Source: an optimization exercise on an open RTL-to-GDS flow (aim: small area, a short achievable clock period and few clock cycles per item). Production flows keep margins and buffers that such runs may drop. RTL that was checked went through simulation tests only; none was proved equivalent to the original. The series may have gaps, and a smaller design here may also do less where the tests do not look. Function not checked in runs 2, 3, 5 and 6: the RTL went through the layout flow alone.

### Met1 routing, run 1

Scale: 1 px per um.
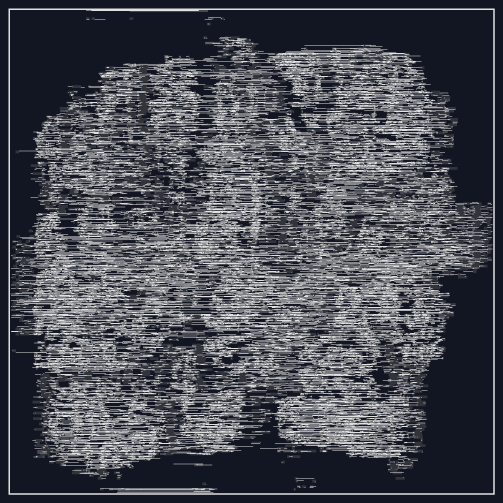
### Met2 routing, run 1

Scale: 1 px per um.
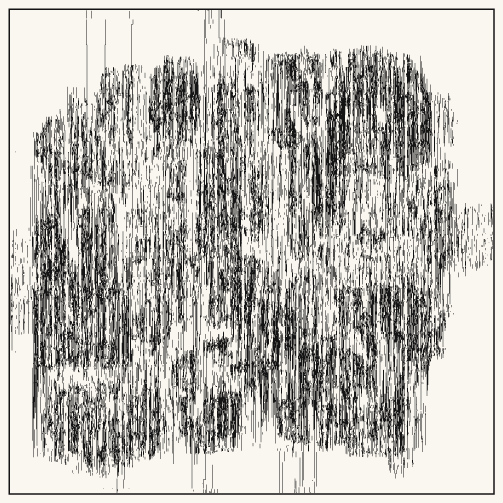
### M4 wires, run 1

Scale: 1.5 px per um.
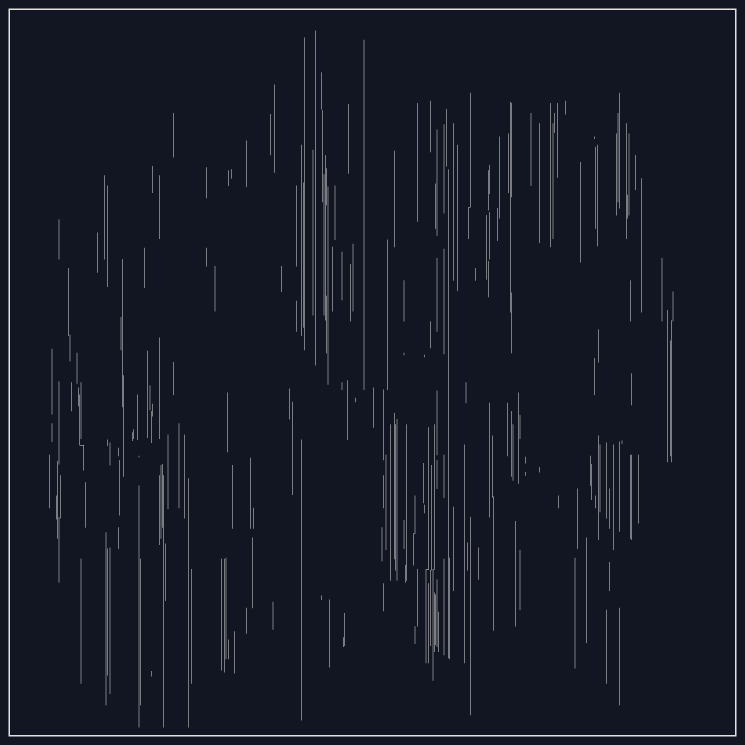
[flow/config.mk]
export PLATFORM = sky130hd
export DESIGN_NAME = fpu_arith
export DESIGN_NICKNAME = fpu_arith
export VERILOG_FILES = /design/flow/design.v
export SDC_FILE = /design/flow/constraint.sdc
export NUM_CORES = 4
export LEC_CHECK = 0
export CAP_MARGIN = 20
export CORE_MARGIN = 2
export CORE_UTILIZATION = 35
export SLEW_MARGIN = 20
[flow/constraint.sdc]
create_clock -name core_clock -period 9.0 [get_ports {clk}]
set_input_delay 1.8000 -clock core_clock [delete_from_list [all_inputs] [get_ports {clk}]]
set_output_delay 1.8000 -clock core_clock [all_outputs]
set_load 0.01 [all_outputs]
[flow/design.v]
module fpu_pre_norm_addsub (
			    clk,
 			    rst,
			    opa_i,		
			    opb_i,		
			    fracta_28_o, 
			    fractb_28_o,
			    exp_o
			    );
   parameter FP_WIDTH = 32;
   parameter MUL_SERIAL = 0;  
   parameter MUL_COUNT = 11;  
   parameter FRAC_WIDTH = 23;
   parameter EXP_WIDTH = 8;
   parameter ZERO_VECTOR = 31'd0;
   parameter INF = 31'b1111111100000000000000000000000;
   parameter QNAN = 31'b1111111110000000000000000000000;
   parameter SNAN = 31'b1111111100000000000000000000001;
   input clk;
   input rst;
   input [FP_WIDTH-1:0] opa_i;
   input [FP_WIDTH-1:0] opb_i;
   output reg [FRAC_WIDTH+4:0] fracta_28_o;
   output reg [FRAC_WIDTH+4:0] fractb_28_o;
   output reg [EXP_WIDTH-1:0]  exp_o;
   reg [EXP_WIDTH-1 : 0]       s_exp_o ;
   wire [FRAC_WIDTH+4 : 0]     s_fracta_28_o, s_fractb_28_o ;
   wire [EXP_WIDTH-1 : 0]      s_expa;
   wire [EXP_WIDTH-1 : 0]      s_expb ;
   wire [FRAC_WIDTH-1 : 0]     s_fracta;
   wire [FRAC_WIDTH-1 : 0]     s_fractb ;
   wire [FRAC_WIDTH+4 : 0]     s_fracta_28;
   wire [FRAC_WIDTH+4 : 0]     s_fractb_28 ;
   wire [FRAC_WIDTH+4 : 0]     s_fract_sm_28;
   wire [FRAC_WIDTH+4 : 0]     s_fract_shr_28 ;
   reg [EXP_WIDTH-1 : 0]       s_exp_diff ;
   reg [5 : 0] 		       s_rzeros ;
   wire 		       s_expa_eq_expb;
   wire 		       s_expa_gt_expb;
   wire 		       s_fracta_1;
   wire 		       s_fractb_1;
   wire 		       s_op_dn,s_opa_dn, s_opb_dn;
   wire [1 : 0] 	       s_mux_diff ;
   wire 		       s_mux_exp;
   wire 		       s_sticky;
   assign s_expa = opa_i[30:23];
   assign s_expb = opb_i[30:23];
   assign s_fracta = opa_i[22:0];
   assign s_fractb = opb_i[22:0];
   always @(posedge clk or posedge rst)
     if (rst)
       begin
	  exp_o <= 'd0;
	  fracta_28_o <= 'd0;
	  fractb_28_o <= 'd0;
       end
     else
       begin
	  exp_o <= s_exp_o;
	  fracta_28_o <= s_fracta_28_o;
	  fractb_28_o <= s_fractb_28_o;	
       end
   assign s_expa_eq_expb = (s_expa == s_expb);
   assign s_expa_gt_expb = (s_expa > s_expb);
   assign s_fracta_1 = |s_fracta;
   assign s_fractb_1 = |s_fractb; 
   assign s_opa_dn = !(|s_expa);
   assign s_opb_dn = !(|s_expb);
   assign s_op_dn = s_opa_dn | s_opb_dn; 
   assign s_mux_exp = s_expa_gt_expb;
   always @(posedge clk or posedge rst)
     if (rst)
       s_exp_o <= 'd0;
     else
       s_exp_o <= s_mux_exp ? s_expa : s_expb;
   assign s_fracta_28 = s_opa_dn ? 
			{2'b00, s_fracta, 3'b000} : {2'b01, s_fracta, 3'b000};
   assign s_fractb_28 = s_opb_dn ? 
			{2'b00, s_fractb, 3'b000} : {2'b01, s_fractb, 3'b000};
   assign s_mux_diff = {s_expa_gt_expb, s_opa_dn ^ s_opb_dn};
   always @(posedge clk or posedge rst)
     if (rst)
       s_exp_diff <= 'd0;
     else
       begin
	  case(s_mux_diff)
	    2'b00: s_exp_diff <= s_expb - s_expa;
	    2'b01: s_exp_diff <= s_expb - (s_expa + 8'd1);
	    2'b10: s_exp_diff <= s_expa - s_expb;
	    2'b11: s_exp_diff <= s_expa - (s_expb + 8'd1);
	  endcase
       end
   assign s_fract_sm_28 =  s_expa_gt_expb ? s_fractb_28 : s_fracta_28;
   assign s_fract_shr_28 = s_fract_sm_28 >> s_exp_diff;
   always @(s_fract_sm_28)
     casez(s_fract_sm_28)
       28'b???????????????????????????1: s_rzeros = 0;
       28'b??????????????????????????10: s_rzeros = 1;
       28'b?????????????????????????100: s_rzeros = 2;
       28'b????????????????????????1000: s_rzeros = 3;
       28'b???????????????????????10000: s_rzeros = 4;
       28'b??????????????????????100000: s_rzeros = 5;
       28'b?????????????????????1000000: s_rzeros = 6;
       28'b????????????????????10000000: s_rzeros = 7;
       28'b???????????????????100000000: s_rzeros = 8;
       28'b??????????????????1000000000: s_rzeros = 9;
       28'b?????????????????10000000000: s_rzeros = 10;
       28'b????????????????100000000000: s_rzeros = 11;
       28'b???????????????1000000000000: s_rzeros = 12;
       28'b??????????????10000000000000: s_rzeros = 13;
       28'b?????????????100000000000000: s_rzeros = 14;
       28'b????????????1000000000000000: s_rzeros = 15;
       28'b???????????10000000000000000: s_rzeros = 16;
       28'b??????????100000000000000000: s_rzeros = 17;
       28'b?????????1000000000000000000: s_rzeros = 18;
       28'b????????10000000000000000000: s_rzeros = 19;
       28'b???????100000000000000000000: s_rzeros = 20;
       28'b??????1000000000000000000000: s_rzeros = 21;
       28'b?????10000000000000000000000: s_rzeros = 22;
       28'b????100000000000000000000000: s_rzeros = 23;
       28'b???1000000000000000000000000: s_rzeros = 24;
       28'b??10000000000000000000000000: s_rzeros = 25;
       28'b?100000000000000000000000000: s_rzeros = 26;
       28'b1000000000000000000000000000: s_rzeros = 27;
       28'b0000000000000000000000000000: s_rzeros = 28;
     endcase  
   assign s_sticky = (s_exp_diff > {2'b00,s_rzeros}) & (|s_fract_sm_28);
   assign s_fracta_28_o = s_expa_gt_expb ?
			  s_fracta_28 :
			  {s_fract_shr_28[27:1],(s_sticky|s_fract_shr_28[0])};
   assign s_fractb_28_o =  s_expa_gt_expb ? 
			   {s_fract_shr_28[27:1],(s_sticky|s_fract_shr_28[0])} :
			   s_fractb_28;
endmodule  
module fpu_addsub(
		  clk,
		  rst,
		  fpu_op_i,
		  fracta_i,
		  fractb_i,
		  signa_i,
		  signb_i,
		  fract_o,
		  sign_o);
   parameter FP_WIDTH = 32;
   parameter MUL_SERIAL = 0;  
   parameter MUL_COUNT = 11;  
   parameter FRAC_WIDTH = 23;
   parameter EXP_WIDTH = 8;
   parameter ZERO_VECTOR = 31'd0;
   parameter INF = 31'b1111111100000000000000000000000;
   parameter QNAN = 31'b1111111110000000000000000000000;
   parameter SNAN = 31'b1111111100000000000000000000001;
   input clk;
   input rst;
   input fpu_op_i;   
   input [FRAC_WIDTH+4:0] fracta_i;
   input [FRAC_WIDTH+4:0] fractb_i;
   input 		  signa_i;
   input 		  signb_i;
   output reg [FRAC_WIDTH+4:0] fract_o;
   output reg 		       sign_o;
   wire [FRAC_WIDTH+4:0]       s_fracta_i;
   wire [FRAC_WIDTH+4:0]       s_fractb_i;
   wire [FRAC_WIDTH+4:0]       s_fract_o;
   wire 		       s_signa_i, s_signb_i, s_sign_o;   
   wire 		       s_fpu_op_i;
   wire 		       fracta_gt_fractb;
   wire 		       s_addop;
   assign s_fracta_i = fracta_i;
   assign s_fractb_i = fractb_i;
   assign s_signa_i  = signa_i;
   assign s_signb_i  = signb_i;
   assign s_fpu_op_i = fpu_op_i;
   always @(posedge clk or posedge rst)
     if (rst)
       begin
	  fract_o <= 'd0;
	  sign_o <= 1'b0;
       end
     else
       begin
	  fract_o <= s_fract_o;
	  sign_o <= s_sign_o;	
       end
   assign fracta_gt_fractb = s_fracta_i > s_fractb_i;
   assign s_addop = ((s_signa_i ^ s_signb_i) & !s_fpu_op_i) |
		    ((s_signa_i ^~ s_signb_i) & s_fpu_op_i);
   assign s_sign_o = ((s_fract_o == 28'd0) & !(s_signa_i & s_signb_i)) ? 1'b0 :
		     (!s_signa_i & (!fracta_gt_fractb & (fpu_op_i^s_signb_i)))|
		     (s_signa_i & (fracta_gt_fractb | (fpu_op_i^s_signb_i)));
   assign s_fract_o = s_addop ?
		      (fracta_gt_fractb ? s_fracta_i - s_fractb_i :
		       s_fractb_i - s_fracta_i) :
		      s_fracta_i + s_fractb_i;
endmodule  
module fpu_post_norm_addsub
  (
   clk,
   rst,
   opa_i,
   opb_i,
   fract_28_i,
   exp_i,
   sign_i,
   fpu_op_i,
   rmode_i,
   output_o,
   ine_o
   );
   parameter FP_WIDTH = 32;
   parameter MUL_SERIAL = 0;  
   parameter MUL_COUNT = 11;  
   parameter FRAC_WIDTH = 23;
   parameter EXP_WIDTH = 8;
   parameter ZERO_VECTOR = 31'd0;
   parameter INF = 31'b1111111100000000000000000000000;
   parameter QNAN = 31'b1111111110000000000000000000000;
   parameter SNAN = 31'b1111111100000000000000000000001;
   input     clk;
   input     rst;
   input [FP_WIDTH-1:0] opa_i;   
   input [FP_WIDTH-1:0] opb_i;
   input [FRAC_WIDTH+4:0] fract_28_i;   
   input [EXP_WIDTH-1:0]  exp_i;
   input 		  sign_i;
   input 		  fpu_op_i;
   input [1:0] 		  rmode_i;
   output reg [FP_WIDTH-1:0] output_o;
   output reg 		     ine_o;
   wire [FP_WIDTH-1:0] 	     s_opa_i;   
   wire [FP_WIDTH-1:0] 	     s_opb_i;
   wire [FRAC_WIDTH+4:0]     s_fract_28_i;	
   wire [EXP_WIDTH-1:0]      s_exp_i;
   wire 		     s_sign_i;
   wire 		     s_fpu_op_i;
   wire [1:0] 		     s_rmode_i;   
   wire [FP_WIDTH-1:0] 	     s_output_o;
   wire 		     s_ine_o;
   wire 		     s_overflow;
   wire [5:0] 		     s_zeros;
   reg [5:0] 		     s_shr1;
   reg [5:0] 		     s_shl1;
   wire 		     s_shr2, s_carry;
   wire [9:0] 		     s_exp10;
   reg [EXP_WIDTH:0] 	     s_expo9_1;
   wire [EXP_WIDTH:0] 	     s_expo9_2;
   wire [EXP_WIDTH:0] 	     s_expo9_3;
   reg [FRAC_WIDTH+4:0]      s_fracto28_1;
   wire [FRAC_WIDTH+4:0]     s_fracto28_2;
   wire [FRAC_WIDTH+4:0]     s_fracto28_rnd;
   wire 		     s_roundup;
   wire 		     s_sticky;
   wire 		     s_zero_fract;	
   wire 		     s_lost;
   wire 		     s_infa, s_infb;
   wire 		     s_nan_in, s_nan_op, s_nan_a, s_nan_b, s_nan_sign;
   assign s_opa_i = opa_i;
   assign s_opb_i = opb_i;
   assign s_fract_28_i = fract_28_i;
   assign s_exp_i = exp_i;
   assign s_sign_i = sign_i;
   assign s_fpu_op_i = fpu_op_i;
   assign s_rmode_i = rmode_i;
   always @(posedge clk or posedge rst)
     if (rst)
       begin
	  output_o <= 'd0;
	  ine_o <= 1'b0;
       end
     else
       begin
	  output_o <= s_output_o;
	  ine_o <= s_ine_o;
       end
   assign s_carry = s_fract_28_i[27];
   reg [5:0] lzeroes;
   always @(s_fract_28_i)
     casez(s_fract_28_i[26:0])
       27'b1??????????????????????????: lzeroes = 0;
       27'b01?????????????????????????: lzeroes = 1;
       27'b001????????????????????????: lzeroes = 2;
       27'b0001???????????????????????: lzeroes = 3;
       27'b00001??????????????????????: lzeroes = 4;
       27'b000001?????????????????????: lzeroes = 5;
       27'b0000001????????????????????: lzeroes = 6;
       27'b00000001???????????????????: lzeroes = 7;
       27'b000000001??????????????????: lzeroes = 8;
       27'b0000000001?????????????????: lzeroes = 9;
       27'b00000000001????????????????: lzeroes = 10;
       27'b000000000001???????????????: lzeroes = 11;
       27'b0000000000001??????????????: lzeroes = 12;
       27'b00000000000001?????????????: lzeroes = 13;
       27'b000000000000001????????????: lzeroes = 14;
       27'b0000000000000001???????????: lzeroes = 15;
       27'b00000000000000001??????????: lzeroes = 16;
       27'b000000000000000001?????????: lzeroes = 17;
       27'b0000000000000000001????????: lzeroes = 18;
       27'b00000000000000000001???????: lzeroes = 19;
       27'b000000000000000000001??????: lzeroes = 20;
       27'b0000000000000000000001?????: lzeroes = 21;
       27'b00000000000000000000001????: lzeroes = 22;
       27'b000000000000000000000001???: lzeroes = 23;
       27'b0000000000000000000000001??: lzeroes = 24;
       27'b00000000000000000000000001?: lzeroes = 25;
       27'b000000000000000000000000001: lzeroes = 26;
       27'b000000000000000000000000000: lzeroes = 27;
     endcase
   assign s_zeros = s_fract_28_i[27] ? 6'd0 : lzeroes;
   assign s_exp10 = {2'd0,s_exp_i} + {9'd0,s_carry} - {4'd0,s_zeros}; 
   always @(posedge clk or posedge rst)
     if (rst)
       begin
	  s_shr1 <= 0;
	  s_shl1 <= 0;
	  s_expo9_1 <= 'd0;
       end
     else
       begin
	  if (s_exp10[9] | !(|s_exp10))
	    begin
	       s_shr1 <= 0;
	       s_expo9_1 <= 9'd1;
	       if (|s_exp_i)
		 s_shl1 <= s_exp_i[5:0] - 6'd1;
	       else
		 s_shl1 <= 0;
	    end
	  else if (s_exp10[8])
	    begin
	       s_shr1 <= 0;
	       s_shl1 <= 0;
	       s_expo9_1 <= 9'b011111111;
	    end
	  else
	    begin
	       s_shr1 <= {5'd0,s_carry};
	       s_shl1 <= s_zeros;
	       s_expo9_1 <= s_exp10[8:0];
	    end  
       end  
   always @(posedge clk or posedge rst)
     if (rst)
       s_fracto28_1 <= 'd0;
     else
       if (|s_shr1)
	 s_fracto28_1 <= s_fract_28_i >> s_shr1;
       else 
	 s_fracto28_1 <= s_fract_28_i << s_shl1; 
   assign s_expo9_2 = (s_fracto28_1[27:26]==2'b00) ? 
		      s_expo9_1 - 9'd1 : s_expo9_1;
   assign s_sticky = s_fracto28_1[0] | (s_fract_28_i[0] & s_fract_28_i[27]); 
   assign s_roundup = s_rmode_i==2'b00 ?
		      s_fracto28_1[2] & ((s_fracto28_1[1] | s_sticky) | 
					 s_fracto28_1[3]) :
		      s_rmode_i==2'b10 ?
		      (s_fracto28_1[2] | s_fracto28_1[1] | s_sticky) & !s_sign_i:
		      s_rmode_i==2'b11 ?
		      (s_fracto28_1[2] | s_fracto28_1[1] | s_sticky) & s_sign_i :
		      1'b0;
   assign s_fracto28_rnd = s_roundup ? 
			   s_fracto28_1+28'b0000_0000_0000_0000_0000_0000_1000 :
			   s_fracto28_1;
   assign s_shr2 = s_fracto28_rnd[27]; 
   assign s_expo9_3 = (s_shr2 &  s_expo9_2!=9'b011111111) ?
		      s_expo9_2 + 9'b000000001 : s_expo9_2;
   assign s_fracto28_2 = s_shr2 ? {1'b0,s_fracto28_rnd[27:1]} : s_fracto28_rnd;
   assign s_infa = &s_opa_i[30:23];
   assign s_infb = &s_opb_i[30:23];
   assign s_nan_a = s_infa &  (|s_opa_i[22:0]);
   assign s_nan_b = s_infb &  (|s_opb_i[22:0]);
   assign s_nan_in = s_nan_a | s_nan_b;
   assign s_nan_op = (s_infa & s_infb) & 
		     (s_opa_i[31] ^ (s_fpu_op_i ^ s_opb_i[31]));
   assign s_nan_sign = (s_nan_a & s_nan_b) ? s_sign_i :
		       s_nan_a ? 
		       s_opa_i[31] : s_opb_i[31];
   assign s_lost = (s_shr1[0] & s_fract_28_i[0]) | 
		   (s_shr2 & s_fracto28_rnd[0]) | (|s_fracto28_2[2:0]);
   assign s_ine_o = (s_lost | s_overflow) & !(s_infa | s_infb);
   assign s_overflow = s_expo9_3==9'b011111111 & !(s_infa | s_infb);
   assign s_zero_fract = s_zeros==27 & !s_fract_28_i[27];
   assign s_output_o = (s_nan_in | s_nan_op) ?
		       {s_nan_sign,QNAN} :
		       (s_infa | s_infb) | s_overflow ?
		       {s_sign_i,INF} :
		       s_zero_fract ?
		       {s_sign_i,ZERO_VECTOR} :
		       {s_sign_i,s_expo9_3[7:0],s_fracto28_2[25:3]};
endmodule  
module fpu_pre_norm_mul (
			 clk,
			 rst,
			 opa_i,
			 opb_i,
			 exp_10_o,
			 fracta_24_o,
			 fractb_24_o
			 );
   parameter FP_WIDTH = 32;
   parameter MUL_SERIAL = 0;  
   parameter MUL_COUNT = 11;  
   parameter FRAC_WIDTH = 23;
   parameter EXP_WIDTH = 8;
   parameter ZERO_VECTOR = 31'd0;
   parameter INF = 31'b1111111100000000000000000000000;
   parameter QNAN = 31'b1111111110000000000000000000000;
   parameter SNAN = 31'b1111111100000000000000000000001;
   input clk;
   input rst;
   input [FP_WIDTH-1:0] opa_i;
   input [FP_WIDTH-1:0] opb_i;
   output reg [EXP_WIDTH+1:0] exp_10_o;
   output [FRAC_WIDTH:0]      fracta_24_o;
   output [FRAC_WIDTH:0]      fractb_24_o; 
   wire [EXP_WIDTH-1:0]       s_expa;
   wire [EXP_WIDTH-1:0]       s_expb;
   wire [FRAC_WIDTH-1:0]      s_fracta;
   wire [FRAC_WIDTH-1:0]      s_fractb;
   wire [EXP_WIDTH+1:0]       s_exp_10_o;
   wire [EXP_WIDTH+1:0]       s_expa_in;
   wire [EXP_WIDTH+1:0]       s_expb_in;
   wire 		      s_opa_dn, s_opb_dn;
   assign s_expa = opa_i[30:23];
   assign s_expb = opb_i[30:23];
   assign s_fracta = opa_i[22:0];
   assign s_fractb = opb_i[22:0];
   always @(posedge clk or posedge rst)
     if (rst)
       exp_10_o <= 'd0;
     else
       exp_10_o <= s_exp_10_o;
   assign s_opa_dn = !(|s_expa);
   assign s_opb_dn = !(|s_expb);
   assign fracta_24_o = {!s_opa_dn, s_fracta};
   assign fractb_24_o = {!s_opb_dn, s_fractb};
   assign s_expa_in = {2'd0, s_expa} + {9'd0, s_opa_dn};
   assign s_expb_in = {2'd0, s_expb} + {9'd0, s_opb_dn};
   assign s_exp_10_o = s_expa_in + s_expb_in - 10'b0001111111;		
endmodule  
module fpu_mul 
  (  
     clk,
     rst,
     fracta_i,
     fractb_i,
     signa_i,
     signb_i,
     start_i,
     fract_o,
     sign_o,
     ready_o
     );
   parameter FP_WIDTH = 32;
   parameter MUL_SERIAL = 0;  
   parameter MUL_COUNT = 11;  
   parameter FRAC_WIDTH = 23;
   parameter EXP_WIDTH = 8;
   parameter ZERO_VECTOR = 31'd0;
   parameter INF = 31'b1111111100000000000000000000000;
   parameter QNAN = 31'b1111111110000000000000000000000;
   parameter SNAN = 31'b1111111100000000000000000000001;
   input clk;
   input rst;
   input [FRAC_WIDTH:0] fracta_i;   
   input [FRAC_WIDTH:0] fractb_i;   
   input 		signa_i;
   input 		signb_i;
   input 		start_i;
   output reg [2*FRAC_WIDTH+1:0] fract_o;
   output reg 			 sign_o;
   output reg 			 ready_o;
   parameter t_state_waiting = 1'b0,
	       t_state_busy = 1'b1;
   reg [47:0] 			 s_fract_o;
   reg [23:0] 			 s_fracta_i;
   reg [23:0] 			 s_fractb_i;
   reg 				 s_signa_i, s_signb_i;
   wire 			 s_sign_o;
   reg 				 s_start_i;
   reg 				 s_ready_o;
   reg 				 s_state;
   reg [4:0] 			 s_count;
   wire [23:0] 			 s_tem_prod;
   always @(posedge clk or posedge rst) 
     if (rst)
       begin 
	  s_fracta_i <= 'd0;
	  s_fractb_i <= 'd0;
	  s_signa_i <= 1'b0;
	  s_signb_i <= 1'b0;
	  s_start_i <= 1'b0;
       end
     else 
       begin
	  s_fracta_i <= fracta_i;
	  s_fractb_i <= fractb_i;
	  s_signa_i<= signa_i;
	  s_signb_i<= signb_i;
	  s_start_i <= start_i;
       end
   always @(posedge clk or posedge rst) 
     if (rst) 
       begin
	  fract_o <= 'd0;
	  sign_o <= 1'b0;
	  ready_o <= 1'b0;
       end
     else 
       begin
	  fract_o <= s_fract_o;
	  sign_o <= s_sign_o;	
	  ready_o <= s_ready_o;
       end
   assign s_sign_o = signa_i ^ signb_i;
   always @(posedge clk or posedge rst) 
     if (rst)
       begin
	  s_state <= t_state_waiting;
	  s_count <= 0;
       end
     else 
       if (s_start_i)
	 begin
	    s_state <= t_state_busy;
	    s_count <= 0;
	 end
       else if (s_count==23)
	 begin
	    s_state <= t_state_waiting;
	    s_ready_o <= 1;
	    s_count <=0;
	 end
       else if (s_state==t_state_busy)
	 s_count <= s_count + 1;
       else
	 begin
	    s_state <= t_state_waiting;
	    s_ready_o <= 0;
	 end
   assign s_tem_prod[0] = s_fracta_i[0] & s_fractb_i[s_count];
   assign s_tem_prod[1] = s_fracta_i[1] & s_fractb_i[s_count];
   assign s_tem_prod[2] = s_fracta_i[2] & s_fractb_i[s_count];
   assign s_tem_prod[3] = s_fracta_i[3] & s_fractb_i[s_count];
   assign s_tem_prod[4] = s_fracta_i[4] & s_fractb_i[s_count];
   assign s_tem_prod[5] = s_fracta_i[5] & s_fractb_i[s_count];
   assign s_tem_prod[6] = s_fracta_i[6] & s_fractb_i[s_count];
   assign s_tem_prod[7] = s_fracta_i[7] & s_fractb_i[s_count];
   assign s_tem_prod[8] = s_fracta_i[8] & s_fractb_i[s_count];
   assign s_tem_prod[9] = s_fracta_i[9] & s_fractb_i[s_count];
   assign s_tem_prod[10] = s_fracta_i[10] & s_fractb_i[s_count];
   assign s_tem_prod[11] = s_fracta_i[11] & s_fractb_i[s_count];
   assign s_tem_prod[12] = s_fracta_i[12] & s_fractb_i[s_count];
   assign s_tem_prod[13] = s_fracta_i[13] & s_fractb_i[s_count];
   assign s_tem_prod[14] = s_fracta_i[14] & s_fractb_i[s_count];
   assign s_tem_prod[15] = s_fracta_i[15] & s_fractb_i[s_count];
   assign s_tem_prod[16] = s_fracta_i[16] & s_fractb_i[s_count];
   assign s_tem_prod[17] = s_fracta_i[17] & s_fractb_i[s_count];
   assign s_tem_prod[18] = s_fracta_i[18] & s_fractb_i[s_count];
   assign s_tem_prod[19] = s_fracta_i[19] & s_fractb_i[s_count];
   assign s_tem_prod[20] = s_fracta_i[20] & s_fractb_i[s_count];
   assign s_tem_prod[21] = s_fracta_i[21] & s_fractb_i[s_count];
   assign s_tem_prod[22] = s_fracta_i[22] & s_fractb_i[s_count];
   assign s_tem_prod[23] = s_fracta_i[23] & s_fractb_i[s_count];
   wire [47:0] v_prod_shl;
   assign v_prod_shl = {24'd0,s_tem_prod} << s_count[4:0];
   always @(posedge clk or posedge rst) 
     if (rst)
       s_fract_o <= 'd0; 
     else
       if (s_state==t_state_busy)
	 begin
	    if (|s_count)
	      s_fract_o <= v_prod_shl + s_fract_o;
	    else
	      s_fract_o <= v_prod_shl;
	 end
endmodule  
module fpu_post_norm_mul(
			 clk,
			 rst,
			 opa_i,
			 opb_i,
			 exp_10_i,
			 fract_48_i,
			 sign_i,
			 rmode_i,
			 output_o,
			 ine_o
			 );
   parameter FP_WIDTH = 32;
   parameter MUL_SERIAL = 0;  
   parameter MUL_COUNT = 11;  
   parameter FRAC_WIDTH = 23;
   parameter EXP_WIDTH = 8;
   parameter ZERO_VECTOR = 31'd0;
   parameter INF = 31'b1111111100000000000000000000000;
   parameter QNAN = 31'b1111111110000000000000000000000;
   parameter SNAN = 31'b1111111100000000000000000000001;
   input clk;
   input rst;
   input [FP_WIDTH-1:0] opa_i;
   input [FP_WIDTH-1:0] opb_i;
   input [EXP_WIDTH+1:0] exp_10_i;
   input [2*FRAC_WIDTH+1:0] fract_48_i;
   input 		    sign_i;
   input [1:0] 		    rmode_i;
   output reg [FP_WIDTH-1:0] output_o;
   output reg 		     ine_o;
   reg [EXP_WIDTH-1:0] 	     s_expa;
   reg [EXP_WIDTH-1:0] 	     s_expb;
   reg [EXP_WIDTH+1:0] 	     s_exp_10_i;
   reg [2*FRAC_WIDTH+1:0]    s_fract_48_i;
   reg 			     s_sign_i;   
   wire [FP_WIDTH-1:0] 	     s_output_o;
   wire 		     s_ine_o;
   wire 		     s_overflow;   
   reg [FP_WIDTH-1:0] 	     s_opa_i;
   reg [FP_WIDTH-1:0] 	     s_opb_i;
   reg [1:0] 		     s_rmode_i;
   reg [5:0] 		     s_zeros;
   wire 		     s_carry;   
   reg [5:0] 		     s_shr2;
   reg [5:0] 		     s_shl2;
   reg [8:0] 		     s_expo1;
   wire [8:0] 		     s_expo2b;
   wire [9:0] 		     s_exp_10a;
   wire [9:0] 		     s_exp_10b;
   reg [47:0] 		     s_frac2a;
   wire 		     s_sticky, s_guard, s_round;   
   wire 		     s_roundup;   
   reg [24:0] 		     s_frac_rnd;
   wire [24:0] 		     s_frac3;
   wire 		     s_shr3;   
   reg [5:0] 		     s_r_zeros;
   wire 		     s_lost;   
   wire 		     s_op_0;   
   wire [8:0] 		     s_expo3;
   wire 		     s_infa, s_infb;   
   wire 		     s_nan_in, s_nan_op, s_nan_a, s_nan_b;   
   always @(posedge clk or posedge rst)
     if (rst)
       begin
	  s_opa_i <= 'd0;
	  s_opb_i <= 'd0;
	  s_expa <= 'd0;
	  s_expb <= 'd0;
	  s_exp_10_i <= 1'b0;
	  s_fract_48_i <= 1'b0;
	  s_sign_i <= 1'b0;
	  s_rmode_i <= 2'b0;
       end
     else
       begin
	  s_opa_i <= opa_i;
	  s_opb_i <= opb_i;	
	  s_expa <= opa_i[30:23];
	  s_expb <= opb_i[30:23];
	  s_exp_10_i <= exp_10_i;
	  s_fract_48_i <= fract_48_i;
	  s_sign_i <= sign_i;
	  s_rmode_i <= rmode_i;
       end
   always @(posedge clk or posedge rst)
     if (rst)
       begin
	  output_o <= 'd0;
	  ine_o <= 1'b0;
       end
     else
       begin
	  output_o <= s_output_o;
	  ine_o	<= s_ine_o;
       end
   assign s_carry = s_fract_48_i[47];
   always @(posedge clk or posedge rst)
     if (rst)
       s_zeros <= 0;
     else
       if (!s_fract_48_i[47])
	 casez(s_fract_48_i[46:1])
	   46'b1?????????????????????????????????????????????: s_zeros <=  0;
	   46'b01????????????????????????????????????????????: s_zeros <=  1;
	   46'b001???????????????????????????????????????????: s_zeros <=  2;
	   46'b0001??????????????????????????????????????????: s_zeros <=  3;
	   46'b00001?????????????????????????????????????????: s_zeros <=  4;
	   46'b000001????????????????????????????????????????: s_zeros <=  5;
	   46'b0000001???????????????????????????????????????: s_zeros <=  6;
	   46'b00000001??????????????????????????????????????: s_zeros <=  7;
	   46'b000000001?????????????????????????????????????: s_zeros <=  8;
	   46'b0000000001????????????????????????????????????: s_zeros <=  9;
	   46'b00000000001???????????????????????????????????: s_zeros <=  10;
	   46'b000000000001??????????????????????????????????: s_zeros <=  11;
	   46'b0000000000001?????????????????????????????????: s_zeros <=  12;
	   46'b00000000000001????????????????????????????????: s_zeros <=  13;
	   46'b000000000000001???????????????????????????????: s_zeros <=  14;
	   46'b0000000000000001??????????????????????????????: s_zeros <=  15;
	   46'b00000000000000001?????????????????????????????: s_zeros <=  16;
	   46'b000000000000000001????????????????????????????: s_zeros <=  17;
	   46'b0000000000000000001???????????????????????????: s_zeros <=  18;
	   46'b00000000000000000001??????????????????????????: s_zeros <=  19;
	   46'b000000000000000000001?????????????????????????: s_zeros <=  20;
	   46'b0000000000000000000001????????????????????????: s_zeros <=  21;
	   46'b00000000000000000000001???????????????????????: s_zeros <=  22;
	   46'b000000000000000000000001??????????????????????: s_zeros <=  23;
	   46'b0000000000000000000000001?????????????????????: s_zeros <=  24;
	   46'b00000000000000000000000001????????????????????: s_zeros <=  25;
	   46'b000000000000000000000000001???????????????????: s_zeros <=  26;
	   46'b0000000000000000000000000001??????????????????: s_zeros <=  27;
	   46'b00000000000000000000000000001?????????????????: s_zeros <=  28;
	   46'b000000000000000000000000000001????????????????: s_zeros <=  29;
	   46'b0000000000000000000000000000001???????????????: s_zeros <=  30;
	   46'b00000000000000000000000000000001??????????????: s_zeros <=  31;
	   46'b000000000000000000000000000000001?????????????: s_zeros <=  32;
	   46'b0000000000000000000000000000000001????????????: s_zeros <=  33;
	   46'b00000000000000000000000000000000001???????????: s_zeros <=  34;
	   46'b000000000000000000000000000000000001??????????: s_zeros <=  35;
	   46'b0000000000000000000000000000000000001?????????: s_zeros <=  36;
	   46'b00000000000000000000000000000000000001????????: s_zeros <=  37;
	   46'b000000000000000000000000000000000000001???????: s_zeros <=  38;
	   46'b0000000000000000000000000000000000000001??????: s_zeros <=  39;
	   46'b00000000000000000000000000000000000000001?????: s_zeros <=  40;
	   46'b000000000000000000000000000000000000000001????: s_zeros <=  41;
	   46'b0000000000000000000000000000000000000000001???: s_zeros <=  42;
	   46'b00000000000000000000000000000000000000000001??: s_zeros <=  43;
	   46'b000000000000000000000000000000000000000000001?: s_zeros <=  44;
	   46'b0000000000000000000000000000000000000000000001: s_zeros <=  45;
	   46'b0000000000000000000000000000000000000000000000: s_zeros <=  46;
	 endcase  
       else
	 s_zeros <= 0;
   always @(posedge clk or posedge rst)
     if (rst)
       s_r_zeros <= 0;
     else
       casez(s_fract_48_i)
	 48'b???????????????????????????????????????????????1: s_r_zeros <=  0;
	 48'b??????????????????????????????????????????????10: s_r_zeros <=  1;
	 48'b?????????????????????????????????????????????100: s_r_zeros <=  2;
	 48'b????????????????????????????????????????????1000: s_r_zeros <=  3;
	 48'b???????????????????????????????????????????10000: s_r_zeros <=  4;
	 48'b??????????????????????????????????????????100000: s_r_zeros <=  5;
	 48'b?????????????????????????????????????????1000000: s_r_zeros <=  6;
	 48'b????????????????????????????????????????10000000: s_r_zeros <=  7;
	 48'b???????????????????????????????????????100000000: s_r_zeros <=  8;
	 48'b??????????????????????????????????????1000000000: s_r_zeros <=  9;
	 48'b?????????????????????????????????????10000000000: s_r_zeros <=  10;
	 48'b????????????????????????????????????100000000000: s_r_zeros <=  11;
	 48'b???????????????????????????????????1000000000000: s_r_zeros <=  12;
	 48'b??????????????????????????????????10000000000000: s_r_zeros <=  13;
	 48'b?????????????????????????????????100000000000000: s_r_zeros <=  14;
	 48'b????????????????????????????????1000000000000000: s_r_zeros <=  15;
	 48'b???????????????????????????????10000000000000000: s_r_zeros <=  16;
	 48'b??????????????????????????????100000000000000000: s_r_zeros <=  17;
	 48'b?????????????????????????????1000000000000000000: s_r_zeros <=  18;
	 48'b????????????????????????????10000000000000000000: s_r_zeros <=  19;
	 48'b???????????????????????????100000000000000000000: s_r_zeros <=  20;
	 48'b??????????????????????????1000000000000000000000: s_r_zeros <=  21;
	 48'b?????????????????????????10000000000000000000000: s_r_zeros <=  22;
	 48'b????????????????????????100000000000000000000000: s_r_zeros <=  23;
	 48'b???????????????????????1000000000000000000000000: s_r_zeros <=  24;
	 48'b??????????????????????10000000000000000000000000: s_r_zeros <=  25;
	 48'b?????????????????????100000000000000000000000000: s_r_zeros <=  26;
	 48'b????????????????????1000000000000000000000000000: s_r_zeros <=  27;
	 48'b???????????????????10000000000000000000000000000: s_r_zeros <=  28;
	 48'b??????????????????100000000000000000000000000000: s_r_zeros <=  29;
	 48'b?????????????????1000000000000000000000000000000: s_r_zeros <=  30;
	 48'b????????????????10000000000000000000000000000000: s_r_zeros <=  31;
	 48'b???????????????100000000000000000000000000000000: s_r_zeros <=  32;
	 48'b??????????????1000000000000000000000000000000000: s_r_zeros <=  33;
	 48'b?????????????10000000000000000000000000000000000: s_r_zeros <=  34;
	 48'b????????????100000000000000000000000000000000000: s_r_zeros <=  35;
	 48'b???????????1000000000000000000000000000000000000: s_r_zeros <=  36;
	 48'b??????????10000000000000000000000000000000000000: s_r_zeros <=  37;
	 48'b?????????100000000000000000000000000000000000000: s_r_zeros <=  38;
	 48'b????????1000000000000000000000000000000000000000: s_r_zeros <=  39;
	 48'b???????10000000000000000000000000000000000000000: s_r_zeros <=  40;
	 48'b??????100000000000000000000000000000000000000000: s_r_zeros <=  41;
	 48'b?????1000000000000000000000000000000000000000000: s_r_zeros <=  42;
	 48'b????10000000000000000000000000000000000000000000: s_r_zeros <=  43;
	 48'b???100000000000000000000000000000000000000000000: s_r_zeros <=  44;
	 48'b??1000000000000000000000000000000000000000000000: s_r_zeros <=  45;
	 48'b?10000000000000000000000000000000000000000000000: s_r_zeros <=  46;
	 48'b100000000000000000000000000000000000000000000000: s_r_zeros <=  47;
	 48'b000000000000000000000000000000000000000000000000: s_r_zeros <=  48;
       endcase  
   assign s_exp_10a = s_exp_10_i + {9'd0,s_carry};		
   assign s_exp_10b = s_exp_10a - {4'd0,s_zeros};
   wire [9:0] v_shr1;
   wire [9:0] v_shl1;
   assign v_shr1 = (s_exp_10a[9] | !(|s_exp_10a)) ?
		   10'd1 - s_exp_10a + {9'd0,s_carry} :
		   (s_exp_10b[9] | !(|s_exp_10b)) ?
		   1'b0 :
		   s_exp_10b[8] ?
		   1'b0 : {9'd0,s_carry};
   assign v_shl1 = (s_exp_10a[9] | !(|s_exp_10a)) ?
		   1'b0 :
		   (s_exp_10b[9] | !(|s_exp_10b)) ?
		   {4'd0,s_zeros} - s_exp_10a :
		   s_exp_10b[8] ?
		   1'b0 : {4'd0,s_zeros};
   always @(posedge clk or posedge rst)
     if (rst)
       s_expo1 <= 'd0;
     else
       begin
	  if ((s_exp_10a[9] | !(|s_exp_10a)))
	    s_expo1 <= 9'd1;
	  else if (s_exp_10b[9] | !(|s_exp_10b))
	    s_expo1 <= 9'd1;
	  else if (s_exp_10b[8])
	    s_expo1 <= 9'b011111111;
	  else
	    s_expo1 <= s_exp_10b[8:0];
	  if (v_shr1[6])
	    s_shr2 <= {6{1'b1}};
	  else
	    s_shr2 <= v_shr1[5:0];
	  s_shl2 <= v_shl1[5:0];
       end  
   always @(posedge clk or posedge rst)
     if (rst)
       s_frac2a <= 'd0;
     else
       if (|s_shr2)
	 s_frac2a <= s_fract_48_i >> s_shr2;
       else 
	 s_frac2a <= s_fract_48_i << s_shl2; 
   assign s_expo2b = s_frac2a[46] ? s_expo1 : s_expo1 - 9'd1;
   assign s_lost = s_shr2 > s_r_zeros;
   assign s_guard = s_frac2a[22];
   assign s_round = s_frac2a[21];
   assign s_sticky = (|s_frac2a[20:0]) | s_lost;
   assign s_roundup = s_rmode_i==2'b00 ?  
		      s_guard & ((s_round | s_sticky) | s_frac2a[23]) :
		      s_rmode_i==2'b10 ?  
		      (s_guard | s_round | s_sticky) & !s_sign_i :
		      s_rmode_i==2'b11 ?  
		      (s_guard | s_round | s_sticky) & s_sign_i : 
		      1'b0;  
   always @(posedge clk or posedge rst)
     if (rst)
       s_frac_rnd <= 'd0;
     else
       if (s_roundup)
	 s_frac_rnd <= s_frac2a[47:23] + 1; 
       else 
	 s_frac_rnd <= s_frac2a[47:23];
   assign s_shr3 = s_frac_rnd[24];
   assign s_expo3 = (s_shr3 & (s_expo2b!=9'b011111111)) ? 
		    s_expo2b + 1'b1 : s_expo2b;
   assign s_frac3 = (s_shr3 & (s_expo2b!=9'b011111111)) ? 
		    {1'b0,s_frac_rnd[24:1]} : s_frac_rnd; 
   assign s_op_0 = !((|s_opa_i[30:0]) & (|s_opb_i[30:0]));
   assign s_infa = &s_expa;
   assign s_infb = &s_expb;
   assign s_nan_a = s_infa & (|s_opa_i[22:0]);
   assign s_nan_b = s_infb & (|s_opb_i[22:0]);
   assign s_nan_in = s_nan_a | s_nan_b;
   assign s_nan_op = (s_infa | s_infb) & s_op_0;  
   assign s_overflow = (s_expo3==9'b011111111) & !(s_infa | s_infb);
   assign s_ine_o = !s_op_0 & (s_lost | (|s_frac2a[22:0]) | s_overflow);
   assign s_output_o = (s_nan_in | s_nan_op) ?
		       {s_sign_i,QNAN} :
		       (s_infa | s_infb) | s_overflow ?
		       {s_sign_i,INF} :
		       s_r_zeros==48 ?
		       {s_sign_i,ZERO_VECTOR} :
		       {s_sign_i,s_expo3[7:0],s_frac3[22:0]};
endmodule  
module fpu_pre_norm_div
  (
   clk,
   rst,
   opa_i,
   opb_i,
   exp_10_o,
   dvdnd_50_o,
   dvsor_27_o
   );
   parameter FP_WIDTH = 32;
   parameter MUL_SERIAL = 0;  
   parameter MUL_COUNT = 11;  
   parameter FRAC_WIDTH = 23;
   parameter EXP_WIDTH = 8;
   parameter ZERO_VECTOR = 31'd0;
   parameter INF = 31'b1111111100000000000000000000000;
   parameter QNAN = 31'b1111111110000000000000000000000;
   parameter SNAN = 31'b1111111100000000000000000000001;
   input clk;
   input rst;
   input [FP_WIDTH-1:0] opa_i;
   input [FP_WIDTH-1:0] opb_i;
   output reg [EXP_WIDTH+1:0] exp_10_o;
   output [2*(FRAC_WIDTH+2)-1:0] dvdnd_50_o;
   output [FRAC_WIDTH+3:0] 	 dvsor_27_o;
   wire [EXP_WIDTH-1:0] 	 s_expa;
   wire [EXP_WIDTH-1:0] 	 s_expb;
   wire [FRAC_WIDTH-1:0] 	 s_fracta;
   wire [FRAC_WIDTH-1:0] 	 s_fractb;
   wire [2*(FRAC_WIDTH+2)-1:0] 	 s_dvdnd_50_o;
   wire [FRAC_WIDTH+3:0] 	 s_dvsor_27_o;
   reg [5:0] 			 s_dvd_zeros;
   reg [5:0] 			 s_div_zeros;
   reg [EXP_WIDTH+1:0] 		 s_exp_10_o;
   reg [EXP_WIDTH+1:0] 		 s_expa_in;
   reg [EXP_WIDTH+1:0] 		 s_expb_in;
   wire 			 s_opa_dn, s_opb_dn;
   wire [FRAC_WIDTH:0] 		 s_fracta_24;
   wire [FRAC_WIDTH:0] 		 s_fractb_24;
   assign s_expa = opa_i[30:23];
   assign s_expb = opb_i[30:23];
   assign s_fracta = opa_i[22:0];
   assign s_fractb = opb_i[22:0];
   assign dvdnd_50_o = s_dvdnd_50_o;
   assign dvsor_27_o	= s_dvsor_27_o;
   always @(posedge clk or posedge rst)
     if (rst)
       exp_10_o <= 'd0;
     else
       exp_10_o <= s_exp_10_o;
   assign s_opa_dn = !(|s_expa);
   assign s_opb_dn = !(|s_expb);
   assign s_fracta_24 = {!s_opa_dn,s_fracta};
   assign s_fractb_24 = {!s_opb_dn,s_fractb};
   always @(s_fracta_24)
     casez(s_fracta_24)
       24'b1???????????????????????: s_dvd_zeros = 0;
       24'b01??????????????????????: s_dvd_zeros = 1;
       24'b001?????????????????????: s_dvd_zeros = 2;
       24'b0001????????????????????: s_dvd_zeros = 3;
       24'b00001???????????????????: s_dvd_zeros = 4;
       24'b000001??????????????????: s_dvd_zeros = 5;
       24'b0000001?????????????????: s_dvd_zeros = 6;
       24'b00000001????????????????: s_dvd_zeros = 7;
       24'b000000001???????????????: s_dvd_zeros = 8;
       24'b0000000001??????????????: s_dvd_zeros = 9;
       24'b00000000001?????????????: s_dvd_zeros = 10;
       24'b000000000001????????????: s_dvd_zeros = 11;
       24'b0000000000001???????????: s_dvd_zeros = 12;
       24'b00000000000001??????????: s_dvd_zeros = 13;
       24'b000000000000001?????????: s_dvd_zeros = 14;
       24'b0000000000000001????????: s_dvd_zeros = 15;
       24'b00000000000000001???????: s_dvd_zeros = 16;
       24'b000000000000000001??????: s_dvd_zeros = 17;
       24'b0000000000000000001?????: s_dvd_zeros = 18;
       24'b00000000000000000001????: s_dvd_zeros = 19;
       24'b000000000000000000001???: s_dvd_zeros = 20;
       24'b0000000000000000000001??: s_dvd_zeros = 21;
       24'b00000000000000000000001?: s_dvd_zeros = 22;
       24'b000000000000000000000001: s_dvd_zeros = 23;
       24'b000000000000000000000000: s_dvd_zeros = 24;
     endcase
   always @(s_fractb_24)
     casez(s_fractb_24)
       24'b1???????????????????????: s_div_zeros = 0;
       24'b01??????????????????????: s_div_zeros = 1;
       24'b001?????????????????????: s_div_zeros = 2;
       24'b0001????????????????????: s_div_zeros = 3;
       24'b00001???????????????????: s_div_zeros = 4;
       24'b000001??????????????????: s_div_zeros = 5;
       24'b0000001?????????????????: s_div_zeros = 6;
       24'b00000001????????????????: s_div_zeros = 7;
       24'b000000001???????????????: s_div_zeros = 8;
       24'b0000000001??????????????: s_div_zeros = 9;
       24'b00000000001?????????????: s_div_zeros = 10;
       24'b000000000001????????????: s_div_zeros = 11;
       24'b0000000000001???????????: s_div_zeros = 12;
       24'b00000000000001??????????: s_div_zeros = 13;
       24'b000000000000001?????????: s_div_zeros = 14;
       24'b0000000000000001????????: s_div_zeros = 15;
       24'b00000000000000001???????: s_div_zeros = 16;
       24'b000000000000000001??????: s_div_zeros = 17;
       24'b0000000000000000001?????: s_div_zeros = 18;
       24'b00000000000000000001????: s_div_zeros = 19;
       24'b000000000000000000001???: s_div_zeros = 20;
       24'b0000000000000000000001??: s_div_zeros = 21;
       24'b00000000000000000000001?: s_div_zeros = 22;
       24'b000000000000000000000001: s_div_zeros = 23;
       24'b000000000000000000000000: s_div_zeros = 24;
     endcase
   wire [FRAC_WIDTH:0] 		 fracta_lshift_intermediate;
   wire [FRAC_WIDTH:0] 		 fractb_lshift_intermediate;
   assign fracta_lshift_intermediate = s_fracta_24 << s_dvd_zeros;
   assign fractb_lshift_intermediate = s_fractb_24 << s_div_zeros;
   assign s_dvdnd_50_o = {fracta_lshift_intermediate,26'd0};
   assign s_dvsor_27_o = {3'd0,fractb_lshift_intermediate};
   always @(posedge clk or posedge rst)
     if (rst)
       begin
	  s_expa_in <= 'd0;
	  s_expb_in <= 'd0;
	  s_exp_10_o <= 'd0;
       end
     else
       begin
	  s_expa_in <= {2'd0,s_expa} + {9'd0,s_opa_dn};
	  s_expb_in <= {2'd0,s_expb} + {9'd0,s_opb_dn};	
	  s_exp_10_o <= s_expa_in - s_expb_in + 10'b0001111111 - 
			{4'd0,s_dvd_zeros} + {4'd0,s_div_zeros};
       end
endmodule  
module fpu_div
  (
   clk,
   rst,
   dvdnd_i,
   dvsor_i,
   sign_dvd_i,
   sign_div_i,
   start_i,
   ready_o,
   qutnt_o,
   rmndr_o,
   sign_o,
   div_zero_o
   );
   parameter FP_WIDTH = 32;
   parameter MUL_SERIAL = 0;  
   parameter MUL_COUNT = 11;  
   parameter FRAC_WIDTH = 23;
   parameter EXP_WIDTH = 8;
   parameter ZERO_VECTOR = 31'd0;
   parameter INF = 31'b1111111100000000000000000000000;
   parameter QNAN = 31'b1111111110000000000000000000000;
   parameter SNAN = 31'b1111111100000000000000000000001;
   input clk;
   input rst;
   input [2*(FRAC_WIDTH+2)-1:0] dvdnd_i;
   input [FRAC_WIDTH+3:0] 	dvsor_i;
   input 			sign_dvd_i;
   input 			sign_div_i;
   input 			start_i;
   output 			ready_o;
   output [FRAC_WIDTH+3:0] 	qutnt_o;
   output [FRAC_WIDTH+3:0] 	rmndr_o;
   output 			sign_o;
   output 			div_zero_o;
   parameter t_state_waiting = 1'b0,
	       t_state_busy = 1'b1;
   reg [FRAC_WIDTH+3:0] 	s_qutnt_o;
   reg [FRAC_WIDTH+3:0] 	s_rmndr_o;   
   reg [2*(FRAC_WIDTH+2)-1:0] 	s_dvdnd_i;   
   reg [FRAC_WIDTH+3:0] 	s_dvsor_i;
   reg 				s_sign_dvd_i, s_sign_div_i;
   wire 			s_sign_o;
   wire 			s_div_zero_o;
   reg 				s_start_i;
   reg 				s_ready_o;
   reg 				s_state;
   reg [4:0] 			s_count;
   reg [FRAC_WIDTH+3:0] 	s_dvd;
   always @(posedge clk or posedge rst)
     if (rst)
       begin
          s_dvdnd_i <= 'd0;
	  s_dvsor_i <= 'd0;
	  s_sign_dvd_i<= 1'b0;
	  s_sign_div_i<= 1'b0;
	  s_start_i <= 1'b0;
       end
     else
       begin
	  s_dvdnd_i <= dvdnd_i;
	  s_dvsor_i <= dvsor_i;
	  s_sign_dvd_i<= sign_dvd_i;
	  s_sign_div_i<= sign_div_i;
	  s_start_i <= start_i;
       end
   assign qutnt_o = s_qutnt_o;
   assign rmndr_o = s_rmndr_o;
   assign sign_o = s_sign_o;	
   assign ready_o = s_ready_o;
   assign div_zero_o = s_div_zero_o;
   assign s_sign_o = sign_dvd_i ^ sign_div_i;
   assign s_div_zero_o = !(|s_dvsor_i) & (|s_dvdnd_i);
   always @(posedge clk or posedge rst)
     if (rst)
       begin
	  s_state <= t_state_waiting;
	  s_count <= 0;
	  s_ready_o <= 0;
       end
     else
       if (s_start_i)
	 begin
	    s_state <= t_state_busy;
	    s_count <= 26;
	 end
       else if (!(|s_count) & s_state==t_state_busy)
	 begin
	    s_state <= t_state_waiting;
	    s_ready_o <= 1;
	    s_count <=26;
	 end
       else if (s_state==t_state_busy)
	 s_count <= s_count - 1;
       else
	 begin
	    s_state <= t_state_waiting;
	    s_ready_o <= 0;
	 end
   wire [26:0] v_div;
   assign v_div = (s_count==26) ? {3'd0,s_dvdnd_i[49:26]} : s_dvd;
   wire [26:0] v_div_minus_s_dvsor_i;
   assign v_div_minus_s_dvsor_i = v_div - s_dvsor_i;
   always @(posedge clk or posedge rst)
     begin
	if (rst)
	  begin
	     s_qutnt_o <= 0;
	     s_rmndr_o <= 0;
	  end
	else
	  if (s_start_i)
	    begin
	       s_qutnt_o <= 0;
	       s_rmndr_o <= 0;
	    end
	  else if (s_state==t_state_busy)
	    begin
	       if (v_div < s_dvsor_i)
		 begin
		    s_qutnt_o[s_count] <= 1'b0;
		    s_dvd <= {v_div[25:0],1'b0};		  
		 end
	       else
		 begin
		    s_qutnt_o[s_count] <= 1'b1;
		    s_dvd <= {v_div_minus_s_dvsor_i[25:0],1'b0};		  
		 end
	       s_rmndr_o <= v_div;
	    end  
     end  
endmodule  
module fpu_post_norm_div
  (
   clk,
   rst,
   opa_i,
   opb_i,
   qutnt_i,
   rmndr_i,
   exp_10_i,
   sign_i,
   rmode_i,
   output_o,
   ine_o
   );
   parameter FP_WIDTH = 32;
   parameter MUL_SERIAL = 0;  
   parameter MUL_COUNT = 11;  
   parameter FRAC_WIDTH = 23;
   parameter EXP_WIDTH = 8;
   parameter ZERO_VECTOR = 31'd0;
   parameter INF = 31'b1111111100000000000000000000000;
   parameter QNAN = 31'b1111111110000000000000000000000;
   parameter SNAN = 31'b1111111100000000000000000000001;
   input clk;
   input rst;
   input [FP_WIDTH-1:0] opa_i;
   input [FP_WIDTH-1:0] opb_i;
   input [FRAC_WIDTH+3:0] qutnt_i;
   input [FRAC_WIDTH+3:0] rmndr_i;
   input [EXP_WIDTH+1:0]  exp_10_i;
   input 		  sign_i;
   input [1:0] 		  rmode_i;
   output reg [FP_WIDTH-1:0] output_o;
   output reg 		     ine_o;
   reg [FP_WIDTH-1:0] 	     s_opa_i;
   reg [FP_WIDTH-1:0] 	     s_opb_i;
   reg [EXP_WIDTH-1:0] 	     s_expa;
   reg [EXP_WIDTH-1:0] 	     s_expb;
   reg [FRAC_WIDTH+3:0]      s_qutnt_i;
   reg [FRAC_WIDTH+3:0]      s_rmndr_i;
   reg [5:0] 		     s_r_zeros;
   reg [EXP_WIDTH+1:0] 	     s_exp_10_i;
   reg 			     s_sign_i;
   reg [1:0] 		     s_rmode_i;
   wire [FP_WIDTH-1:0] 	     s_output_o;
   wire 		     s_ine_o, s_overflow;
   wire 		     s_opa_dn, s_opb_dn;
   wire 		     s_qutdn;
   wire [9:0] 		     s_exp_10b;
   reg [5:0] 		     s_shr1;
   reg [5:0] 		     s_shl1;
   wire 		     s_shr2;
   reg [8:0] 		     s_expo1;
   wire [8:0] 		     s_expo2;
   reg [8:0] 		     s_expo3;
   reg [26:0] 		     s_fraco1;
   wire [24:0] 		     s_frac_rnd;
   reg [24:0] 		     s_fraco2;
   wire 		     s_guard, s_round, s_sticky, s_roundup;
   wire 		     s_lost;
   wire 		     s_op_0, s_opab_0, s_opb_0;
   wire 		     s_infa, s_infb;
   wire 		     s_nan_in, s_nan_op, s_nan_a, s_nan_b;
   wire 		     s_inf_result;
   always @(posedge clk or posedge rst)
     if (rst)
       begin
	  s_opa_i <= 'd0;
	  s_opb_i <= 'd0;
	  s_expa <= 'd0;
	  s_expb <= 'd0;
	  s_qutnt_i <= 1'b0;
	  s_rmndr_i <= 1'b0;
	  s_exp_10_i <= 1'b0;
	  s_sign_i <= 1'b0;
	  s_rmode_i <= 1'b0;
       end
     else
       begin
	  s_opa_i <= opa_i;
	  s_opb_i <= opb_i;	
	  s_expa <= opa_i[30:23];
	  s_expb <= opb_i[30:23];
	  s_qutnt_i <= qutnt_i;
	  s_rmndr_i <= rmndr_i;
	  s_exp_10_i <= exp_10_i;			
	  s_sign_i <= sign_i;
	  s_rmode_i <= rmode_i;
       end
   always @(posedge clk or posedge rst)
     if (rst)
       begin
	  output_o <= 'd0;
	  ine_o <= 1'b0;
       end
     else
       begin
	  output_o <= s_output_o;
	  ine_o	<= s_ine_o;
       end
   assign s_opa_dn = !(|s_expa) & (|opa_i[22:0]);
   assign s_opb_dn = !(|s_expb) & (|opb_i[22:0]);
   assign s_qutdn =  !s_qutnt_i[26];
   assign s_exp_10b = s_exp_10_i - {9'd0,s_qutdn};
   wire [9:0] v_shr;
   wire [9:0] v_shl;
   assign v_shr = (s_exp_10b[9] | !(|s_exp_10b)) ?
		  (10'd1 - s_exp_10b) - {9'd0,s_qutdn} : 6'd0;
   assign v_shl = (s_exp_10b[9] | !(|s_exp_10b)) ?
		  10'd0 :
		  s_exp_10b[8] ?   
		  10'd0 : {9'd0,s_qutdn};
   always @(posedge clk or posedge rst)
     if (rst)
       s_expo1 <= 'd0;
     else
       if (s_exp_10b[9] | !(|s_exp_10b))
	 s_expo1 <= 9'd1;
       else
	 s_expo1 <= s_exp_10b[8:0];
   always @(posedge clk or posedge rst)
     if (rst)
       s_shr1 <= 'd0;
     else
       s_shr1 <= v_shr[6] ? 6'b111111 : v_shr[5:0];
   always @(posedge clk or posedge rst)
     if (rst)
       s_shl1 <= 'd0;
     else
       s_shl1 <= v_shl[5:0];
   always @(posedge clk or posedge rst)
     if (rst)
       s_fraco1 <= 'd0;
     else
       if (|s_shr1)
	 s_fraco1 <= s_qutnt_i >> s_shr1;
       else
	 s_fraco1 <= s_qutnt_i << s_shl1;
   assign s_expo2 = s_fraco1[26] ? s_expo1 : s_expo1 - 9'd1;
   always @(s_qutnt_i)
     casez(s_qutnt_i)
       27'b??????????????????????????1: s_r_zeros = 0;
       27'b?????????????????????????10: s_r_zeros = 1;
       27'b????????????????????????100: s_r_zeros = 2;
       27'b???????????????????????1000: s_r_zeros = 3;
       27'b??????????????????????10000: s_r_zeros = 4;
       27'b?????????????????????100000: s_r_zeros = 5;
       27'b????????????????????1000000: s_r_zeros = 6;
       27'b???????????????????10000000: s_r_zeros = 7;
       27'b??????????????????100000000: s_r_zeros = 8;
       27'b?????????????????1000000000: s_r_zeros = 9;
       27'b????????????????10000000000: s_r_zeros = 10;
       27'b???????????????100000000000: s_r_zeros = 11;
       27'b??????????????1000000000000: s_r_zeros = 12;
       27'b?????????????10000000000000: s_r_zeros = 13;
       27'b????????????100000000000000: s_r_zeros = 14;
       27'b???????????1000000000000000: s_r_zeros = 15;
       27'b??????????10000000000000000: s_r_zeros = 16;
       27'b?????????100000000000000000: s_r_zeros = 17;
       27'b????????1000000000000000000: s_r_zeros = 18;
       27'b???????10000000000000000000: s_r_zeros = 19;
       27'b??????100000000000000000000: s_r_zeros = 20;
       27'b?????1000000000000000000000: s_r_zeros = 21;
       27'b????10000000000000000000000: s_r_zeros = 22;
       27'b???100000000000000000000000: s_r_zeros = 23;
       27'b??1000000000000000000000000: s_r_zeros = 24;
       27'b?10000000000000000000000000: s_r_zeros = 25;
       27'b100000000000000000000000000: s_r_zeros = 26;
       27'b000000000000000000000000000: s_r_zeros = 27;
     endcase  
   assign s_lost = (s_shr1+{5'd0,s_shr2}) > s_r_zeros;
   assign s_guard = s_fraco1[2];
   assign s_round = s_fraco1[1];
   assign s_sticky = s_fraco1[0] | (|s_rmndr_i);
   assign s_roundup = s_rmode_i==2'b00 ?  
		      s_guard & ((s_round | s_sticky) | s_fraco1[3]) :
		      s_rmode_i==2'b10 ?  
		      (s_guard | s_round | s_sticky) & !s_sign_i :
		      s_rmode_i==2'b11 ?  
		      (s_guard | s_round | s_sticky) & s_sign_i : 
		      1'b0;  
   assign s_frac_rnd = s_roundup ?{1'b0,s_fraco1[26:3]} + 25'd1 : 
		       {1'b0,s_fraco1[26:3]};
   assign s_shr2 = s_frac_rnd[24];
   always @(posedge clk or posedge rst)
     if (rst)
       begin
	  s_expo3 <= 1'b0;
	  s_fraco2 <= 'd0;
       end
     else
       begin
	  s_expo3 <= s_shr2 ? s_expo2 + 9'd1 : s_expo2;
	  s_fraco2 <= s_shr2 ? {1'b0,s_frac_rnd[24:1]} : s_frac_rnd;
       end
   assign s_op_0 = !((|s_opa_i[30:0]) & (|s_opb_i[30:0]));
   assign s_opab_0 = !((|s_opa_i[30:0]) | (|s_opb_i[30:0]));
   assign s_opb_0 = !(|s_opb_i[30:0]);
   assign s_infa = &s_expa;
   assign s_infb = &s_expb;
   assign s_nan_a = s_infa & (|s_opa_i[22:0]);
   assign s_nan_b = s_infb & (|s_opb_i[22:0]);
   assign s_nan_in = s_nan_a | s_nan_b;
   assign s_nan_op = (s_infa & s_infb) | s_opab_0;  
   assign s_inf_result = (&s_expo3[7:0]) | s_expo3[8] | s_opb_0;
   assign s_overflow =  s_inf_result & !(s_infa) & !s_opb_0;
   assign s_ine_o =  !s_op_0 & 
		     (s_lost | (|s_fraco1[2:0]) | s_overflow | (|s_rmndr_i));
   assign s_output_o = (s_nan_in | s_nan_op) ?
		       {s_sign_i,QNAN} :
		       s_infa  | s_overflow | s_inf_result ?
		       {s_sign_i,INF} :
		       s_op_0 | s_infb ?
		       {s_sign_i,ZERO_VECTOR} :
		       {s_sign_i,s_expo3[7:0],s_fraco2[22:0]};
endmodule  
module fpu_post_norm_intfloat_conv 
  ( 
    clk, rst, fpu_op, opas, sign, rmode, fract_in, 
    exp_in, opa_dn, opa_nan, opa_inf, opb_dn,  out,
    ine, inv, overflow, underflow, f2i_out_sign
    );
   input		clk;
   input 		rst;
   input [2:0] 		fpu_op;
   input		opas;
   input		sign;
   input [1:0] 		rmode;
   input [47:0] 	fract_in;
   input [7:0] 		exp_in;
   input		opa_dn, opb_dn;
   input 		opa_nan, opa_inf;
   output [30:0] 	out;
   output		ine, inv;
   output		overflow, underflow;
   output		f2i_out_sign;
     reg [22:0] 		fract_out;
    reg [7:0] 		exp_out;
   wire [30:0] 		out;
   wire 		exp_out1_co, overflow, underflow;
   wire [22:0] 		fract_out_final;
   reg [22:0] 		fract_out_rnd;
   wire [8:0] 		exp_next_mi;
   wire 		dn;
   wire 		exp_rnd_adj;
   wire [7:0] 		exp_out_final;
   reg [7:0] 		exp_out_rnd;
   wire 		op_dn = opa_dn | opb_dn;
   wire 		op_mul = fpu_op[2:0]==3'b010;
   wire 		op_div = fpu_op[2:0]==3'b011;
   wire 		op_i2f = fpu_op[2:0]==3'b100;
   wire 		op_f2i = fpu_op[2:0]==3'b101;
   reg [5:0] 		fi_ldz;
   wire 		g, r, s;
   wire 		round, round2, round2a, round2_fasu, round2_fmul;
   wire [7:0] 		exp_out_rnd0, exp_out_rnd1, exp_out_rnd2, exp_out_rnd2a;
   wire [22:0] 		fract_out_rnd0, fract_out_rnd1, fract_out_rnd2, 
			fract_out_rnd2a;
   wire 		exp_rnd_adj0, exp_rnd_adj2a;
   wire 		r_sign;
   wire 		ovf0, ovf1;
   wire [23:0] 		fract_out_pl1;
   wire [7:0] 		exp_out_pl1, exp_out_mi1;
   wire 		exp_out_00, exp_out_fe, exp_out_ff, exp_in_00, 
			exp_in_ff;
   wire 		exp_out_final_ff, fract_out_7fffff;
    reg [24:0] 		fract_trunc;
   wire [7:0] 		exp_out1;
   wire 		grs_sel;
   wire 		fract_out_00;
   reg 			fract_in_00;
   wire 		shft_co;
   wire [8:0] 		exp_in_pl1, exp_in_mi1;
   wire [47:0] 		fract_in_shftr;
   wire [47:0] 		fract_in_shftl;
   wire [7:0] 		shft2;
   wire [7:0] 		exp_out1_mi1;
   wire [6:0] 		fi_ldz_2a;
   wire [7:0] 		fi_ldz_2;
   wire 		left_right;   
   wire [7:0] 		shift_right;
   wire [7:0] 		shift_left;   
   wire [7:0] 		fasu_shift;
   wire [5:0] 		fi_ldz_mi1;
   wire [5:0] 		fi_ldz_mi22;
   wire [6:0] 		ldz_all;
   wire [7:0] 		f2i_shft;
   wire [55:0] 		exp_f2i_1;
   wire 		f2i_zero, f2i_max;
   wire [7:0] 		f2i_emin;
   wire 		f2i_exp_gt_max ,f2i_exp_lt_min;
   wire [7:0] 		conv_shft;
   wire [7:0] 		exp_i2f, exp_f2i, conv_exp;
   wire 		round2_f2i;
   always @(  posedge clk or posedge rst)
     if (rst)
       fi_ldz <= 0;
     else
       casez(fract_in)
	 48'b1???????????????????????????????????????????????: fi_ldz <=  1;
	 48'b01??????????????????????????????????????????????: fi_ldz <=  2;
	 48'b001?????????????????????????????????????????????: fi_ldz <=  3;
	 48'b0001????????????????????????????????????????????: fi_ldz <=  4;
	 48'b00001???????????????????????????????????????????: fi_ldz <=  5;
	 48'b000001??????????????????????????????????????????: fi_ldz <=  6;
	 48'b0000001?????????????????????????????????????????: fi_ldz <=  7;
	 48'b00000001????????????????????????????????????????: fi_ldz <=  8;
	 48'b000000001???????????????????????????????????????: fi_ldz <=  9;
	 48'b0000000001??????????????????????????????????????: fi_ldz <=  10;
	 48'b00000000001?????????????????????????????????????: fi_ldz <=  11;
	 48'b000000000001????????????????????????????????????: fi_ldz <=  12;
	 48'b0000000000001???????????????????????????????????: fi_ldz <=  13;
	 48'b00000000000001??????????????????????????????????: fi_ldz <=  14;
	 48'b000000000000001?????????????????????????????????: fi_ldz <=  15;
	 48'b0000000000000001????????????????????????????????: fi_ldz <=  16;
	 48'b00000000000000001???????????????????????????????: fi_ldz <=  17;
	 48'b000000000000000001??????????????????????????????: fi_ldz <=  18;
	 48'b0000000000000000001?????????????????????????????: fi_ldz <=  19;
	 48'b00000000000000000001????????????????????????????: fi_ldz <=  20;
	 48'b000000000000000000001???????????????????????????: fi_ldz <=  21;
	 48'b0000000000000000000001??????????????????????????: fi_ldz <=  22;
	 48'b00000000000000000000001?????????????????????????: fi_ldz <=  23;
	 48'b000000000000000000000001????????????????????????: fi_ldz <=  24;
	 48'b0000000000000000000000001???????????????????????: fi_ldz <=  25;
	 48'b00000000000000000000000001??????????????????????: fi_ldz <=  26;
	 48'b000000000000000000000000001?????????????????????: fi_ldz <=  27;
	 48'b0000000000000000000000000001????????????????????: fi_ldz <=  28;
	 48'b00000000000000000000000000001???????????????????: fi_ldz <=  29;
	 48'b000000000000000000000000000001??????????????????: fi_ldz <=  30;
	 48'b0000000000000000000000000000001?????????????????: fi_ldz <=  31;
	 48'b00000000000000000000000000000001????????????????: fi_ldz <=  32;
	 48'b000000000000000000000000000000001???????????????: fi_ldz <=  33;
	 48'b0000000000000000000000000000000001??????????????: fi_ldz <=  34;
	 48'b00000000000000000000000000000000001?????????????: fi_ldz <=  35;
	 48'b000000000000000000000000000000000001????????????: fi_ldz <=  36;
	 48'b0000000000000000000000000000000000001???????????: fi_ldz <=  37;
	 48'b00000000000000000000000000000000000001??????????: fi_ldz <=  38;
	 48'b000000000000000000000000000000000000001?????????: fi_ldz <=  39;
	 48'b0000000000000000000000000000000000000001????????: fi_ldz <=  40;
	 48'b00000000000000000000000000000000000000001???????: fi_ldz <=  41;
	 48'b000000000000000000000000000000000000000001??????: fi_ldz <=  42;
	 48'b0000000000000000000000000000000000000000001?????: fi_ldz <=  43;
	 48'b00000000000000000000000000000000000000000001????: fi_ldz <=  44;
	 48'b000000000000000000000000000000000000000000001???: fi_ldz <=  45;
	 48'b0000000000000000000000000000000000000000000001??: fi_ldz <=  46;
	 48'b00000000000000000000000000000000000000000000001?: fi_ldz <=  47;
	 48'b00000000000000000000000000000000000000000000000?: fi_ldz <=  48;
       endcase
   wire 		exp_in_80;
   wire 		rmode_00, rmode_01, rmode_10, rmode_11;
   assign exp_in_ff        = &exp_in;
   assign exp_in_00        = !(|exp_in);
   assign exp_in_80	= exp_in[7] & !(|exp_in[6:0]);
   assign exp_out_ff       = &exp_out;
   assign exp_out_00       = !(|exp_out);
   assign exp_out_fe       = &exp_out[7:1] & !exp_out[0];
   assign exp_out_final_ff = &exp_out_final;
   assign fract_out_7fffff = &fract_out;
   assign fract_out_00     = !(|fract_out);
   always @(posedge clk or posedge rst)
     if (rst)
       fract_in_00 <= 1'b0;
     else
       fract_in_00  <= !(|fract_in);
   assign rmode_00 = (rmode==2'b00);
   assign rmode_01 = (rmode==2'b01);
   assign rmode_10 = (rmode==2'b10);
   assign rmode_11 = (rmode==2'b11);
   assign dn = !op_mul & !op_div & 
	       (exp_in_00 | (exp_next_mi[8] & !fract_in[47]) );
   parameter	f2i_emax = 8'h9d;
   assign f2i_emin = rmode_00 ? 8'h7e : 8'h7f;
   assign f2i_exp_gt_max = (exp_in > f2i_emax);
   assign f2i_exp_lt_min = (exp_in < f2i_emin);
   assign fract_out_pl1 = fract_out + 24'd1;
   assign f2i_zero = (
		      ( (f2i_exp_lt_min & (opas & (!rmode_11 | fract_in_00))) |
			(f2i_exp_lt_min & !opas) |
			(f2i_exp_gt_max & opas) )
		      & !(&exp_in)
		      ) |
		     (opa_inf & opas) |
		       (fract_in_00 & exp_in_00);
   assign f2i_max = (
		     ( ((!opas & f2i_exp_gt_max) | 
			(f2i_exp_lt_min & !fract_in_00 & rmode_11 & opas)) 
		       & !(&exp_in)) |
		     (opa_nan | (opa_inf & !opas))) &
                    !(opas & fract_in_00 & exp_in_00);
   assign f2i_shft  = exp_in-8'h7d;
   assign conv_shft = op_f2i ? f2i_shft : {2'h0, fi_ldz};
   assign fract_in_shftl   = (|conv_shft[7:6] | (f2i_zero & op_f2i)) ? 
			     0 : fract_in<<conv_shft[5:0];
   always @(posedge clk or posedge rst)
     if (rst)
       begin
	  fract_out <= 1'b0;
	  fract_trunc <= 'd0;
       end
     else
       {fract_out,fract_trunc} <= fract_in_shftl;
   assign fi_ldz_mi1    = fi_ldz - 6'd1;
   assign fi_ldz_mi22   = fi_ldz - 6'd22;
   assign exp_out_pl1   = exp_out + 8'd1;
   assign exp_out_mi1   = exp_out - 8'd1;
   assign exp_in_pl1    = exp_in  + 9'd1;	 
   assign exp_in_mi1    = exp_in  - 9'd1;	 
   assign exp_out1_mi1  = exp_out1 - 8'd1;
   assign exp_next_mi  = exp_in_pl1 - 
			 {3'd0,fi_ldz_mi1};  
   assign {exp_out1_co, exp_out1} = fract_in[47] ? exp_in_pl1 : exp_next_mi;
   assign f2i_out_sign = (opas & (exp_in>f2i_emax) & f2i_zero) ?
			 1'b1 : opa_nan | (f2i_zero & !f2i_max & !(opa_inf & opas))
			   | (!(|out) & !f2i_zero)
			     ? 
			 1'b0 :opas;
   assign exp_i2f   = fract_in_00 ? (opas ? 8'h9e : 1'b0) : (8'h9e-{2'd0,fi_ldz});
   assign exp_f2i_1 = {{8{fract_in[47]}}, fract_in }<<f2i_shft;
   assign exp_f2i   = f2i_zero ? 1'b0 : f2i_max ? 8'hff : exp_f2i_1[55:48];
   assign conv_exp  = op_f2i ? exp_f2i : exp_i2f;
   always @(posedge clk or posedge rst)
     if (rst)
       exp_out <= 'd0;
     else
       exp_out <= conv_exp;
   assign ldz_all   = {1'b0,fi_ldz};
   assign fi_ldz_2a = 6'd23 - fi_ldz;
   assign fi_ldz_2  = {fi_ldz_2a[6], fi_ldz_2a[6:0]};
   assign g = fract_out[0];
   assign r = fract_trunc[24];
   assign s = |fract_trunc[23:0];
   assign round = (g & r) | (r & s) ;
   assign {exp_rnd_adj0, fract_out_rnd0} = round ? 
					   fract_out_pl1 : {1'b0, fract_out};
   assign exp_out_rnd0 =  exp_rnd_adj0 ? exp_out_pl1 : exp_out;
   assign ovf0 = exp_out_final_ff & !rmode_01 & !op_f2i;
   assign fract_out_rnd1 = (exp_out_ff  & !dn & !op_f2i) ? 
			   23'h7fffff : 
			   (op_f2i & (|fract_trunc) & opas) ? 
			   fract_out_pl1[22:0] : fract_out ;
   assign exp_out_rnd1 = (g & r & s & exp_in_ff) ? 
			 exp_next_mi[7:0] : (exp_out_ff & !op_f2i) ? 
			 exp_in : 
			 (op_f2i & opas & (|fract_trunc) & fract_out_pl1[23]) ? 
			 exp_out_pl1: exp_out;
   assign ovf1 = exp_out_ff & !dn;
   assign r_sign = sign;
   assign round2a = !exp_out_fe | !fract_out_7fffff | 
		    (exp_out_fe & fract_out_7fffff);
   assign round2_fasu = ((r | s) & !r_sign) & (!exp_out[7] | 
					       (exp_out[7] & round2a));
   assign round2_f2i = rmode_10 & 
		       (( |fract_in[23:0] & !opas & (exp_in<8'h80 )) | 
			(|fract_trunc));
   assign round2 = op_f2i ? round2_f2i : round2_fasu;
   assign {exp_rnd_adj2a, fract_out_rnd2a} = round2 ? fract_out_pl1 : 
					     {1'b0, fract_out};
   assign exp_out_rnd2a  = exp_rnd_adj2a ?  exp_out_pl1 : exp_out;
   assign fract_out_rnd2 = (r_sign & exp_out_ff & !op_div & !dn & !op_f2i) ? 
			   23'h7fffff : fract_out_rnd2a;
   assign exp_out_rnd2   = (r_sign & exp_out_ff & !op_f2i) ? 
			   8'hfe      : exp_out_rnd2a;
   always @(rmode or exp_out_rnd0 or exp_out_rnd1 or exp_out_rnd2)
     case(rmode)
       0: exp_out_rnd = exp_out_rnd0;
       1: exp_out_rnd = exp_out_rnd1;
       2,3: exp_out_rnd = exp_out_rnd2;
     endcase
   always @(rmode or fract_out_rnd0 or fract_out_rnd1 or fract_out_rnd2)
     case(rmode)
       0: fract_out_rnd = fract_out_rnd0;
       1: fract_out_rnd = fract_out_rnd1;
       2,3: fract_out_rnd = fract_out_rnd2;
     endcase
   assign fract_out_final = ovf0 ? 23'h0 :
			    (f2i_max & op_f2i) ? 23'h7fffff :
			    fract_out_rnd;
   assign exp_out_final = (f2i_max & op_f2i) ? 8'hff :  exp_out_rnd;
   assign out = {exp_out_final, fract_out_final};
   assign underflow = (!fract_in[47] & exp_out1_co) & !dn;
   assign overflow  = ovf0 | ovf1;
   wire 		f2i_ine;
   wire 		exp_in_lt_half = (exp_in<8'h80);
   assign f2i_ine = (f2i_zero & !fract_in_00 & !opas) |
		    (|fract_trunc) |
		    (f2i_zero & exp_in_lt_half  & opas & !fract_in_00) |
		    (f2i_max & rmode_11 & (exp_in<8'h80));
   assign ine =	op_f2i ? f2i_ine :
	       op_i2f ? (|fract_trunc) :
	       ((r & !dn) | (s & !dn) );
   assign inv = op_f2i & (exp_in > f2i_emax);
endmodule  
module fpu_intfloat_conv_except
  (	
	clk, rst, opa, opb, inf, ind, qnan, snan, opa_nan, opb_nan,
	opa_00, opb_00, opa_inf, opb_inf, opa_dn, opb_dn
	);
   input		clk;
   input 		rst;
   input [31:0] 	opa, opb;
   output		inf, ind, qnan, snan, opa_nan, opb_nan;
   output		opa_00, opb_00;
   output		opa_inf, opb_inf;
   output		opa_dn;
   output		opb_dn;
   wire [7:0] 		expa, expb;		 
   wire [22:0] 		fracta, fractb;		 
   reg 			expa_ff, infa_f_r, qnan_r_a, snan_r_a;
   reg 			expb_ff, infb_f_r, qnan_r_b, snan_r_b;
   reg 			inf, ind, qnan, snan;	 
   reg 			opa_nan, opb_nan;
   reg 			expa_00, expb_00, fracta_00, fractb_00;
   reg 			opa_00, opb_00;
   reg 			opa_inf, opb_inf;
   reg 			opa_dn, opb_dn;
   assign   expa = opa[30:23];
   assign   expb = opb[30:23];
   assign fracta = opa[22:0];
   assign fractb = opb[22:0];
   always @(posedge clk or posedge rst)
     if (rst)
       expa_ff <= 1'b0;
     else
       expa_ff <=  &expa;
   always @(posedge clk or posedge rst)
     if (rst)     
       expb_ff <= 1'b0;
     else
       expb_ff <=  &expb;
   always @(posedge clk or posedge rst) 
     if (rst) 
       infa_f_r <= 1'b0; 
     else
       infa_f_r <=  !(|fracta);
   always @(posedge clk or posedge rst) 
     if (rst)
       infb_f_r <= 1'b0; 
     else
       infb_f_r <=  !(|fractb);
   always @(posedge clk or posedge rst) 
     if (rst) 
       qnan_r_a <= 1'b0; 
     else
       qnan_r_a <=   fracta[22];
   always @(posedge clk or posedge rst) 
     if (rst) 
       snan_r_a <= 1'b0; 
     else
       snan_r_a <=  !fracta[22] & |fracta[21:0];
   always @(posedge clk or posedge rst) 
     if (rst) 
       qnan_r_b <= 1'b0; 
     else
       qnan_r_b <=   fractb[22];
   always @(posedge clk or posedge rst) 
     if (rst) 
       snan_r_b <= 1'b0; 
     else
       snan_r_b <=  !fractb[22];  
   always @(posedge clk or posedge rst) 
     if (rst) 
       ind <= 1'b0; 
     else
       ind  <=  (expa_ff & infa_f_r);  
   always @(posedge clk or posedge rst) 
     if (rst)
       inf <= 1'b0; 
     else
       inf  <=  (expa_ff & infa_f_r);  
   always @(posedge clk or posedge rst) 
     if (rst) 
       qnan <= 1'b0; 
     else
       qnan <=  (expa_ff & qnan_r_a);  
   always @(posedge clk or posedge rst) 
     if (rst) 
       snan <= 1'b0; 
     else
       snan <=  (expa_ff & snan_r_a);  
   always @(posedge clk or posedge rst) 
     if (rst) 
       opa_nan <= 1'b0; 
     else
       opa_nan <=  &expa & (|fracta[22:0]);
   always @(posedge clk or posedge rst) 
     if (rst) 
       opb_nan <= 1'b0; 
     else
       opb_nan <=  &expb & (|fractb[22:0]);
   always @(posedge clk or posedge rst) 
     if (rst) 
       opa_inf <= 1'b0; 
     else
       opa_inf <=  (expa_ff & infa_f_r);
   always @(posedge clk or posedge rst) 
     if (rst) 
       opb_inf <= 1'b0; 
     else
       opb_inf <=  (expb_ff & infb_f_r);
   always @(posedge clk or posedge rst) 
     if (rst)
       expa_00 <= 1'b0; 
     else
       expa_00 <=  !(|expa);
   always @(posedge clk or posedge rst) 
     if (rst)
       expb_00 <= 1'b0;
     else
       expb_00 <=  !(|expb);
   always @(posedge clk or posedge rst) 
     if (rst)
       fracta_00 <= 1'b0; 
     else
       fracta_00 <=  !(|fracta);
   always @(posedge clk or posedge rst) 
     if (rst) 
       fractb_00 <= 1'b0; 
     else
       fractb_00 <=  !(|fractb);
   always @(posedge clk or posedge rst) 
     if (rst) 
       opa_00 <= 1'b0; 
     else
       opa_00 <=  expa_00 & fracta_00;
   always @(posedge clk or posedge rst) 
     if (rst) 
       opb_00 <= 1'b0; 
     else
       opb_00 <=  expb_00 & fractb_00;
   always @(posedge clk or posedge rst) 
     if (rst)
       opa_dn <= 1'b0; 
     else
       opa_dn <=  expa_00;
   always @(posedge clk or posedge rst) 
     if (rst) 
       opb_dn <= 1'b0; 
     else
       opb_dn <=  expb_00;
endmodule  
module fpu_intfloat_conv
  ( 
    clk, rst, rmode, fpu_op, opa, out, snan, ine, inv,
    overflow, underflow, zero
    );
   input		clk;
   input 		rst;
   input [1:0] 		rmode;
   input [2:0] 		fpu_op;
   input [31:0] 	opa;
   output [31:0] 	out;
   output		snan;   
   output		ine;
   output 		inv;   
   output 		overflow;
   output 		underflow;   
   output		zero;
   parameter	INF  = 31'h7f800000,
		  QNAN = 31'h7fc00001,
		  SNAN = 31'h7f800001;
   reg 			zero;
   reg [31:0] 		opa_r;	 
   reg [31:0] 		out;		 
   reg 			div_by_zero;	 
   wire [7:0] 		exp_fasu;	 
   reg [7:0] 		exp_r;		 
   wire 		co;		 
   wire [30:0] 		out_d;		 
   wire 		overflow_d, underflow_d; 
   reg 			inf, snan, qnan; 
   reg 			ine;		 
   reg [1:0] 		rmode_r1, rmode_r2, 
			rmode_r3;
   reg [2:0] 		fpu_op_r1, fpu_op_r2, 
			fpu_op_r3;
   always @(posedge clk or posedge rst) 
     if (rst) 
       opa_r <= 'd0; 
     else
       opa_r <=  opa;
   always @(posedge clk or posedge rst) 
     if (rst) 
       rmode_r1 <= 'd0; 
     else
       rmode_r1 <=  rmode;
   always @(posedge clk or posedge rst) 
     if (rst) 
       rmode_r2 <= 'd0; 
     else
       rmode_r2 <=  rmode_r1;
   always @(posedge clk or posedge rst) 
     if (rst) 
       rmode_r3 <= 'd0; 
     else
       rmode_r3 <=  rmode_r2;
   always @(posedge clk or posedge rst) 
     if (rst) 
       fpu_op_r1 <= 1'b0; 
     else
       fpu_op_r1 <=  fpu_op;
   always @(posedge clk or posedge rst) 
     if (rst) 
       fpu_op_r2 <= 1'b0; 
     else
       fpu_op_r2 <=  fpu_op_r1;
   always @(posedge clk or posedge rst) 
     if (rst) 
       fpu_op_r3 <= 1'b0; 
     else
       fpu_op_r3 <=  fpu_op_r2;
   wire 		inf_d, ind_d, qnan_d, snan_d, opa_nan;
   wire 		opa_00;   
   wire 		opa_inf;
   wire 		opa_dn;
   fpu_intfloat_conv_except u0
     (	.clk(clk),
	.rst(rst),
	.opa(opa_r), 
	.opb(),
	.inf(inf_d), 
	.ind(ind_d),
	.qnan(qnan_d), 
	.snan(snan_d),
	.opa_nan(opa_nan), 
	.opb_nan(),
	.opa_00(opa_00),   
	.opb_00(),
	.opa_inf(opa_inf), 
	.opb_inf(),
	.opa_dn(opa_dn), 
	.opb_dn()
	);
   wire 		nan_sign_d, result_zero_sign_d;
   reg 			sign_fasu_r;
   wire [1:0] 		exp_ovf;
   reg [1:0] 		exp_ovf_r;
   reg 			opa_sign_r;
   always @(posedge clk or posedge rst) 
     if (rst) 
       opa_sign_r <= 1'b0;
     else
       opa_sign_r <= opa_r[31];
   always @(posedge clk or posedge rst) 
     if (rst) 
       sign_fasu_r <= 1'b0; 
     else
       sign_fasu_r <=  opa_sign_r;  
   wire 		ine_d;
   wire 		inv_d;   
   wire 		sign_d;
   reg 			sign;
   reg [30:0] 		opa_r1;
   reg [47:0] 		fract_i2f;
   reg 			opas_r1, opas_r2;
   wire 		f2i_out_sign;
   wire [47:0] 		fract_denorm;
   always @(posedge clk or posedge rst) 
     if (rst) 
       exp_r <= 'd0; 
     else   
       case(fpu_op_r2)
	 5:	exp_r <=  opa_r1[30:23];
	 default: exp_r <=  0;
       endcase
   always @(posedge clk or posedge rst) 
     if (rst) 
       opa_r1 <= 'd0; 
     else
       opa_r1 <=  opa_r[30:0];
   always @(posedge clk or posedge rst) 
     if (rst) 
       fract_i2f <= 'd0; 
     else
       fract_i2f <=  (fpu_op_r2==5) ?
		     (sign_d ?  1-{24'h00, (|opa_r1[30:23]), opa_r1[22:0]}-1 : 
		      {24'h0, (|opa_r1[30:23]), opa_r1[22:0]})
	 : (sign_d ? 1 - {opa_r1, 17'h01} : {opa_r1, 17'h0});
   assign fract_denorm = fract_i2f;
   always @(posedge clk or posedge rst) 
     if (rst) 
       opas_r1 <= 1'b0;
     else
       opas_r1 <=  opa_r[31];
   always @(posedge clk or posedge rst) 
     if (rst) 
       opas_r2 <= 1'b0; 
     else
       opas_r2 <= opas_r1;
   assign sign_d = opa_sign_r;  
   always @(posedge clk or posedge rst) 
     if (rst)
       sign <= 1'b0;
     else
       sign <=  (rmode_r2==2'h3) ? !sign_d : sign_d;
   wire 		f2i_special_case_no_inv;
   assign f2i_special_case_no_inv = (opa == 32'hcf000000);
   fpu_post_norm_intfloat_conv u4
     (
      .clk(clk),			 
      .rst(rst),
      .fpu_op(fpu_op_r3),		 
      .opas(opas_r2),			 
      .sign(sign),			 
      .rmode(rmode_r3),		 
      .fract_in(fract_denorm),	 
      .exp_in(exp_r),			 
      .opa_dn(opa_dn),		 
      .opa_nan(opa_nan),
      .opa_inf(opa_inf),
      .opb_dn(),		 
      .out(out_d),		 
      .ine(ine_d),		 
      .inv(inv_d),             
      .overflow(overflow_d),	 
      .underflow(underflow_d), 
      .f2i_out_sign(f2i_out_sign)	 
      );
   reg 			fasu_op_r1, fasu_op_r2;
   wire [30:0] 		out_fixed;
   wire 		output_zero_fasu;
   wire 		overflow_fasu;
   wire 		out_d_00;
   wire 		ine_fasu;
   wire 		underflow_fasu;   
   assign out_fixed = (	(qnan_d | snan_d) |
			(ind_d  ))  ? QNAN : INF;
   always @(posedge clk or posedge rst) 
     if (rst)
       out [30:0] <= 'd0; 
     else
       out[30:0] <=  
  out_d;
   assign out_d_00 = !(|out_d);
   always @(posedge clk or posedge rst) 
     if (rst) 
       out[31] <= 1'b0; 
     else
       out[31] <= (fpu_op_r3==3'b101) ? f2i_out_sign : sign_fasu_r; 
   assign ine_fasu = (ine_d | overflow_d | underflow_d) & 
		     !(snan_d | qnan_d | inf_d);
   always @(posedge clk or posedge rst)
     if (rst)
       ine <= 1'b0;
     else
       ine <= fpu_op_r3[2] ? ine_d : ine_fasu;
   assign overflow = overflow_d & !(snan_d | qnan_d | inf_d);
   assign underflow = underflow_d & !(inf_d | snan_d | qnan_d);
   always @(posedge clk or posedge rst) 
     if (rst) 
       snan <= 1'b0; 
     else
       snan <=  snan_d & (fpu_op_r3==3'b101);   
   assign output_zero_fasu = out_d_00 & !(inf_d | snan_d | qnan_d);
   always @(posedge clk or posedge rst) 
     if (rst) 
       zero <= 1'b0; 
     else
       zero <= 	fpu_op_r3==3'b101 ? out_d_00 & !(snan_d | qnan_d) :
	       output_zero_fasu ;
   assign inv = inv_d & !f2i_special_case_no_inv;
endmodule  
module fpu_arith
  (
   clk,
   rst,
   opa_i,
   opb_i,
   fpu_op_i,
   rmode_i,
   output_o,
   start_i,
   ready_o,
   ine_o,
   overflow_o,
   underflow_o,
   div_zero_o,
   inf_o,
   zero_o,
   qnan_o,
   snan_o
   );
   parameter FP_WIDTH = 32;
   parameter MUL_COUNT = 34;  
   parameter FRAC_WIDTH = 23;
   parameter EXP_WIDTH = 8;
   parameter ZERO_VECTOR = 31'd0;
   parameter INF = 31'b1111111100000000000000000000000;
   parameter QNAN = 31'b11111111_10000000000000000000000;
   parameter SNAN = 31'b11111111_00000000000000000000001;
   input  clk;
   input  rst;
   input [FP_WIDTH-1:0] opa_i;
   input [FP_WIDTH-1:0] opb_i;
   input [2:0] 		fpu_op_i;
   input [1:0] 		rmode_i;
   input 		start_i;
   output reg 		ready_o;
   output reg [FP_WIDTH-1:0] output_o;
   output reg 		     ine_o;
   output reg 		     overflow_o;
   output reg 		     underflow_o;
   output reg 		     div_zero_o;
   output reg 		     inf_o;
   output reg 		     zero_o;
   output reg 		     qnan_o;
   output reg 		     snan_o;
   reg [FP_WIDTH-1:0] 	     s_opa_i;
   reg [FP_WIDTH-1:0] 	     s_opb_i;
   reg [2:0] 		     s_fpu_op_i;
   reg [1:0] 		     s_rmode_i;
   reg 			     s_start_i;
   reg [5:0] 		     s_count;  
   reg [FP_WIDTH-1:0] 	     s_output1;   
   reg [FP_WIDTH-1:0] 	     s_output_o;  
   reg 			     s_ine_o;
   wire 		     s_overflow_o, 
			     s_underflow_o, 
			     s_div_zero_o, 
			     s_inf_o, s_zero_o, s_qnan_o, s_snan_o;
   wire 		     s_infa, s_infb;
   parameter t_state_waiting = 0,
	       t_state_busy = 1;
   reg 			     s_state;
   wire [27:0] 		     prenorm_addsub_fracta_28_o;
   wire [27:0] 		     prenorm_addsub_fractb_28_o;
   wire [7:0] 		     prenorm_addsub_exp_o; 
   wire [27:0] 		     addsub_fract_o; 
   wire 		     addsub_sign_o;
   wire [31:0] 		     postnorm_addsub_output_o; 
   wire 		     postnorm_addsub_ine_o;
   wire [9:0] 		     pre_norm_mul_exp_10;
   wire [23:0] 		     pre_norm_mul_fracta_24 ;
   wire [23:0] 		     pre_norm_mul_fractb_24 ;
   wire [47:0] 		     mul_fract_48;
   wire [47:0] 		     mul_24_fract_48;
   wire 		     mul_24_sign;   
   wire [47:0] 		     serial_mul_fract_48;
   wire 		     serial_mul_sign;   
   wire 		     mul_sign;
   wire [31:0] 		     post_norm_mul_output   ;
   wire 		     post_norm_mul_ine;
   wire [49:0] 		     pre_norm_div_dvdnd;
   wire [26:0] 		     pre_norm_div_dvsor;
   wire [EXP_WIDTH+1:0]      pre_norm_div_exp;   
   wire [26:0] 		     serial_div_qutnt;
   wire [26:0] 		     serial_div_rmndr;
   wire 		     serial_div_sign;   
   wire 		     serial_div_div_zero;
   wire [31:0] 		     post_norm_div_output;
   wire 		     post_norm_div_ine;
   wire [51:0] 		     pre_norm_sqrt_fracta_o;   
   wire [7:0] 		     pre_norm_sqrt_exp_o;   
   wire [25:0] 		     sqrt_sqr_o;
   wire 		     sqrt_ine_o;
   wire [31:0] 		     post_norm_sqrt_output  ;
   wire 		     post_norm_sqrt_ine_o;
   wire [31:0] 		     intfloat_conv_output_s;
   wire 		     intfloat_conv_ine_s;
   fpu_pre_norm_addsub fpu_prenorm_addsub
     (
      .clk(clk)  ,
      .rst(rst),
      .opa_i(s_opa_i)  ,
      .opb_i(s_opb_i)  ,
      .fracta_28_o(prenorm_addsub_fracta_28_o)  ,
      .fractb_28_o(prenorm_addsub_fractb_28_o)  ,
      .exp_o(prenorm_addsub_exp_o) );
   fpu_addsub fpu_addsub
     (      
	    .clk(clk)  ,
 	    .rst(rst), 
	    .fpu_op_i(s_fpu_op_i[0]),		 
	    .fracta_i(prenorm_addsub_fracta_28_o)	 ,	
	    .fractb_i(prenorm_addsub_fractb_28_o)	 ,		
	    .signa_i( s_opa_i[31]),			
	    .signb_i( s_opb_i[31]),				
	    .fract_o(addsub_fract_o)  ,			
	    .sign_o(addsub_sign_o)  );	
   fpu_post_norm_addsub fpu_postnorm_addsub
     (
      .clk(clk)  ,
      .rst(rst),
      .opa_i(s_opa_i)  ,
      .opb_i(s_opb_i)  ,	
      .fract_28_i(addsub_fract_o)  ,
      .exp_i(prenorm_addsub_exp_o)  ,
      .sign_i(addsub_sign_o)  ,
      .fpu_op_i(s_fpu_op_i[0]), 
      .rmode_i(s_rmode_i)  ,
      .output_o(postnorm_addsub_output_o)  ,
      .ine_o(postnorm_addsub_ine_o)  
      );
   fpu_pre_norm_mul fpu_pre_norm_mul
     (
      .clk(clk),
      .rst(rst),
      .opa_i(s_opa_i),
      .opb_i(s_opb_i),
      .exp_10_o(pre_norm_mul_exp_10),
      .fracta_24_o(pre_norm_mul_fracta_24),
      .fractb_24_o(pre_norm_mul_fractb_24));
   fpu_mul fpu_mul
     (
      .clk(clk)  ,
      .rst(rst),
      .fracta_i(pre_norm_mul_fracta_24)  ,
      .fractb_i(pre_norm_mul_fractb_24)  ,
      .signa_i(s_opa_i[31]),
      .signb_i(s_opb_i[31]),
      .start_i(s_start_i)  ,
      .fract_o(serial_mul_fract_48)  ,
      .sign_o(serial_mul_sign) 	,
      .ready_o()
      );
   fpu_post_norm_mul fpu_post_norm_mul
     (
      .clk(clk)  ,
      .rst(rst),
      .opa_i(s_opa_i)  ,
      .opb_i(s_opb_i)  ,
      .exp_10_i(pre_norm_mul_exp_10)  ,
      .fract_48_i(serial_mul_fract_48)	 ,  
      .sign_i(serial_mul_sign)	 ,  
      .rmode_i(s_rmode_i)  ,
      .output_o(post_norm_mul_output)  ,
      .ine_o(post_norm_mul_ine)  
      );
   fpu_pre_norm_div fpu_pre_norm_div
     (
      .clk(clk)  ,
      .rst(rst),
      .opa_i(s_opa_i)  ,
      .opb_i(s_opb_i)  ,
      .exp_10_o(pre_norm_div_exp)  ,
      .dvdnd_50_o(pre_norm_div_dvdnd)	 ,
      .dvsor_27_o(pre_norm_div_dvsor)	 );
   fpu_div fpu_div
     (
      .clk(clk) ,
      .rst(rst),
      .dvdnd_i(pre_norm_div_dvdnd)  ,
      .dvsor_i(pre_norm_div_dvsor)  ,
      .sign_dvd_i(s_opa_i[31]),
      .sign_div_i(s_opb_i[31]),
      .start_i(s_start_i)  ,
      .ready_o()  ,
      .qutnt_o(serial_div_qutnt)  ,
      .rmndr_o(serial_div_rmndr)  ,
      .sign_o(serial_div_sign)  ,
      .div_zero_o(serial_div_div_zero)	 );
   fpu_post_norm_div fpu_post_norm_div
     (
      .clk(clk)  ,
      .rst(rst),
      .opa_i(s_opa_i)  ,
      .opb_i(s_opb_i)  ,
      .qutnt_i(serial_div_qutnt) 	,
      .rmndr_i(serial_div_rmndr)  ,
      .exp_10_i(pre_norm_div_exp)  ,
      .sign_i(serial_div_sign)	 ,
      .rmode_i(s_rmode_i) 	,
      .output_o(post_norm_div_output)  ,
      .ine_o(post_norm_div_ine)  );
   fpu_intfloat_conv fpu_intfloat_conv
     (
      .clk(clk),
      .rst(rst),
      .rmode(s_rmode_i),
      .fpu_op(fpu_op_i),
      .opa(opa_i),
      .out(intfloat_conv_output_s),
      .snan(),
      .ine(intfloat_conv_ine_s),
      .inv(),
      .overflow(),
      .underflow(),
      .zero()
      );
   always @(posedge clk or posedge rst)
     if (rst)
       begin
	  s_opa_i <= 'd0;
	  s_opb_i <= 'd0;
	  s_fpu_op_i <= 'd0;
	  s_rmode_i <= 'd0;
	  s_start_i <= 1'b0;
       end
     else
       begin
	  s_opa_i <= opa_i;
	  s_opb_i <= opb_i;
	  s_fpu_op_i <= fpu_op_i;
	  s_rmode_i <= rmode_i;
	  s_start_i <= start_i;
       end
   always @(posedge clk or posedge rst)
     if (rst)
       begin
          output_o <= 'd0;
	  ine_o <= 1'b0;
	  overflow_o <= 1'b0;
	  underflow_o <= 1'b0;
	  div_zero_o <= 1'b0;
	  inf_o <= 1'b0;
	  zero_o <= 1'b0;
	  qnan_o <= 1'b0;
	  snan_o <= 1'b0;
       end
     else
       begin
	  output_o <= s_output_o;
	  ine_o <= s_ine_o;
	  overflow_o <= s_overflow_o;
	  underflow_o <= s_underflow_o;
	  div_zero_o <= s_div_zero_o & !s_infa;
	  inf_o <= s_inf_o;
	  zero_o <= s_zero_o;
	  qnan_o <= s_qnan_o;
	  snan_o <= s_snan_o;
       end
   always @(posedge clk or posedge rst)
     if (rst)
       begin
	  s_state <= t_state_waiting;
	  s_count <= 0;
	  ready_o <= 1'b0;
       end
     else
       begin
	  if (s_start_i)  begin
	     s_state <= t_state_busy;
	     s_count <= 0;
	  end
	  else if (s_state == t_state_busy) begin
	     if (((s_count == 6) & ((fpu_op_i==3'd0) | (fpu_op_i==3'd1))) |
		 ((s_count==MUL_COUNT) & (fpu_op_i==3'd2)) |
		 ((s_count==33) & (fpu_op_i==3'd3)) |
		 ((s_count==5) & (fpu_op_i == 3'd4)) |
		 ((s_count==5) & (fpu_op_i == 3'd5))) 
	       begin
		  s_state <= t_state_waiting;
		  ready_o <= 1;
		  s_count <= 0;
	       end
	     else
	       s_count <= s_count + 1;
	  end  
	  else begin
	     s_state <= t_state_waiting;
	     ready_o <= 0;
	  end  
       end  
   always @(posedge clk or posedge rst)
     if (rst)
       begin
	  s_output1 <= 'd0;
	  s_ine_o <= 1'b0;
       end
     else
       begin
	  case(fpu_op_i)
	    3'd0,
	      3'd1: begin
		 s_output1 <= postnorm_addsub_output_o;
		 s_ine_o <= postnorm_addsub_ine_o;
	      end
	    3'd2: begin
	       s_output1 <= post_norm_mul_output;
	       s_ine_o <= post_norm_mul_ine;
	    end
	    3'd3: begin
	       s_output1 <= post_norm_div_output;
	       s_ine_o <= post_norm_div_ine;
	    end
	    3'd4, 3'd5 : begin
	       s_output1 <= intfloat_conv_output_s;
	       s_ine_o <= intfloat_conv_ine_s;
	    end
	    default: begin
	       s_output1 <= 0;
	       s_ine_o <= 0;
	    end
	  endcase  
       end  
   assign s_infa = &s_opa_i[30:23];
   assign s_infb = &s_opb_i[30:23];
   always @*
     begin
	if (s_rmode_i==2'd0 | s_div_zero_o | s_infa | s_infb | s_qnan_o |
	    s_qnan_o)  
	  s_output_o = s_output1;
	else if (s_rmode_i==2'd1 & (&s_output1[30:23]))
	  s_output_o = {s_output1[31], 31'b1111111_01111111_11111111_11111111};
	else if (s_rmode_i==2'd2 & (&s_output1[31:23]))
	  s_output_o = {32'b11111111_01111111_11111111_11111111};
	else if (s_rmode_i==2'd3) begin
	   if (((s_fpu_op_i==3'd0) | (s_fpu_op_i==3'd1)) & s_zero_o & 
	       (s_opa_i[31] | (s_fpu_op_i[0] ^ s_opb_i[31])))
	     s_output_o = {1'b1,s_output1[30:0]};
	   else if (s_output1[31:23]==9'b0_11111111)
	     s_output_o = 32'b01111111011111111111111111111111;
	   else
	     s_output_o = s_output1;
	end
	else
	  s_output_o = s_output1;
     end  
   assign s_underflow_o = (s_output1[30:23]==8'h00) & s_ine_o;
   assign s_overflow_o = (s_output1[30:23]==8'hff) & s_ine_o;
   assign s_div_zero_o = serial_div_div_zero & fpu_op_i==3'd3;
   assign s_inf_o = s_output1[30:23]==8'hff & !(s_qnan_o | s_snan_o);
   assign s_zero_o = !(|s_output1[30:0]);
   assign s_qnan_o = s_output1[30:0]==QNAN;
   assign s_snan_o = s_output1[30:0]==SNAN;
endmodule  
[flow/run.sh]
#!/bin/bash
# synth_recipe.tcl (not shown) runs the flow's synth.tcl, then flattens the netlist and writes it again
# the make line also repeats each setting of config.mk as NAME=value (left out here)
make -C /OpenROAD-flow-scripts/flow DESIGN_CONFIG=/design/flow/config.mk WORK_HOME=/design/flow/orfs CLKGATE_MAP_FILE= SYNTH_SCRIPT=/design/flow/synth_recipe.tcl finish
==> out/results.tsv, run 1 <==
metric	value	unit
finalHoldViolCount	0	
sh_seq_area	34.6	%
buffer_area_share	2.40	%
yosys.area.top_type	dfrtp_1	
endpoint_kind	flip-flop	
slew_viol_final	0	
tap-cell-count	3009	
placed_area	84200	sq um
ff_latch_area	30900	sq um
ys.flop_type	dfrtp_1	
synth_nets	9481	
synth_cells	9089	
cap_violations	0	
viasPerCell	5.84	
fin_skew	0.0621	ns
overflow	0	
outcome	no timing/DRC/antenna violations	
crit_family	compound AO/OA/AOI/OAI gates	
place_ws	3.01	ns
min_from	fpu_mul.fract_o[47]$_DFF_PP0_	
fin_util	39.1	%
hold_buffers	0	
synthSimpleGateAreaFrac	18.0	%
inverters	403	
root_buffer	clkbuf_16	
layout_setup_ws	2.89	ns
multi_input_area_share	51.5	%
slowest_stage	o41ai_1	
fin_tns_setup	0	ns
rsz0062_at_grt	no	
crit_path_start	fpu_mul.s_count[1]$_DFFE_PP0P_	
setup_violations	0	
antenna_left	0	
synth_mux_area_share	11.9	%
regToRegSetupSlack	2.89	ns
final_cells	12000	
path_clk_slew	0.06	ns
met3_length	19400	um
final.fill_count	22700	
synthTopCellsByArea	dfrtp_1 37%, mux2i_1 6.9%, nand2_1 4.8%, ha_1 4.6%, nor2_1 4.2%	
synth-seq-cells	1226	
reg2reg_from	fpu_mul.s_count[1]$_DFFE_PP0P_	
synth-compound-area-share	17.0	%
portBuffers	112	
multi_input_area	45900	sq um
rr_endpoint	fpu_mul.s_fract_o[46]$_DFFE_PP0P_	
yosysWarnings	13	
largest_class	multi-input combinational cells	
initialDrtViolationCount	7749	
crit_top_cell	o21ai_0	
crit_path_max_fanout	21	
layout_commonest_cell	dfrtp_1	
grt_use_met3	3.68	%
cts-resized-gates	0	
numCtsBuffers	141	
wl_per_cell	24.3	um
drive_gt1_share	7.86	%
synthToLayoutAreaGrowth	10.9	%
Testbench counts for the RTL of run 1, summed over its fixed seeds: cycles 295,988, ops 16,000.
Notes on 'Met1 routing' above:
wire length on this layer: 128 mm
share of all routed wire: 44%
Post-Route WL: 291000 um
GR Util met1: 33.5%
routed vias: 69900

Notes on 'Met2 routing' above:
wire length on this layer: 131 mm
longest straight run: 125 um
share of all routed wire: 45%
main direction: vertical
met2 Track Usage GR: 37.5%

Notes on 'M4 wires' above:
longest straight run: 326 um
wire length on this layer: 12300 um
share of all routed wire: 4.2%
nets with wire on the layer: 186
main direction: vertical

### Wiring by layer, run 1

Scale: 1 px per um. Two of the layers only.
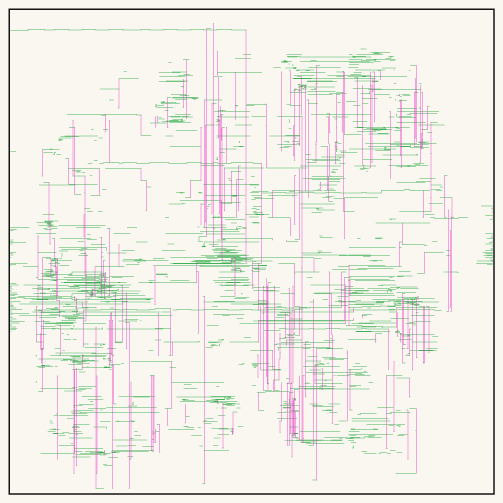

## Run 2: files that changed since run 1, shown whole
==> flow/design.v <==
module fpu_as_s1
  (
   input [31:0]      opa_i,
   input [31:0]      opb_i,
   output [27:0]     fa_o,
   output [27:0]     fb_o,
   output [7:0]      exp_o
   );
   wire [7:0] 	     s_expa = opa_i[30:23];
   wire [7:0] 	     s_expb = opb_i[30:23];
   wire [22:0] 	     s_fracta = opa_i[22:0];
   wire [22:0] 	     s_fractb = opb_i[22:0];
   wire 	     s_expa_gt_expb = s_expa > s_expb;
   wire 	     s_opa_dn = !(|s_expa);
   wire 	     s_opb_dn = !(|s_expb);
   assign exp_o = s_expa_gt_expb ? s_expa : s_expb;
   wire [27:0] 	     s_fracta_28 = {1'b0, !s_opa_dn, s_fracta, 3'b000};
   wire [27:0] 	     s_fractb_28 = {1'b0, !s_opb_dn, s_fractb, 3'b000};
   reg [7:0] 	     s_exp_diff;
   always @*
     case ({s_expa_gt_expb, s_opa_dn ^ s_opb_dn})
       2'b00: s_exp_diff = s_expb - s_expa;
       2'b01: s_exp_diff = s_expb - (s_expa + 8'd1);
       2'b10: s_exp_diff = s_expa - s_expb;
       default: s_exp_diff = s_expa - (s_expb + 8'd1);
     endcase
   wire [27:0] 	     s_fract_sm_28 = s_expa_gt_expb ? s_fractb_28 : s_fracta_28;
   wire [27:0] 	     s_fract_shr_28 = s_fract_sm_28 >> s_exp_diff;
   wire [27:0] 	     s_lost_mask = ~(28'hfffffff << s_exp_diff);
   wire 	     s_sticky = |(s_fract_sm_28 & s_lost_mask);
   wire [27:0] 	     fa = s_expa_gt_expb ? s_fracta_28 :
			  {s_fract_shr_28[27:1], (s_sticky | s_fract_shr_28[0])};
   wire [27:0] 	     fb = s_expa_gt_expb ? {s_fract_shr_28[27:1], (s_sticky | s_fract_shr_28[0])} :
			  s_fractb_28;
   assign fa_o = fa;
   assign fb_o = fb;
endmodule
module fpu_as_add
  (
   input [27:0]      fa,
   input [27:0]      fb,
   input 	     signa,
   input 	     signb,
   input 	     fpu_op_i,
   output [27:0]     fract_o,
   output 	     sign_o
   );
   wire [28:0] 	     d_ab = {1'b0, fa} - {1'b0, fb};
   wire [28:0] 	     d_ba = {1'b0, fb} - {1'b0, fa};
   wire 	     fa_gt_fb = d_ba[28];
   wire 	     fa_eq_fb = fa == fb;
   wire 	     s_addop = ((signa ^ signb) & !fpu_op_i) | ((signa ^~ signb) & fpu_op_i);
   assign fract_o = s_addop ? (fa_gt_fb ? d_ab[27:0] : d_ba[27:0]) : fa + fb;
   wire 	     fract_zero = s_addop ? fa_eq_fb : !(|fa) & !(|fb);
   assign sign_o = (fract_zero & !(signa & signb)) ? 1'b0 :
		   (!signa & (!fa_gt_fb & (fpu_op_i ^ signb))) |
		   (signa & (fa_gt_fb | (fpu_op_i ^ signb)));
endmodule
module fpu_as_s2a
  (
   input [27:0]      fract_28_i,
   input [7:0] 	     exp_i,
   output [27:0]     fracto28_1_o,
   output [8:0]      expo9_1_o,
   output 	     x_sticky_o,  
   output 	     x_lost_o,  
   output 	     zero_fract_o
   );
   wire 	     s_carry = fract_28_i[27];
   reg [5:0] 	     lzeroes;
   integer 	     i;
   always @* begin
      lzeroes = 6'd27;
      for (i = 0; i < 27; i = i + 1)
	if (fract_28_i[i]) lzeroes = 6'd26 - i;
   end
   wire [5:0] 	     s_zeros = s_carry ? 6'd0 : lzeroes;
   wire [9:0] 	     s_exp10 = {2'd0, exp_i} + {9'd0, s_carry} - {4'd0, s_zeros};
   reg [5:0] 	     s_shl1;
   reg 		     s_shr1;
   reg [8:0] 	     s_expo9_1;
   always @* begin
      if (s_exp10[9] | !(|s_exp10)) begin
	 s_shr1 = 1'b0;
	 s_expo9_1 = 9'd1;
	 s_shl1 = (|exp_i) ? exp_i[5:0] - 6'd1 : 6'd0;
      end else if (s_exp10[8]) begin
	 s_shr1 = 1'b0;
	 s_shl1 = 6'd0;
	 s_expo9_1 = 9'b011111111;
      end else begin
	 s_shr1 = s_carry;
	 s_shl1 = s_zeros;
	 s_expo9_1 = s_exp10[8:0];
      end
   end
   assign fracto28_1_o = s_shr1 ? {1'b0, fract_28_i[27:1]} : fract_28_i << s_shl1;
   assign expo9_1_o = s_expo9_1;
   assign x_sticky_o = fract_28_i[0] & fract_28_i[27];
   assign x_lost_o = s_shr1 & fract_28_i[0];
   assign zero_fract_o = s_zeros == 6'd27 & !fract_28_i[27];
endmodule
module fpu_as_s2b
  (
   input [27:0]      s_fracto28_1,
   input [8:0] 	     s_expo9_1,
   input 	     x_sticky,
   input 	     x_lost,
   input 	     s_zero_fract,
   input 	     sign_i,
   input [1:0] 	     rmode_i,
   input 	     nan_in,  
   input 	     nan_op,  
   input 	     nan_sign,
   input 	     inf_in,  
   output [31:0]     output_o,
   output 	     ine_o
   );
   localparam [30:0] INF = 31'b1111111100000000000000000000000;
   localparam [30:0] QNAN = 31'b1111111110000000000000000000000;
   wire [8:0] 	     s_expo9_2 = (s_fracto28_1[27:26] == 2'b00) ? s_expo9_1 - 9'd1 : s_expo9_1;
   wire 	     s_sticky = s_fracto28_1[0] | x_sticky;
   wire 	     s_roundup = rmode_i == 2'b00 ?
				 s_fracto28_1[2] & ((s_fracto28_1[1] | s_sticky) | s_fracto28_1[3]) :
				 rmode_i == 2'b10 ?
				 (s_fracto28_1[2] | s_fracto28_1[1] | s_sticky) & !sign_i :
				 rmode_i == 2'b11 ?
				 (s_fracto28_1[2] | s_fracto28_1[1] | s_sticky) & sign_i :
				 1'b0;
   wire [27:0] 	     s_fracto28_rnd = s_roundup ? s_fracto28_1 + 28'd8 : s_fracto28_1;
   wire 	     s_shr2 = s_fracto28_rnd[27];
   wire [8:0] 	     s_expo9_3 = (s_shr2 & s_expo9_2 != 9'b011111111) ? s_expo9_2 + 9'd1 : s_expo9_2;
   wire [27:0] 	     s_fracto28_2 = s_shr2 ? {1'b0, s_fracto28_rnd[27:1]} : s_fracto28_rnd;
   wire 	     s_lost = x_lost | (s_shr2 & s_fracto28_rnd[0]) | (|s_fracto28_2[2:0]);
   wire 	     s_overflow = s_expo9_3 == 9'b011111111 & !inf_in;
   assign ine_o = (s_lost | s_overflow) & !inf_in;
   assign output_o = (nan_in | nan_op) ? {nan_sign, QNAN} :
		     inf_in | s_overflow ? {sign_i, INF} :
		     s_zero_fract ? {sign_i, 31'd0} :
		     {sign_i, s_expo9_3[7:0], s_fracto28_2[25:3]};
endmodule
module fpu_mul_s1
  (
   input [31:0]      opa_i,
   input [31:0]      opb_i,
   input [35:0]      plo_i,  
   output [35:0]     plo_o,
   output [47:0]     fract_o,
   output [9:0]      exp_10_o
   );
   wire [7:0] 	     s_expa = opa_i[30:23];
   wire [7:0] 	     s_expb = opb_i[30:23];
   wire 	     s_opa_dn = !(|s_expa);
   wire 	     s_opb_dn = !(|s_expb);
   wire [23:0] 	     fracta_24 = {!s_opa_dn, opa_i[22:0]};
   wire [23:0] 	     fractb_24 = {!s_opb_dn, opb_i[22:0]};
   wire [9:0] 	     s_expa_in = {2'd0, s_expa} + {9'd0, s_opa_dn};
   wire [9:0] 	     s_expb_in = {2'd0, s_expb} + {9'd0, s_opb_dn};
   assign exp_10_o = s_expa_in + s_expb_in - 10'b0001111111;
   assign plo_o = fracta_24 * fractb_24[11:0];
   wire [35:0] 	     phi = fracta_24 * fractb_24[23:12] + {12'd0, plo_i[35:12]};
   assign fract_o = {phi, plo_i[11:0]};
endmodule
module fpu_mul_s2
  (
   input [47:0]      fract_48_i,
   input [9:0] 	     exp_10_i,
   output [47:0]     frac2a_o,
   output [8:0]      expo1_o,
   output 	     lost_o
   );
   wire 	     s_carry = fract_48_i[47];
   reg [5:0] 	     s_zeros_l;
   reg [5:0] 	     s_r_zeros;
   integer 	     i;
   always @* begin
      s_zeros_l = 6'd46;
      for (i = 1; i < 47; i = i + 1)
	if (fract_48_i[i]) s_zeros_l = 6'd46 - i;
      s_r_zeros = 6'd48;
      for (i = 47; i >= 0; i = i - 1)
	if (fract_48_i[i]) s_r_zeros = i;
   end
   wire [5:0] 	     s_zeros = s_carry ? 6'd0 : s_zeros_l;
   wire [9:0] 	     s_exp_10a = exp_10_i + {9'd0, s_carry};
   wire [9:0] 	     s_exp_10b = s_exp_10a - {4'd0, s_zeros};
   wire 	     c_a = s_exp_10a[9] | !(|s_exp_10a);
   wire 	     c_b = s_exp_10b[9] | !(|s_exp_10b);
   wire [9:0] 	     v_shr1 = c_a ? 10'd1 - s_exp_10a + {9'd0, s_carry} :
			      c_b ? 10'd0 :
			      s_exp_10b[8] ? 10'd0 : {9'd0, s_carry};
   wire [9:0] 	     v_shl1 = c_a ? 10'd0 :
			      c_b ? {4'd0, s_zeros} - s_exp_10a :
			      s_exp_10b[8] ? 10'd0 : {4'd0, s_zeros};
   assign expo1_o = c_a ? 9'd1 : c_b ? 9'd1 : s_exp_10b[8] ? 9'b011111111 : s_exp_10b[8:0];
   wire [5:0] 	     s_shr2 = v_shr1[6] ? 6'b111111 : v_shr1[5:0];
   wire [5:0] 	     s_shl2 = v_shl1[5:0];
   assign frac2a_o = (|s_shr2) ? fract_48_i >> s_shr2 : fract_48_i << s_shl2;
   assign lost_o = s_shr2 > s_r_zeros;
endmodule
module fpu_mul_s3
  (
   input [47:0]      frac2a_i,
   input [8:0] 	     expo1_i,
   input 	     lost_i,
   input 	     sign_i,
   input [1:0] 	     rmode_i,
   input 	     nan_in,
   input 	     nan_op,
   input 	     inf_in,
   input 	     op_0,
   output [31:0]     output_o,
   output 	     ine_o
   );
   localparam [30:0] INF = 31'b1111111100000000000000000000000;
   localparam [30:0] QNAN = 31'b1111111110000000000000000000000;
   wire [8:0] 	     s_expo2b = frac2a_i[46] ? expo1_i : expo1_i - 9'd1;
   wire 	     s_guard = frac2a_i[22];
   wire 	     s_round = frac2a_i[21];
   wire 	     s_sticky = (|frac2a_i[20:0]) | lost_i;
   wire 	     s_roundup = rmode_i == 2'b00 ?
				 s_guard & ((s_round | s_sticky) | frac2a_i[23]) :
				 rmode_i == 2'b10 ?
				 (s_guard | s_round | s_sticky) & !sign_i :
				 rmode_i == 2'b11 ?
				 (s_guard | s_round | s_sticky) & sign_i :
				 1'b0;
   wire [24:0] 	     s_frac_rnd = frac2a_i[47:23] + {24'd0, s_roundup};
   wire 	     s_shr3 = s_frac_rnd[24];
   wire [8:0] 	     s_expo3 = (s_shr3 & (s_expo2b != 9'b011111111)) ? s_expo2b + 9'd1 : s_expo2b;
   wire [24:0] 	     s_frac3 = (s_shr3 & (s_expo2b != 9'b011111111)) ? {1'b0, s_frac_rnd[24:1]} : s_frac_rnd;
   wire 	     s_overflow = (s_expo3 == 9'b011111111) & !inf_in;
   assign ine_o = !op_0 & (lost_i | (|frac2a_i[22:0]) | s_overflow);
   assign output_o = (nan_in | nan_op) ? {sign_i, QNAN} :
		     inf_in | s_overflow ? {sign_i, INF} :
		     op_0 ? {sign_i, 31'd0} :
		     {sign_i, s_expo3[7:0], s_frac3[22:0]};
endmodule
module fpu_div_s1
  (
   input [31:0]      opa_i,
   input [31:0]      opb_i,
   output [23:0]     dvdnd_o,
   output [23:0]     dvsor_o,
   output [9:0]      exp_10_o
   );
   wire [7:0] 	     s_expa = opa_i[30:23];
   wire [7:0] 	     s_expb = opb_i[30:23];
   wire 	     s_opa_dn = !(|s_expa);
   wire 	     s_opb_dn = !(|s_expb);
   wire [23:0] 	     s_fracta_24 = {!s_opa_dn, opa_i[22:0]};
   wire [23:0] 	     s_fractb_24 = {!s_opb_dn, opb_i[22:0]};
   reg [4:0] 	     s_dvd_zeros;
   reg [4:0] 	     s_div_zeros;
   integer 	     i;
   always @* begin
      s_dvd_zeros = 5'd24;
      s_div_zeros = 5'd24;
      for (i = 0; i < 24; i = i + 1) begin
	 if (s_fracta_24[i]) s_dvd_zeros = 5'd23 - i;
	 if (s_fractb_24[i]) s_div_zeros = 5'd23 - i;
      end
   end
   assign dvdnd_o = s_fracta_24 << s_dvd_zeros;
   assign dvsor_o = s_fractb_24 << s_div_zeros;
   wire [9:0] 	     s_expa_in = {2'd0, s_expa} + {9'd0, s_opa_dn};
   wire [9:0] 	     s_expb_in = {2'd0, s_expb} + {9'd0, s_opb_dn};
   assign exp_10_o = s_expa_in - s_expb_in + 10'b0001111111 -
		     {5'd0, s_dvd_zeros} + {5'd0, s_div_zeros};
endmodule
module fpu_div_step
  (
   input [24:0]      rem_i,
   input [23:0]      dvsor_i,
   output [24:0]     rem_o,
   output 	     q_o
   );
   wire [24:0] 	     b = {1'b0, dvsor_i};
   wire [24:0] 	     g0 = ~rem_i & b;
   wire [24:0] 	     p0 = ~(rem_i ^ b);
   wire [24:0] 	     g1 = g0 | (p0 & {g0[23:0], 1'b0});
   wire [24:0] 	     p1 = p0 & {p0[23:0], 1'b0};
   wire [24:0] 	     g2 = g1 | (p1 & {g1[22:0], 2'b0});
   wire [24:0] 	     p2 = p1 & {p1[22:0], 2'b0};
   wire [24:0] 	     g3 = g2 | (p2 & {g2[20:0], 4'b0});
   wire [24:0] 	     p3 = p2 & {p2[20:0], 4'b0};
   wire [24:0] 	     g4 = g3 | (p3 & {g3[16:0], 8'b0});
   wire [24:0] 	     p4 = p3 & {p3[16:0], 8'b0};
   wire [24:0] 	     g5 = g4 | (p4 & {g4[8:0], 16'b0});
   wire [24:0] 	     bin = {g5[23:0], 1'b0};
   wire [24:0] 	     diff = rem_i ^ b ^ bin;
   assign q_o = !g5[24];
   assign rem_o = q_o ? {diff[23:0], 1'b0} : {rem_i[23:0], 1'b0};
endmodule
module fpu_div_s2a
  (
   input [26:0]      qutnt_i,
   input [9:0] 	     exp_10_i,
   output [26:0]     fraco1_o,
   output [8:0]      expo2_o,
   output 	     lost0_o,  
   output 	     lost1_o  
   );
   wire 	     s_qutdn = !qutnt_i[26];
   wire [9:0] 	     s_exp_10b = exp_10_i - {9'd0, s_qutdn};
   wire 	     c_b = s_exp_10b[9] | !(|s_exp_10b);
   wire [9:0] 	     v_shr = c_b ? (10'd1 - s_exp_10b) - {9'd0, s_qutdn} : 10'd0;
   wire [9:0] 	     v_shl = c_b ? 10'd0 : s_exp_10b[8] ? 10'd0 : {9'd0, s_qutdn};
   wire [8:0] 	     s_expo1 = c_b ? 9'd1 : s_exp_10b[8:0];
   wire [5:0] 	     s_shr1 = v_shr[6] ? 6'b111111 : v_shr[5:0];
   wire [5:0] 	     s_shl1 = v_shl[5:0];
   wire [26:0] 	     s_fraco1 = (|s_shr1) ? qutnt_i >> s_shr1 : qutnt_i << s_shl1;
   assign fraco1_o = s_fraco1;
   assign expo2_o = s_fraco1[26] ? s_expo1 : s_expo1 - 9'd1;
   reg [5:0] 	     s_r_zeros;
   integer 	     i;
   always @* begin
      s_r_zeros = 6'd27;
      for (i = 26; i >= 0; i = i - 1)
	if (qutnt_i[i]) s_r_zeros = i;
   end
   assign lost0_o = s_shr1 > s_r_zeros;
   assign lost1_o = (s_shr1 + 6'd1) > s_r_zeros;
endmodule
module fpu_div_s2b
  (
   input [26:0]      s_fraco1,
   input [8:0] 	     s_expo2,
   input 	     lost0,
   input 	     lost1,
   input 	     rmndr_nz_i,
   input 	     sign_i,
   input [1:0] 	     rmode_i,
   input 	     nan_in,
   input 	     infa,
   input 	     infb,
   input 	     opa_0,
   input 	     opb_0,
   output [31:0]     output_o,
   output 	     ine_o
   );
   localparam [30:0] INF = 31'b1111111100000000000000000000000;
   localparam [30:0] QNAN = 31'b1111111110000000000000000000000;
   wire 	     s_guard = s_fraco1[2];
   wire 	     s_round = s_fraco1[1];
   wire 	     s_sticky = s_fraco1[0] | rmndr_nz_i;
   wire 	     s_roundup = rmode_i == 2'b00 ?
				 s_guard & ((s_round | s_sticky) | s_fraco1[3]) :
				 rmode_i == 2'b10 ?
				 (s_guard | s_round | s_sticky) & !sign_i :
				 rmode_i == 2'b11 ?
				 (s_guard | s_round | s_sticky) & sign_i :
				 1'b0;
   wire [24:0] 	     s_frac_rnd = {1'b0, s_fraco1[26:3]} + {24'd0, s_roundup};
   wire 	     s_shr2 = s_frac_rnd[24];
   wire [8:0] 	     s_expo3 = s_shr2 ? s_expo2 + 9'd1 : s_expo2;
   wire [24:0] 	     s_fraco2 = s_shr2 ? {1'b0, s_frac_rnd[24:1]} : s_frac_rnd;
   wire 	     s_lost = s_shr2 ? lost1 : lost0;
   wire 	     s_op_0 = opa_0 | opb_0;
   wire 	     s_opab_0 = opa_0 & opb_0;
   wire 	     s_nan_op = (infa & infb) | s_opab_0;
   wire 	     s_inf_result = (&s_expo3[7:0]) | s_expo3[8] | opb_0;
   wire 	     s_overflow = s_inf_result & !infa & !opb_0;
   assign ine_o = !s_op_0 & (s_lost | (|s_fraco1[2:0]) | s_overflow | rmndr_nz_i);
   assign output_o = (nan_in | s_nan_op) ? {sign_i, QNAN} :
		     infa | s_overflow | s_inf_result ? {sign_i, INF} :
		     s_op_0 | infb ? {sign_i, 31'd0} :
		     {sign_i, s_expo3[7:0], s_fraco2[22:0]};
endmodule
module fpu_conv_s1
  (
   input [31:0]      opa,
   input 	     op_f2i,  
   input [1:0] 	     rmode,
   output [22:0]     fract_out,
   output 	     r_o,
   output 	     s_o,
   output [7:0]      exp_out,
   output 	     exp_in_lt_half_o,
   output 	     f2i_zero_o,
   output 	     f2i_max_o,
   output 	     fract_in_00_o,
   output 	     fract_in_lo_nz_o,
   output 	     sign_a_o,
   output 	     sign_b_o
   );
   wire 	     opas = opa[31];
   wire [7:0] 	     expa = opa[30:23];
   wire 	     opa_inf = (&expa) & !(|opa[22:0]);
   wire 	     opa_nan = (&expa) & (|opa[22:0]);
   wire [7:0] 	     exp_in = op_f2i ? expa : 8'd0;
   wire [47:0] 	     fract_in = op_f2i ?
			       (opas ? 48'd1 - {24'h00, (|expa), opa[22:0]} - 48'd1 :
				{24'h0, (|expa), opa[22:0]}) :
			       (opas ? 48'd1 - {opa[30:0], 17'h01} : {opa[30:0], 17'h0});
   reg [5:0] 	     fi_ldz;
   integer 	     i;
   always @* begin
      fi_ldz = 6'd48;
      for (i = 1; i < 48; i = i + 1)
	if (fract_in[i]) fi_ldz = 6'd48 - i;
   end
   wire 	     fract_in_00 = !(|fract_in);
   wire 	     rmode_00 = rmode == 2'b00;
   wire 	     rmode_11 = rmode == 2'b11;
   wire 	     exp_in_00 = !(|exp_in);
   wire [7:0] 	     f2i_emin = rmode_00 ? 8'h7e : 8'h7f;
   wire 	     f2i_exp_gt_max = exp_in > 8'h9d;
   wire 	     f2i_exp_lt_min = exp_in < f2i_emin;
   wire 	     f2i_zero = (((f2i_exp_lt_min & (opas & (!rmode_11 | fract_in_00))) |
				  (f2i_exp_lt_min & !opas) |
				  (f2i_exp_gt_max & opas))
				 & !(&exp_in)) |
			        (opa_inf & opas) |
			        (fract_in_00 & exp_in_00);
   wire 	     f2i_max = ((((!opas & f2i_exp_gt_max) |
				  (f2i_exp_lt_min & !fract_in_00 & rmode_11 & opas))
				 & !(&exp_in)) |
				(opa_nan | (opa_inf & !opas))) &
			       !(opas & fract_in_00 & exp_in_00);
   wire [7:0] 	     f2i_shft = exp_in - 8'h7d;
   wire [7:0] 	     conv_shft = op_f2i ? f2i_shft : {2'h0, fi_ldz};
   wire [47:0] 	     fract_in_shftl = (|conv_shft[7:6] | (f2i_zero & op_f2i)) ?
				      48'd0 : fract_in << conv_shft[5:0];
   assign fract_out = fract_in_shftl[47:25];
   assign r_o = fract_in_shftl[24];
   assign s_o = |fract_in_shftl[23:0];
   wire [7:0] 	     exp_i2f = fract_in_00 ? (opas ? 8'h9e : 8'd0) : (8'h9e - {2'd0, fi_ldz});
   wire [55:0] 	     exp_f2i_1 = {{8{fract_in[47]}}, fract_in} << f2i_shft;
   wire [7:0] 	     exp_f2i = f2i_zero ? 8'd0 : f2i_max ? 8'hff : exp_f2i_1[55:48];
   assign exp_out = op_f2i ? exp_f2i : exp_i2f;
   assign exp_in_lt_half_o = exp_in < 8'h80;
   assign f2i_zero_o = f2i_zero;
   assign f2i_max_o = f2i_max;
   assign fract_in_00_o = fract_in_00;
   assign fract_in_lo_nz_o = |fract_in[23:0];
   assign sign_a_o = opas & f2i_exp_gt_max & f2i_zero;
   assign sign_b_o = opa_nan | (f2i_zero & !f2i_max & !(opa_inf & opas));
endmodule
module fpu_conv_s2
  (
   input [22:0]      fract_out,
   input 	     r,
   input 	     s,
   input [7:0] 	     exp_out,
   input 	     exp_in_lt_half,
   input 	     f2i_zero,
   input 	     f2i_max,
   input 	     fract_in_00,
   input 	     fract_in_lo_nz,
   input 	     sign_a,
   input 	     sign_b,
   input 	     opas,
   input 	     op_f2i,
   input [1:0] 	     rmode,
   output [31:0]     out,
   output 	     ine
   );
   wire 	     rmode_01 = rmode == 2'b01;
   wire 	     rmode_10 = rmode == 2'b10;
   wire 	     rmode_11 = rmode == 2'b11;
   wire 	     sign = rmode_11 ? !opas : opas;
   wire 	     exp_out_ff = &exp_out;
   wire 	     exp_out_fe = &exp_out[7:1] & !exp_out[0];
   wire 	     fract_out_7fffff = &fract_out;
   wire [23:0] 	     fract_out_pl1 = fract_out + 24'd1;
   wire [7:0] 	     exp_out_pl1 = exp_out + 8'd1;
   wire 	     g = fract_out[0];
   wire 	     trunc_nz = r | s;
   wire 	     round = (g & r) | (r & s);
   wire 	     exp_rnd_adj0;
   wire [22:0] 	     fract_out_rnd0;
   assign {exp_rnd_adj0, fract_out_rnd0} = round ? fract_out_pl1 : {1'b0, fract_out};
   wire [7:0] 	     exp_out_rnd0 = exp_rnd_adj0 ? exp_out_pl1 : exp_out;
   wire [22:0] 	     fract_out_rnd1 = 1'b0 ? 23'h7fffff :
				      (op_f2i & trunc_nz & opas) ? fract_out_pl1[22:0] : fract_out;
   wire [7:0] 	     exp_out_rnd1 = (exp_out_ff & !op_f2i) ? 8'd0 :
				    (op_f2i & opas & trunc_nz & fract_out_pl1[23]) ? exp_out_pl1 : exp_out;
   wire 	     round2a = !exp_out_fe | !fract_out_7fffff | (exp_out_fe & fract_out_7fffff);
   wire 	     round2_fasu = ((r | s) & !sign) & (!exp_out[7] | (exp_out[7] & round2a));
   wire 	     round2_f2i = rmode_10 & ((fract_in_lo_nz & !opas & exp_in_lt_half) | trunc_nz);
   wire 	     round2 = op_f2i ? round2_f2i : round2_fasu;
   wire 	     exp_rnd_adj2a;
   wire [22:0] 	     fract_out_rnd2a;
   assign {exp_rnd_adj2a, fract_out_rnd2a} = round2 ? fract_out_pl1 : {1'b0, fract_out};
   wire [7:0] 	     exp_out_rnd2a = exp_rnd_adj2a ? exp_out_pl1 : exp_out;
   wire [22:0] 	     fract_out_rnd2 = 1'b0 ? 23'h7fffff : fract_out_rnd2a;
   wire [7:0] 	     exp_out_rnd2 = (sign & exp_out_ff & !op_f2i) ? 8'hfe : exp_out_rnd2a;
   reg [7:0] 	     exp_out_rnd;
   reg [22:0] 	     fract_out_rnd;
   always @* begin
      case (rmode)
	2'd0: begin exp_out_rnd = exp_out_rnd0; fract_out_rnd = fract_out_rnd0; end
	2'd1: begin exp_out_rnd = exp_out_rnd1; fract_out_rnd = fract_out_rnd1; end
	default: begin exp_out_rnd = exp_out_rnd2; fract_out_rnd = fract_out_rnd2; end
      endcase
   end
   wire 	     exp_out_final_ff = &exp_out_final;
   wire 	     ovf0 = exp_out_final_ff & !rmode_01 & !op_f2i;
   wire [22:0] 	     fract_out_final = ovf0 ? 23'h0 : (f2i_max & op_f2i) ? 23'h7fffff : fract_out_rnd;
   wire [7:0] 	     exp_out_final = (f2i_max & op_f2i) ? 8'hff : exp_out_rnd;
   wire [30:0] 	     out_d = {exp_out_final, fract_out_final};
   wire 	     f2i_out_sign = sign_a ? 1'b1 :
				    (sign_b | (!(|out_d) & !f2i_zero)) ? 1'b0 : opas;
   assign out = {op_f2i ? f2i_out_sign : opas, out_d};
   wire 	     f2i_ine = (f2i_zero & !fract_in_00 & !opas) |
			       trunc_nz |
			       (f2i_zero & exp_in_lt_half & opas & !fract_in_00) |
			       (f2i_max & rmode_11 & exp_in_lt_half);
   assign ine = op_f2i ? f2i_ine : trunc_nz;
endmodule
module fpu_arith
  (
   clk,
   rst,
   opa_i,
   opb_i,
   fpu_op_i,
   rmode_i,
   output_o,
   start_i,
   ready_o,
   ine_o,
   overflow_o,
   underflow_o,
   div_zero_o,
   inf_o,
   zero_o,
   qnan_o,
   snan_o
   );
   input  clk;
   input  rst;
   input [31:0] opa_i;
   input [31:0] opb_i;
   input [2:0] 	fpu_op_i;
   input [1:0] 	rmode_i;
   input 	start_i;
   output reg 	ready_o;
   output reg [31:0] output_o;
   output reg 	     ine_o;
   output reg 	     overflow_o;
   output reg 	     underflow_o;
   output reg 	     div_zero_o;
   output reg 	     inf_o;
   output reg 	     zero_o;
   output reg 	     qnan_o;
   output reg 	     snan_o;
   localparam [30:0] QNAN = 31'b11111111_10000000000000000000000;
   localparam [30:0] SNAN = 31'b11111111_00000000000000000000001;
   reg 		     busy;
   reg [3:0] 	     cnt;
   reg [2:0] 	     op_r;
   reg [1:0] 	     rm_r;
   wire 	     op_mul = fpu_op_i == 3'd2;
   wire 	     op_div = fpu_op_i == 3'd3;
   wire 	     op_as = fpu_op_i[2:1] == 2'b00;
   wire 	     op_cv = fpu_op_i[2];
   wire 	     last = busy & (op_as ? cnt == 4'd0 : op_mul ? cnt == 4'd1 : cnt == 4'd7);
   always @(posedge clk or posedge rst)
     if (rst) begin
	busy <= 1'b0;
	ready_o <= 1'b0;
	cnt <= 3'd0;
     end else begin
	if (start_i) begin
	   busy <= !op_cv;
	   ready_o <= op_cv;
	   cnt <= 4'd0;
	end else if (last) begin
	   busy <= 1'b0;
	   ready_o <= 1'b1;
	end else begin
	   ready_o <= 1'b0;
	   cnt <= cnt + 4'd1;
	end
     end
   reg sa, sb, infa, infb, nana, nanb, za, zb;
   always @(posedge clk)
     if (start_i) begin
	op_r <= fpu_op_i;
	rm_r <= rmode_i;
	sa <= opa_i[31];
	sb <= opb_i[31];
	infa <= &opa_i[30:23];
	infb <= &opb_i[30:23];
	nana <= (&opa_i[30:23]) & (|opa_i[22:0]);
	nanb <= (&opb_i[30:23]) & (|opb_i[22:0]);
	za <= !(|opa_i[30:0]);
	zb <= !(|opb_i[30:0]);
     end
   wire [27:0] as_fa_d, as_fb_d;
   wire [7:0]  as_exp_d;
   reg [27:0]  as_fa, as_fb;
   reg [7:0]   as_exp;
   fpu_as_s1 u_as_s1 (.opa_i(opa_i), .opb_i(opb_i), .fa_o(as_fa_d), .fb_o(as_fb_d), .exp_o(as_exp_d));
   always @(posedge clk)
     if (start_i) begin
	as_fa <= as_fa_d;
	as_fb <= as_fb_d;
	as_exp <= as_exp_d;
     end
   wire [27:0] as_fract_d;
   wire        as_sign_d;
   fpu_as_add u_as_add (.fa(as_fa), .fb(as_fb), .signa(sa), .signb(sb), .fpu_op_i(op_r[0]),
			.fract_o(as_fract_d), .sign_o(as_sign_d));
   wire [27:0] as_f1_d;
   wire [8:0]  as_e1_d;
   wire        as_xs_d, as_xl_d, as_zf_d;
   fpu_as_s2a u_as_s2a (.fract_28_i(as_fract_d), .exp_i(as_exp), .fracto28_1_o(as_f1_d),
			.expo9_1_o(as_e1_d), .x_sticky_o(as_xs_d), .x_lost_o(as_xl_d),
			.zero_fract_o(as_zf_d));
   reg [27:0]  as_f1;
   reg [8:0]   as_e1;
   reg 	       as_xs, as_xl, as_zf, as_sign;
   always @(posedge clk)
     if (busy & op_as) begin
	as_f1 <= as_f1_d;
	as_e1 <= as_e1_d;
	as_xs <= as_xs_d;
	as_xl <= as_xl_d;
	as_zf <= as_zf_d;
	as_sign <= as_sign_d;
     end
   wire [31:0] as_out;
   wire        as_ine;
   fpu_as_s2b u_as_s2b
     (.s_fracto28_1(as_f1), .s_expo9_1(as_e1), .x_sticky(as_xs), .x_lost(as_xl),
      .s_zero_fract(as_zf), .sign_i(as_sign), .rmode_i(rm_r),
      .nan_in(nana | nanb),
      .nan_op(infa & infb & (sa ^ (op_r[0] ^ sb))),
      .nan_sign((nana & nanb) ? as_sign : nana ? sa : sb),
      .inf_in(infa | infb),
      .output_o(as_out), .ine_o(as_ine));
   wire [47:0] mul_p_d;
   wire [9:0]  mul_e_d;
   reg [47:0]  mul_m;
   reg [9:0]   mul_e;
   reg 	       mul_lost;
   wire [47:0] mul_frac2a_d;
   wire [8:0]  mul_expo1_d;
   wire        mul_lost_d;
   wire [35:0] mul_plo_d;
   fpu_mul_s1 u_mul_s1 (.opa_i(opa_i), .opb_i(opb_i), .plo_i(mul_m[35:0]), .plo_o(mul_plo_d),
			.fract_o(mul_p_d), .exp_10_o(mul_e_d));
   fpu_mul_s2 u_mul_s2 (.fract_48_i(mul_m), .exp_10_i(mul_e), .frac2a_o(mul_frac2a_d),
			.expo1_o(mul_expo1_d), .lost_o(mul_lost_d));
   always @(posedge clk)
     if (start_i) begin
	mul_m <= {12'd0, mul_plo_d};
	mul_e <= mul_e_d;
     end else if (busy & op_mul & cnt == 4'd0) begin
	mul_m <= mul_p_d;
     end else if (busy & op_mul) begin
	mul_m <= mul_frac2a_d;
	mul_e <= {1'b0, mul_expo1_d};
	mul_lost <= mul_lost_d;
     end
   wire [31:0] mul_out;
   wire        mul_ine;
   fpu_mul_s3 u_mul_s3
     (.frac2a_i(mul_m), .expo1_i(mul_e[8:0]), .lost_i(mul_lost), .sign_i(sa ^ sb),
      .rmode_i(rm_r), .nan_in(nana | nanb), .nan_op((infa | infb) & (za | zb)),
      .inf_in(infa | infb), .op_0(za | zb),
      .output_o(mul_out), .ine_o(mul_ine));
   wire [23:0] div_a_d, div_b_d;
   wire [9:0]  div_e_d;
   reg [24:0]  div_rem;
   reg [23:0]  div_b;
   reg [9:0]   div_e;
   reg [27:0]  div_q;
   fpu_div_s1 u_div_s1 (.opa_i(opa_i), .opb_i(opb_i), .dvdnd_o(div_a_d), .dvsor_o(div_b_d),
			.exp_10_o(div_e_d));
   wire [24:0] r0, r1, r2, r3, r4;
   wire [3:0]  qd;
   assign r0 = div_rem;
   fpu_div_step u_st0 (.rem_i(r0), .dvsor_i(div_b), .rem_o(r1), .q_o(qd[3]));
   fpu_div_step u_st1 (.rem_i(r1), .dvsor_i(div_b), .rem_o(r2), .q_o(qd[2]));
   fpu_div_step u_st2 (.rem_i(r2), .dvsor_i(div_b), .rem_o(r3), .q_o(qd[1]));
   fpu_div_step u_st3 (.rem_i(r3), .dvsor_i(div_b), .rem_o(r4), .q_o(qd[0]));
   always @(posedge clk)
     if (start_i) begin
	div_rem <= {1'b0, div_a_d};
	div_b <= div_b_d;
	div_e <= div_e_d;
     end else if (busy & op_div & !cnt[3] & (cnt != 4'd7)) begin
	div_rem <= r4;
	div_q <= {div_q[23:0], qd};
     end
   wire [26:0] div_f1_d;
   wire [8:0]  div_e2_d;
   wire        div_l0_d, div_l1_d;
   reg [26:0]  div_f1;
   reg [8:0]   div_e2;
   reg 	       div_l0, div_l1;
   fpu_div_s2a u_div_s2a (.qutnt_i(div_q[27:1]), .exp_10_i(div_e), .fraco1_o(div_f1_d),
			  .expo2_o(div_e2_d), .lost0_o(div_l0_d), .lost1_o(div_l1_d));
   always @(posedge clk)
     if (busy & op_div & cnt == 4'd7) begin
	div_f1 <= div_f1_d;
	div_e2 <= div_e2_d;
	div_l0 <= div_l0_d;
	div_l1 <= div_l1_d;
     end
   wire [31:0] div_out;
   wire        div_ine;
   fpu_div_s2b u_div_s2b
     (.s_fraco1(div_f1), .s_expo2(div_e2), .lost0(div_l0), .lost1(div_l1),
      .rmndr_nz_i(|div_rem), .sign_i(sa ^ sb),
      .rmode_i(rm_r), .nan_in(nana | nanb), .infa(infa), .infb(infb), .opa_0(za), .opb_0(zb),
      .output_o(div_out), .ine_o(div_ine));
   wire [22:0] cv_fract_d;
   wire        cv_r_d, cv_s_d;
   wire [7:0]  cv_exp_out_d;
   wire        cv_eh_d, cv_zero_d, cv_max_d, cv_f00_d, cv_lonz_d, cv_sa_d, cv_sb_d;
   reg [22:0]  cv_fract;
   reg 	       cv_r, cv_s;
   reg [7:0]   cv_exp_out;
   reg 	       cv_eh, cv_zero, cv_max, cv_f00, cv_lonz, cv_sa, cv_sb;
   fpu_conv_s1 u_cv_s1
     (.opa(opa_i), .op_f2i(fpu_op_i[0]), .rmode(rmode_i),
      .fract_out(cv_fract_d), .r_o(cv_r_d), .s_o(cv_s_d), .exp_out(cv_exp_out_d),
      .exp_in_lt_half_o(cv_eh_d),
      .f2i_zero_o(cv_zero_d), .f2i_max_o(cv_max_d), .fract_in_00_o(cv_f00_d),
      .fract_in_lo_nz_o(cv_lonz_d), .sign_a_o(cv_sa_d), .sign_b_o(cv_sb_d));
   always @(posedge clk)
     if (start_i) begin
	cv_fract <= cv_fract_d;
	cv_r <= cv_r_d;
	cv_s <= cv_s_d;
	cv_exp_out <= cv_exp_out_d;
	cv_eh <= cv_eh_d;
	cv_zero <= cv_zero_d;
	cv_max <= cv_max_d;
	cv_f00 <= cv_f00_d;
	cv_lonz <= cv_lonz_d;
	cv_sa <= cv_sa_d;
	cv_sb <= cv_sb_d;
     end
   wire [31:0] cv_out;
   wire        cv_ine;
   fpu_conv_s2 u_cv_s2
     (.fract_out(cv_fract), .r(cv_r), .s(cv_s), .exp_out(cv_exp_out), .exp_in_lt_half(cv_eh), .f2i_zero(cv_zero), .f2i_max(cv_max),
      .fract_in_00(cv_f00), .fract_in_lo_nz(cv_lonz), .sign_a(cv_sa), .sign_b(cv_sb),
      .opas(sa), .op_f2i(op_r[0]), .rmode(rm_r), .out(cv_out), .ine(cv_ine));
   reg [31:0]  s_output1;
   reg 	       s_ine_o;
   always @* begin
      case (op_r)
	3'd0, 3'd1: begin s_output1 = as_out; s_ine_o = as_ine; end
	3'd2: begin s_output1 = mul_out; s_ine_o = mul_ine; end
	3'd3: begin s_output1 = div_out; s_ine_o = div_ine; end
	3'd4, 3'd5: begin s_output1 = cv_out; s_ine_o = cv_ine; end
	default: begin s_output1 = 32'd0; s_ine_o = 1'b0; end
      endcase
   end
   wire s_div_zero_o = zb & !za & (op_r == 3'd3);
   wire s_qnan_o = s_output1[30:0] == QNAN;
   wire s_snan_o = s_output1[30:0] == SNAN;
   wire s_zero_o = !(|s_output1[30:0]);
   wire s_exp_ff = &s_output1[30:23];
   wire s_exp_00 = !(|s_output1[30:23]);
   always @* begin
      if (rm_r == 2'd0 | s_div_zero_o | infa | infb | s_qnan_o)
	output_o = s_output1;
      else if (rm_r == 2'd1 & s_exp_ff)
	output_o = {s_output1[31], 31'b1111111_01111111_11111111_11111111};
      else if (rm_r == 2'd2 & s_exp_ff & s_output1[31])
	output_o = 32'b11111111_01111111_11111111_11111111;
      else if (rm_r == 2'd3) begin
	 if (((op_r == 3'd0) | (op_r == 3'd1)) & s_zero_o & (sa | (op_r[0] ^ sb)))
	   output_o = {1'b1, s_output1[30:0]};
	 else if (!s_output1[31] & s_exp_ff)
	   output_o = 32'b01111111011111111111111111111111;
	 else
	   output_o = s_output1;
      end else
	output_o = s_output1;
      ine_o = s_ine_o;
      overflow_o = s_exp_ff & s_ine_o;
      underflow_o = s_exp_00 & s_ine_o;
      div_zero_o = s_div_zero_o & !infa;
      inf_o = s_exp_ff & !(s_qnan_o | s_snan_o);
      zero_o = s_zero_o;
      qnan_o = s_qnan_o;
      snan_o = s_snan_o;
   end
endmodule
### Wiring by layer, run 2

Scale: 1 px per um. Two of the layers only.
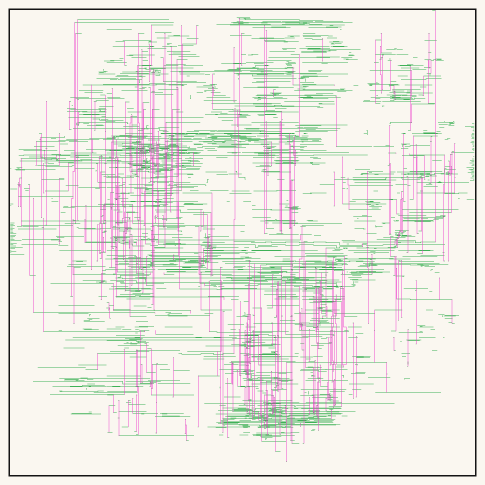
| layer | color | wire length |
|---|---|---|
| M3 | green | 33.3 mm |
| M4 | magenta | 18600 um |
routed vias: 81200
Post-Route WL: 357000 um
total track usage: 31.7%

### M4 wires, run 2

Scale: 1.5 px per um.
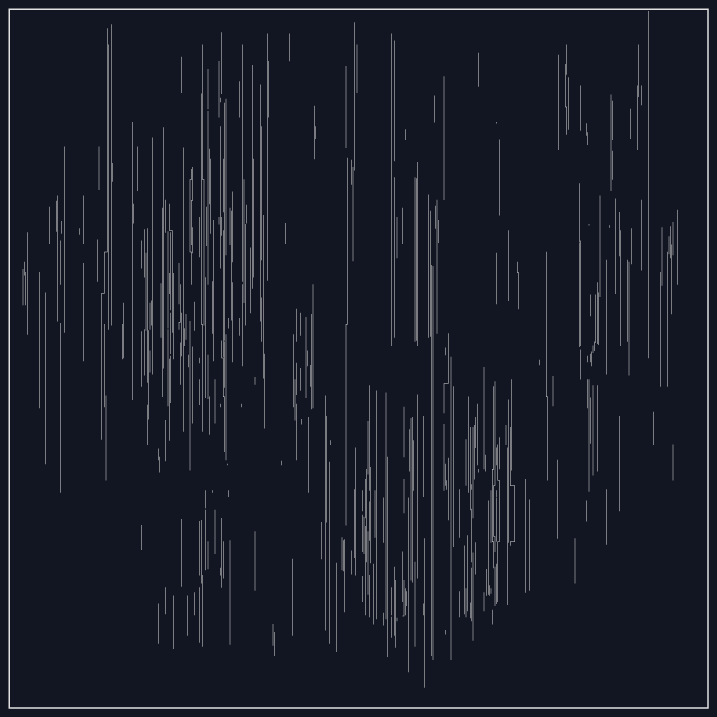
longest straight run: 263 um
main direction: vertical
nets with wire on the layer: 290
wire length on this layer: 18600 um

### Finished layout with every layer on, run 2

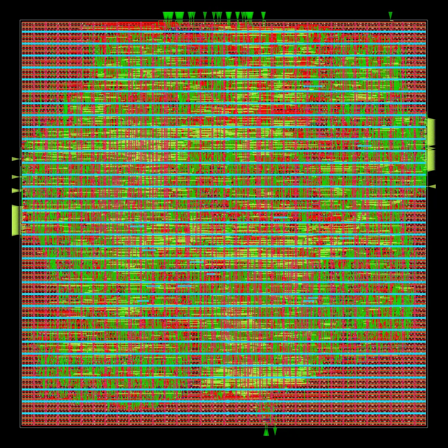
Finished Cell Area: 92000 sq um
Util after Layout: 43.5%
die area: 216000 sq um
Die W: 465 um

### Met1 routing, run 2

Scale: 1 px per um.
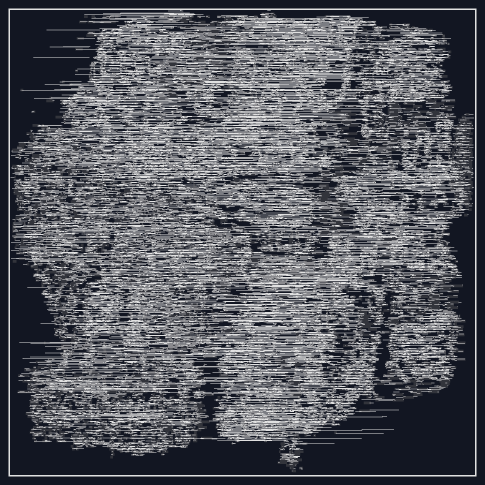
nets with wire on the layer: 11099
longest straight run: 130 um
main direction: horizontal
wire length on this layer: 151 mm

==> out/results.tsv, run 2 <==
metric	value	unit	change
layout_setup_ws	-3.73	ns	-6.62 ns
largest_reg_flops	46		
crit_path_start	div_rem[1]$_DFFE_PP_		
core	212000	sq um	
initialDrtViolationCount	9284		+20%
synth_nets	10800		+14%
drive_gt1_share	19.1	%	+11 points
seq_area_frac_synth	13.7	%	
synth-seq-cells	345		-72%
start_util	35.1	%	
slowest_stage	edfxtp_1		
viasPerCell	5.95		+1.9%
crit_path_max_fanout	11		-48%
cap_violations	0		unchanged
antenna_left	0		unchanged
outcome	finished with violations		
yosysWarnings	8		-5
r2r_cells	67		
crit_family	compound AO/OA/AOI/OAI gates		
hold_end	busy$_DFFE_PP0P_		
multi_input_area_share	65.5	%	+14 points
synthTopCellsByArea	edfxtp_1 13%, fa_1 13%, mux2i_1 8.1%, ha_1 7.8%, nand2_1 6.5%		
inverters	822		+100%
slew_viol_final	0		unchanged
reg2reg_from	div_rem[1]$_DFFE_PP_		
layout_commonest_cell	buf_4		
sh_seq_area	11.1	%	-24 points
ff_latch_area	10200	sq um	-67%
path_class	reg -> reg		
path_clk_slew	0.05	ns	about the same
setup_violations	52		+52
regToRegSetupSlack	-3.73	ns	-6.62 ns
placed_area	87800	sq um	+4.3%
synthSimpleGateAreaFrac	22.1	%	+4.1 points
final_cells	13700		+14%
multi_input_area	60300	sq um	+31%
tap-cell-count	2821		-6.2%
place_ws	-4.58	ns	-7.58 ns
final_nets	11800		
so.violations	setup timing		
synth_mux_area_share	10.1	%	-1.8 points
fin_skew	0.0479	ns	-0.0142 ns
tritoncts	done		
synth_top_cells_by_count	1288 x nand2_1, 881 x nor2_1, 805 x inv_1		
cts-resized-gates	302		+302
synth_cells	9802		+7.8%
endpoint_kind	flip-flop		
n_antenna_cell	3		
min_from	busy$_DFFE_PP0P_		
buffer_area_share	14.3	%	+12 points
overflow	0		unchanged
met2_usage	48.5	%	+11 points
rr_endpoint	div_rem[23]$_DFFE_PP_		
hold_buffers	0		unchanged
largest_class	multi-input combinational cells		
root_buffer	clkbuf_16		
finalHoldViolCount	0		unchanged
numCtsBuffers	48		-66%
grt_use_met3	6.36	%	+2.7 points
globalRouteMet1Util	43.1	%	+9.6 points
ys.flop_type	edfxtp_1		
wl_met2	154000	um	
portBuffers	112		unchanged
synth-edff-count	326		
crit_buf_inv	14		
yosys.area.top_type	edfxtp_1		
rsz0062_at_grt	yes		
fin_tns_setup	-98.40	ns	-98.40 ns
final.fill_count	21300		-6.0%
wl_per_cell	26.2	um	+7.8%
synthToLayoutAreaGrowth	23.7	%	
synth-compound-area-share	20.7	%	+3.6 points
### Met2 routing, run 2

Scale: 1 px per um.
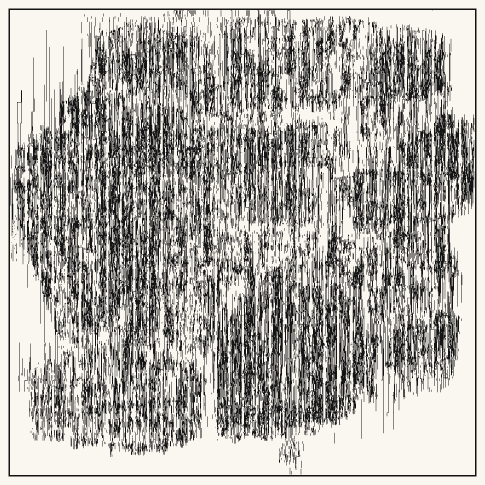

--- run 3 (diff from run 2) ---
--- a/flow/design.v
+++ b/flow/design.v
@@ -144,7 +144,7 @@
    input [31:0]      opa_i,
    input [31:0]      opb_i,
+   input 	     first,  
    input [35:0]      plo_i,  
-   output [35:0]     plo_o,
-   output [47:0]     fract_o,
+   output [35:0]     prod_o,  
    output [9:0]      exp_10_o
    );
@@ -158,7 +158,7 @@
    wire [9:0] 	     s_expb_in = {2'd0, s_expb} + {9'd0, s_opb_dn};
    assign exp_10_o = s_expa_in + s_expb_in - 10'b0001111111;
-   assign plo_o = fracta_24 * fractb_24[11:0];
-   wire [35:0] 	     phi = fracta_24 * fractb_24[23:12] + {12'd0, plo_i[35:12]};
-   assign fract_o = {phi, plo_i[11:0]};
+   wire [11:0] 	     bsel = first ? fractb_24[11:0] : fractb_24[23:12];
+   wire [23:0] 	     addend = first ? 24'd0 : plo_i[35:12];
+   assign prod_o = fracta_24 * bsel + {12'd0, addend};
 endmodule
 module fpu_mul_s2
@@ -271,25 +271,43 @@
 module fpu_div_step
   (
-   input [24:0]      rem_i,
-   input [23:0]      dvsor_i,
-   output [24:0]     rem_o,
-   output 	     q_o
-   );
-   wire [24:0] 	     b = {1'b0, dvsor_i};
-   wire [24:0] 	     g0 = ~rem_i & b;
-   wire [24:0] 	     p0 = ~(rem_i ^ b);
-   wire [24:0] 	     g1 = g0 | (p0 & {g0[23:0], 1'b0});
-   wire [24:0] 	     p1 = p0 & {p0[23:0], 1'b0};
-   wire [24:0] 	     g2 = g1 | (p1 & {g1[22:0], 2'b0});
-   wire [24:0] 	     p2 = p1 & {p1[22:0], 2'b0};
-   wire [24:0] 	     g3 = g2 | (p2 & {g2[20:0], 4'b0});
-   wire [24:0] 	     p3 = p2 & {p2[20:0], 4'b0};
-   wire [24:0] 	     g4 = g3 | (p3 & {g3[16:0], 8'b0});
-   wire [24:0] 	     p4 = p3 & {p3[16:0], 8'b0};
-   wire [24:0] 	     g5 = g4 | (p4 & {g4[8:0], 16'b0});
-   wire [24:0] 	     bin = {g5[23:0], 1'b0};
-   wire [24:0] 	     diff = rem_i ^ b ^ bin;
-   assign q_o = !g5[24];
-   assign rem_o = q_o ? {diff[23:0], 1'b0} : {rem_i[23:0], 1'b0};
+   input [27:0]      s_i,
+   input [27:0]      c_i,
+   input [27:0]      q_i,
+   input [27:0]      qm_i,
+   input [24:0]      d_i,
+   output [27:0]     s_o,
+   output [27:0]     c_o,
+   output [27:0]     q_o,
+   output [27:0]     qm_o
+   );
+   wire [27:0] 	     s2 = {s_i[26:0], 1'b0};
+   wire [27:0] 	     c2 = {c_i[26:0], 1'b0};
+   wire [3:0] 	     y = s2[27:24] + c2[27:24];
+   wire 	     q_pos = !y[3];
+   wire 	     q_zero = y == 4'b1111;
+   wire 	     q_neg = y[3] & !q_zero;
+   wire [27:0] 	     dx = {3'b000, d_i};
+   wire [27:0] 	     t = ({28{q_pos}} & ~dx) | ({28{q_neg}} & dx);
+   assign s_o = s2 ^ c2 ^ t;
+   assign c_o = {(s2[26:0] & c2[26:0]) | (s2[26:0] & t[26:0]) | (c2[26:0] & t[26:0]), q_pos};
+   assign q_o = q_pos ? {q_i[26:0], 1'b1} : q_zero ? {q_i[26:0], 1'b0} : {qm_i[26:0], 1'b1};
+   assign qm_o = q_pos ? {q_i[26:0], 1'b0} : q_zero ? {qm_i[26:0], 1'b1} : {qm_i[26:0], 1'b0};
+endmodule
+module fpu_div_fin
+  (
+   input [27:0]      s_i,
+   input [27:0]      c_i,
+   input [27:0]      q_i,
+   input [27:0]      qm_i,
+   input [24:0]      d_i,
+   output [26:0]     qutnt_o,
+   output 	     rmndr_nz_o
+   );
+   wire [27:0] 	     w = s_i + c_i;
+   wire [27:0] 	     wd = s_i + c_i + {3'b000, d_i};
+   wire 	     neg = w[27];
+   wire [27:0] 	     qf = neg ? qm_i : q_i;
+   assign qutnt_o = qf[27:1];
+   assign rmndr_nz_o = neg ? |wd : |w;
 endmodule
 module fpu_div_s2a
@@ -551,9 +569,7 @@
    reg 		     busy;
    reg [3:0] 	     cnt;
-   reg [2:0] 	     op_r;
-   reg [1:0] 	     rm_r;
+   wire 	     op_as = fpu_op_i[2:1] == 2'b00;
    wire 	     op_mul = fpu_op_i == 3'd2;
    wire 	     op_div = fpu_op_i == 3'd3;
-   wire 	     op_as = fpu_op_i[2:1] == 2'b00;
    wire 	     op_cv = fpu_op_i[2];
    wire 	     last = busy & (op_as ? cnt == 4'd0 : op_mul ? cnt == 4'd1 : cnt == 4'd7);
@@ -562,5 +578,5 @@
 	busy <= 1'b0;
 	ready_o <= 1'b0;
-	cnt <= 3'd0;
+	cnt <= 4'd0;
      end else begin
 	if (start_i) begin
@@ -576,11 +592,20 @@
 	end
      end
-   reg sa, sb, infa, infb, nana, nanb, za, zb;
+   reg sel_as, sel_mul, sel_div, sel_cv;
+   reg op0, rm0, rm1, rm2, rm3, sa, sb, sab, infa, infb, nana, nanb, za, zb;
    always @(posedge clk)
      if (start_i) begin
-	op_r <= fpu_op_i;
-	rm_r <= rmode_i;
+	sel_as <= op_as;
+	sel_mul <= op_mul;
+	sel_div <= op_div;
+	sel_cv <= op_cv;
+	op0 <= fpu_op_i[0];
+	rm0 <= rmode_i == 2'd0;
+	rm1 <= rmode_i == 2'd1;
+	rm2 <= rmode_i == 2'd2;
+	rm3 <= rmode_i == 2'd3;
 	sa <= opa_i[31];
 	sb <= opb_i[31];
+	sab <= opa_i[31] ^ opb_i[31];
 	infa <= &opa_i[30:23];
 	infb <= &opb_i[30:23];
@@ -590,4 +615,5 @@
 	zb <= !(|opb_i[30:0]);
      end
+   wire [1:0] rm_r = {rm2 | rm3, rm1 | rm3};
    wire [27:0] as_fa_d, as_fb_d;
    wire [7:0]  as_exp_d;
@@ -603,5 +629,5 @@
    wire [27:0] as_fract_d;
    wire        as_sign_d;
-   fpu_as_add u_as_add (.fa(as_fa), .fb(as_fb), .signa(sa), .signb(sb), .fpu_op_i(op_r[0]),
+   fpu_as_add u_as_add (.fa(as_fa), .fb(as_fb), .signa(sa), .signb(sb), .fpu_op_i(op0),
 			.fract_o(as_fract_d), .sign_o(as_sign_d));
    wire [27:0] as_f1_d;
@@ -613,5 +639,5 @@
    reg [27:0]  as_f1;
    reg [8:0]   as_e1;
-   reg 	       as_xs, as_xl, as_zf, as_sign;
+   reg 	       as_xs, as_xl, as_zf, as_sign, as_nsign;
    always @(posedge clk)
      if (busy & op_as) begin
@@ -622,4 +648,5 @@
 	as_zf <= as_zf_d;
 	as_sign <= as_sign_d;
+	as_nsign <= (nana & nanb) ? as_sign_d : nana ? sa : sb;
      end
    wire [31:0] as_out;
@@ -629,9 +656,9 @@
       .s_zero_fract(as_zf), .sign_i(as_sign), .rmode_i(rm_r),
       .nan_in(nana | nanb),
-      .nan_op(infa & infb & (sa ^ (op_r[0] ^ sb))),
-      .nan_sign((nana & nanb) ? as_sign : nana ? sa : sb),
+      .nan_op(infa & infb & (sa ^ (op0 ^ sb))),
+      .nan_sign(as_nsign),
       .inf_in(infa | infb),
       .output_o(as_out), .ine_o(as_ine));
-   wire [47:0] mul_p_d;
+   wire [35:0] mul_prod_d;
    wire [9:0]  mul_e_d;
    reg [47:0]  mul_m;
@@ -641,15 +668,14 @@
    wire [8:0]  mul_expo1_d;
    wire        mul_lost_d;
-   wire [35:0] mul_plo_d;
-   fpu_mul_s1 u_mul_s1 (.opa_i(opa_i), .opb_i(opb_i), .plo_i(mul_m[35:0]), .plo_o(mul_plo_d),
-			.fract_o(mul_p_d), .exp_10_o(mul_e_d));
+   fpu_mul_s1 u_mul_s1 (.opa_i(opa_i), .opb_i(opb_i), .first(!busy), .plo_i(mul_m[35:0]),
+			.prod_o(mul_prod_d), .exp_10_o(mul_e_d));
    fpu_mul_s2 u_mul_s2 (.fract_48_i(mul_m), .exp_10_i(mul_e), .frac2a_o(mul_frac2a_d),
 			.expo1_o(mul_expo1_d), .lost_o(mul_lost_d));
    always @(posedge clk)
      if (start_i) begin
-	mul_m <= {12'd0, mul_plo_d};
+	mul_m <= {12'd0, mul_prod_d};
 	mul_e <= mul_e_d;
      end else if (busy & op_mul & cnt == 4'd0) begin
-	mul_m <= mul_p_d;
+	mul_m <= {mul_prod_d, mul_m[11:0]};
      end else if (busy & op_mul) begin
 	mul_m <= mul_frac2a_d;
@@ -660,5 +686,5 @@
    wire        mul_ine;
    fpu_mul_s3 u_mul_s3
-     (.frac2a_i(mul_m), .expo1_i(mul_e[8:0]), .lost_i(mul_lost), .sign_i(sa ^ sb),
+     (.frac2a_i(mul_m), .expo1_i(mul_e[8:0]), .lost_i(mul_lost), .sign_i(sab),
       .rmode_i(rm_r), .nan_in(nana | nanb), .nan_op((infa | infb) & (za | zb)),
       .inf_in(infa | infb), .op_0(za | zb),
@@ -666,26 +692,37 @@
    wire [23:0] div_a_d, div_b_d;
    wire [9:0]  div_e_d;
-   reg [24:0]  div_rem;
+   reg [27:0]  div_s, div_c, div_q, div_qm;
    reg [23:0]  div_b;
    reg [9:0]   div_e;
-   reg [27:0]  div_q;
    fpu_div_s1 u_div_s1 (.opa_i(opa_i), .opb_i(opb_i), .dvdnd_o(div_a_d), .dvsor_o(div_b_d),
 			.exp_10_o(div_e_d));
-   wire [24:0] r0, r1, r2, r3, r4;
-   wire [3:0]  qd;
-   assign r0 = div_rem;
-   fpu_div_step u_st0 (.rem_i(r0), .dvsor_i(div_b), .rem_o(r1), .q_o(qd[3]));
-   fpu_div_step u_st1 (.rem_i(r1), .dvsor_i(div_b), .rem_o(r2), .q_o(qd[2]));
-   fpu_div_step u_st2 (.rem_i(r2), .dvsor_i(div_b), .rem_o(r3), .q_o(qd[1]));
-   fpu_div_step u_st3 (.rem_i(r3), .dvsor_i(div_b), .rem_o(r4), .q_o(qd[0]));
+   wire [24:0] div_d = {div_b, 1'b0};
+   wire [27:0] s1, c1, q1, qm1, s2, c2, q2, qm2, s3, c3, q3, qm3, s4, c4, q4, qm4;
+   fpu_div_step u_st0 (.s_i(div_s), .c_i(div_c), .q_i(div_q), .qm_i(div_qm), .d_i(div_d),
+		       .s_o(s1), .c_o(c1), .q_o(q1), .qm_o(qm1));
+   fpu_div_step u_st1 (.s_i(s1), .c_i(c1), .q_i(q1), .qm_i(qm1), .d_i(div_d),
+		       .s_o(s2), .c_o(c2), .q_o(q2), .qm_o(qm2));
+   fpu_div_step u_st2 (.s_i(s2), .c_i(c2), .q_i(q2), .qm_i(qm2), .d_i(div_d),
+		       .s_o(s3), .c_o(c3), .q_o(q3), .qm_o(qm3));
+   fpu_div_step u_st3 (.s_i(s3), .c_i(c3), .q_i(q3), .qm_i(qm3), .d_i(div_d),
+		       .s_o(s4), .c_o(c4), .q_o(q4), .qm_o(qm4));
    always @(posedge clk)
      if (start_i) begin
-	div_rem <= {1'b0, div_a_d};
+	div_s <= {4'd0, div_a_d};
+	div_c <= 28'd0;
+	div_q <= 28'd0;
+	div_qm <= {28{1'b1}};
 	div_b <= div_b_d;
 	div_e <= div_e_d;
-     end else if (busy & op_div & !cnt[3] & (cnt != 4'd7)) begin
-	div_rem <= r4;
-	div_q <= {div_q[23:0], qd};
+     end else if (busy & op_div & (cnt != 4'd7)) begin
+	div_s <= s4;
+	div_c <= c4;
+	div_q <= q4;
+	div_qm <= qm4;
      end
+   wire [26:0] div_qf;
+   wire        div_rnz_d;
+   fpu_div_fin u_div_fin (.s_i(div_s), .c_i(div_c), .q_i(div_q), .qm_i(div_qm), .d_i(div_d),
+			  .qutnt_o(div_qf), .rmndr_nz_o(div_rnz_d));
    wire [26:0] div_f1_d;
    wire [8:0]  div_e2_d;
@@ -693,6 +730,6 @@
    reg [26:0]  div_f1;
    reg [8:0]   div_e2;
-   reg 	       div_l0, div_l1;
-   fpu_div_s2a u_div_s2a (.qutnt_i(div_q[27:1]), .exp_10_i(div_e), .fraco1_o(div_f1_d),
+   reg 	       div_l0, div_l1, div_rnz;
+   fpu_div_s2a u_div_s2a (.qutnt_i(div_qf), .exp_10_i(div_e), .fraco1_o(div_f1_d),
 			  .expo2_o(div_e2_d), .lost0_o(div_l0_d), .lost1_o(div_l1_d));
    always @(posedge clk)
@@ -702,4 +739,5 @@
 	div_l0 <= div_l0_d;
 	div_l1 <= div_l1_d;
+	div_rnz <= div_rnz_d;
      end
    wire [31:0] div_out;
@@ -707,5 +745,5 @@
    fpu_div_s2b u_div_s2b
      (.s_fraco1(div_f1), .s_expo2(div_e2), .lost0(div_l0), .lost1(div_l1),
-      .rmndr_nz_i(|div_rem), .sign_i(sa ^ sb),
+      .rmndr_nz_i(div_rnz), .sign_i(sab),
       .rmode_i(rm_r), .nan_in(nana | nanb), .infa(infa), .infb(infb), .opa_0(za), .opb_0(zb),
       .output_o(div_out), .ine_o(div_ine));
@@ -741,19 +779,13 @@
    wire        cv_ine;
    fpu_conv_s2 u_cv_s2
-     (.fract_out(cv_fract), .r(cv_r), .s(cv_s), .exp_out(cv_exp_out), .exp_in_lt_half(cv_eh), .f2i_zero(cv_zero), .f2i_max(cv_max),
+     (.fract_out(cv_fract), .r(cv_r), .s(cv_s), .exp_out(cv_exp_out),
+      .exp_in_lt_half(cv_eh), .f2i_zero(cv_zero), .f2i_max(cv_max),
       .fract_in_00(cv_f00), .fract_in_lo_nz(cv_lonz), .sign_a(cv_sa), .sign_b(cv_sb),
-      .opas(sa), .op_f2i(op_r[0]), .rmode(rm_r), .out(cv_out), .ine(cv_ine));
-   reg [31:0]  s_output1;
-   reg 	       s_ine_o;
-   always @* begin
-      case (op_r)
-	3'd0, 3'd1: begin s_output1 = as_out; s_ine_o = as_ine; end
-	3'd2: begin s_output1 = mul_out; s_ine_o = mul_ine; end
-	3'd3: begin s_output1 = div_out; s_ine_o = div_ine; end
-	3'd4, 3'd5: begin s_output1 = cv_out; s_ine_o = cv_ine; end
-	default: begin s_output1 = 32'd0; s_ine_o = 1'b0; end
-      endcase
-   end
-   wire s_div_zero_o = zb & !za & (op_r == 3'd3);
+      .opas(sa), .op_f2i(op0), .rmode(rm_r), .out(cv_out), .ine(cv_ine));
+   wire [31:0] s_output1 = ({32{sel_as}} & as_out) | ({32{sel_mul}} & mul_out) |
+		({32{sel_div}} & div_out) | ({32{sel_cv}} & cv_out);
+   wire        s_ine_o = (sel_as & as_ine) | (sel_mul & mul_ine) |
+	       (sel_div & div_ine) | (sel_cv & cv_ine);
+   wire s_div_zero_o = zb & !za & sel_div;
    wire s_qnan_o = s_output1[30:0] == QNAN;
    wire s_snan_o = s_output1[30:0] == SNAN;
@@ -761,20 +793,10 @@
    wire s_exp_ff = &s_output1[30:23];
    wire s_exp_00 = !(|s_output1[30:23]);
+   wire keep = rm0 | s_div_zero_o | infa | infb | s_qnan_o;
+   wire sat = !keep & s_exp_ff & (rm1 | (rm2 & s_output1[31]) | (rm3 & !s_output1[31]));
+   wire neg_zero = !keep & rm3 & sel_as & s_zero_o & (sa | (op0 ^ sb));
    always @* begin
-      if (rm_r == 2'd0 | s_div_zero_o | infa | infb | s_qnan_o)
-	output_o = s_output1;
-      else if (rm_r == 2'd1 & s_exp_ff)
-	output_o = {s_output1[31], 31'b1111111_01111111_11111111_11111111};
-      else if (rm_r == 2'd2 & s_exp_ff & s_output1[31])
-	output_o = 32'b11111111_01111111_11111111_11111111;
-      else if (rm_r == 2'd3) begin
-	 if (((op_r == 3'd0) | (op_r == 3'd1)) & s_zero_o & (sa | (op_r[0] ^ sb)))
-	   output_o = {1'b1, s_output1[30:0]};
-	 else if (!s_output1[31] & s_exp_ff)
-	   output_o = 32'b01111111011111111111111111111111;
-	 else
-	   output_o = s_output1;
-      end else
-	output_o = s_output1;
+      output_o = {s_output1[31] | neg_zero,
+		  sat ? 31'b1111111_01111111_11111111_11111111 : s_output1[30:0]};
       ine_o = s_ine_o;
       overflow_o = s_exp_ff & s_ine_o;
### Met2 routing, run 3

Scale: 1 px per um.
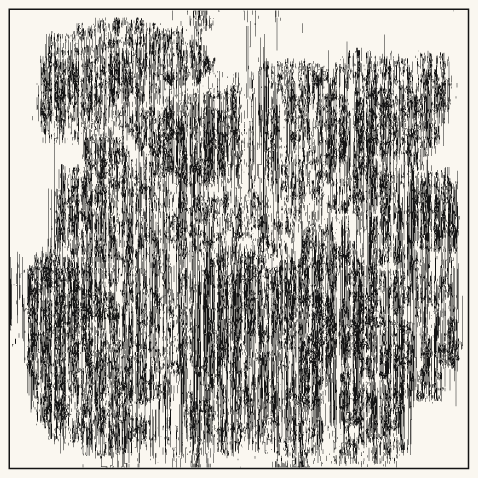
wire length on this layer: 159 mm
nets with wire on the layer: 9207

### Wiring by layer, run 3

Scale: 1 px per um. Two of the layers only.
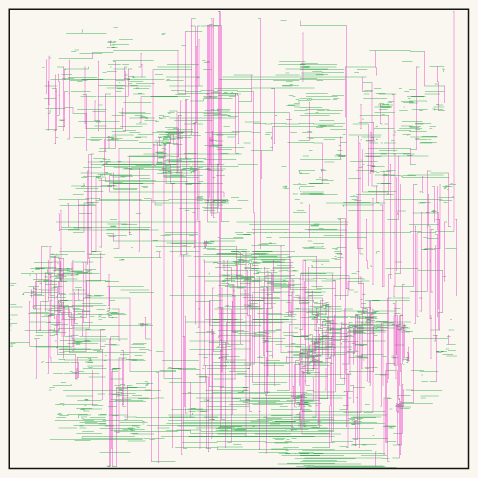
| layer | color | wire length |
|---|---|---|
| M3 | green | 30.9 mm |
| M4 | magenta | 24.9 mm |
total track usage: 33.1%
routed vias: 79000
drt wl/cell: 28.0 um
Post-Route WL: 362000 um

### Finished layout with every layer on, run 3

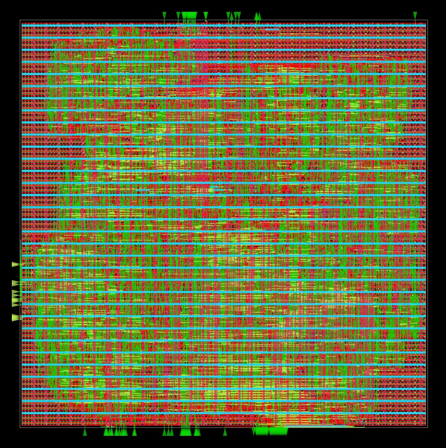
num rows: 166
Layout Cells excl Fill: 12900
Die Y: 458 um

### M4 wires, run 3

Scale: 1.5 px per um.
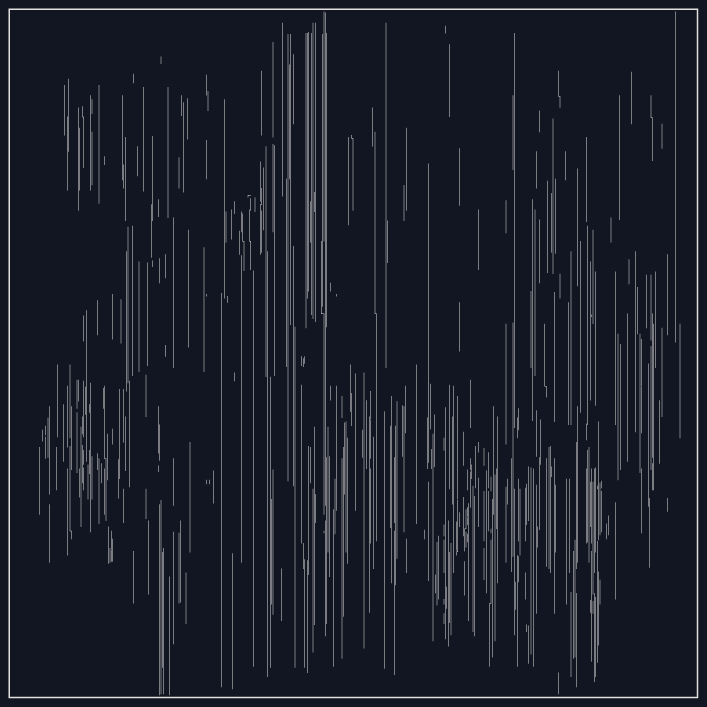
share of all routed wire: 6.9%
longest straight run: 328 um
nets with wire on the layer: 346
wire length on this layer: 24.9 mm

==> out/results.tsv, run 3 <==
metric	value	unit	change
outcome	finished with violations		
so.violations	setup timing		
antenna_left	0		unchanged
yosys.area.top_type	edfxtp_1		
fin_skew	0.0575	ns	+0.00960 ns
portBuffers	112		unchanged
synthSimpleGateAreaFrac	22.9	%	+0.78 points
place_ws	-0.891	ns	+3.69 ns
synthTopCellsByArea	edfxtp_1 13%, fa_1 10%, mux2i_1 9.0%, nand2_1 6.3%, ha_1 6.3%		
hold_buffers	0		unchanged
wl_met2	159000	um	+3.0%
final_nets	11000		-7.2%
largest_reg_flops	46		unchanged
grt_use_met3	6.55	%	+0.19 points
synth_nets	10400		-4.2%
cts-resized-gates	194		-36%
drive_gt1_share	16.7	%	-2.4 points
crit_path_start	mul_m[10]$_DFFE_PP_		
synth_top_cells_by_count	1210 x nand2_1, 875 x nor2_1, 653 x a21oi_1		
multi_input_area_share	66.5	%	+0.98 points
dieArea	210000	sq um	-3.0%
hold_end	div_qm[0]$_SDFFE_PP1P_		
synth-compound-area-share	22.9	%	+2.3 points
globalRouteMet1Util	42.4	%	-0.63 points
tritoncts	done		
initialDrtViolationCount	9029		-2.7%
rsz0062_at_grt	yes		
layout_commonest_cell	nand2_1		
met2_usage	51.5	%	+3.0 points
final.fill_count	20800		-2.6%
synth_mux_area_share	10.6	%	+0.48 points
ff_latch_area	11300	sq um	+11%
crit_family	simple AND/OR/NAND/NOR gates		
rr_endpoint	div_q[3]$_SDFFE_PP0P_		
crit_buf_inv	6		-8
synth-edff-count	305		-6.4%
synthToLayoutAreaGrowth	19.4	%	
sh_seq_area	13.1	%	+2.0 points
tap-cell-count	2688		-4.7%
overflow	0		unchanged
setup_violations	22		-58%
cap_violations	0		unchanged
endpoint_kind	primary output		
layout_setup_ws	-0.163	ns	+3.57 ns
numCtsBuffers	53		+10%
regToRegSetupSlack	0.28	ns	+4.01 ns
path_clk_slew	0.06	ns	about the same
### Met1 routing, run 3

Scale: 1 px per um.
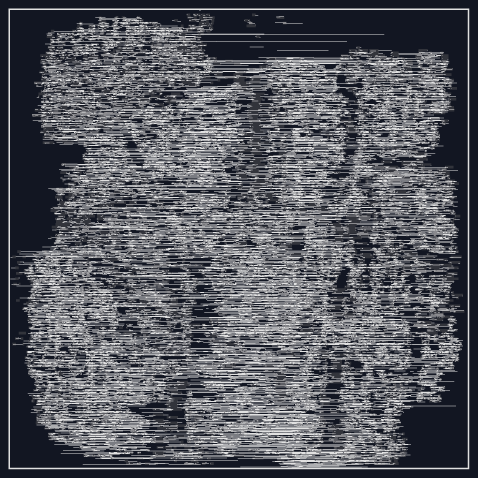

--- run 4 (diff from run 3) ---
--- a/flow/design.v
+++ b/flow/design.v
@@ -201,7 +201,8 @@
 module fpu_mul_s3
   (
-   input [47:0]      frac2a_i,
+   input [47:21]     frac2a_i,  
+   input 	     sticky_i,  
+   input 	     inelow_i,  
    input [8:0] 	     expo1_i,
-   input 	     lost_i,
    input 	     sign_i,
    input [1:0] 	     rmode_i,
@@ -218,5 +219,5 @@
    wire 	     s_guard = frac2a_i[22];
    wire 	     s_round = frac2a_i[21];
-   wire 	     s_sticky = (|frac2a_i[20:0]) | lost_i;
+   wire 	     s_sticky = sticky_i;
    wire 	     s_roundup = rmode_i == 2'b00 ?
 				 s_guard & ((s_round | s_sticky) | frac2a_i[23]) :
@@ -226,10 +227,11 @@
 				 (s_guard | s_round | s_sticky) & sign_i :
 				 1'b0;
-   wire [24:0] 	     s_frac_rnd = frac2a_i[47:23] + {24'd0, s_roundup};
+   wire [24:0] 	     s_frac_inc = frac2a_i[47:23] + 25'd1;
+   wire [24:0] 	     s_frac_rnd = s_roundup ? s_frac_inc : frac2a_i[47:23];
    wire 	     s_shr3 = s_frac_rnd[24];
    wire [8:0] 	     s_expo3 = (s_shr3 & (s_expo2b != 9'b011111111)) ? s_expo2b + 9'd1 : s_expo2b;
    wire [24:0] 	     s_frac3 = (s_shr3 & (s_expo2b != 9'b011111111)) ? {1'b0, s_frac_rnd[24:1]} : s_frac_rnd;
    wire 	     s_overflow = (s_expo3 == 9'b011111111) & !inf_in;
-   assign ine_o = !op_0 & (lost_i | (|frac2a_i[22:0]) | s_overflow);
+   assign ine_o = !op_0 & (inelow_i | s_overflow);
    assign output_o = (nan_in | nan_op) ? {sign_i, QNAN} :
 		     inf_in | s_overflow ? {sign_i, INF} :
@@ -370,5 +372,6 @@
 				 (s_guard | s_round | s_sticky) & sign_i :
 				 1'b0;
-   wire [24:0] 	     s_frac_rnd = {1'b0, s_fraco1[26:3]} + {24'd0, s_roundup};
+   wire [24:0] 	     s_frac_inc = {1'b0, s_fraco1[26:3]} + 25'd1;
+   wire [24:0] 	     s_frac_rnd = s_roundup ? s_frac_inc : {1'b0, s_fraco1[26:3]};
    wire 	     s_shr2 = s_frac_rnd[24];
    wire [8:0] 	     s_expo3 = s_shr2 ? s_expo2 + 9'd1 : s_expo2;
@@ -573,5 +576,7 @@
    wire 	     op_div = fpu_op_i == 3'd3;
    wire 	     op_cv = fpu_op_i[2];
-   wire 	     last = busy & (op_as ? cnt == 4'd0 : op_mul ? cnt == 4'd1 : cnt == 4'd7);
+   reg 		     mul_fast;
+   wire 	     last = busy & (op_as ? cnt == 4'd0 :
+				    op_mul ? (cnt == 4'd1 | mul_fast) : cnt == 4'd7);
    always @(posedge clk or posedge rst)
      if (rst) begin
@@ -664,5 +669,5 @@
    reg [47:0]  mul_m;
    reg [9:0]   mul_e;
-   reg 	       mul_lost;
+   reg 	       mul_or;
    wire [47:0] mul_frac2a_d;
    wire [8:0]  mul_expo1_d;
@@ -672,19 +677,30 @@
    fpu_mul_s2 u_mul_s2 (.fract_48_i(mul_m), .exp_10_i(mul_e), .frac2a_o(mul_frac2a_d),
 			.expo1_o(mul_expo1_d), .lost_o(mul_lost_d));
+   wire [8:0]  mul_esum = {1'b0, opa_i[30:23]} + {1'b0, opb_i[30:23]};
+   wire        mul_fast_d = (|opa_i[30:23]) & !(&opa_i[30:23]) &
+	       (|opb_i[30:23]) & !(&opb_i[30:23]) &
+	       (mul_esum >= 9'd128) & (mul_esum <= 9'd381);
    always @(posedge clk)
      if (start_i) begin
 	mul_m <= {12'd0, mul_prod_d};
 	mul_e <= mul_e_d;
+	mul_fast <= mul_fast_d;
      end else if (busy & op_mul & cnt == 4'd0) begin
 	mul_m <= {mul_prod_d, mul_m[11:0]};
+	mul_or <= |{mul_prod_d[8:0], mul_m[11:0]};
      end else if (busy & op_mul) begin
 	mul_m <= mul_frac2a_d;
 	mul_e <= {1'b0, mul_expo1_d};
-	mul_lost <= mul_lost_d;
+	mul_or <= (|mul_frac2a_d[20:0]) | mul_lost_d;
      end
+   wire        mul_sh = mul_fast & mul_m[47];
+   wire [47:21] mul_fx = mul_sh ? {1'b0, mul_m[47:22]} : mul_m[47:21];
+   wire [8:0]  mul_ex = mul_e[8:0] + {8'd0, mul_sh};
    wire [31:0] mul_out;
    wire        mul_ine;
    fpu_mul_s3 u_mul_s3
-     (.frac2a_i(mul_m), .expo1_i(mul_e[8:0]), .lost_i(mul_lost), .sign_i(sab),
+     (.frac2a_i(mul_fx), .sticky_i(mul_or | (mul_sh & mul_m[21])),
+      .inelow_i(mul_or | mul_m[21] | mul_m[22] | (mul_sh & mul_m[23])),
+      .expo1_i(mul_ex), .sign_i(sab),
       .rmode_i(rm_r), .nan_in(nana | nanb), .nan_op((infa | infb) & (za | zb)),
       .inf_in(infa | infb), .op_0(za | zb),
### Met1 routing, run 4

Scale: 1 px per um.
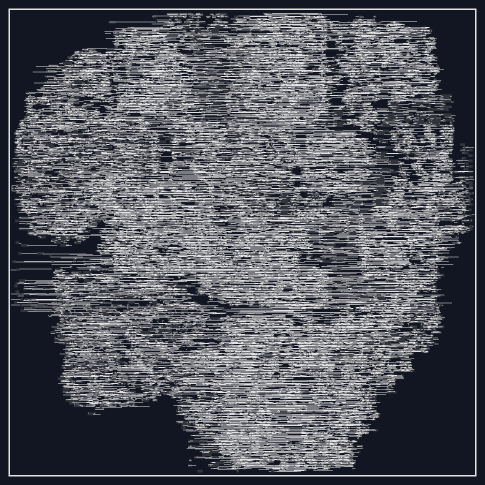
wire length on this layer: 151 mm
nets with wire on the layer: 10502
share of all routed wire: 43%

### Met2 routing, run 4

Scale: 1 px per um.
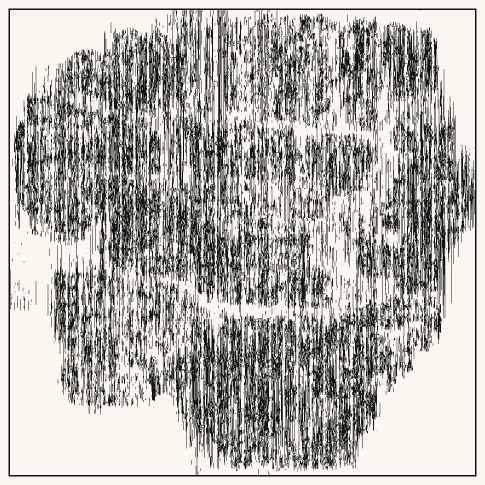
nets with wire on the layer: 9253
longest straight run: 125 um
main direction: vertical
share of all routed wire: 41%
wire length on this layer: 143 mm
routed vias: 82200
met2 Track Usage GR: 44.5%
Post-Route WL: 349000 um

### Wiring by layer, run 4

Scale: 1 px per um. Two of the layers only.
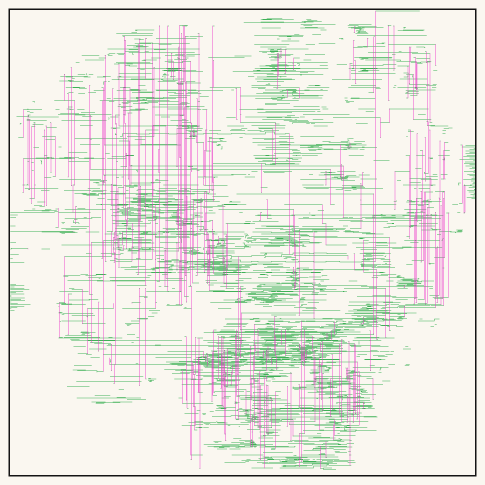
| layer | color | wire length |
|---|---|---|
| M3 | green | 36.3 mm |
| M4 | magenta | 18400 um |

### Finished layout with every layer on, run 4

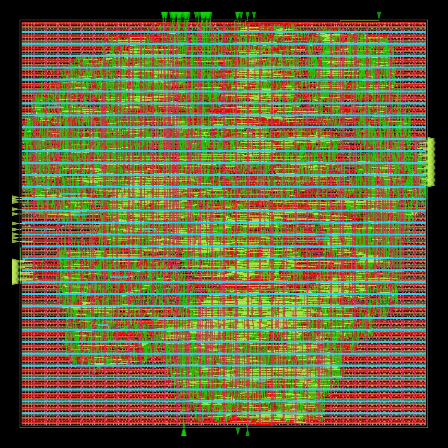
Finished Cell Area: 85600 sq um
Util after Layout: 40.5%
Layout Cells excl Fill: 13200

==> out/results.tsv, run 4 <==
metric	value	unit	change
outcome	no timing/DRC/antenna violations		
netlist.area_leader.share	12.3	%	
hold_depth	2		
gp_routability_congestion	1.07		
sh_seq_area	13.2	%	+0.065 points
crit_path_start_kind	flip-flop		
grt_use_met3	6.50	%	-0.044 points
crit_path_start	mul_fast$_DFFE_PP_		
crit_cells	28		
dieArea	216000	sq um	+3.2%
numCtsBuffers	52		-1.9%
portBuffers	112		unchanged
met3_length	36300	um	
final_cell_mix	1276 x nand2_1, 985 x nor2_1, 768 x buf_4		
die_w	465	um	
slew_viol_final	0		
grt_pass1_wl	511000	um	
die_h	465	um	+1.6%
synthSimpleGateAreaFrac	23.2	%	+0.34 points
synth-edff-count	305		unchanged
tritoncts	done		
final_nets	11100		+1.6%
layout_commonest_cell	nand2_1		
layout_setup_ws	0.134	ns	+0.297 ns
fin_skew	0.0694	ns	+0.0120 ns
place_ws	-0.561	ns	+0.331 ns
hold_buffers	0		unchanged
r2r_cells	38		
yosysWarnings	8		
wl_met2	143000	um	-9.8%
fin_tns_setup	0	ns	
synthTopCellsByArea	edfxtp_1 12%, fa_1 9.8%, mux2i_1 6.8%, nand2_1 6.5%, ha_1 6.1%		
crit_path_max_fanout	23		
gr-usage-all-layers	30.8	%	-2.3 points
cts-resized-gates	22		-89%
wl_per_cell	26.4	um	-5.7%
crit_buf_inv	5		-1
synthToLayoutAreaGrowth	15.1	%	
path_clk_slew	0.06	ns	about the same
core.rowCount	169		+1.8%
yosys.area.top_type	edfxtp_1		
viasPerCell	6.22		
nNonClkBuffers	916		
layout_min_cycle_time	8.87	ns	
endpoint_kind	primary output		
antenna_found_initial	21		
largest_class	multi-input combinational cells		
clkLatencyLatePin	0.73	ns	
multi_input_area	58900	sq um	
drc	0		
multi_input_area_share	68.8	%	+2.2 points
finalHoldViolCount	0		
ff_latch_area	11300	sq um	about the same
overflow	0		unchanged
tap-cell-count	2821		+4.9%
multi_input_gates	8302		
syn_area	74400	sq um	
drive_gt1_share	12.9	%	-3.8 points
pin_count	113		
synth_mux_area_share	9.03	%	-1.6 points
final.fill_count	21700		+4.6%
post_cts_buffers	5		
crit_family	simple AND/OR/NAND/NOR gates		
synth-compound-area-share	25.3	%	+2.4 points
fin_crit_sh	98.5	%	
synth_top_family_by_area	compound AO/OA/AOI/OAI gates		
setup_violations	0		-100%
n_clock_buffer	54		
hold_end	div_c[25]$_SDFFE_PP0P_		
m1WireLength	151000	um	
reg2reg_from	div_s[23]$_DFFE_PP_		
synthAdderAreaFrac	15.9	%	
synth_nets	10900		+5.1%
buffer_area_share	8.91	%	
hpwlAfterDp	280000	um	
largest_reg_flops	48		+4.3%
rr_endpoint	div_s[6]$_DFFE_PP_		
antenna_left	0		unchanged
cap_violations	0		unchanged
synth_top_cells_by_count	1282 x nand2_1, 994 x nor2_1, 711 x a21oi_1		
slowest_stage	or4_4		
grt_pass1_vias	76100		
path_class	reg -> out		
seq_area_frac_synth	15.2	%	
regToRegSetupSlack	0.21	ns	-0.07 ns
initialDrtViolationCount	11000		+22%
max_stage_delay	0.62	ns	
grt_max_degree	79		
n_antenna_cell	12		
globalRouteMet1Util	43.7	%	+1.3 points
Testbench counts for the RTL of run 4, summed over its fixed seeds: cycles 40,382, ops 16,000.
### M4 wires, run 4

Scale: 1.5 px per um.
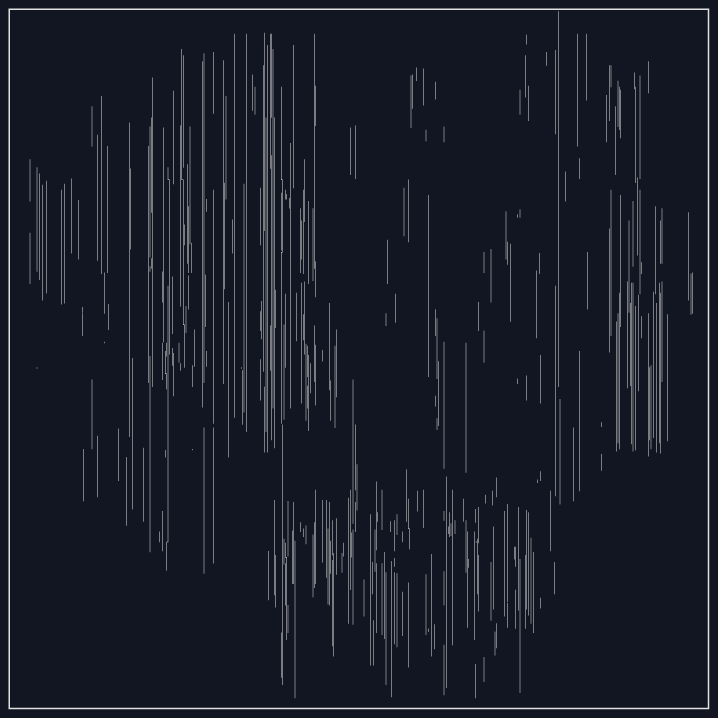

--- run 5 (diff from run 4) ---
--- a/flow/design.v
+++ b/flow/design.v
@@ -109,5 +109,5 @@
    input 	     s_zero_fract,
    input 	     sign_i,
-   input [1:0] 	     rmode_i,
+   input [3:0] 	     rm_i,  
    input 	     nan_in,  
    input 	     nan_op,  
@@ -115,5 +115,7 @@
    input 	     inf_in,  
    output [31:0]     output_o,
-   output 	     ine_o
+   output 	     ine_o,
+   output 	     sp_nan_o,  
+   output 	     sp_inf_o  
    );
    localparam [30:0] INF = 31'b1111111100000000000000000000000;
@@ -121,11 +123,7 @@
    wire [8:0] 	     s_expo9_2 = (s_fracto28_1[27:26] == 2'b00) ? s_expo9_1 - 9'd1 : s_expo9_1;
    wire 	     s_sticky = s_fracto28_1[0] | x_sticky;
-   wire 	     s_roundup = rmode_i == 2'b00 ?
-				 s_fracto28_1[2] & ((s_fracto28_1[1] | s_sticky) | s_fracto28_1[3]) :
-				 rmode_i == 2'b10 ?
-				 (s_fracto28_1[2] | s_fracto28_1[1] | s_sticky) & !sign_i :
-				 rmode_i == 2'b11 ?
-				 (s_fracto28_1[2] | s_fracto28_1[1] | s_sticky) & sign_i :
-				 1'b0;
+   wire 	     s_roundup = (rm_i[0] & (s_fracto28_1[2] & ((s_fracto28_1[1] | s_sticky) | s_fracto28_1[3]))) |
+				 (rm_i[2] & ((s_fracto28_1[2] | s_fracto28_1[1] | s_sticky) & !sign_i)) |
+				 (rm_i[3] & ((s_fracto28_1[2] | s_fracto28_1[1] | s_sticky) & sign_i));
    wire [27:0] 	     s_fracto28_rnd = s_roundup ? s_fracto28_1 + 28'd8 : s_fracto28_1;
    wire 	     s_shr2 = s_fracto28_rnd[27];
@@ -135,4 +133,6 @@
    wire 	     s_overflow = s_expo9_3 == 9'b011111111 & !inf_in;
    assign ine_o = (s_lost | s_overflow) & !inf_in;
+   assign sp_nan_o = nan_in | nan_op;
+   assign sp_inf_o = !(nan_in | nan_op) & (inf_in | s_overflow);
    assign output_o = (nan_in | nan_op) ? {nan_sign, QNAN} :
 		     inf_in | s_overflow ? {sign_i, INF} :
@@ -206,5 +206,5 @@
    input [8:0] 	     expo1_i,
    input 	     sign_i,
-   input [1:0] 	     rmode_i,
+   input [3:0] 	     rm_i,  
    input 	     nan_in,
    input 	     nan_op,
@@ -212,5 +212,7 @@
    input 	     op_0,
    output [31:0]     output_o,
-   output 	     ine_o
+   output 	     ine_o,
+   output 	     sp_nan_o,  
+   output 	     sp_inf_o  
    );
    localparam [30:0] INF = 31'b1111111100000000000000000000000;
@@ -220,11 +222,7 @@
    wire 	     s_round = frac2a_i[21];
    wire 	     s_sticky = sticky_i;
-   wire 	     s_roundup = rmode_i == 2'b00 ?
-				 s_guard & ((s_round | s_sticky) | frac2a_i[23]) :
-				 rmode_i == 2'b10 ?
-				 (s_guard | s_round | s_sticky) & !sign_i :
-				 rmode_i == 2'b11 ?
-				 (s_guard | s_round | s_sticky) & sign_i :
-				 1'b0;
+   wire 	     s_roundup = (rm_i[0] & (s_guard & ((s_round | s_sticky) | frac2a_i[23]))) |
+				 (rm_i[2] & ((s_guard | s_round | s_sticky) & !sign_i)) |
+				 (rm_i[3] & ((s_guard | s_round | s_sticky) & sign_i));
    wire [24:0] 	     s_frac_inc = frac2a_i[47:23] + 25'd1;
    wire [24:0] 	     s_frac_rnd = s_roundup ? s_frac_inc : frac2a_i[47:23];
@@ -234,4 +232,6 @@
    wire 	     s_overflow = (s_expo3 == 9'b011111111) & !inf_in;
    assign ine_o = !op_0 & (inelow_i | s_overflow);
+   assign sp_nan_o = nan_in | nan_op;
+   assign sp_inf_o = !(nan_in | nan_op) & (inf_in | s_overflow);
    assign output_o = (nan_in | nan_op) ? {sign_i, QNAN} :
 		     inf_in | s_overflow ? {sign_i, INF} :
@@ -275,24 +275,27 @@
    input [27:0]      s_i,
    input [27:0]      c_i,
-   input [27:0]      q_i,
-   input [27:0]      qm_i,
    input [24:0]      d_i,
    output [27:0]     s_o,
    output [27:0]     c_o,
-   output [27:0]     q_o,
-   output [27:0]     qm_o
+   output 	     qpos_o,
+   output 	     qneg_o
    );
    wire [27:0] 	     s2 = {s_i[26:0], 1'b0};
    wire [27:0] 	     c2 = {c_i[26:0], 1'b0};
-   wire [3:0] 	     y = s2[27:24] + c2[27:24];
-   wire 	     q_pos = !y[3];
-   wire 	     q_zero = y == 4'b1111;
-   wire 	     q_neg = y[3] & !q_zero;
+   wire [3:0] 	     ya = s2[27:24];
+   wire [3:0] 	     yb = c2[27:24];
+   wire [3:0] 	     yg = ya & yb;
+   wire [3:0] 	     yp = ya ^ yb;
+   wire 	     yc3 = yg[2] | (yp[2] & yg[1]) | (yp[2] & yp[1] & yg[0]);
+   wire 	     ysign = yp[3] ^ yc3;
+   wire 	     yall1 = &yp;
+   wire 	     q_pos = !ysign;
+   wire 	     q_neg = ysign & !yall1;
    wire [27:0] 	     dx = {3'b000, d_i};
    wire [27:0] 	     t = ({28{q_pos}} & ~dx) | ({28{q_neg}} & dx);
    assign s_o = s2 ^ c2 ^ t;
    assign c_o = {(s2[26:0] & c2[26:0]) | (s2[26:0] & t[26:0]) | (c2[26:0] & t[26:0]), q_pos};
-   assign q_o = q_pos ? {q_i[26:0], 1'b1} : q_zero ? {q_i[26:0], 1'b0} : {qm_i[26:0], 1'b1};
-   assign qm_o = q_pos ? {q_i[26:0], 1'b0} : q_zero ? {qm_i[26:0], 1'b1} : {qm_i[26:0], 1'b0};
+   assign qpos_o = q_pos;
+   assign qneg_o = q_neg;
 endmodule
 module fpu_div_fin
@@ -300,6 +303,6 @@
    input [27:0]      s_i,
    input [27:0]      c_i,
-   input [27:0]      q_i,
-   input [27:0]      qm_i,
+   input [27:0]      qp_i,
+   input [27:0]      qn_i,
    input [24:0]      d_i,
    output [26:0]     qutnt_o,
@@ -309,5 +312,7 @@
    wire [27:0] 	     wd = s_i + c_i + {3'b000, d_i};
    wire 	     neg = w[27];
-   wire [27:0] 	     qf = neg ? qm_i : q_i;
+   wire [27:0] 	     q_0 = qp_i - qn_i;
+   wire [27:0] 	     q_m = qp_i + ~qn_i;
+   wire [27:0] 	     qf = neg ? q_m : q_0;
    assign qutnt_o = qf[27:1];
    assign rmndr_nz_o = neg ? |wd : |w;
@@ -351,5 +356,5 @@
    input 	     rmndr_nz_i,
    input 	     sign_i,
-   input [1:0] 	     rmode_i,
+   input [3:0] 	     rm_i,  
    input 	     nan_in,
    input 	     infa,
@@ -358,5 +363,7 @@
    input 	     opb_0,
    output [31:0]     output_o,
-   output 	     ine_o
+   output 	     ine_o,
+   output 	     sp_nan_o,  
+   output 	     sp_inf_o  
    );
    localparam [30:0] INF = 31'b1111111100000000000000000000000;
@@ -365,11 +372,7 @@
    wire 	     s_round = s_fraco1[1];
    wire 	     s_sticky = s_fraco1[0] | rmndr_nz_i;
-   wire 	     s_roundup = rmode_i == 2'b00 ?
-				 s_guard & ((s_round | s_sticky) | s_fraco1[3]) :
-				 rmode_i == 2'b10 ?
-				 (s_guard | s_round | s_sticky) & !sign_i :
-				 rmode_i == 2'b11 ?
-				 (s_guard | s_round | s_sticky) & sign_i :
-				 1'b0;
+   wire 	     s_roundup = (rm_i[0] & (s_guard & ((s_round | s_sticky) | s_fraco1[3]))) |
+				 (rm_i[2] & ((s_guard | s_round | s_sticky) & !sign_i)) |
+				 (rm_i[3] & ((s_guard | s_round | s_sticky) & sign_i));
    wire [24:0] 	     s_frac_inc = {1'b0, s_fraco1[26:3]} + 25'd1;
    wire [24:0] 	     s_frac_rnd = s_roundup ? s_frac_inc : {1'b0, s_fraco1[26:3]};
@@ -384,4 +387,6 @@
    wire 	     s_overflow = s_inf_result & !infa & !opb_0;
    assign ine_o = !s_op_0 & (s_lost | (|s_fraco1[2:0]) | s_overflow | rmndr_nz_i);
+   assign sp_nan_o = nan_in | s_nan_op;
+   assign sp_inf_o = !(nan_in | s_nan_op) & (infa | s_overflow | s_inf_result);
    assign output_o = (nan_in | s_nan_op) ? {sign_i, QNAN} :
 		     infa | s_overflow | s_inf_result ? {sign_i, INF} :
@@ -474,11 +479,11 @@
    input 	     opas,
    input 	     op_f2i,
-   input [1:0] 	     rmode,
+   input [3:0] 	     rm,  
    output [31:0]     out,
    output 	     ine
    );
-   wire 	     rmode_01 = rmode == 2'b01;
-   wire 	     rmode_10 = rmode == 2'b10;
-   wire 	     rmode_11 = rmode == 2'b11;
+   wire 	     rmode_01 = rm[1];
+   wire 	     rmode_10 = rm[2];
+   wire 	     rmode_11 = rm[3];
    wire 	     sign = rmode_11 ? !opas : opas;
    wire 	     exp_out_ff = &exp_out;
@@ -508,13 +513,8 @@
    wire [22:0] 	     fract_out_rnd2 = 1'b0 ? 23'h7fffff : fract_out_rnd2a;
    wire [7:0] 	     exp_out_rnd2 = (sign & exp_out_ff & !op_f2i) ? 8'hfe : exp_out_rnd2a;
-   reg [7:0] 	     exp_out_rnd;
-   reg [22:0] 	     fract_out_rnd;
-   always @* begin
-      case (rmode)
-	2'd0: begin exp_out_rnd = exp_out_rnd0; fract_out_rnd = fract_out_rnd0; end
-	2'd1: begin exp_out_rnd = exp_out_rnd1; fract_out_rnd = fract_out_rnd1; end
-	default: begin exp_out_rnd = exp_out_rnd2; fract_out_rnd = fract_out_rnd2; end
-      endcase
-   end
+   wire [7:0] 	     exp_out_rnd = ({8{rm[0]}} & exp_out_rnd0) | ({8{rm[1]}} & exp_out_rnd1) |
+				   ({8{rm[2] | rm[3]}} & exp_out_rnd2);
+   wire [22:0] 	     fract_out_rnd = ({23{rm[0]}} & fract_out_rnd0) | ({23{rm[1]}} & fract_out_rnd1) |
+				     ({23{rm[2] | rm[3]}} & fract_out_rnd2);
    wire 	     exp_out_final_ff = &exp_out_final;
    wire 	     ovf0 = exp_out_final_ff & !rmode_01 & !op_f2i;
@@ -599,6 +599,5 @@
    reg sel_as, sel_mul, sel_div, sel_cv;
    reg op0, rm0, rm1, rm2, rm3, sa, sb, sab, infa, infb, nana, nanb, za, zb;
-   always @(posedge clk)
-     if (start_i) begin
+   always @(posedge clk) begin
 	sel_as <= op_as;
 	sel_mul <= op_mul;
@@ -620,5 +619,5 @@
 	zb <= !(|opb_i[30:0]);
      end
-   wire [1:0] rm_r = {rm2 | rm3, rm1 | rm3};
+   wire [3:0] rm_oh = {rm3, rm2, rm1, rm0};
    wire [27:0] as_fa_d, as_fb_d;
    wire [7:0]  as_exp_d;
@@ -626,6 +625,5 @@
    reg [7:0]   as_exp;
    fpu_as_s1 u_as_s1 (.opa_i(opa_i), .opb_i(opb_i), .fa_o(as_fa_d), .fb_o(as_fb_d), .exp_o(as_exp_d));
-   always @(posedge clk)
-     if (start_i) begin
+   always @(posedge clk) begin
 	as_fa <= as_fa_d;
 	as_fb <= as_fb_d;
@@ -645,6 +643,5 @@
    reg [8:0]   as_e1;
    reg 	       as_xs, as_xl, as_zf, as_sign, as_nsign;
-   always @(posedge clk)
-     if (busy & op_as) begin
+   always @(posedge clk) begin
 	as_f1 <= as_f1_d;
 	as_e1 <= as_e1_d;
@@ -656,13 +653,13 @@
      end
    wire [31:0] as_out;
-   wire        as_ine;
+   wire        as_ine, as_spn, as_spi;
    fpu_as_s2b u_as_s2b
      (.s_fracto28_1(as_f1), .s_expo9_1(as_e1), .x_sticky(as_xs), .x_lost(as_xl),
-      .s_zero_fract(as_zf), .sign_i(as_sign), .rmode_i(rm_r),
+      .s_zero_fract(as_zf), .sign_i(as_sign), .rm_i(rm_oh),
       .nan_in(nana | nanb),
       .nan_op(infa & infb & (sa ^ (op0 ^ sb))),
       .nan_sign(as_nsign),
       .inf_in(infa | infb),
-      .output_o(as_out), .ine_o(as_ine));
+      .output_o(as_out), .ine_o(as_ine), .sp_nan_o(as_spn), .sp_inf_o(as_spi));
    wire [35:0] mul_prod_d;
    wire [9:0]  mul_e_d;
@@ -681,32 +678,36 @@
 	       (|opb_i[30:23]) & !(&opb_i[30:23]) &
 	       (mul_esum >= 9'd128) & (mul_esum <= 9'd381);
-   always @(posedge clk)
-     if (start_i) begin
+   always @(posedge clk) begin
+      mul_fast <= mul_fast_d;
+      if (!busy)
 	mul_m <= {12'd0, mul_prod_d};
-	mul_e <= mul_e_d;
-	mul_fast <= mul_fast_d;
-     end else if (busy & op_mul & cnt == 4'd0) begin
+      else if (cnt == 4'd0)
 	mul_m <= {mul_prod_d, mul_m[11:0]};
-	mul_or <= |{mul_prod_d[8:0], mul_m[11:0]};
-     end else if (busy & op_mul) begin
+      else
 	mul_m <= mul_frac2a_d;
+      if (busy & cnt != 4'd0)
 	mul_e <= {1'b0, mul_expo1_d};
+      else
+	mul_e <= mul_e_d;
+      if (cnt == 4'd0)
+	mul_or <= |{mul_prod_d[8:0], mul_m[11:0]};
+      else
 	mul_or <= (|mul_frac2a_d[20:0]) | mul_lost_d;
-     end
+   end
    wire        mul_sh = mul_fast & mul_m[47];
    wire [47:21] mul_fx = mul_sh ? {1'b0, mul_m[47:22]} : mul_m[47:21];
    wire [8:0]  mul_ex = mul_e[8:0] + {8'd0, mul_sh};
    wire [31:0] mul_out;
-   wire        mul_ine;
+   wire        mul_ine, mul_spn, mul_spi;
    fpu_mul_s3 u_mul_s3
      (.frac2a_i(mul_fx), .sticky_i(mul_or | (mul_sh & mul_m[21])),
       .inelow_i(mul_or | mul_m[21] | mul_m[22] | (mul_sh & mul_m[23])),
       .expo1_i(mul_ex), .sign_i(sab),
-      .rmode_i(rm_r), .nan_in(nana | nanb), .nan_op((infa | infb) & (za | zb)),
+      .rm_i(rm_oh), .nan_in(nana | nanb), .nan_op((infa | infb) & (za | zb)),
       .inf_in(infa | infb), .op_0(za | zb),
-      .output_o(mul_out), .ine_o(mul_ine));
+      .output_o(mul_out), .ine_o(mul_ine), .sp_nan_o(mul_spn), .sp_inf_o(mul_spi));
    wire [23:0] div_a_d, div_b_d;
    wire [9:0]  div_e_d;
-   reg [27:0]  div_s, div_c, div_q, div_qm;
+   reg [27:0]  div_s, div_c, div_dp, div_dn;
    reg [23:0]  div_b;
    reg [9:0]   div_e;
@@ -714,30 +715,35 @@
 			.exp_10_o(div_e_d));
    wire [24:0] div_d = {div_b, 1'b0};
-   wire [27:0] s1, c1, q1, qm1, s2, c2, q2, qm2, s3, c3, q3, qm3, s4, c4, q4, qm4;
-   fpu_div_step u_st0 (.s_i(div_s), .c_i(div_c), .q_i(div_q), .qm_i(div_qm), .d_i(div_d),
-		       .s_o(s1), .c_o(c1), .q_o(q1), .qm_o(qm1));
-   fpu_div_step u_st1 (.s_i(s1), .c_i(c1), .q_i(q1), .qm_i(qm1), .d_i(div_d),
-		       .s_o(s2), .c_o(c2), .q_o(q2), .qm_o(qm2));
-   fpu_div_step u_st2 (.s_i(s2), .c_i(c2), .q_i(q2), .qm_i(qm2), .d_i(div_d),
-		       .s_o(s3), .c_o(c3), .q_o(q3), .qm_o(qm3));
-   fpu_div_step u_st3 (.s_i(s3), .c_i(c3), .q_i(q3), .qm_i(qm3), .d_i(div_d),
-		       .s_o(s4), .c_o(c4), .q_o(q4), .qm_o(qm4));
-   always @(posedge clk)
-     if (start_i) begin
-	div_s <= {4'd0, div_a_d};
-	div_c <= 28'd0;
-	div_q <= 28'd0;
-	div_qm <= {28{1'b1}};
-	div_b <= div_b_d;
-	div_e <= div_e_d;
-     end else if (busy & op_div & (cnt != 4'd7)) begin
-	div_s <= s4;
-	div_c <= c4;
-	div_q <= q4;
-	div_qm <= qm4;
-     end
+   wire [27:0] st_s [0:4];
+   wire [27:0] st_c [0:4];
+   wire [3:0]  st_qp, st_qn;
+   assign st_s[0] = div_s;
+   assign st_c[0] = div_c;
+   genvar      gi;
+   generate
+      for (gi = 0; gi < 4; gi = gi + 1) begin : g_st
+	 fpu_div_step u_st
+	      (.s_i(st_s[gi]), .c_i(st_c[gi]), .d_i(div_d),
+	       .s_o(st_s[gi+1]), .c_o(st_c[gi+1]), .qpos_o(st_qp[3-gi]), .qneg_o(st_qn[3-gi]));
+      end
+   endgenerate
+   always @(posedge clk) begin
+      div_b <= div_b_d;
+      div_e <= div_e_d;
+      if (!busy) begin
+	 div_s <= {4'd0, div_a_d};
+	 div_c <= 28'd0;
+	 div_dp <= 28'd0;
+	 div_dn <= 28'd0;
+      end else begin
+	 div_s <= st_s[4];
+	 div_c <= st_c[4];
+	 div_dp <= {div_dp[23:0], st_qp};
+	 div_dn <= {div_dn[23:0], st_qn};
+      end
+   end
    wire [26:0] div_qf;
    wire        div_rnz_d;
-   fpu_div_fin u_div_fin (.s_i(div_s), .c_i(div_c), .q_i(div_q), .qm_i(div_qm), .d_i(div_d),
+   fpu_div_fin u_div_fin (.s_i(div_s), .c_i(div_c), .qp_i(div_dp), .qn_i(div_dn), .d_i(div_d),
 			  .qutnt_o(div_qf), .rmndr_nz_o(div_rnz_d));
    wire [26:0] div_f1_d;
@@ -749,6 +755,5 @@
    fpu_div_s2a u_div_s2a (.qutnt_i(div_qf), .exp_10_i(div_e), .fraco1_o(div_f1_d),
 			  .expo2_o(div_e2_d), .lost0_o(div_l0_d), .lost1_o(div_l1_d));
-   always @(posedge clk)
-     if (busy & op_div & cnt == 4'd7) begin
+   always @(posedge clk) begin
 	div_f1 <= div_f1_d;
 	div_e2 <= div_e2_d;
@@ -758,10 +763,10 @@
      end
    wire [31:0] div_out;
-   wire        div_ine;
+   wire        div_ine, div_spn, div_spi;
    fpu_div_s2b u_div_s2b
      (.s_fraco1(div_f1), .s_expo2(div_e2), .lost0(div_l0), .lost1(div_l1),
       .rmndr_nz_i(div_rnz), .sign_i(sab),
-      .rmode_i(rm_r), .nan_in(nana | nanb), .infa(infa), .infb(infb), .opa_0(za), .opb_0(zb),
-      .output_o(div_out), .ine_o(div_ine));
+      .rm_i(rm_oh), .nan_in(nana | nanb), .infa(infa), .infb(infb), .opa_0(za), .opb_0(zb),
+      .output_o(div_out), .ine_o(div_ine), .sp_nan_o(div_spn), .sp_inf_o(div_spi));
    wire [22:0] cv_fract_d;
    wire        cv_r_d, cv_s_d;
@@ -778,6 +783,5 @@
       .f2i_zero_o(cv_zero_d), .f2i_max_o(cv_max_d), .fract_in_00_o(cv_f00_d),
       .fract_in_lo_nz_o(cv_lonz_d), .sign_a_o(cv_sa_d), .sign_b_o(cv_sb_d));
-   always @(posedge clk)
-     if (start_i) begin
+   always @(posedge clk) begin
 	cv_fract <= cv_fract_d;
 	cv_r <= cv_r_d;
@@ -798,29 +802,48 @@
       .exp_in_lt_half(cv_eh), .f2i_zero(cv_zero), .f2i_max(cv_max),
       .fract_in_00(cv_f00), .fract_in_lo_nz(cv_lonz), .sign_a(cv_sa), .sign_b(cv_sb),
-      .opas(sa), .op_f2i(op0), .rmode(rm_r), .out(cv_out), .ine(cv_ine));
-   wire [31:0] s_output1 = ({32{sel_as}} & as_out) | ({32{sel_mul}} & mul_out) |
-		({32{sel_div}} & div_out) | ({32{sel_cv}} & cv_out);
-   wire        s_ine_o = (sel_as & as_ine) | (sel_mul & mul_ine) |
-	       (sel_div & div_ine) | (sel_cv & cv_ine);
-   wire s_div_zero_o = zb & !za & sel_div;
-   wire s_qnan_o = s_output1[30:0] == QNAN;
-   wire s_snan_o = s_output1[30:0] == SNAN;
-   wire s_zero_o = !(|s_output1[30:0]);
-   wire s_exp_ff = &s_output1[30:23];
-   wire s_exp_00 = !(|s_output1[30:23]);
-   wire keep = rm0 | s_div_zero_o | infa | infb | s_qnan_o;
-   wire sat = !keep & s_exp_ff & (rm1 | (rm2 & s_output1[31]) | (rm3 & !s_output1[31]));
-   wire neg_zero = !keep & rm3 & sel_as & s_zero_o & (sa | (op0 ^ sb));
+      .opas(sa), .op_f2i(op0), .rm(rm_oh), .out(cv_out), .ine(cv_ine));
+   localparam [30:0] MAXF = 31'b1111111_01111111_11111111_11111111;
+   wire dz = zb & !za;
+   wire as_z = !(|as_out[30:0]);
+   wire as_e0 = !(|as_out[30:23]);
+   wire as_ff = as_spn | as_spi;
+   wire as_keep = rm0 | infa | infb | as_spn;
+   wire as_sat = !as_keep & as_ff & (rm1 | (rm2 & as_out[31]) | (rm3 & !as_out[31]));
+   wire as_negz = !as_keep & rm3 & as_z & (sa | (op0 ^ sb));
+   wire [31:0] as_fo = {as_out[31] | as_negz, as_sat ? MAXF : as_out[30:0]};
+   wire mul_z = !(|mul_out[30:0]);
+   wire mul_e0 = !(|mul_out[30:23]);
+   wire mul_ff = mul_spn | mul_spi;
+   wire mul_keep = rm0 | infa | infb | mul_spn;
+   wire mul_sat = !mul_keep & mul_ff & (rm1 | (rm2 & mul_out[31]) | (rm3 & !mul_out[31]));
+   wire [31:0] mul_fo = {mul_out[31], mul_sat ? MAXF : mul_out[30:0]};
+   wire div_z = !(|div_out[30:0]);
+   wire div_e0 = !(|div_out[30:23]);
+   wire div_ff = div_spn | div_spi;
+   wire div_keep = rm0 | dz | infa | infb | div_spn;
+   wire div_sat = !div_keep & div_ff & (rm1 | (rm2 & div_out[31]) | (rm3 & !div_out[31]));
+   wire [31:0] div_fo = {div_out[31], div_sat ? MAXF : div_out[30:0]};
+   wire cv_z = !(|cv_out[30:0]);
+   wire cv_e0 = !(|cv_out[30:23]);
+   wire cv_ff = &cv_out[30:23];
+   wire cv_qn = cv_out[30:0] == QNAN;
+   wire cv_sn = cv_out[30:0] == SNAN;
+   wire cv_keep = rm0 | infa | infb | cv_qn;
+   wire cv_sat = !cv_keep & cv_ff & (rm1 | (rm2 & cv_out[31]) | (rm3 & !cv_out[31]));
+   wire [31:0] cv_fo = {cv_out[31], cv_sat ? MAXF : cv_out[30:0]};
    always @* begin
-      output_o = {s_output1[31] | neg_zero,
-		  sat ? 31'b1111111_01111111_11111111_11111111 : s_output1[30:0]};
-      ine_o = s_ine_o;
-      overflow_o = s_exp_ff & s_ine_o;
-      underflow_o = s_exp_00 & s_ine_o;
-      div_zero_o = s_div_zero_o & !infa;
-      inf_o = s_exp_ff & !(s_qnan_o | s_snan_o);
-      zero_o = s_zero_o;
-      qnan_o = s_qnan_o;
-      snan_o = s_snan_o;
+      output_o = ({32{sel_as}} & as_fo) | ({32{sel_mul}} & mul_fo) |
+		 ({32{sel_div}} & div_fo) | ({32{sel_cv}} & cv_fo);
+      ine_o = (sel_as & as_ine) | (sel_mul & mul_ine) | (sel_div & div_ine) | (sel_cv & cv_ine);
+      overflow_o = (sel_as & as_ff & as_ine) | (sel_mul & mul_ff & mul_ine) |
+		   (sel_div & div_ff & div_ine) | (sel_cv & cv_ff & cv_ine);
+      underflow_o = (sel_as & as_e0 & as_ine) | (sel_mul & mul_e0 & mul_ine) |
+		    (sel_div & div_e0 & div_ine) | (sel_cv & cv_e0 & cv_ine);
+      div_zero_o = sel_div & dz & !infa;
+      inf_o = (sel_as & as_spi) | (sel_mul & mul_spi) | (sel_div & div_spi) |
+	      (sel_cv & cv_ff & !(cv_qn | cv_sn));
+      zero_o = (sel_as & as_z) | (sel_mul & mul_z) | (sel_div & div_z) | (sel_cv & cv_z);
+      qnan_o = (sel_as & as_spn) | (sel_mul & mul_spn) | (sel_div & div_spn) | (sel_cv & cv_qn);
+      snan_o = sel_cv & cv_sn;
    end
 endmodule
### M4 wires, run 5

Scale: 1.5 px per um.
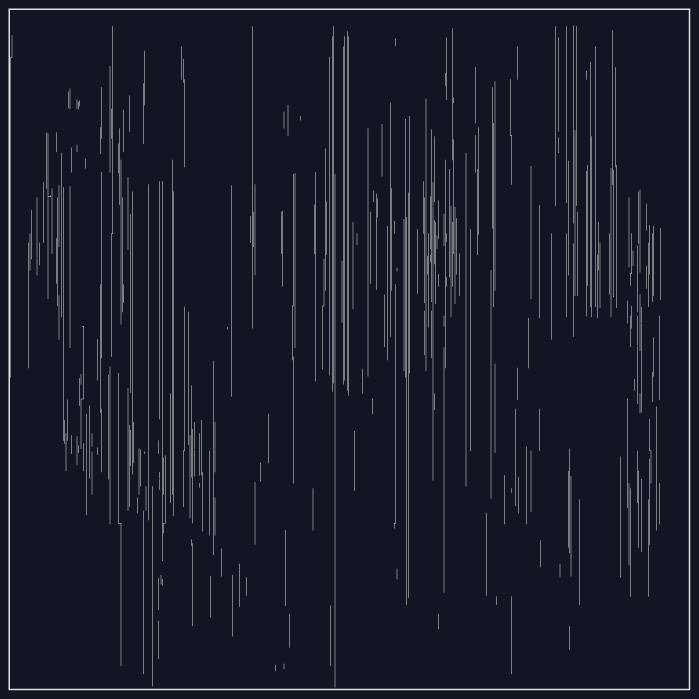
wire length on this layer: 19500 um
longest straight run: 342 um
nets with wire on the layer: 267
share of all routed wire: 5.5%
main direction: vertical
routed vias: 80100
Post-Route WL: 353000 um

### Finished layout with every layer on, run 5

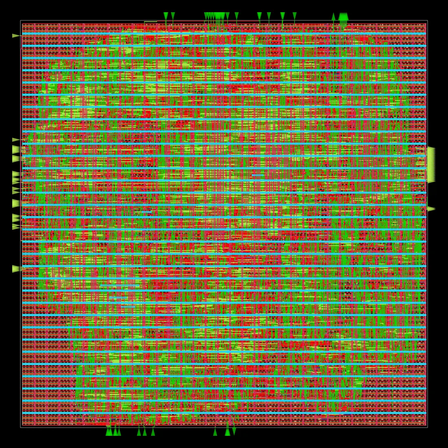
num rows: 164
Layout Cells excl Fill: 13100

### Met1 routing, run 5

Scale: 1 px per um.
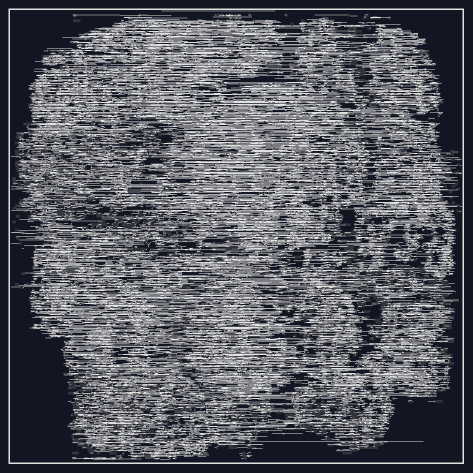
share of all routed wire: 44%
longest straight run: 114 um
main direction: horizontal
nets with wire on the layer: 10591

### Wiring by layer, run 5

Scale: 1 px per um. Two of the layers only.
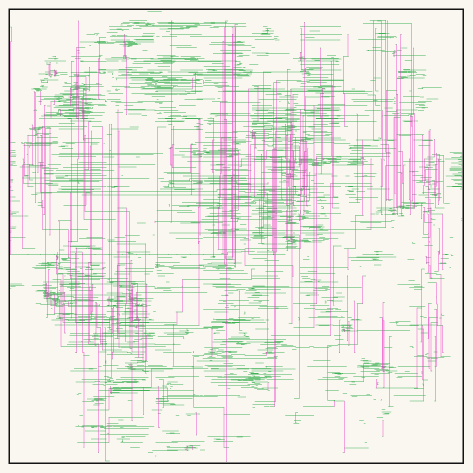
| layer | color | wire length |
|---|---|---|
| M4 | magenta | 19500 um |
| M3 | green | 32.5 mm |
total track usage: 33.0%
drt wl/cell: 26.9 um

==> out/results.tsv, run 5 <==
metric	value	unit	change
outcome	finished with violations		
so.violations	setup timing		
crit_path_start_kind	flip-flop		
max_stage_delay	0.80	ns	+0.18 ns
regToRegSetupSlack	-0.12	ns	-0.33 ns
synthAdderAreaFrac	17.2	%	+1.3 points
antenna_found_initial	28		+33%
wl_met2	145000	um	+1.5%
grt_use_met3	5.20	%	-1.3 points
yosys.area.top_type	dfxtp_1		
synth_top_family_by_area	simple AND/OR/NAND/NOR gates		
slew_viol_final	0		unchanged
layout_commonest_cell	nand2_1		
slowest_stage	o311ai_1		
n_antenna_cell	13		+1
crit_cells	43		+54%
tap-cell-count	2656		-5.8%
cts-resized-gates	62		+180%
fin_util	41.9	%	+1.4 points
finalHoldViolCount	0		unchanged
final_cell_mix	1214 x nand2_1, 986 x nor2_1, 982 x buf_4		
synth-edff-count	12		-96%
multi_input_area_share	70.0	%	+1.2 points
numCtsBuffers	52		unchanged
fin_skew	0.0590	ns	-0.0105 ns
syn_area	70400	sq um	-5.4%
met2_usage	48.6	%	+4.1 points
buffer_area_share	10.8	%	+1.9 points
yosysWarnings	7		-1
antenna_left	0		unchanged
place_ws	-0.798	ns	-0.237 ns
final.fill_count	20700		-4.6%
hold_buffers	0		unchanged
fin_tns_setup	-0.810	ns	-0.810 ns
die_h	453	um	-2.7%
tritoncts	done		
layout_setup_ws	-0.122	ns	-0.256 ns
nNonClkBuffers	1130		+23%
crit_path_start	div_c[3]$_SDFF_PN0_		
synth_mux_area_share	9.70	%	+0.68 points
n_clock_buffer	62		+15%
clkLatencyLatePin	0.71	ns	-0.02 ns
grt_max_degree	76		-3.8%
hpwlAfterDp	290000	um	+3.6%
path_clk_slew	0.07	ns	about the same
crit_path_max_fanout	6		-74%
grt_pass1_vias	75200		-1.1%
largest_class	multi-input combinational cells		
viasPerCell	6.09		-2.0%
drc	0		unchanged
netlist.area_leader.share	11.1	%	-1.2 points
initialDrtViolationCount	10000		-9.3%
synthToLayoutAreaGrowth	18.9	%	
rr_endpoint	div_f1[4]$_DFF_P_		
pin_count	113		unchanged
final_nets	11200		+0.97%
hold_depth	1		-1
fin_crit_sh	101	%	+2.8 points
post_cts_buffers	27		+22
endpoint_kind	flip-flop		
synthTopCellsByArea	dfxtp_1 11%, fa_1 10%, mux2i_1 7.9%, ha_1 6.9%, nand2_1 6.5%		
fin_area	83700	sq um	-2.2%
r2r_cells	43		+13%
largest_reg_flops	48		unchanged
multi_input_area	58600	sq um	-0.51%
core	200000	sq um	
crit_buf_inv	10		+5
crit_family	compound AO/OA/AOI/OAI gates		
overflow	0		unchanged
globalRouteMet1Util	46.8	%	+3.1 points
ff_latch_area	8330	sq um	-26%
synthSimpleGateAreaFrac	24.9	%	+1.7 points
setup_violations	13		+13
path_class	reg -> reg		
m1WireLength	155000	um	+2.8%
seq_area_frac_synth	11.8	%	-3.4 points
inverters	666		
hold_end	div_dp[10]$_SDFF_PN0_		
dieArea	205000	sq um	-5.3%
synth_top_cells_by_count	1227 x nand2_1, 997 x nor2_1, 728 x a21oi_1		
### Met2 routing, run 5

Scale: 1 px per um.
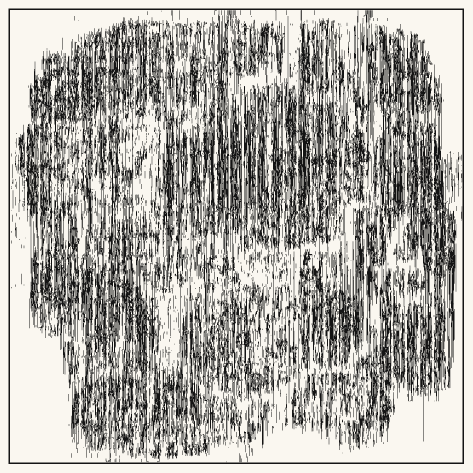

--- run 6 (diff from run 5) ---
--- a/flow/config.mk
+++ b/flow/config.mk
@@ -9,3 +9,4 @@
 export CORE_MARGIN = 2
 export CORE_UTILIZATION = 35
+export GPL_TIMING_DRIVEN = 0
 export SLEW_MARGIN = 20
### Met2 routing, run 6

Scale: 1 px per um.
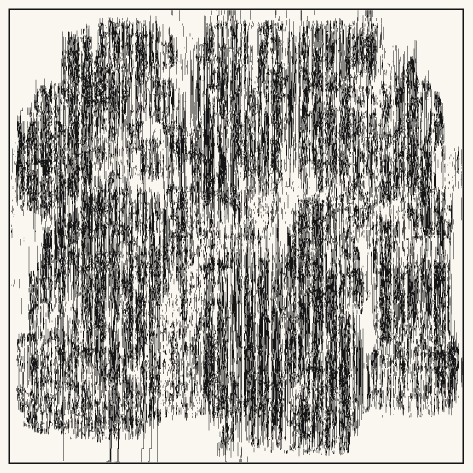
longest straight run: 113 um
share of all routed wire: 43%
nets with wire on the layer: 9473
main direction: vertical

### Wiring by layer, run 6

Scale: 1 px per um. Two of the layers only.
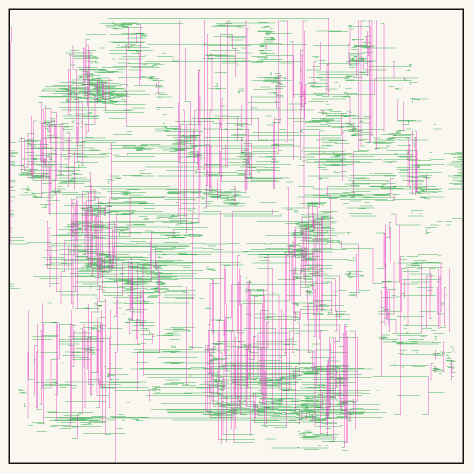
| layer | color | wire length |
|---|---|---|
| M3 | green | 37.9 mm |
| M4 | magenta | 23.2 mm |
total track usage: 35.2%
Post-Route WL: 379000 um
routed vias: 81700
drt wl/cell: 29.1 um

==> out/results.tsv, run 6 <==
metric	value	unit	change
outcome	finished with violations		
so.violations	setup timing		
multi_input_area_share	73.2	%	+3.2 points
synthSimpleGateAreaFrac	24.9	%	unchanged
fin_tns_setup	-27.69	ns	-26.88 ns
finalHoldViolCount	0		unchanged
nNonClkBuffers	966		-15%
synth_nets	10700		
multi_input_area	60100	sq um	+2.6%
hold_class	reg -> reg		
flops_and_latches	408		
yosysWarnings	7		unchanged
hold_depth	1		unchanged
viasPerCell	6.28		+3.1%
buffer_area_share	7.22	%	-3.6 points
crit_path_max_fanout	3		-3
cts_sinks	408		
antenna_found_initial	38		+36%
max_freq	99.2	MHz	
reg2reg_from	div_dp[1]$_SDFF_PN0_		
htreeDepth	2		
final_nets	11100		-1.4%
grt_max_degree	20		-74%
syn_area	70400	sq um	unchanged
globalRouteMet1Util	46.0	%	-0.80 points
synth-edff-count	12		unchanged
wl_met2	162000	um	+11%
hold_buffers	0		unchanged
core.rowCount	164		unchanged
crit_family	buffers and inverters		
top_layer	met5		
path_class	reg -> reg		
m1WireLength	155000	um	about the same
seq_area_frac_synth	11.8	%	unchanged
drc	0		unchanged
final.fill_count	20900		+0.78%
required	9.53	ns	
tritoncts	done		
grt_pass1_vias	77100		+2.6%
fin_crit_sh	112	%	+11 points
ys.flop_type	dfxtp_1		
synth_area_per_cell	7.10	sq um	
largest_reg_flops	48		unchanged
synthAdderAreaFrac	17.2	%	unchanged
regToRegSetupSlack	-1.08	ns	-0.96 ns
setup_violations	37		+24
synth_top_cells_by_count	1227 x nand2_1, 997 x nor2_1, 728 x a21oi_1		
yosys.area.top_type	dfxtp_1		
grt_pass1_wl	540000	um	
n_clock_buffer	67		+8.1%
slew_viol_final	0		unchanged
synth_top_family_by_area	simple AND/OR/NAND/NOR gates		
die_h	453	um	unchanged
crit_path_start_kind	flip-flop		
cts-resized-gates	581		+840%
r2r_cells	62		+44%
fin_skew	0.0663	ns	+0.00728 ns
synthToLayoutAreaGrowth	16.7	%	
final_cell_mix	1198 x nand2_1, 971 x nor2_1, 684 x a21oi_1		
synth_most_common_cell	nand2_1		
placed_cells	12700		
endpoint_kind	flip-flop		
synthTopCellsByArea	dfxtp_1 11%, fa_1 10%, mux2i_1 7.9%, ha_1 6.9%, nand2_1 6.5%		
synth_mux_area_share	9.70	%	unchanged
hpwlAfterDp	306000	um	+5.5%
core	200000	sq um	unchanged
crit_path_start	div_dp[1]$_SDFF_PN0_		
max_stage_delay	0.48	ns	-0.32 ns
layout_commonest_cell	nand2_1		
largest_class	multi-input combinational cells		
top_usage_layer	met2		
grt_use_met3	7.96	%	+2.8 points
inverters	666		unchanged
path_clk_slew	0.06	ns	about the same
crit_buf_inv	28		+18
layout_setup_ws	-1.08	ns	-0.956 ns
netlist.area_leader.share	11.1	%	unchanged
initialDrtViolationCount	9946		-0.64%
place_ws	-3.41	ns	-2.61 ns
n_antenna_cell	32		+19
met2_usage	53.9	%	+5.3 points
tap-cell-count	2656		unchanged
crit_cells	62		+44%
post_cts_buffers	134		+400%
overflow	0		unchanged
ff_latch_area	8350	sq um	+0.20%
clkLatencyLatePin	0.73	ns	+0.02 ns
antenna_left	0		unchanged
rr_endpoint	div_l0$_DFF_P_		
die_w	453	um	
hold_end	div_dp[14]$_SDFF_PN0_		
slowest_stage	or3_4		
numCtsBuffers	53		+1.9%
### M4 wires, run 6

Scale: 1.5 px per um.
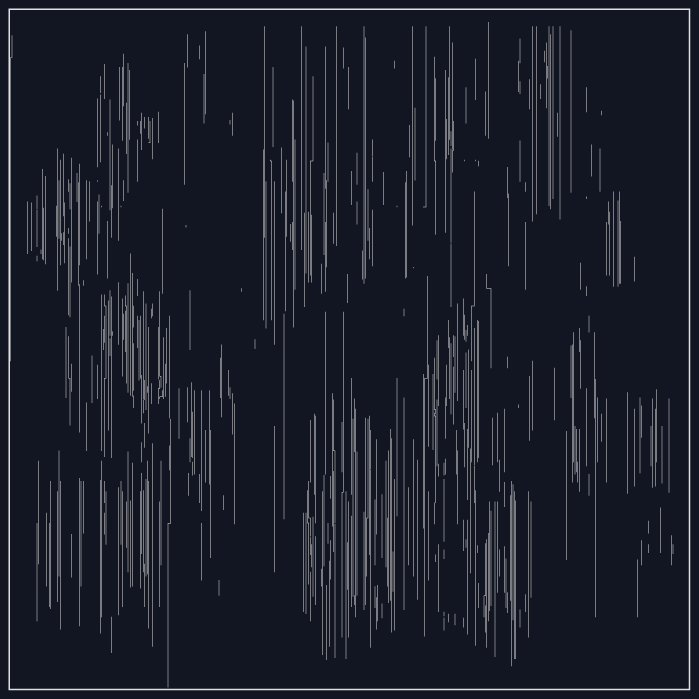
wire length on this layer: 23.2 mm
main direction: vertical

### Finished layout with every layer on, run 6

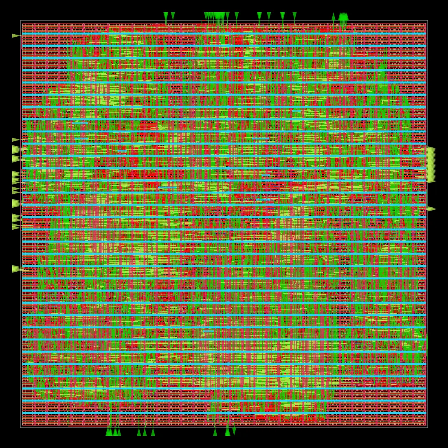
Util after Layout: 41.1%
die area: 205000 sq um
Boundary Pins: 113
Layout Cells excl Fill: 13000
Finished Cell Area: 82200 sq um

### Met1 routing, run 6

Scale: 1 px per um.
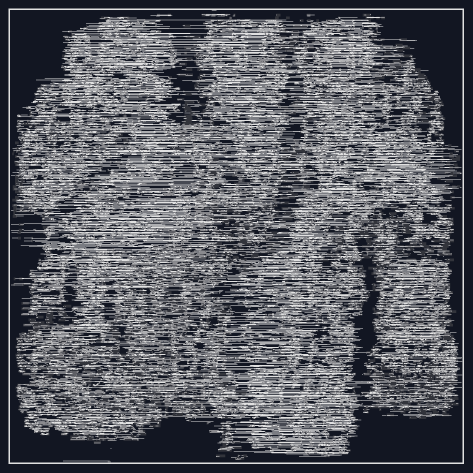

--- run 7 (diff from run 6) ---
--- a/flow/design.v
+++ b/flow/design.v
@@ -328,14 +328,25 @@
    );
    wire 	     s_qutdn = !qutnt_i[26];
-   wire [9:0] 	     s_exp_10b = exp_10_i - {9'd0, s_qutdn};
-   wire 	     c_b = s_exp_10b[9] | !(|s_exp_10b);
-   wire [9:0] 	     v_shr = c_b ? (10'd1 - s_exp_10b) - {9'd0, s_qutdn} : 10'd0;
-   wire [9:0] 	     v_shl = c_b ? 10'd0 : s_exp_10b[8] ? 10'd0 : {9'd0, s_qutdn};
-   wire [8:0] 	     s_expo1 = c_b ? 9'd1 : s_exp_10b[8:0];
-   wire [5:0] 	     s_shr1 = v_shr[6] ? 6'b111111 : v_shr[5:0];
-   wire [5:0] 	     s_shl1 = v_shl[5:0];
-   wire [26:0] 	     s_fraco1 = (|s_shr1) ? qutnt_i >> s_shr1 : qutnt_i << s_shl1;
+   wire [9:0] 	     eb0 = exp_10_i;
+   wire [9:0] 	     eb1 = exp_10_i - 10'd1;
+   wire 	     cb0 = eb0[9] | !(|eb0);
+   wire 	     cb1 = eb1[9] | !(|eb1);
+   wire [9:0] 	     vr0 = cb0 ? 10'd1 - eb0 : 10'd0;
+   wire [9:0] 	     vr1 = cb1 ? (10'd1 - eb1) - 10'd1 : 10'd0;
+   wire [9:0] 	     vl1 = cb1 ? 10'd0 : eb1[8] ? 10'd0 : 10'd1;
+   wire [8:0] 	     e1_0 = cb0 ? 9'd1 : eb0[8:0];
+   wire [8:0] 	     e1_1 = cb1 ? 9'd1 : eb1[8:0];
+   wire [5:0] 	     sr0 = vr0[6] ? 6'b111111 : vr0[5:0];
+   wire [5:0] 	     sr1 = vr1[6] ? 6'b111111 : vr1[5:0];
+   wire [8:0] 	     e1m_0 = e1_0 - 9'd1;
+   wire [8:0] 	     e1m_1 = e1_1 - 9'd1;
+   wire [5:0] 	     s_shr1 = s_qutdn ? sr1 : sr0;
+   wire [5:0] 	     s_shl1 = s_qutdn ? vl1[5:0] : 6'd0;
+   wire 	     s_right = s_qutdn ? (|sr1) : (|sr0);
+   wire [8:0] 	     s_expo1 = s_qutdn ? e1_1 : e1_0;
+   wire [8:0] 	     s_expo1m = s_qutdn ? e1m_1 : e1m_0;
+   wire [26:0] 	     s_fraco1 = s_right ? qutnt_i >> s_shr1 : qutnt_i << s_shl1;
    assign fraco1_o = s_fraco1;
-   assign expo2_o = s_fraco1[26] ? s_expo1 : s_expo1 - 9'd1;
+   assign expo2_o = s_fraco1[26] ? s_expo1 : s_expo1m;
    reg [5:0] 	     s_r_zeros;
    integer 	     i;
--- a/flow/config.mk
+++ b/flow/config.mk
@@ -9,4 +9,4 @@
 export CORE_MARGIN = 2
 export CORE_UTILIZATION = 35
-export GPL_TIMING_DRIVEN = 0
+export SETUP_SLACK_MARGIN = 0.3
 export SLEW_MARGIN = 20
### Met1 routing, run 7

Scale: 1 px per um.
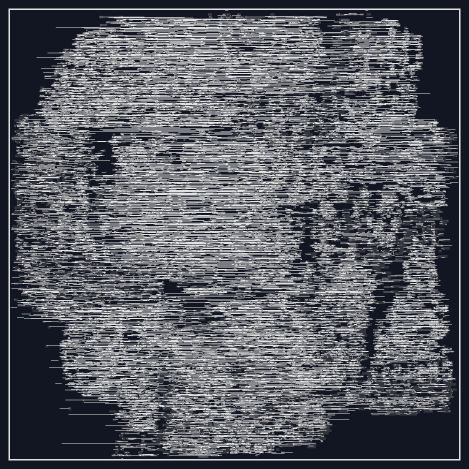
nets with wire on the layer: 10397
main direction: horizontal

### M4 wires, run 7

Scale: 1.5 px per um.
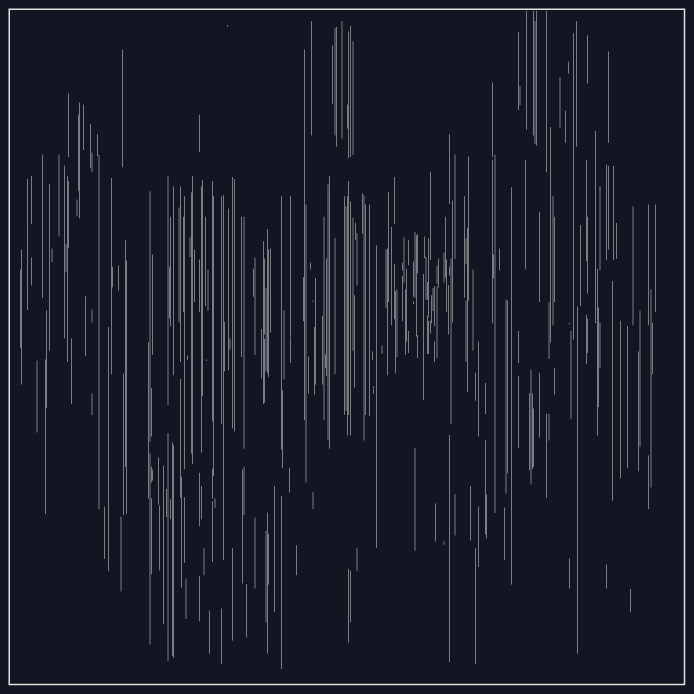
longest straight run: 265 um
nets with wire on the layer: 251
wire length on this layer: 20.3 mm
main direction: vertical
share of all routed wire: 5.9%
routed vias: 77300
Post-Route WL: 346000 um

==> out/results.tsv, run 7 <==
metric	value	unit	change
clkLatencyLatePin	0.69	ns	-0.04 ns
synthToLayoutAreaGrowth	17.5	%	
htreeDepth	2		unchanged
max_freq	118	MHz	+19%
tap-cell-count	2640		-0.60%
crit_buf_inv	11		-61%
final_nets	11000		-1.2%
hold_depth	1		unchanged
viasPerCell	6.02		-4.2%
n_antenna_cell	9		-72%
buffer_area_share	10.2	%	+3.0 points
dieArea	202000	sq um	-1.5%
synth_area_per_cell	7.12	sq um	+0.33%
layout_commonest_cell	nand2_1		
yosys.area.top_type	dfxtp_1		
flops_and_latches	408		unchanged
placed_cells	12700		+0.10%
nNonClkBuffers	1014		+5.0%
fin_skew	0.0258	ns	-0.0405 ns
antenna_found_initial	21		-45%
crit_family	compound AO/OA/AOI/OAI gates		
top_layer	met5		
required	9.55	ns	+0.02 ns
gr-usage-all-layers	32.8	%	-2.4 points
place_ws	-0.252	ns	+3.16 ns
final.fill_count	20600		-1.6%
overflow	0		unchanged
grt_max_degree	69		+250%
synthSimpleGateAreaFrac	24.2	%	-0.76 points
crit_path_start	as_fa[0]$_SDFF_PN0_		
yosysWarnings	7		unchanged
largest_reg_flops	48		unchanged
globalRouteMet1Util	45.8	%	-0.27 points
multi_input_area	57300	sq um	-4.6%
path_class	reg -> reg		
setup_violations	0		-100%
outcome	no timing/DRC/antenna violations		
ff_latch_area	8360	sq um	+0.18%
finalHoldViolCount	0		unchanged
synthTopCellsByArea	dfxtp_1 11%, fa_1 10%, mux2i_1 8.0%, ha_1 6.9%, nand2_1 6.3%		
n_clock_buffer	66		-1.5%
hold_class	reg -> reg		
fin_crit_sh	94.5	%	-17 points
path_clk_slew	0.06	ns	about the same
syn_area	69300	sq um	-1.5%
wl_per_cell	26.9	um	-7.5%
crit_cells	46		-26%
rr_endpoint	as_f1[7]$_DFF_P_		
largest_class	multi-input combinational cells		
regToRegSetupSlack	0.50	ns	+1.57 ns
reg2reg_from	as_fa[0]$_SDFF_PN0_		
final_cell_mix	1160 x nand2_1, 954 x nor2_1, 858 x buf_4		
synth_top_cells_by_count	1161 x nand2_1, 963 x nor2_1, 721 x o21ai_0		
die_w	449	um	-0.77%
crit_path_start_kind	flip-flop		
die_h	449	um	-0.77%
cts_sinks	408		unchanged
top_usage_layer	met2		
layout_setup_ws	0.497	ns	+1.57 ns
numCtsBuffers	50		-5.7%
initialDrtViolationCount	8596		-14%
grt_pass1_vias	73700		-4.4%
slew_viol_final	0		unchanged
grt_use_met3	6.20	%	-1.8 points
core.rowCount	163		-0.61%
cts-resized-gates	34		-94%
multi_input_area_share	70.4	%	-2.8 points
pin_count	113		unchanged
grt_pass1_wl	502000	um	-7.1%
seq_area_frac_synth	12.0	%	+0.19 points
netlist.area_leader.share	11.3	%	+0.17 points
Testbench counts for the RTL of run 7, summed over its fixed seeds: cycles 40,382, ops 16,000.
### Met2 routing, run 7

Scale: 1 px per um.
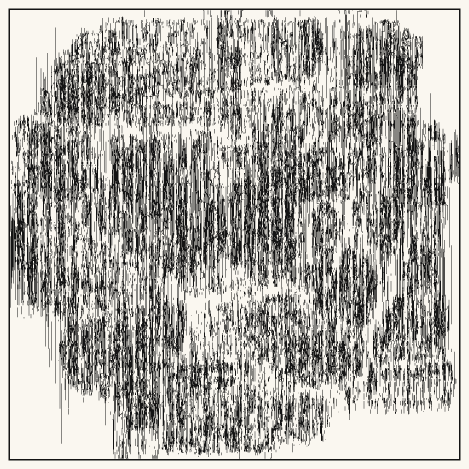
nets with wire on the layer: 9125
wire length on this layer: 142 mm
main direction: vertical
met2 Track Usage GR: 48.0%

### Wiring by layer, run 7

Scale: 1 px per um. Two of the layers only.
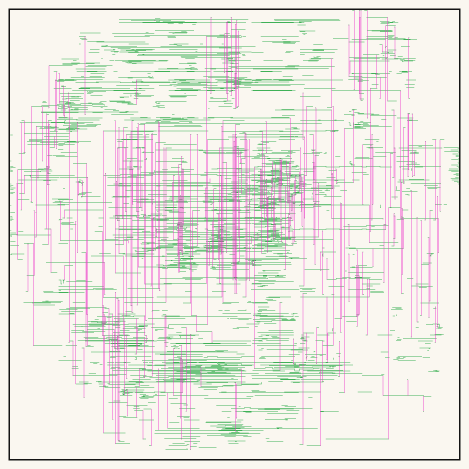
| layer | color | wire length |
|---|---|---|
| M4 | magenta | 20.3 mm |
| M3 | green | 31.8 mm |

### Finished layout with every layer on, run 7

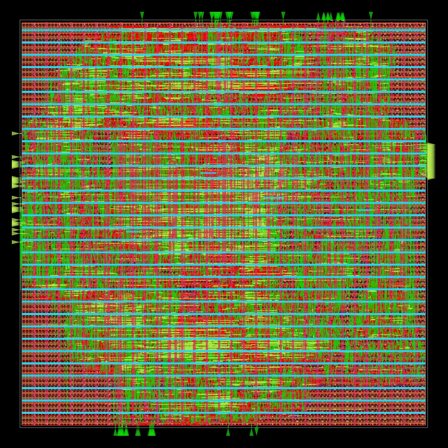

--- run 8 (diff from run 7) ---
--- a/flow/config.mk
+++ b/flow/config.mk
@@ -6,7 +6,7 @@
 export NUM_CORES = 4
 export LEC_CHECK = 0
+export ABC_AREA = 1
 export CAP_MARGIN = 20
 export CORE_MARGIN = 2
 export CORE_UTILIZATION = 35
-export SETUP_SLACK_MARGIN = 0.3
 export SLEW_MARGIN = 20
### Finished layout with every layer on, run 8

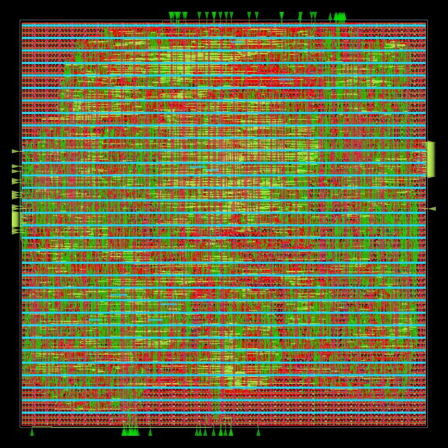
Util after Layout: 40.3%
die area: 197000 sq um
Die W: 444 um

### Met1 routing, run 8

Scale: 1 px per um.
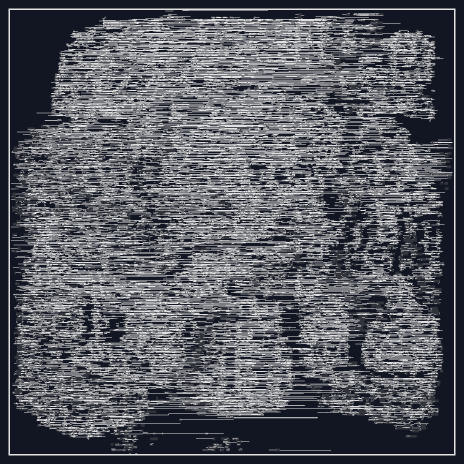
nets with wire on the layer: 11700
wire length on this layer: 143 mm
share of all routed wire: 44%
longest straight run: 185 um

### Met2 routing, run 8

Scale: 1 px per um.
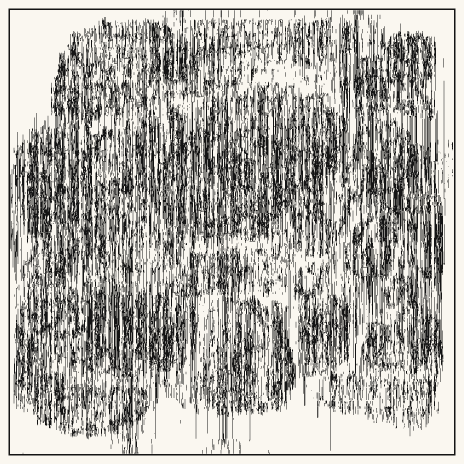
wire length on this layer: 139 mm
main direction: vertical
longest straight run: 152 um
share of all routed wire: 43%

### Wiring by layer, run 8

Scale: 1 px per um. Two of the layers only.
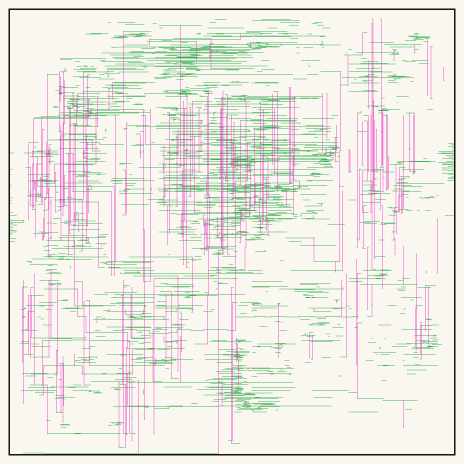
| layer | color | wire length |
|---|---|---|
| M3 | green | 27.7 mm |
| M4 | magenta | 16200 um |
Post-Route WL: 326000 um
drt wl/cell: 23.1 um

==> out/results.tsv, run 8 <==
metric	value	unit	change
outcome	no timing/DRC/antenna violations		
netlist.area_leader.share	16.3	%	+5.0 points
fin_skew	0.0413	ns	+0.0155 ns
htreeDepth	2		unchanged
globalRouteMet1Util	44.0	%	-1.7 points
grt_pass1_wl	480000	um	-4.4%
overflow	0		unchanged
final.fill_count	20800		+1.3%
synth_area_per_cell	6.00	sq um	-16%
hold_class	reg -> reg		
yosys.area.top_type	nand2_1		
nNonClkBuffers	743		-27%
largest_reg_flops	48		unchanged
viasPerCell	5.62		-6.7%
final_cell_mix	2924 x nand2_1, 1479 x inv_1, 1045 x o21ai_0		
grt_pass1_vias	74700		+1.4%
synth_top_cells_by_count	2942 x nand2_1, 1493 x inv_1, 1098 x o21ai_0		
synthToLayoutAreaGrowth	14.5	%	
layout_commonest_cell	nand2_1		
layout_setup_ws	0.359	ns	-0.138 ns
grt_use_met3	5.39	%	-0.80 points
n_clock_buffer	62		-6.1%
top_usage_layer	met2		
crit_cells	40		-13%
setup_violations	0		unchanged
pin_count	113		unchanged
placed_cells	14000		+10%
multi_input_area_share	67.1	%	-3.3 points
crit_path_start_kind	input pin		
regToRegSetupSlack	0.53	ns	+0.03 ns
cts_sinks	408		unchanged
initialDrtViolationCount	8742		+1.7%
tap-cell-count	2526		-4.3%
rr_endpoint	mul_m[47]$_SDFFE_PN0P_		
required	9.61	ns	+0.06 ns
finalHoldViolCount	0		unchanged
seq_area_frac_synth	12.3	%	+0.28 points
multi_input_area	52100	sq um	-9.2%
path_class	in -> reg		
buffer_area_share	8.08	%	-2.1 points
reg2reg_from	busy$_DFFE_PP0P_		
synthTopCellsByArea	nand2_1 16%, dfxtp_1 12%, fa_1 11%, inv_1 8.3%, o21ai_0 8.1%		
crit_family	adder cells		
met2_usage	48.7	%	+0.76 points
place_ws	-1.06	ns	-0.805 ns
syn_area	67700	sq um	-2.3%
gr-usage-all-layers	31.9	%	-0.85 points
synthSimpleGateAreaFrac	32.8	%	+8.6 points
slew_viol_final	0		unchanged
grt_max_degree	66		-4.3%
crit_path_start	opa_i[3]		
### M4 wires, run 8

Scale: 1.5 px per um.
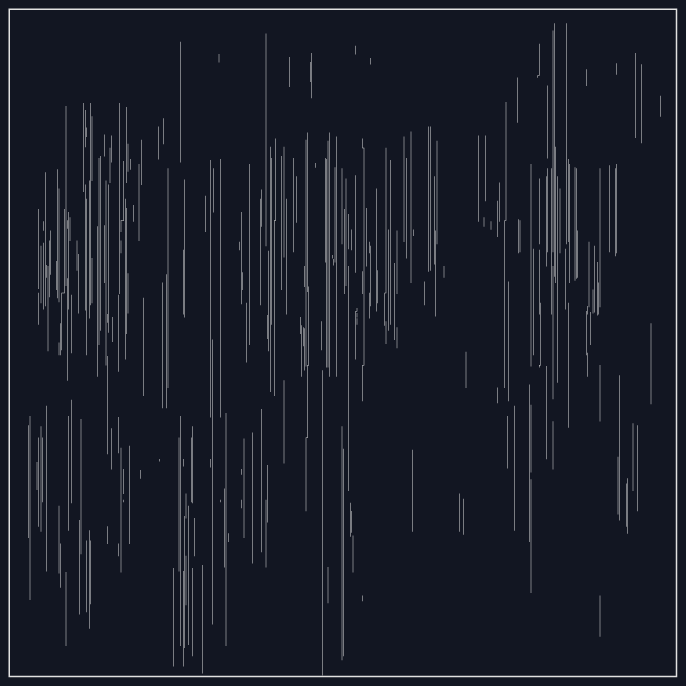

--- run 9 (diff from run 8) ---
--- a/flow/config.mk
+++ b/flow/config.mk
@@ -6,5 +6,4 @@
 export NUM_CORES = 4
 export LEC_CHECK = 0
-export ABC_AREA = 1
 export CAP_MARGIN = 20
 export CORE_MARGIN = 2
### M4 wires, run 9

Scale: 1.5 px per um.
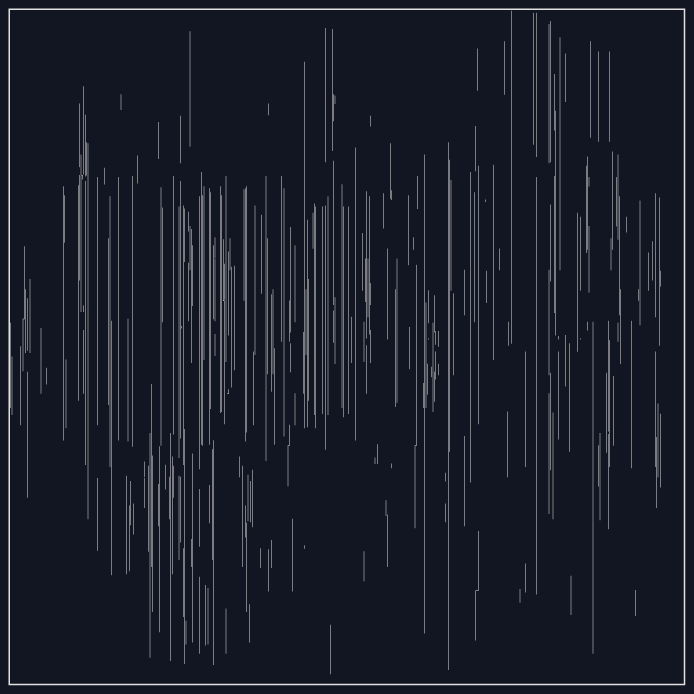
share of all routed wire: 5.7%
longest straight run: 352 um
main direction: vertical
nets with wire on the layer: 240

### Met1 routing, run 9

Scale: 1 px per um.
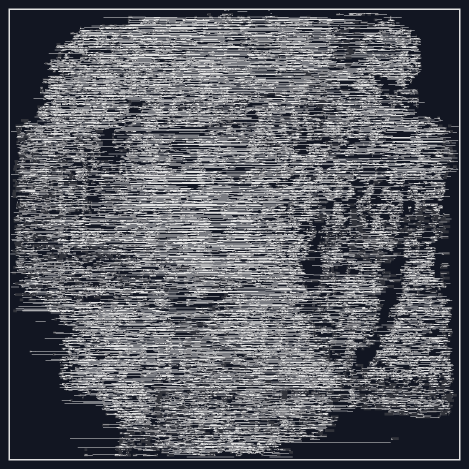
longest straight run: 130 um
share of all routed wire: 44%
wire length on this layer: 152 mm
nets with wire on the layer: 10341
main direction: horizontal

### Wiring by layer, run 9

Scale: 1 px per um. Two of the layers only.
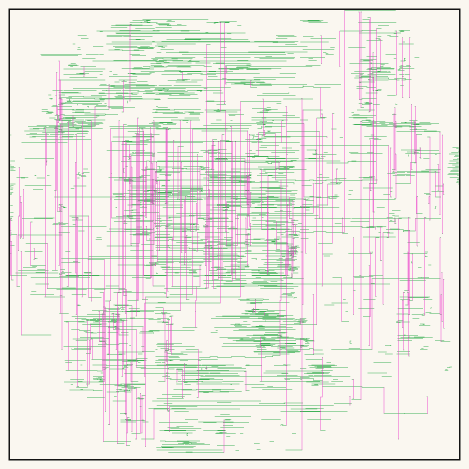
| layer | color | wire length |
|---|---|---|
| M3 | green | 32.2 mm |
| M4 | magenta | 19700 um |
routed vias: 77600
total track usage: 32.9%

### Met2 routing, run 9

Scale: 1 px per um.
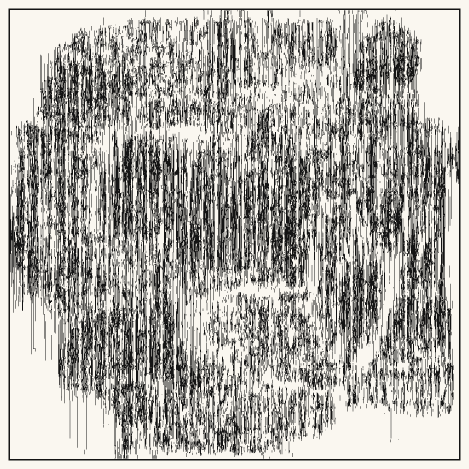
nets with wire on the layer: 9176
wire length on this layer: 142 mm
share of all routed wire: 41%
main direction: vertical
longest straight run: 138 um

==> out/results.tsv, run 9 <==
metric	value	unit	change
outcome	no timing/DRC/antenna violations		
fin_crit_sh	97.2	%	
placed_cells	12700		-8.9%
dieArea	202000	sq um	+2.3%
crit_path_start_kind	input pin		
fin_util	41.0	%	+0.65 points
crit_cells	28		-30%
synthAdderAreaFrac	17.3	%	
hold_class	reg -> reg		
viasPerCell	6.04		+7.5%
regToRegSetupSlack	0.33	ns	-0.20 ns
crit_path_max_fanout	11		
final_nets	11000		
initialDrtViolationCount	9298		+6.4%
crit_family	compound AO/OA/AOI/OAI gates		
timing.critical_path.to	cv_fract[11]$_SDFF_PN0_		
cts_sinks	408		unchanged
setup_violations	0		unchanged
synth_area_per_cell	7.12	sq um	+19%
n_clock_buffer	58		-6.5%
wl_per_cell	26.9	um	+16%
grt_max_degree	78		+18%
nNonClkBuffers	1019		+37%
seq_area_frac_synth	12.0	%	-0.28 points
multi_input_gates	8017		
pin_count	113		unchanged
synth_cells	9733		
met2_usage	48.3	%	-0.39 points
globalRouteMet1Util	46.4	%	+2.4 points
fin_skew	0.0149	ns	-0.0264 ns
htreeDepth	2		unchanged
multi_input_area	56700	sq um	+9.0%
synthTopCellsByArea	dfxtp_1 11%, fa_1 10%, mux2i_1 8.0%, ha_1 6.9%, nand2_1 6.3%		
place_ws	-0.428	ns	+0.629 ns
rr_endpoint	mul_or$_DFF_P_		
die_w	449	um	+1.2%
crit_path_start	opa_i[1]		
largest_reg_flops	48		unchanged
grt_pass1_wl	504000	um	+5.0%
crit_top_cell	buf_4		
drive_gt1_share	13.2	%	
syn_area	69300	sq um	+2.4%
required	9.53	ns	-0.08 ns
overflow	0		unchanged
slew_viol_final	0		unchanged
final.fill_count	20800		-0.27%
reg2reg_from	mul_m[3]$_DFFE_PP_		
grt_use_met3	5.54	%	+0.14 points
final_cell_mix	1160 x nand2_1, 959 x nor2_1, 884 x buf_4		
top_usage_layer	met2		
synthToLayoutAreaGrowth	16.4	%	
synth_top_cells_by_count	1161 x nand2_1, 963 x nor2_1, 721 x o21ai_0		
layout_commonest_cell	nand2_1		
layout_setup_ws	0.252	ns	-0.107 ns
finalHoldViolCount	0		unchanged
multi_input_area_share	70.3	%	+3.2 points
### Finished layout with every layer on, run 9

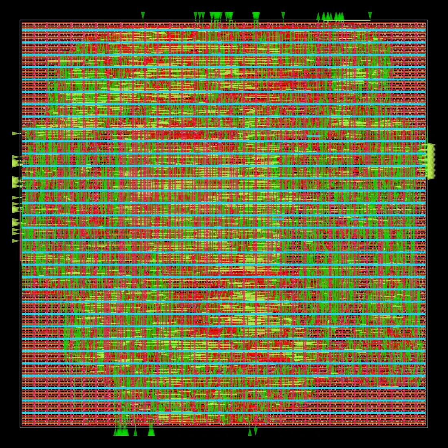

--- run 10 (diff from run 9) ---
--- a/flow/design.v
+++ b/flow/design.v
@@ -458,12 +458,13 @@
    wire [7:0] 	     f2i_shft = exp_in - 8'h7d;
    wire [7:0] 	     conv_shft = op_f2i ? f2i_shft : {2'h0, fi_ldz};
+   wire [55:0] 	     fract_in_shft56 = {{8{fract_in[47]}}, fract_in} << conv_shft[5:0];
    wire [47:0] 	     fract_in_shftl = (|conv_shft[7:6] | (f2i_zero & op_f2i)) ?
-				      48'd0 : fract_in << conv_shft[5:0];
+				      48'd0 : fract_in_shft56[47:0];
    assign fract_out = fract_in_shftl[47:25];
    assign r_o = fract_in_shftl[24];
    assign s_o = |fract_in_shftl[23:0];
    wire [7:0] 	     exp_i2f = fract_in_00 ? (opas ? 8'h9e : 8'd0) : (8'h9e - {2'd0, fi_ldz});
-   wire [55:0] 	     exp_f2i_1 = {{8{fract_in[47]}}, fract_in} << f2i_shft;
-   wire [7:0] 	     exp_f2i = f2i_zero ? 8'd0 : f2i_max ? 8'hff : exp_f2i_1[55:48];
+   wire [7:0] 	     exp_f2i_1 = (|f2i_shft[7:6]) ? 8'd0 : fract_in_shft56[55:48];
+   wire [7:0] 	     exp_f2i = f2i_zero ? 8'd0 : f2i_max ? 8'hff : exp_f2i_1;
    assign exp_out = op_f2i ? exp_f2i : exp_i2f;
    assign exp_in_lt_half_o = exp_in < 8'h80;
--- a/flow/config.mk
+++ b/flow/config.mk
@@ -6,6 +6,8 @@
 export NUM_CORES = 4
 export LEC_CHECK = 0
+export ABC_AREA = 1
 export CAP_MARGIN = 20
 export CORE_MARGIN = 2
 export CORE_UTILIZATION = 35
+export SETUP_SLACK_MARGIN = 0.5
 export SLEW_MARGIN = 20
### Finished layout with every layer on, run 10

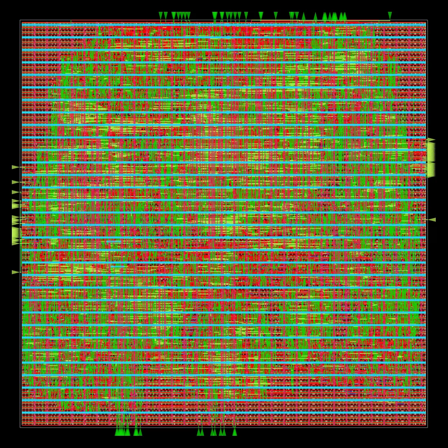
die area: 196000 sq um
Util after Layout: 41.9%
Layout Cells excl Fill: 14300
Die W: 443 um
Post-Route WL: 330000 um

### M4 wires, run 10

Scale: 1.5 px per um.
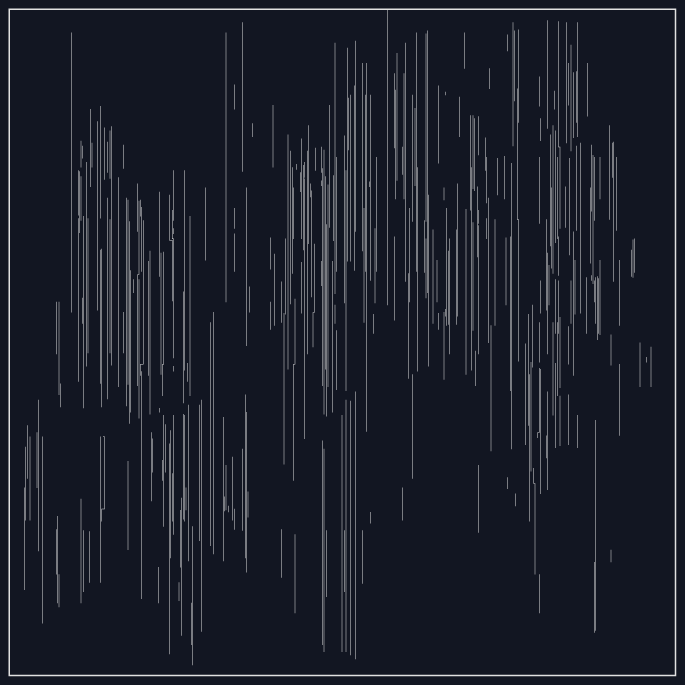
nets with wire on the layer: 277
longest straight run: 246 um

==> out/results.tsv, run 10 <==
metric	value	unit	change
outcome	no timing/DRC/antenna violations		
largest_reg_flops	48		unchanged
synthSimpleGateAreaFrac	33.9	%	
grt_max_degree	64		-18%
slowest_stage	fa_1		
synthToLayoutAreaGrowth	19.4	%	
nNonClkBuffers	1038		+1.9%
crit_buf_inv	26		
crit_cells	48		+71%
multi_input_area	52900	sq um	-6.8%
synth_top_cells_by_count	2932 x nand2_1, 1435 x inv_1, 1025 x nand3_1		
hold_depth	2		
multi_input_gates	8704		+8.6%
flops_and_latches	408		
grt_use_met3	4.69	%	-0.85 points
crit_family	buffers and inverters		
n_clock_buffer	61		+5.2%
largest_class	multi-input combinational cells		
clk_share	2.15	%	
buffer_area_share	10.7	%	
synthTopCellsByArea	nand2_1 16%, dfxtp_1 12%, fa_1 11%, inv_1 8.0%, nand3_1 7.6%		
hpwlAfterDp	275000	um	
postSynth.asyncResetShare	1.47	%	
path_class	in -> reg		
reg2reg_from	busy$_DFFE_PP0P_		
start_util	35.1	%	
setup_violations	0		unchanged
syn_area	67500	sq um	-2.6%
fin_skew	0.0589	ns	+0.0441 ns
timing.critical_path.to	mul_m[28]$_DFF_P_		
synth-edff-count	12		
crit_path_start_kind	input pin		
cts_sinks	408		unchanged
crit_path_max_fanout	4		-7
grt_pass1_wl	485000	um	-3.8%
met3_length	25300	um	
crit_path_start	opb_i[0]		
top_usage_layer	met2		
synth_area_per_cell	6.04	sq um	-15%
path_clk_slew	0.07	ns	
synth-compound-area-share	18.4	%	
required	9.53	ns	about the same
drive_gt1_share	13.4	%	+0.18 points
ff_latch_area	8360	sq um	
met2_usage	50.2	%	+1.9 points
place_ws	-1.01	ns	-0.578 ns
initialDrtViolationCount	8511		-8.5%
final_cell_mix	2879 x nand2_1, 1400 x inv_1, 994 x nand3_1		
regToRegSetupSlack	0.67	ns	+0.34 ns
layout_setup_ws	0.476	ns	+0.224 ns
clk_path_buf_depth	3		
finalHoldViolCount	0		unchanged
antenna_found_initial	13		
synthAdderAreaFrac	17.7	%	+0.46 points
synth_cells	11200		+15%
synth_most_common_cell	nand2_1		
htreeDepth	2		unchanged
synth_mux_area_share	0.465	%	
fin_crit_sh	94.7	%	-2.5 points
worst_pin_slew	1.19	ns	
m1WireLength	142000	um	
rr_endpoint	mul_m[28]$_DFF_P_		
sh_seq_area	10.4	%	
root_buffer	clkbuf_16		
tap-cell-count	2526		
synth-seq-cells	408		
wl_met2	142000	um	
antenna_left	0		
layout_commonest_cell	nand2_1		
pin_count	113		unchanged
yosysUniqueCellTypes	102		
cts-resized-gates	145		
cap_violations	0		
fin_area	80600	sq um	
placed_cells	14000		+10%
final.fill_count	20700		-0.35%
slew_viol_final	0		unchanged
yosys.area.top_type	nand2_1		
hold_class	reg -> reg		
clkLatencyLatePin	0.68	ns	
synth_top_family_by_area	simple AND/OR/NAND/NOR gates		
overflow	0		unchanged
final_nets	12500		+14%
r2r_cells	46		
ys.flop_type	dfxtp_1		
multi_input_area_share	65.6	%	-4.7 points
crit_top_cell	buf_4		
viasPerCell	5.54		-8.3%
rsz0062_at_grt	yes		
tritoncts	done		
grt_pass1_vias	75300		
seq_area_frac_synth	12.3	%	+0.32 points
min_from	div_dp[19]$_SDFF_PN0_		
endpoint_kind	flip-flop		
netlist.area_leader.share	16.3	%	
synth_nets	12000		
numCtsBuffers	50		
Testbench counts for the RTL of run 10, summed over its fixed seeds: cycles 40,382, ops 16,000.
### Met1 routing, run 10

Scale: 1 px per um.
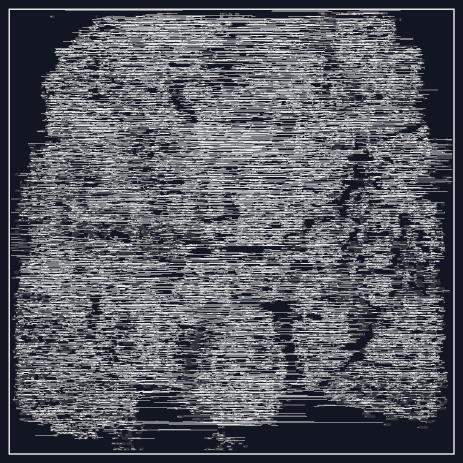
main direction: horizontal
nets with wire on the layer: 11853
longest straight run: 226 um
routed vias: 79200
GR Util met1: 43.5%

### Wiring by layer, run 10

Scale: 1 px per um. Two of the layers only.
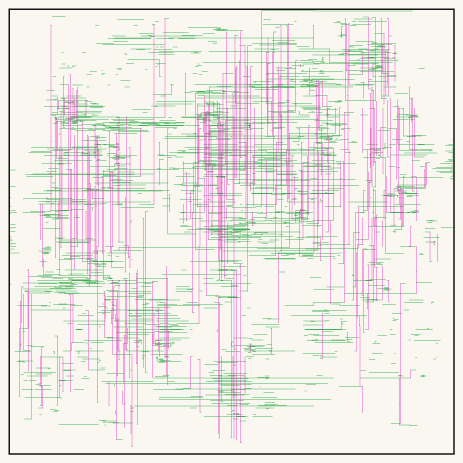
| layer | color | wire length |
|---|---|---|
| M4 | magenta | 21.4 mm |
| M3 | green | 25.3 mm |
total track usage: 32.4%
drt wl/cell: 23.1 um

-- separate check: timing with driven ports --
Ports are ideal in the flow. The routed layouts listed here were re-timed in OpenROAD.
Step 1, drivers: a clkbuf_16 drives clk and a buf_2 each remaining input, both assumed.
Step 2, shift: input delay + t, output delay - t, t = (earliest + latest rising clock arrival at the registers) / 2. This alone moves slack from input paths to output paths.
a / b / c = no drivers / after step 1 / after step 2; a / b = the first two.
run | t, ns | setup WS [ns] | latest minus earliest clock arrival (ns) | slew at the worst register clock pin (ns) | pins driven straight from the clock port
run 1 | 0.885 | 2.888 / 2.888 / 2.888 | 0.071 / 0.071 | 0.07 / 0.07 | 1
run 2 | 0.792 | -3.734 / -3.734 / -3.734 | 0.069 / 0.070 | 0.07 / 0.07 | 1
run 3 | 0.778 | -0.163 / -0.257 / -0.439 | 0.059 / 0.059 | 0.08 / 0.08 | 1
run 4 | 0.789 | 0.134 / 0.038 / -0.400 | 0.076 / 0.076 | 0.09 / 0.09 | 1
run 5 | 0.784 | -0.122 / -0.122 / -0.412 | 0.071 / 0.071 | 0.07 / 0.07 | 1
run 6 | 0.780 | -1.078 / -1.078 / -1.078 | 0.069 / 0.069 | 0.08 / 0.08 | 1
run 7 | 0.764 | 0.497 / 0.414 / -0.172 | 0.028 / 0.028 | 0.08 / 0.08 | 1
run 8 | 0.771 | 0.359 / 0.382 / -0.389 | 0.047 / 0.048 | 0.07 / 0.07 | 1
run 9 | 0.754 | 0.252 / 0.182 / -0.477 | 0.019 / 0.020 | 0.07 / 0.07 | 1
run 10 | 0.743 | 0.476 / 0.468 / -0.215 | 0.064 / 0.064 | 0.08 / 0.08 | 1
With both steps, setup timing fails in 5 of these runs, where it was met with ideal ports. For run 8, which loses most, drivers alone change the setup slack by +0.023 ns; drivers and shift together by -0.748 ns.
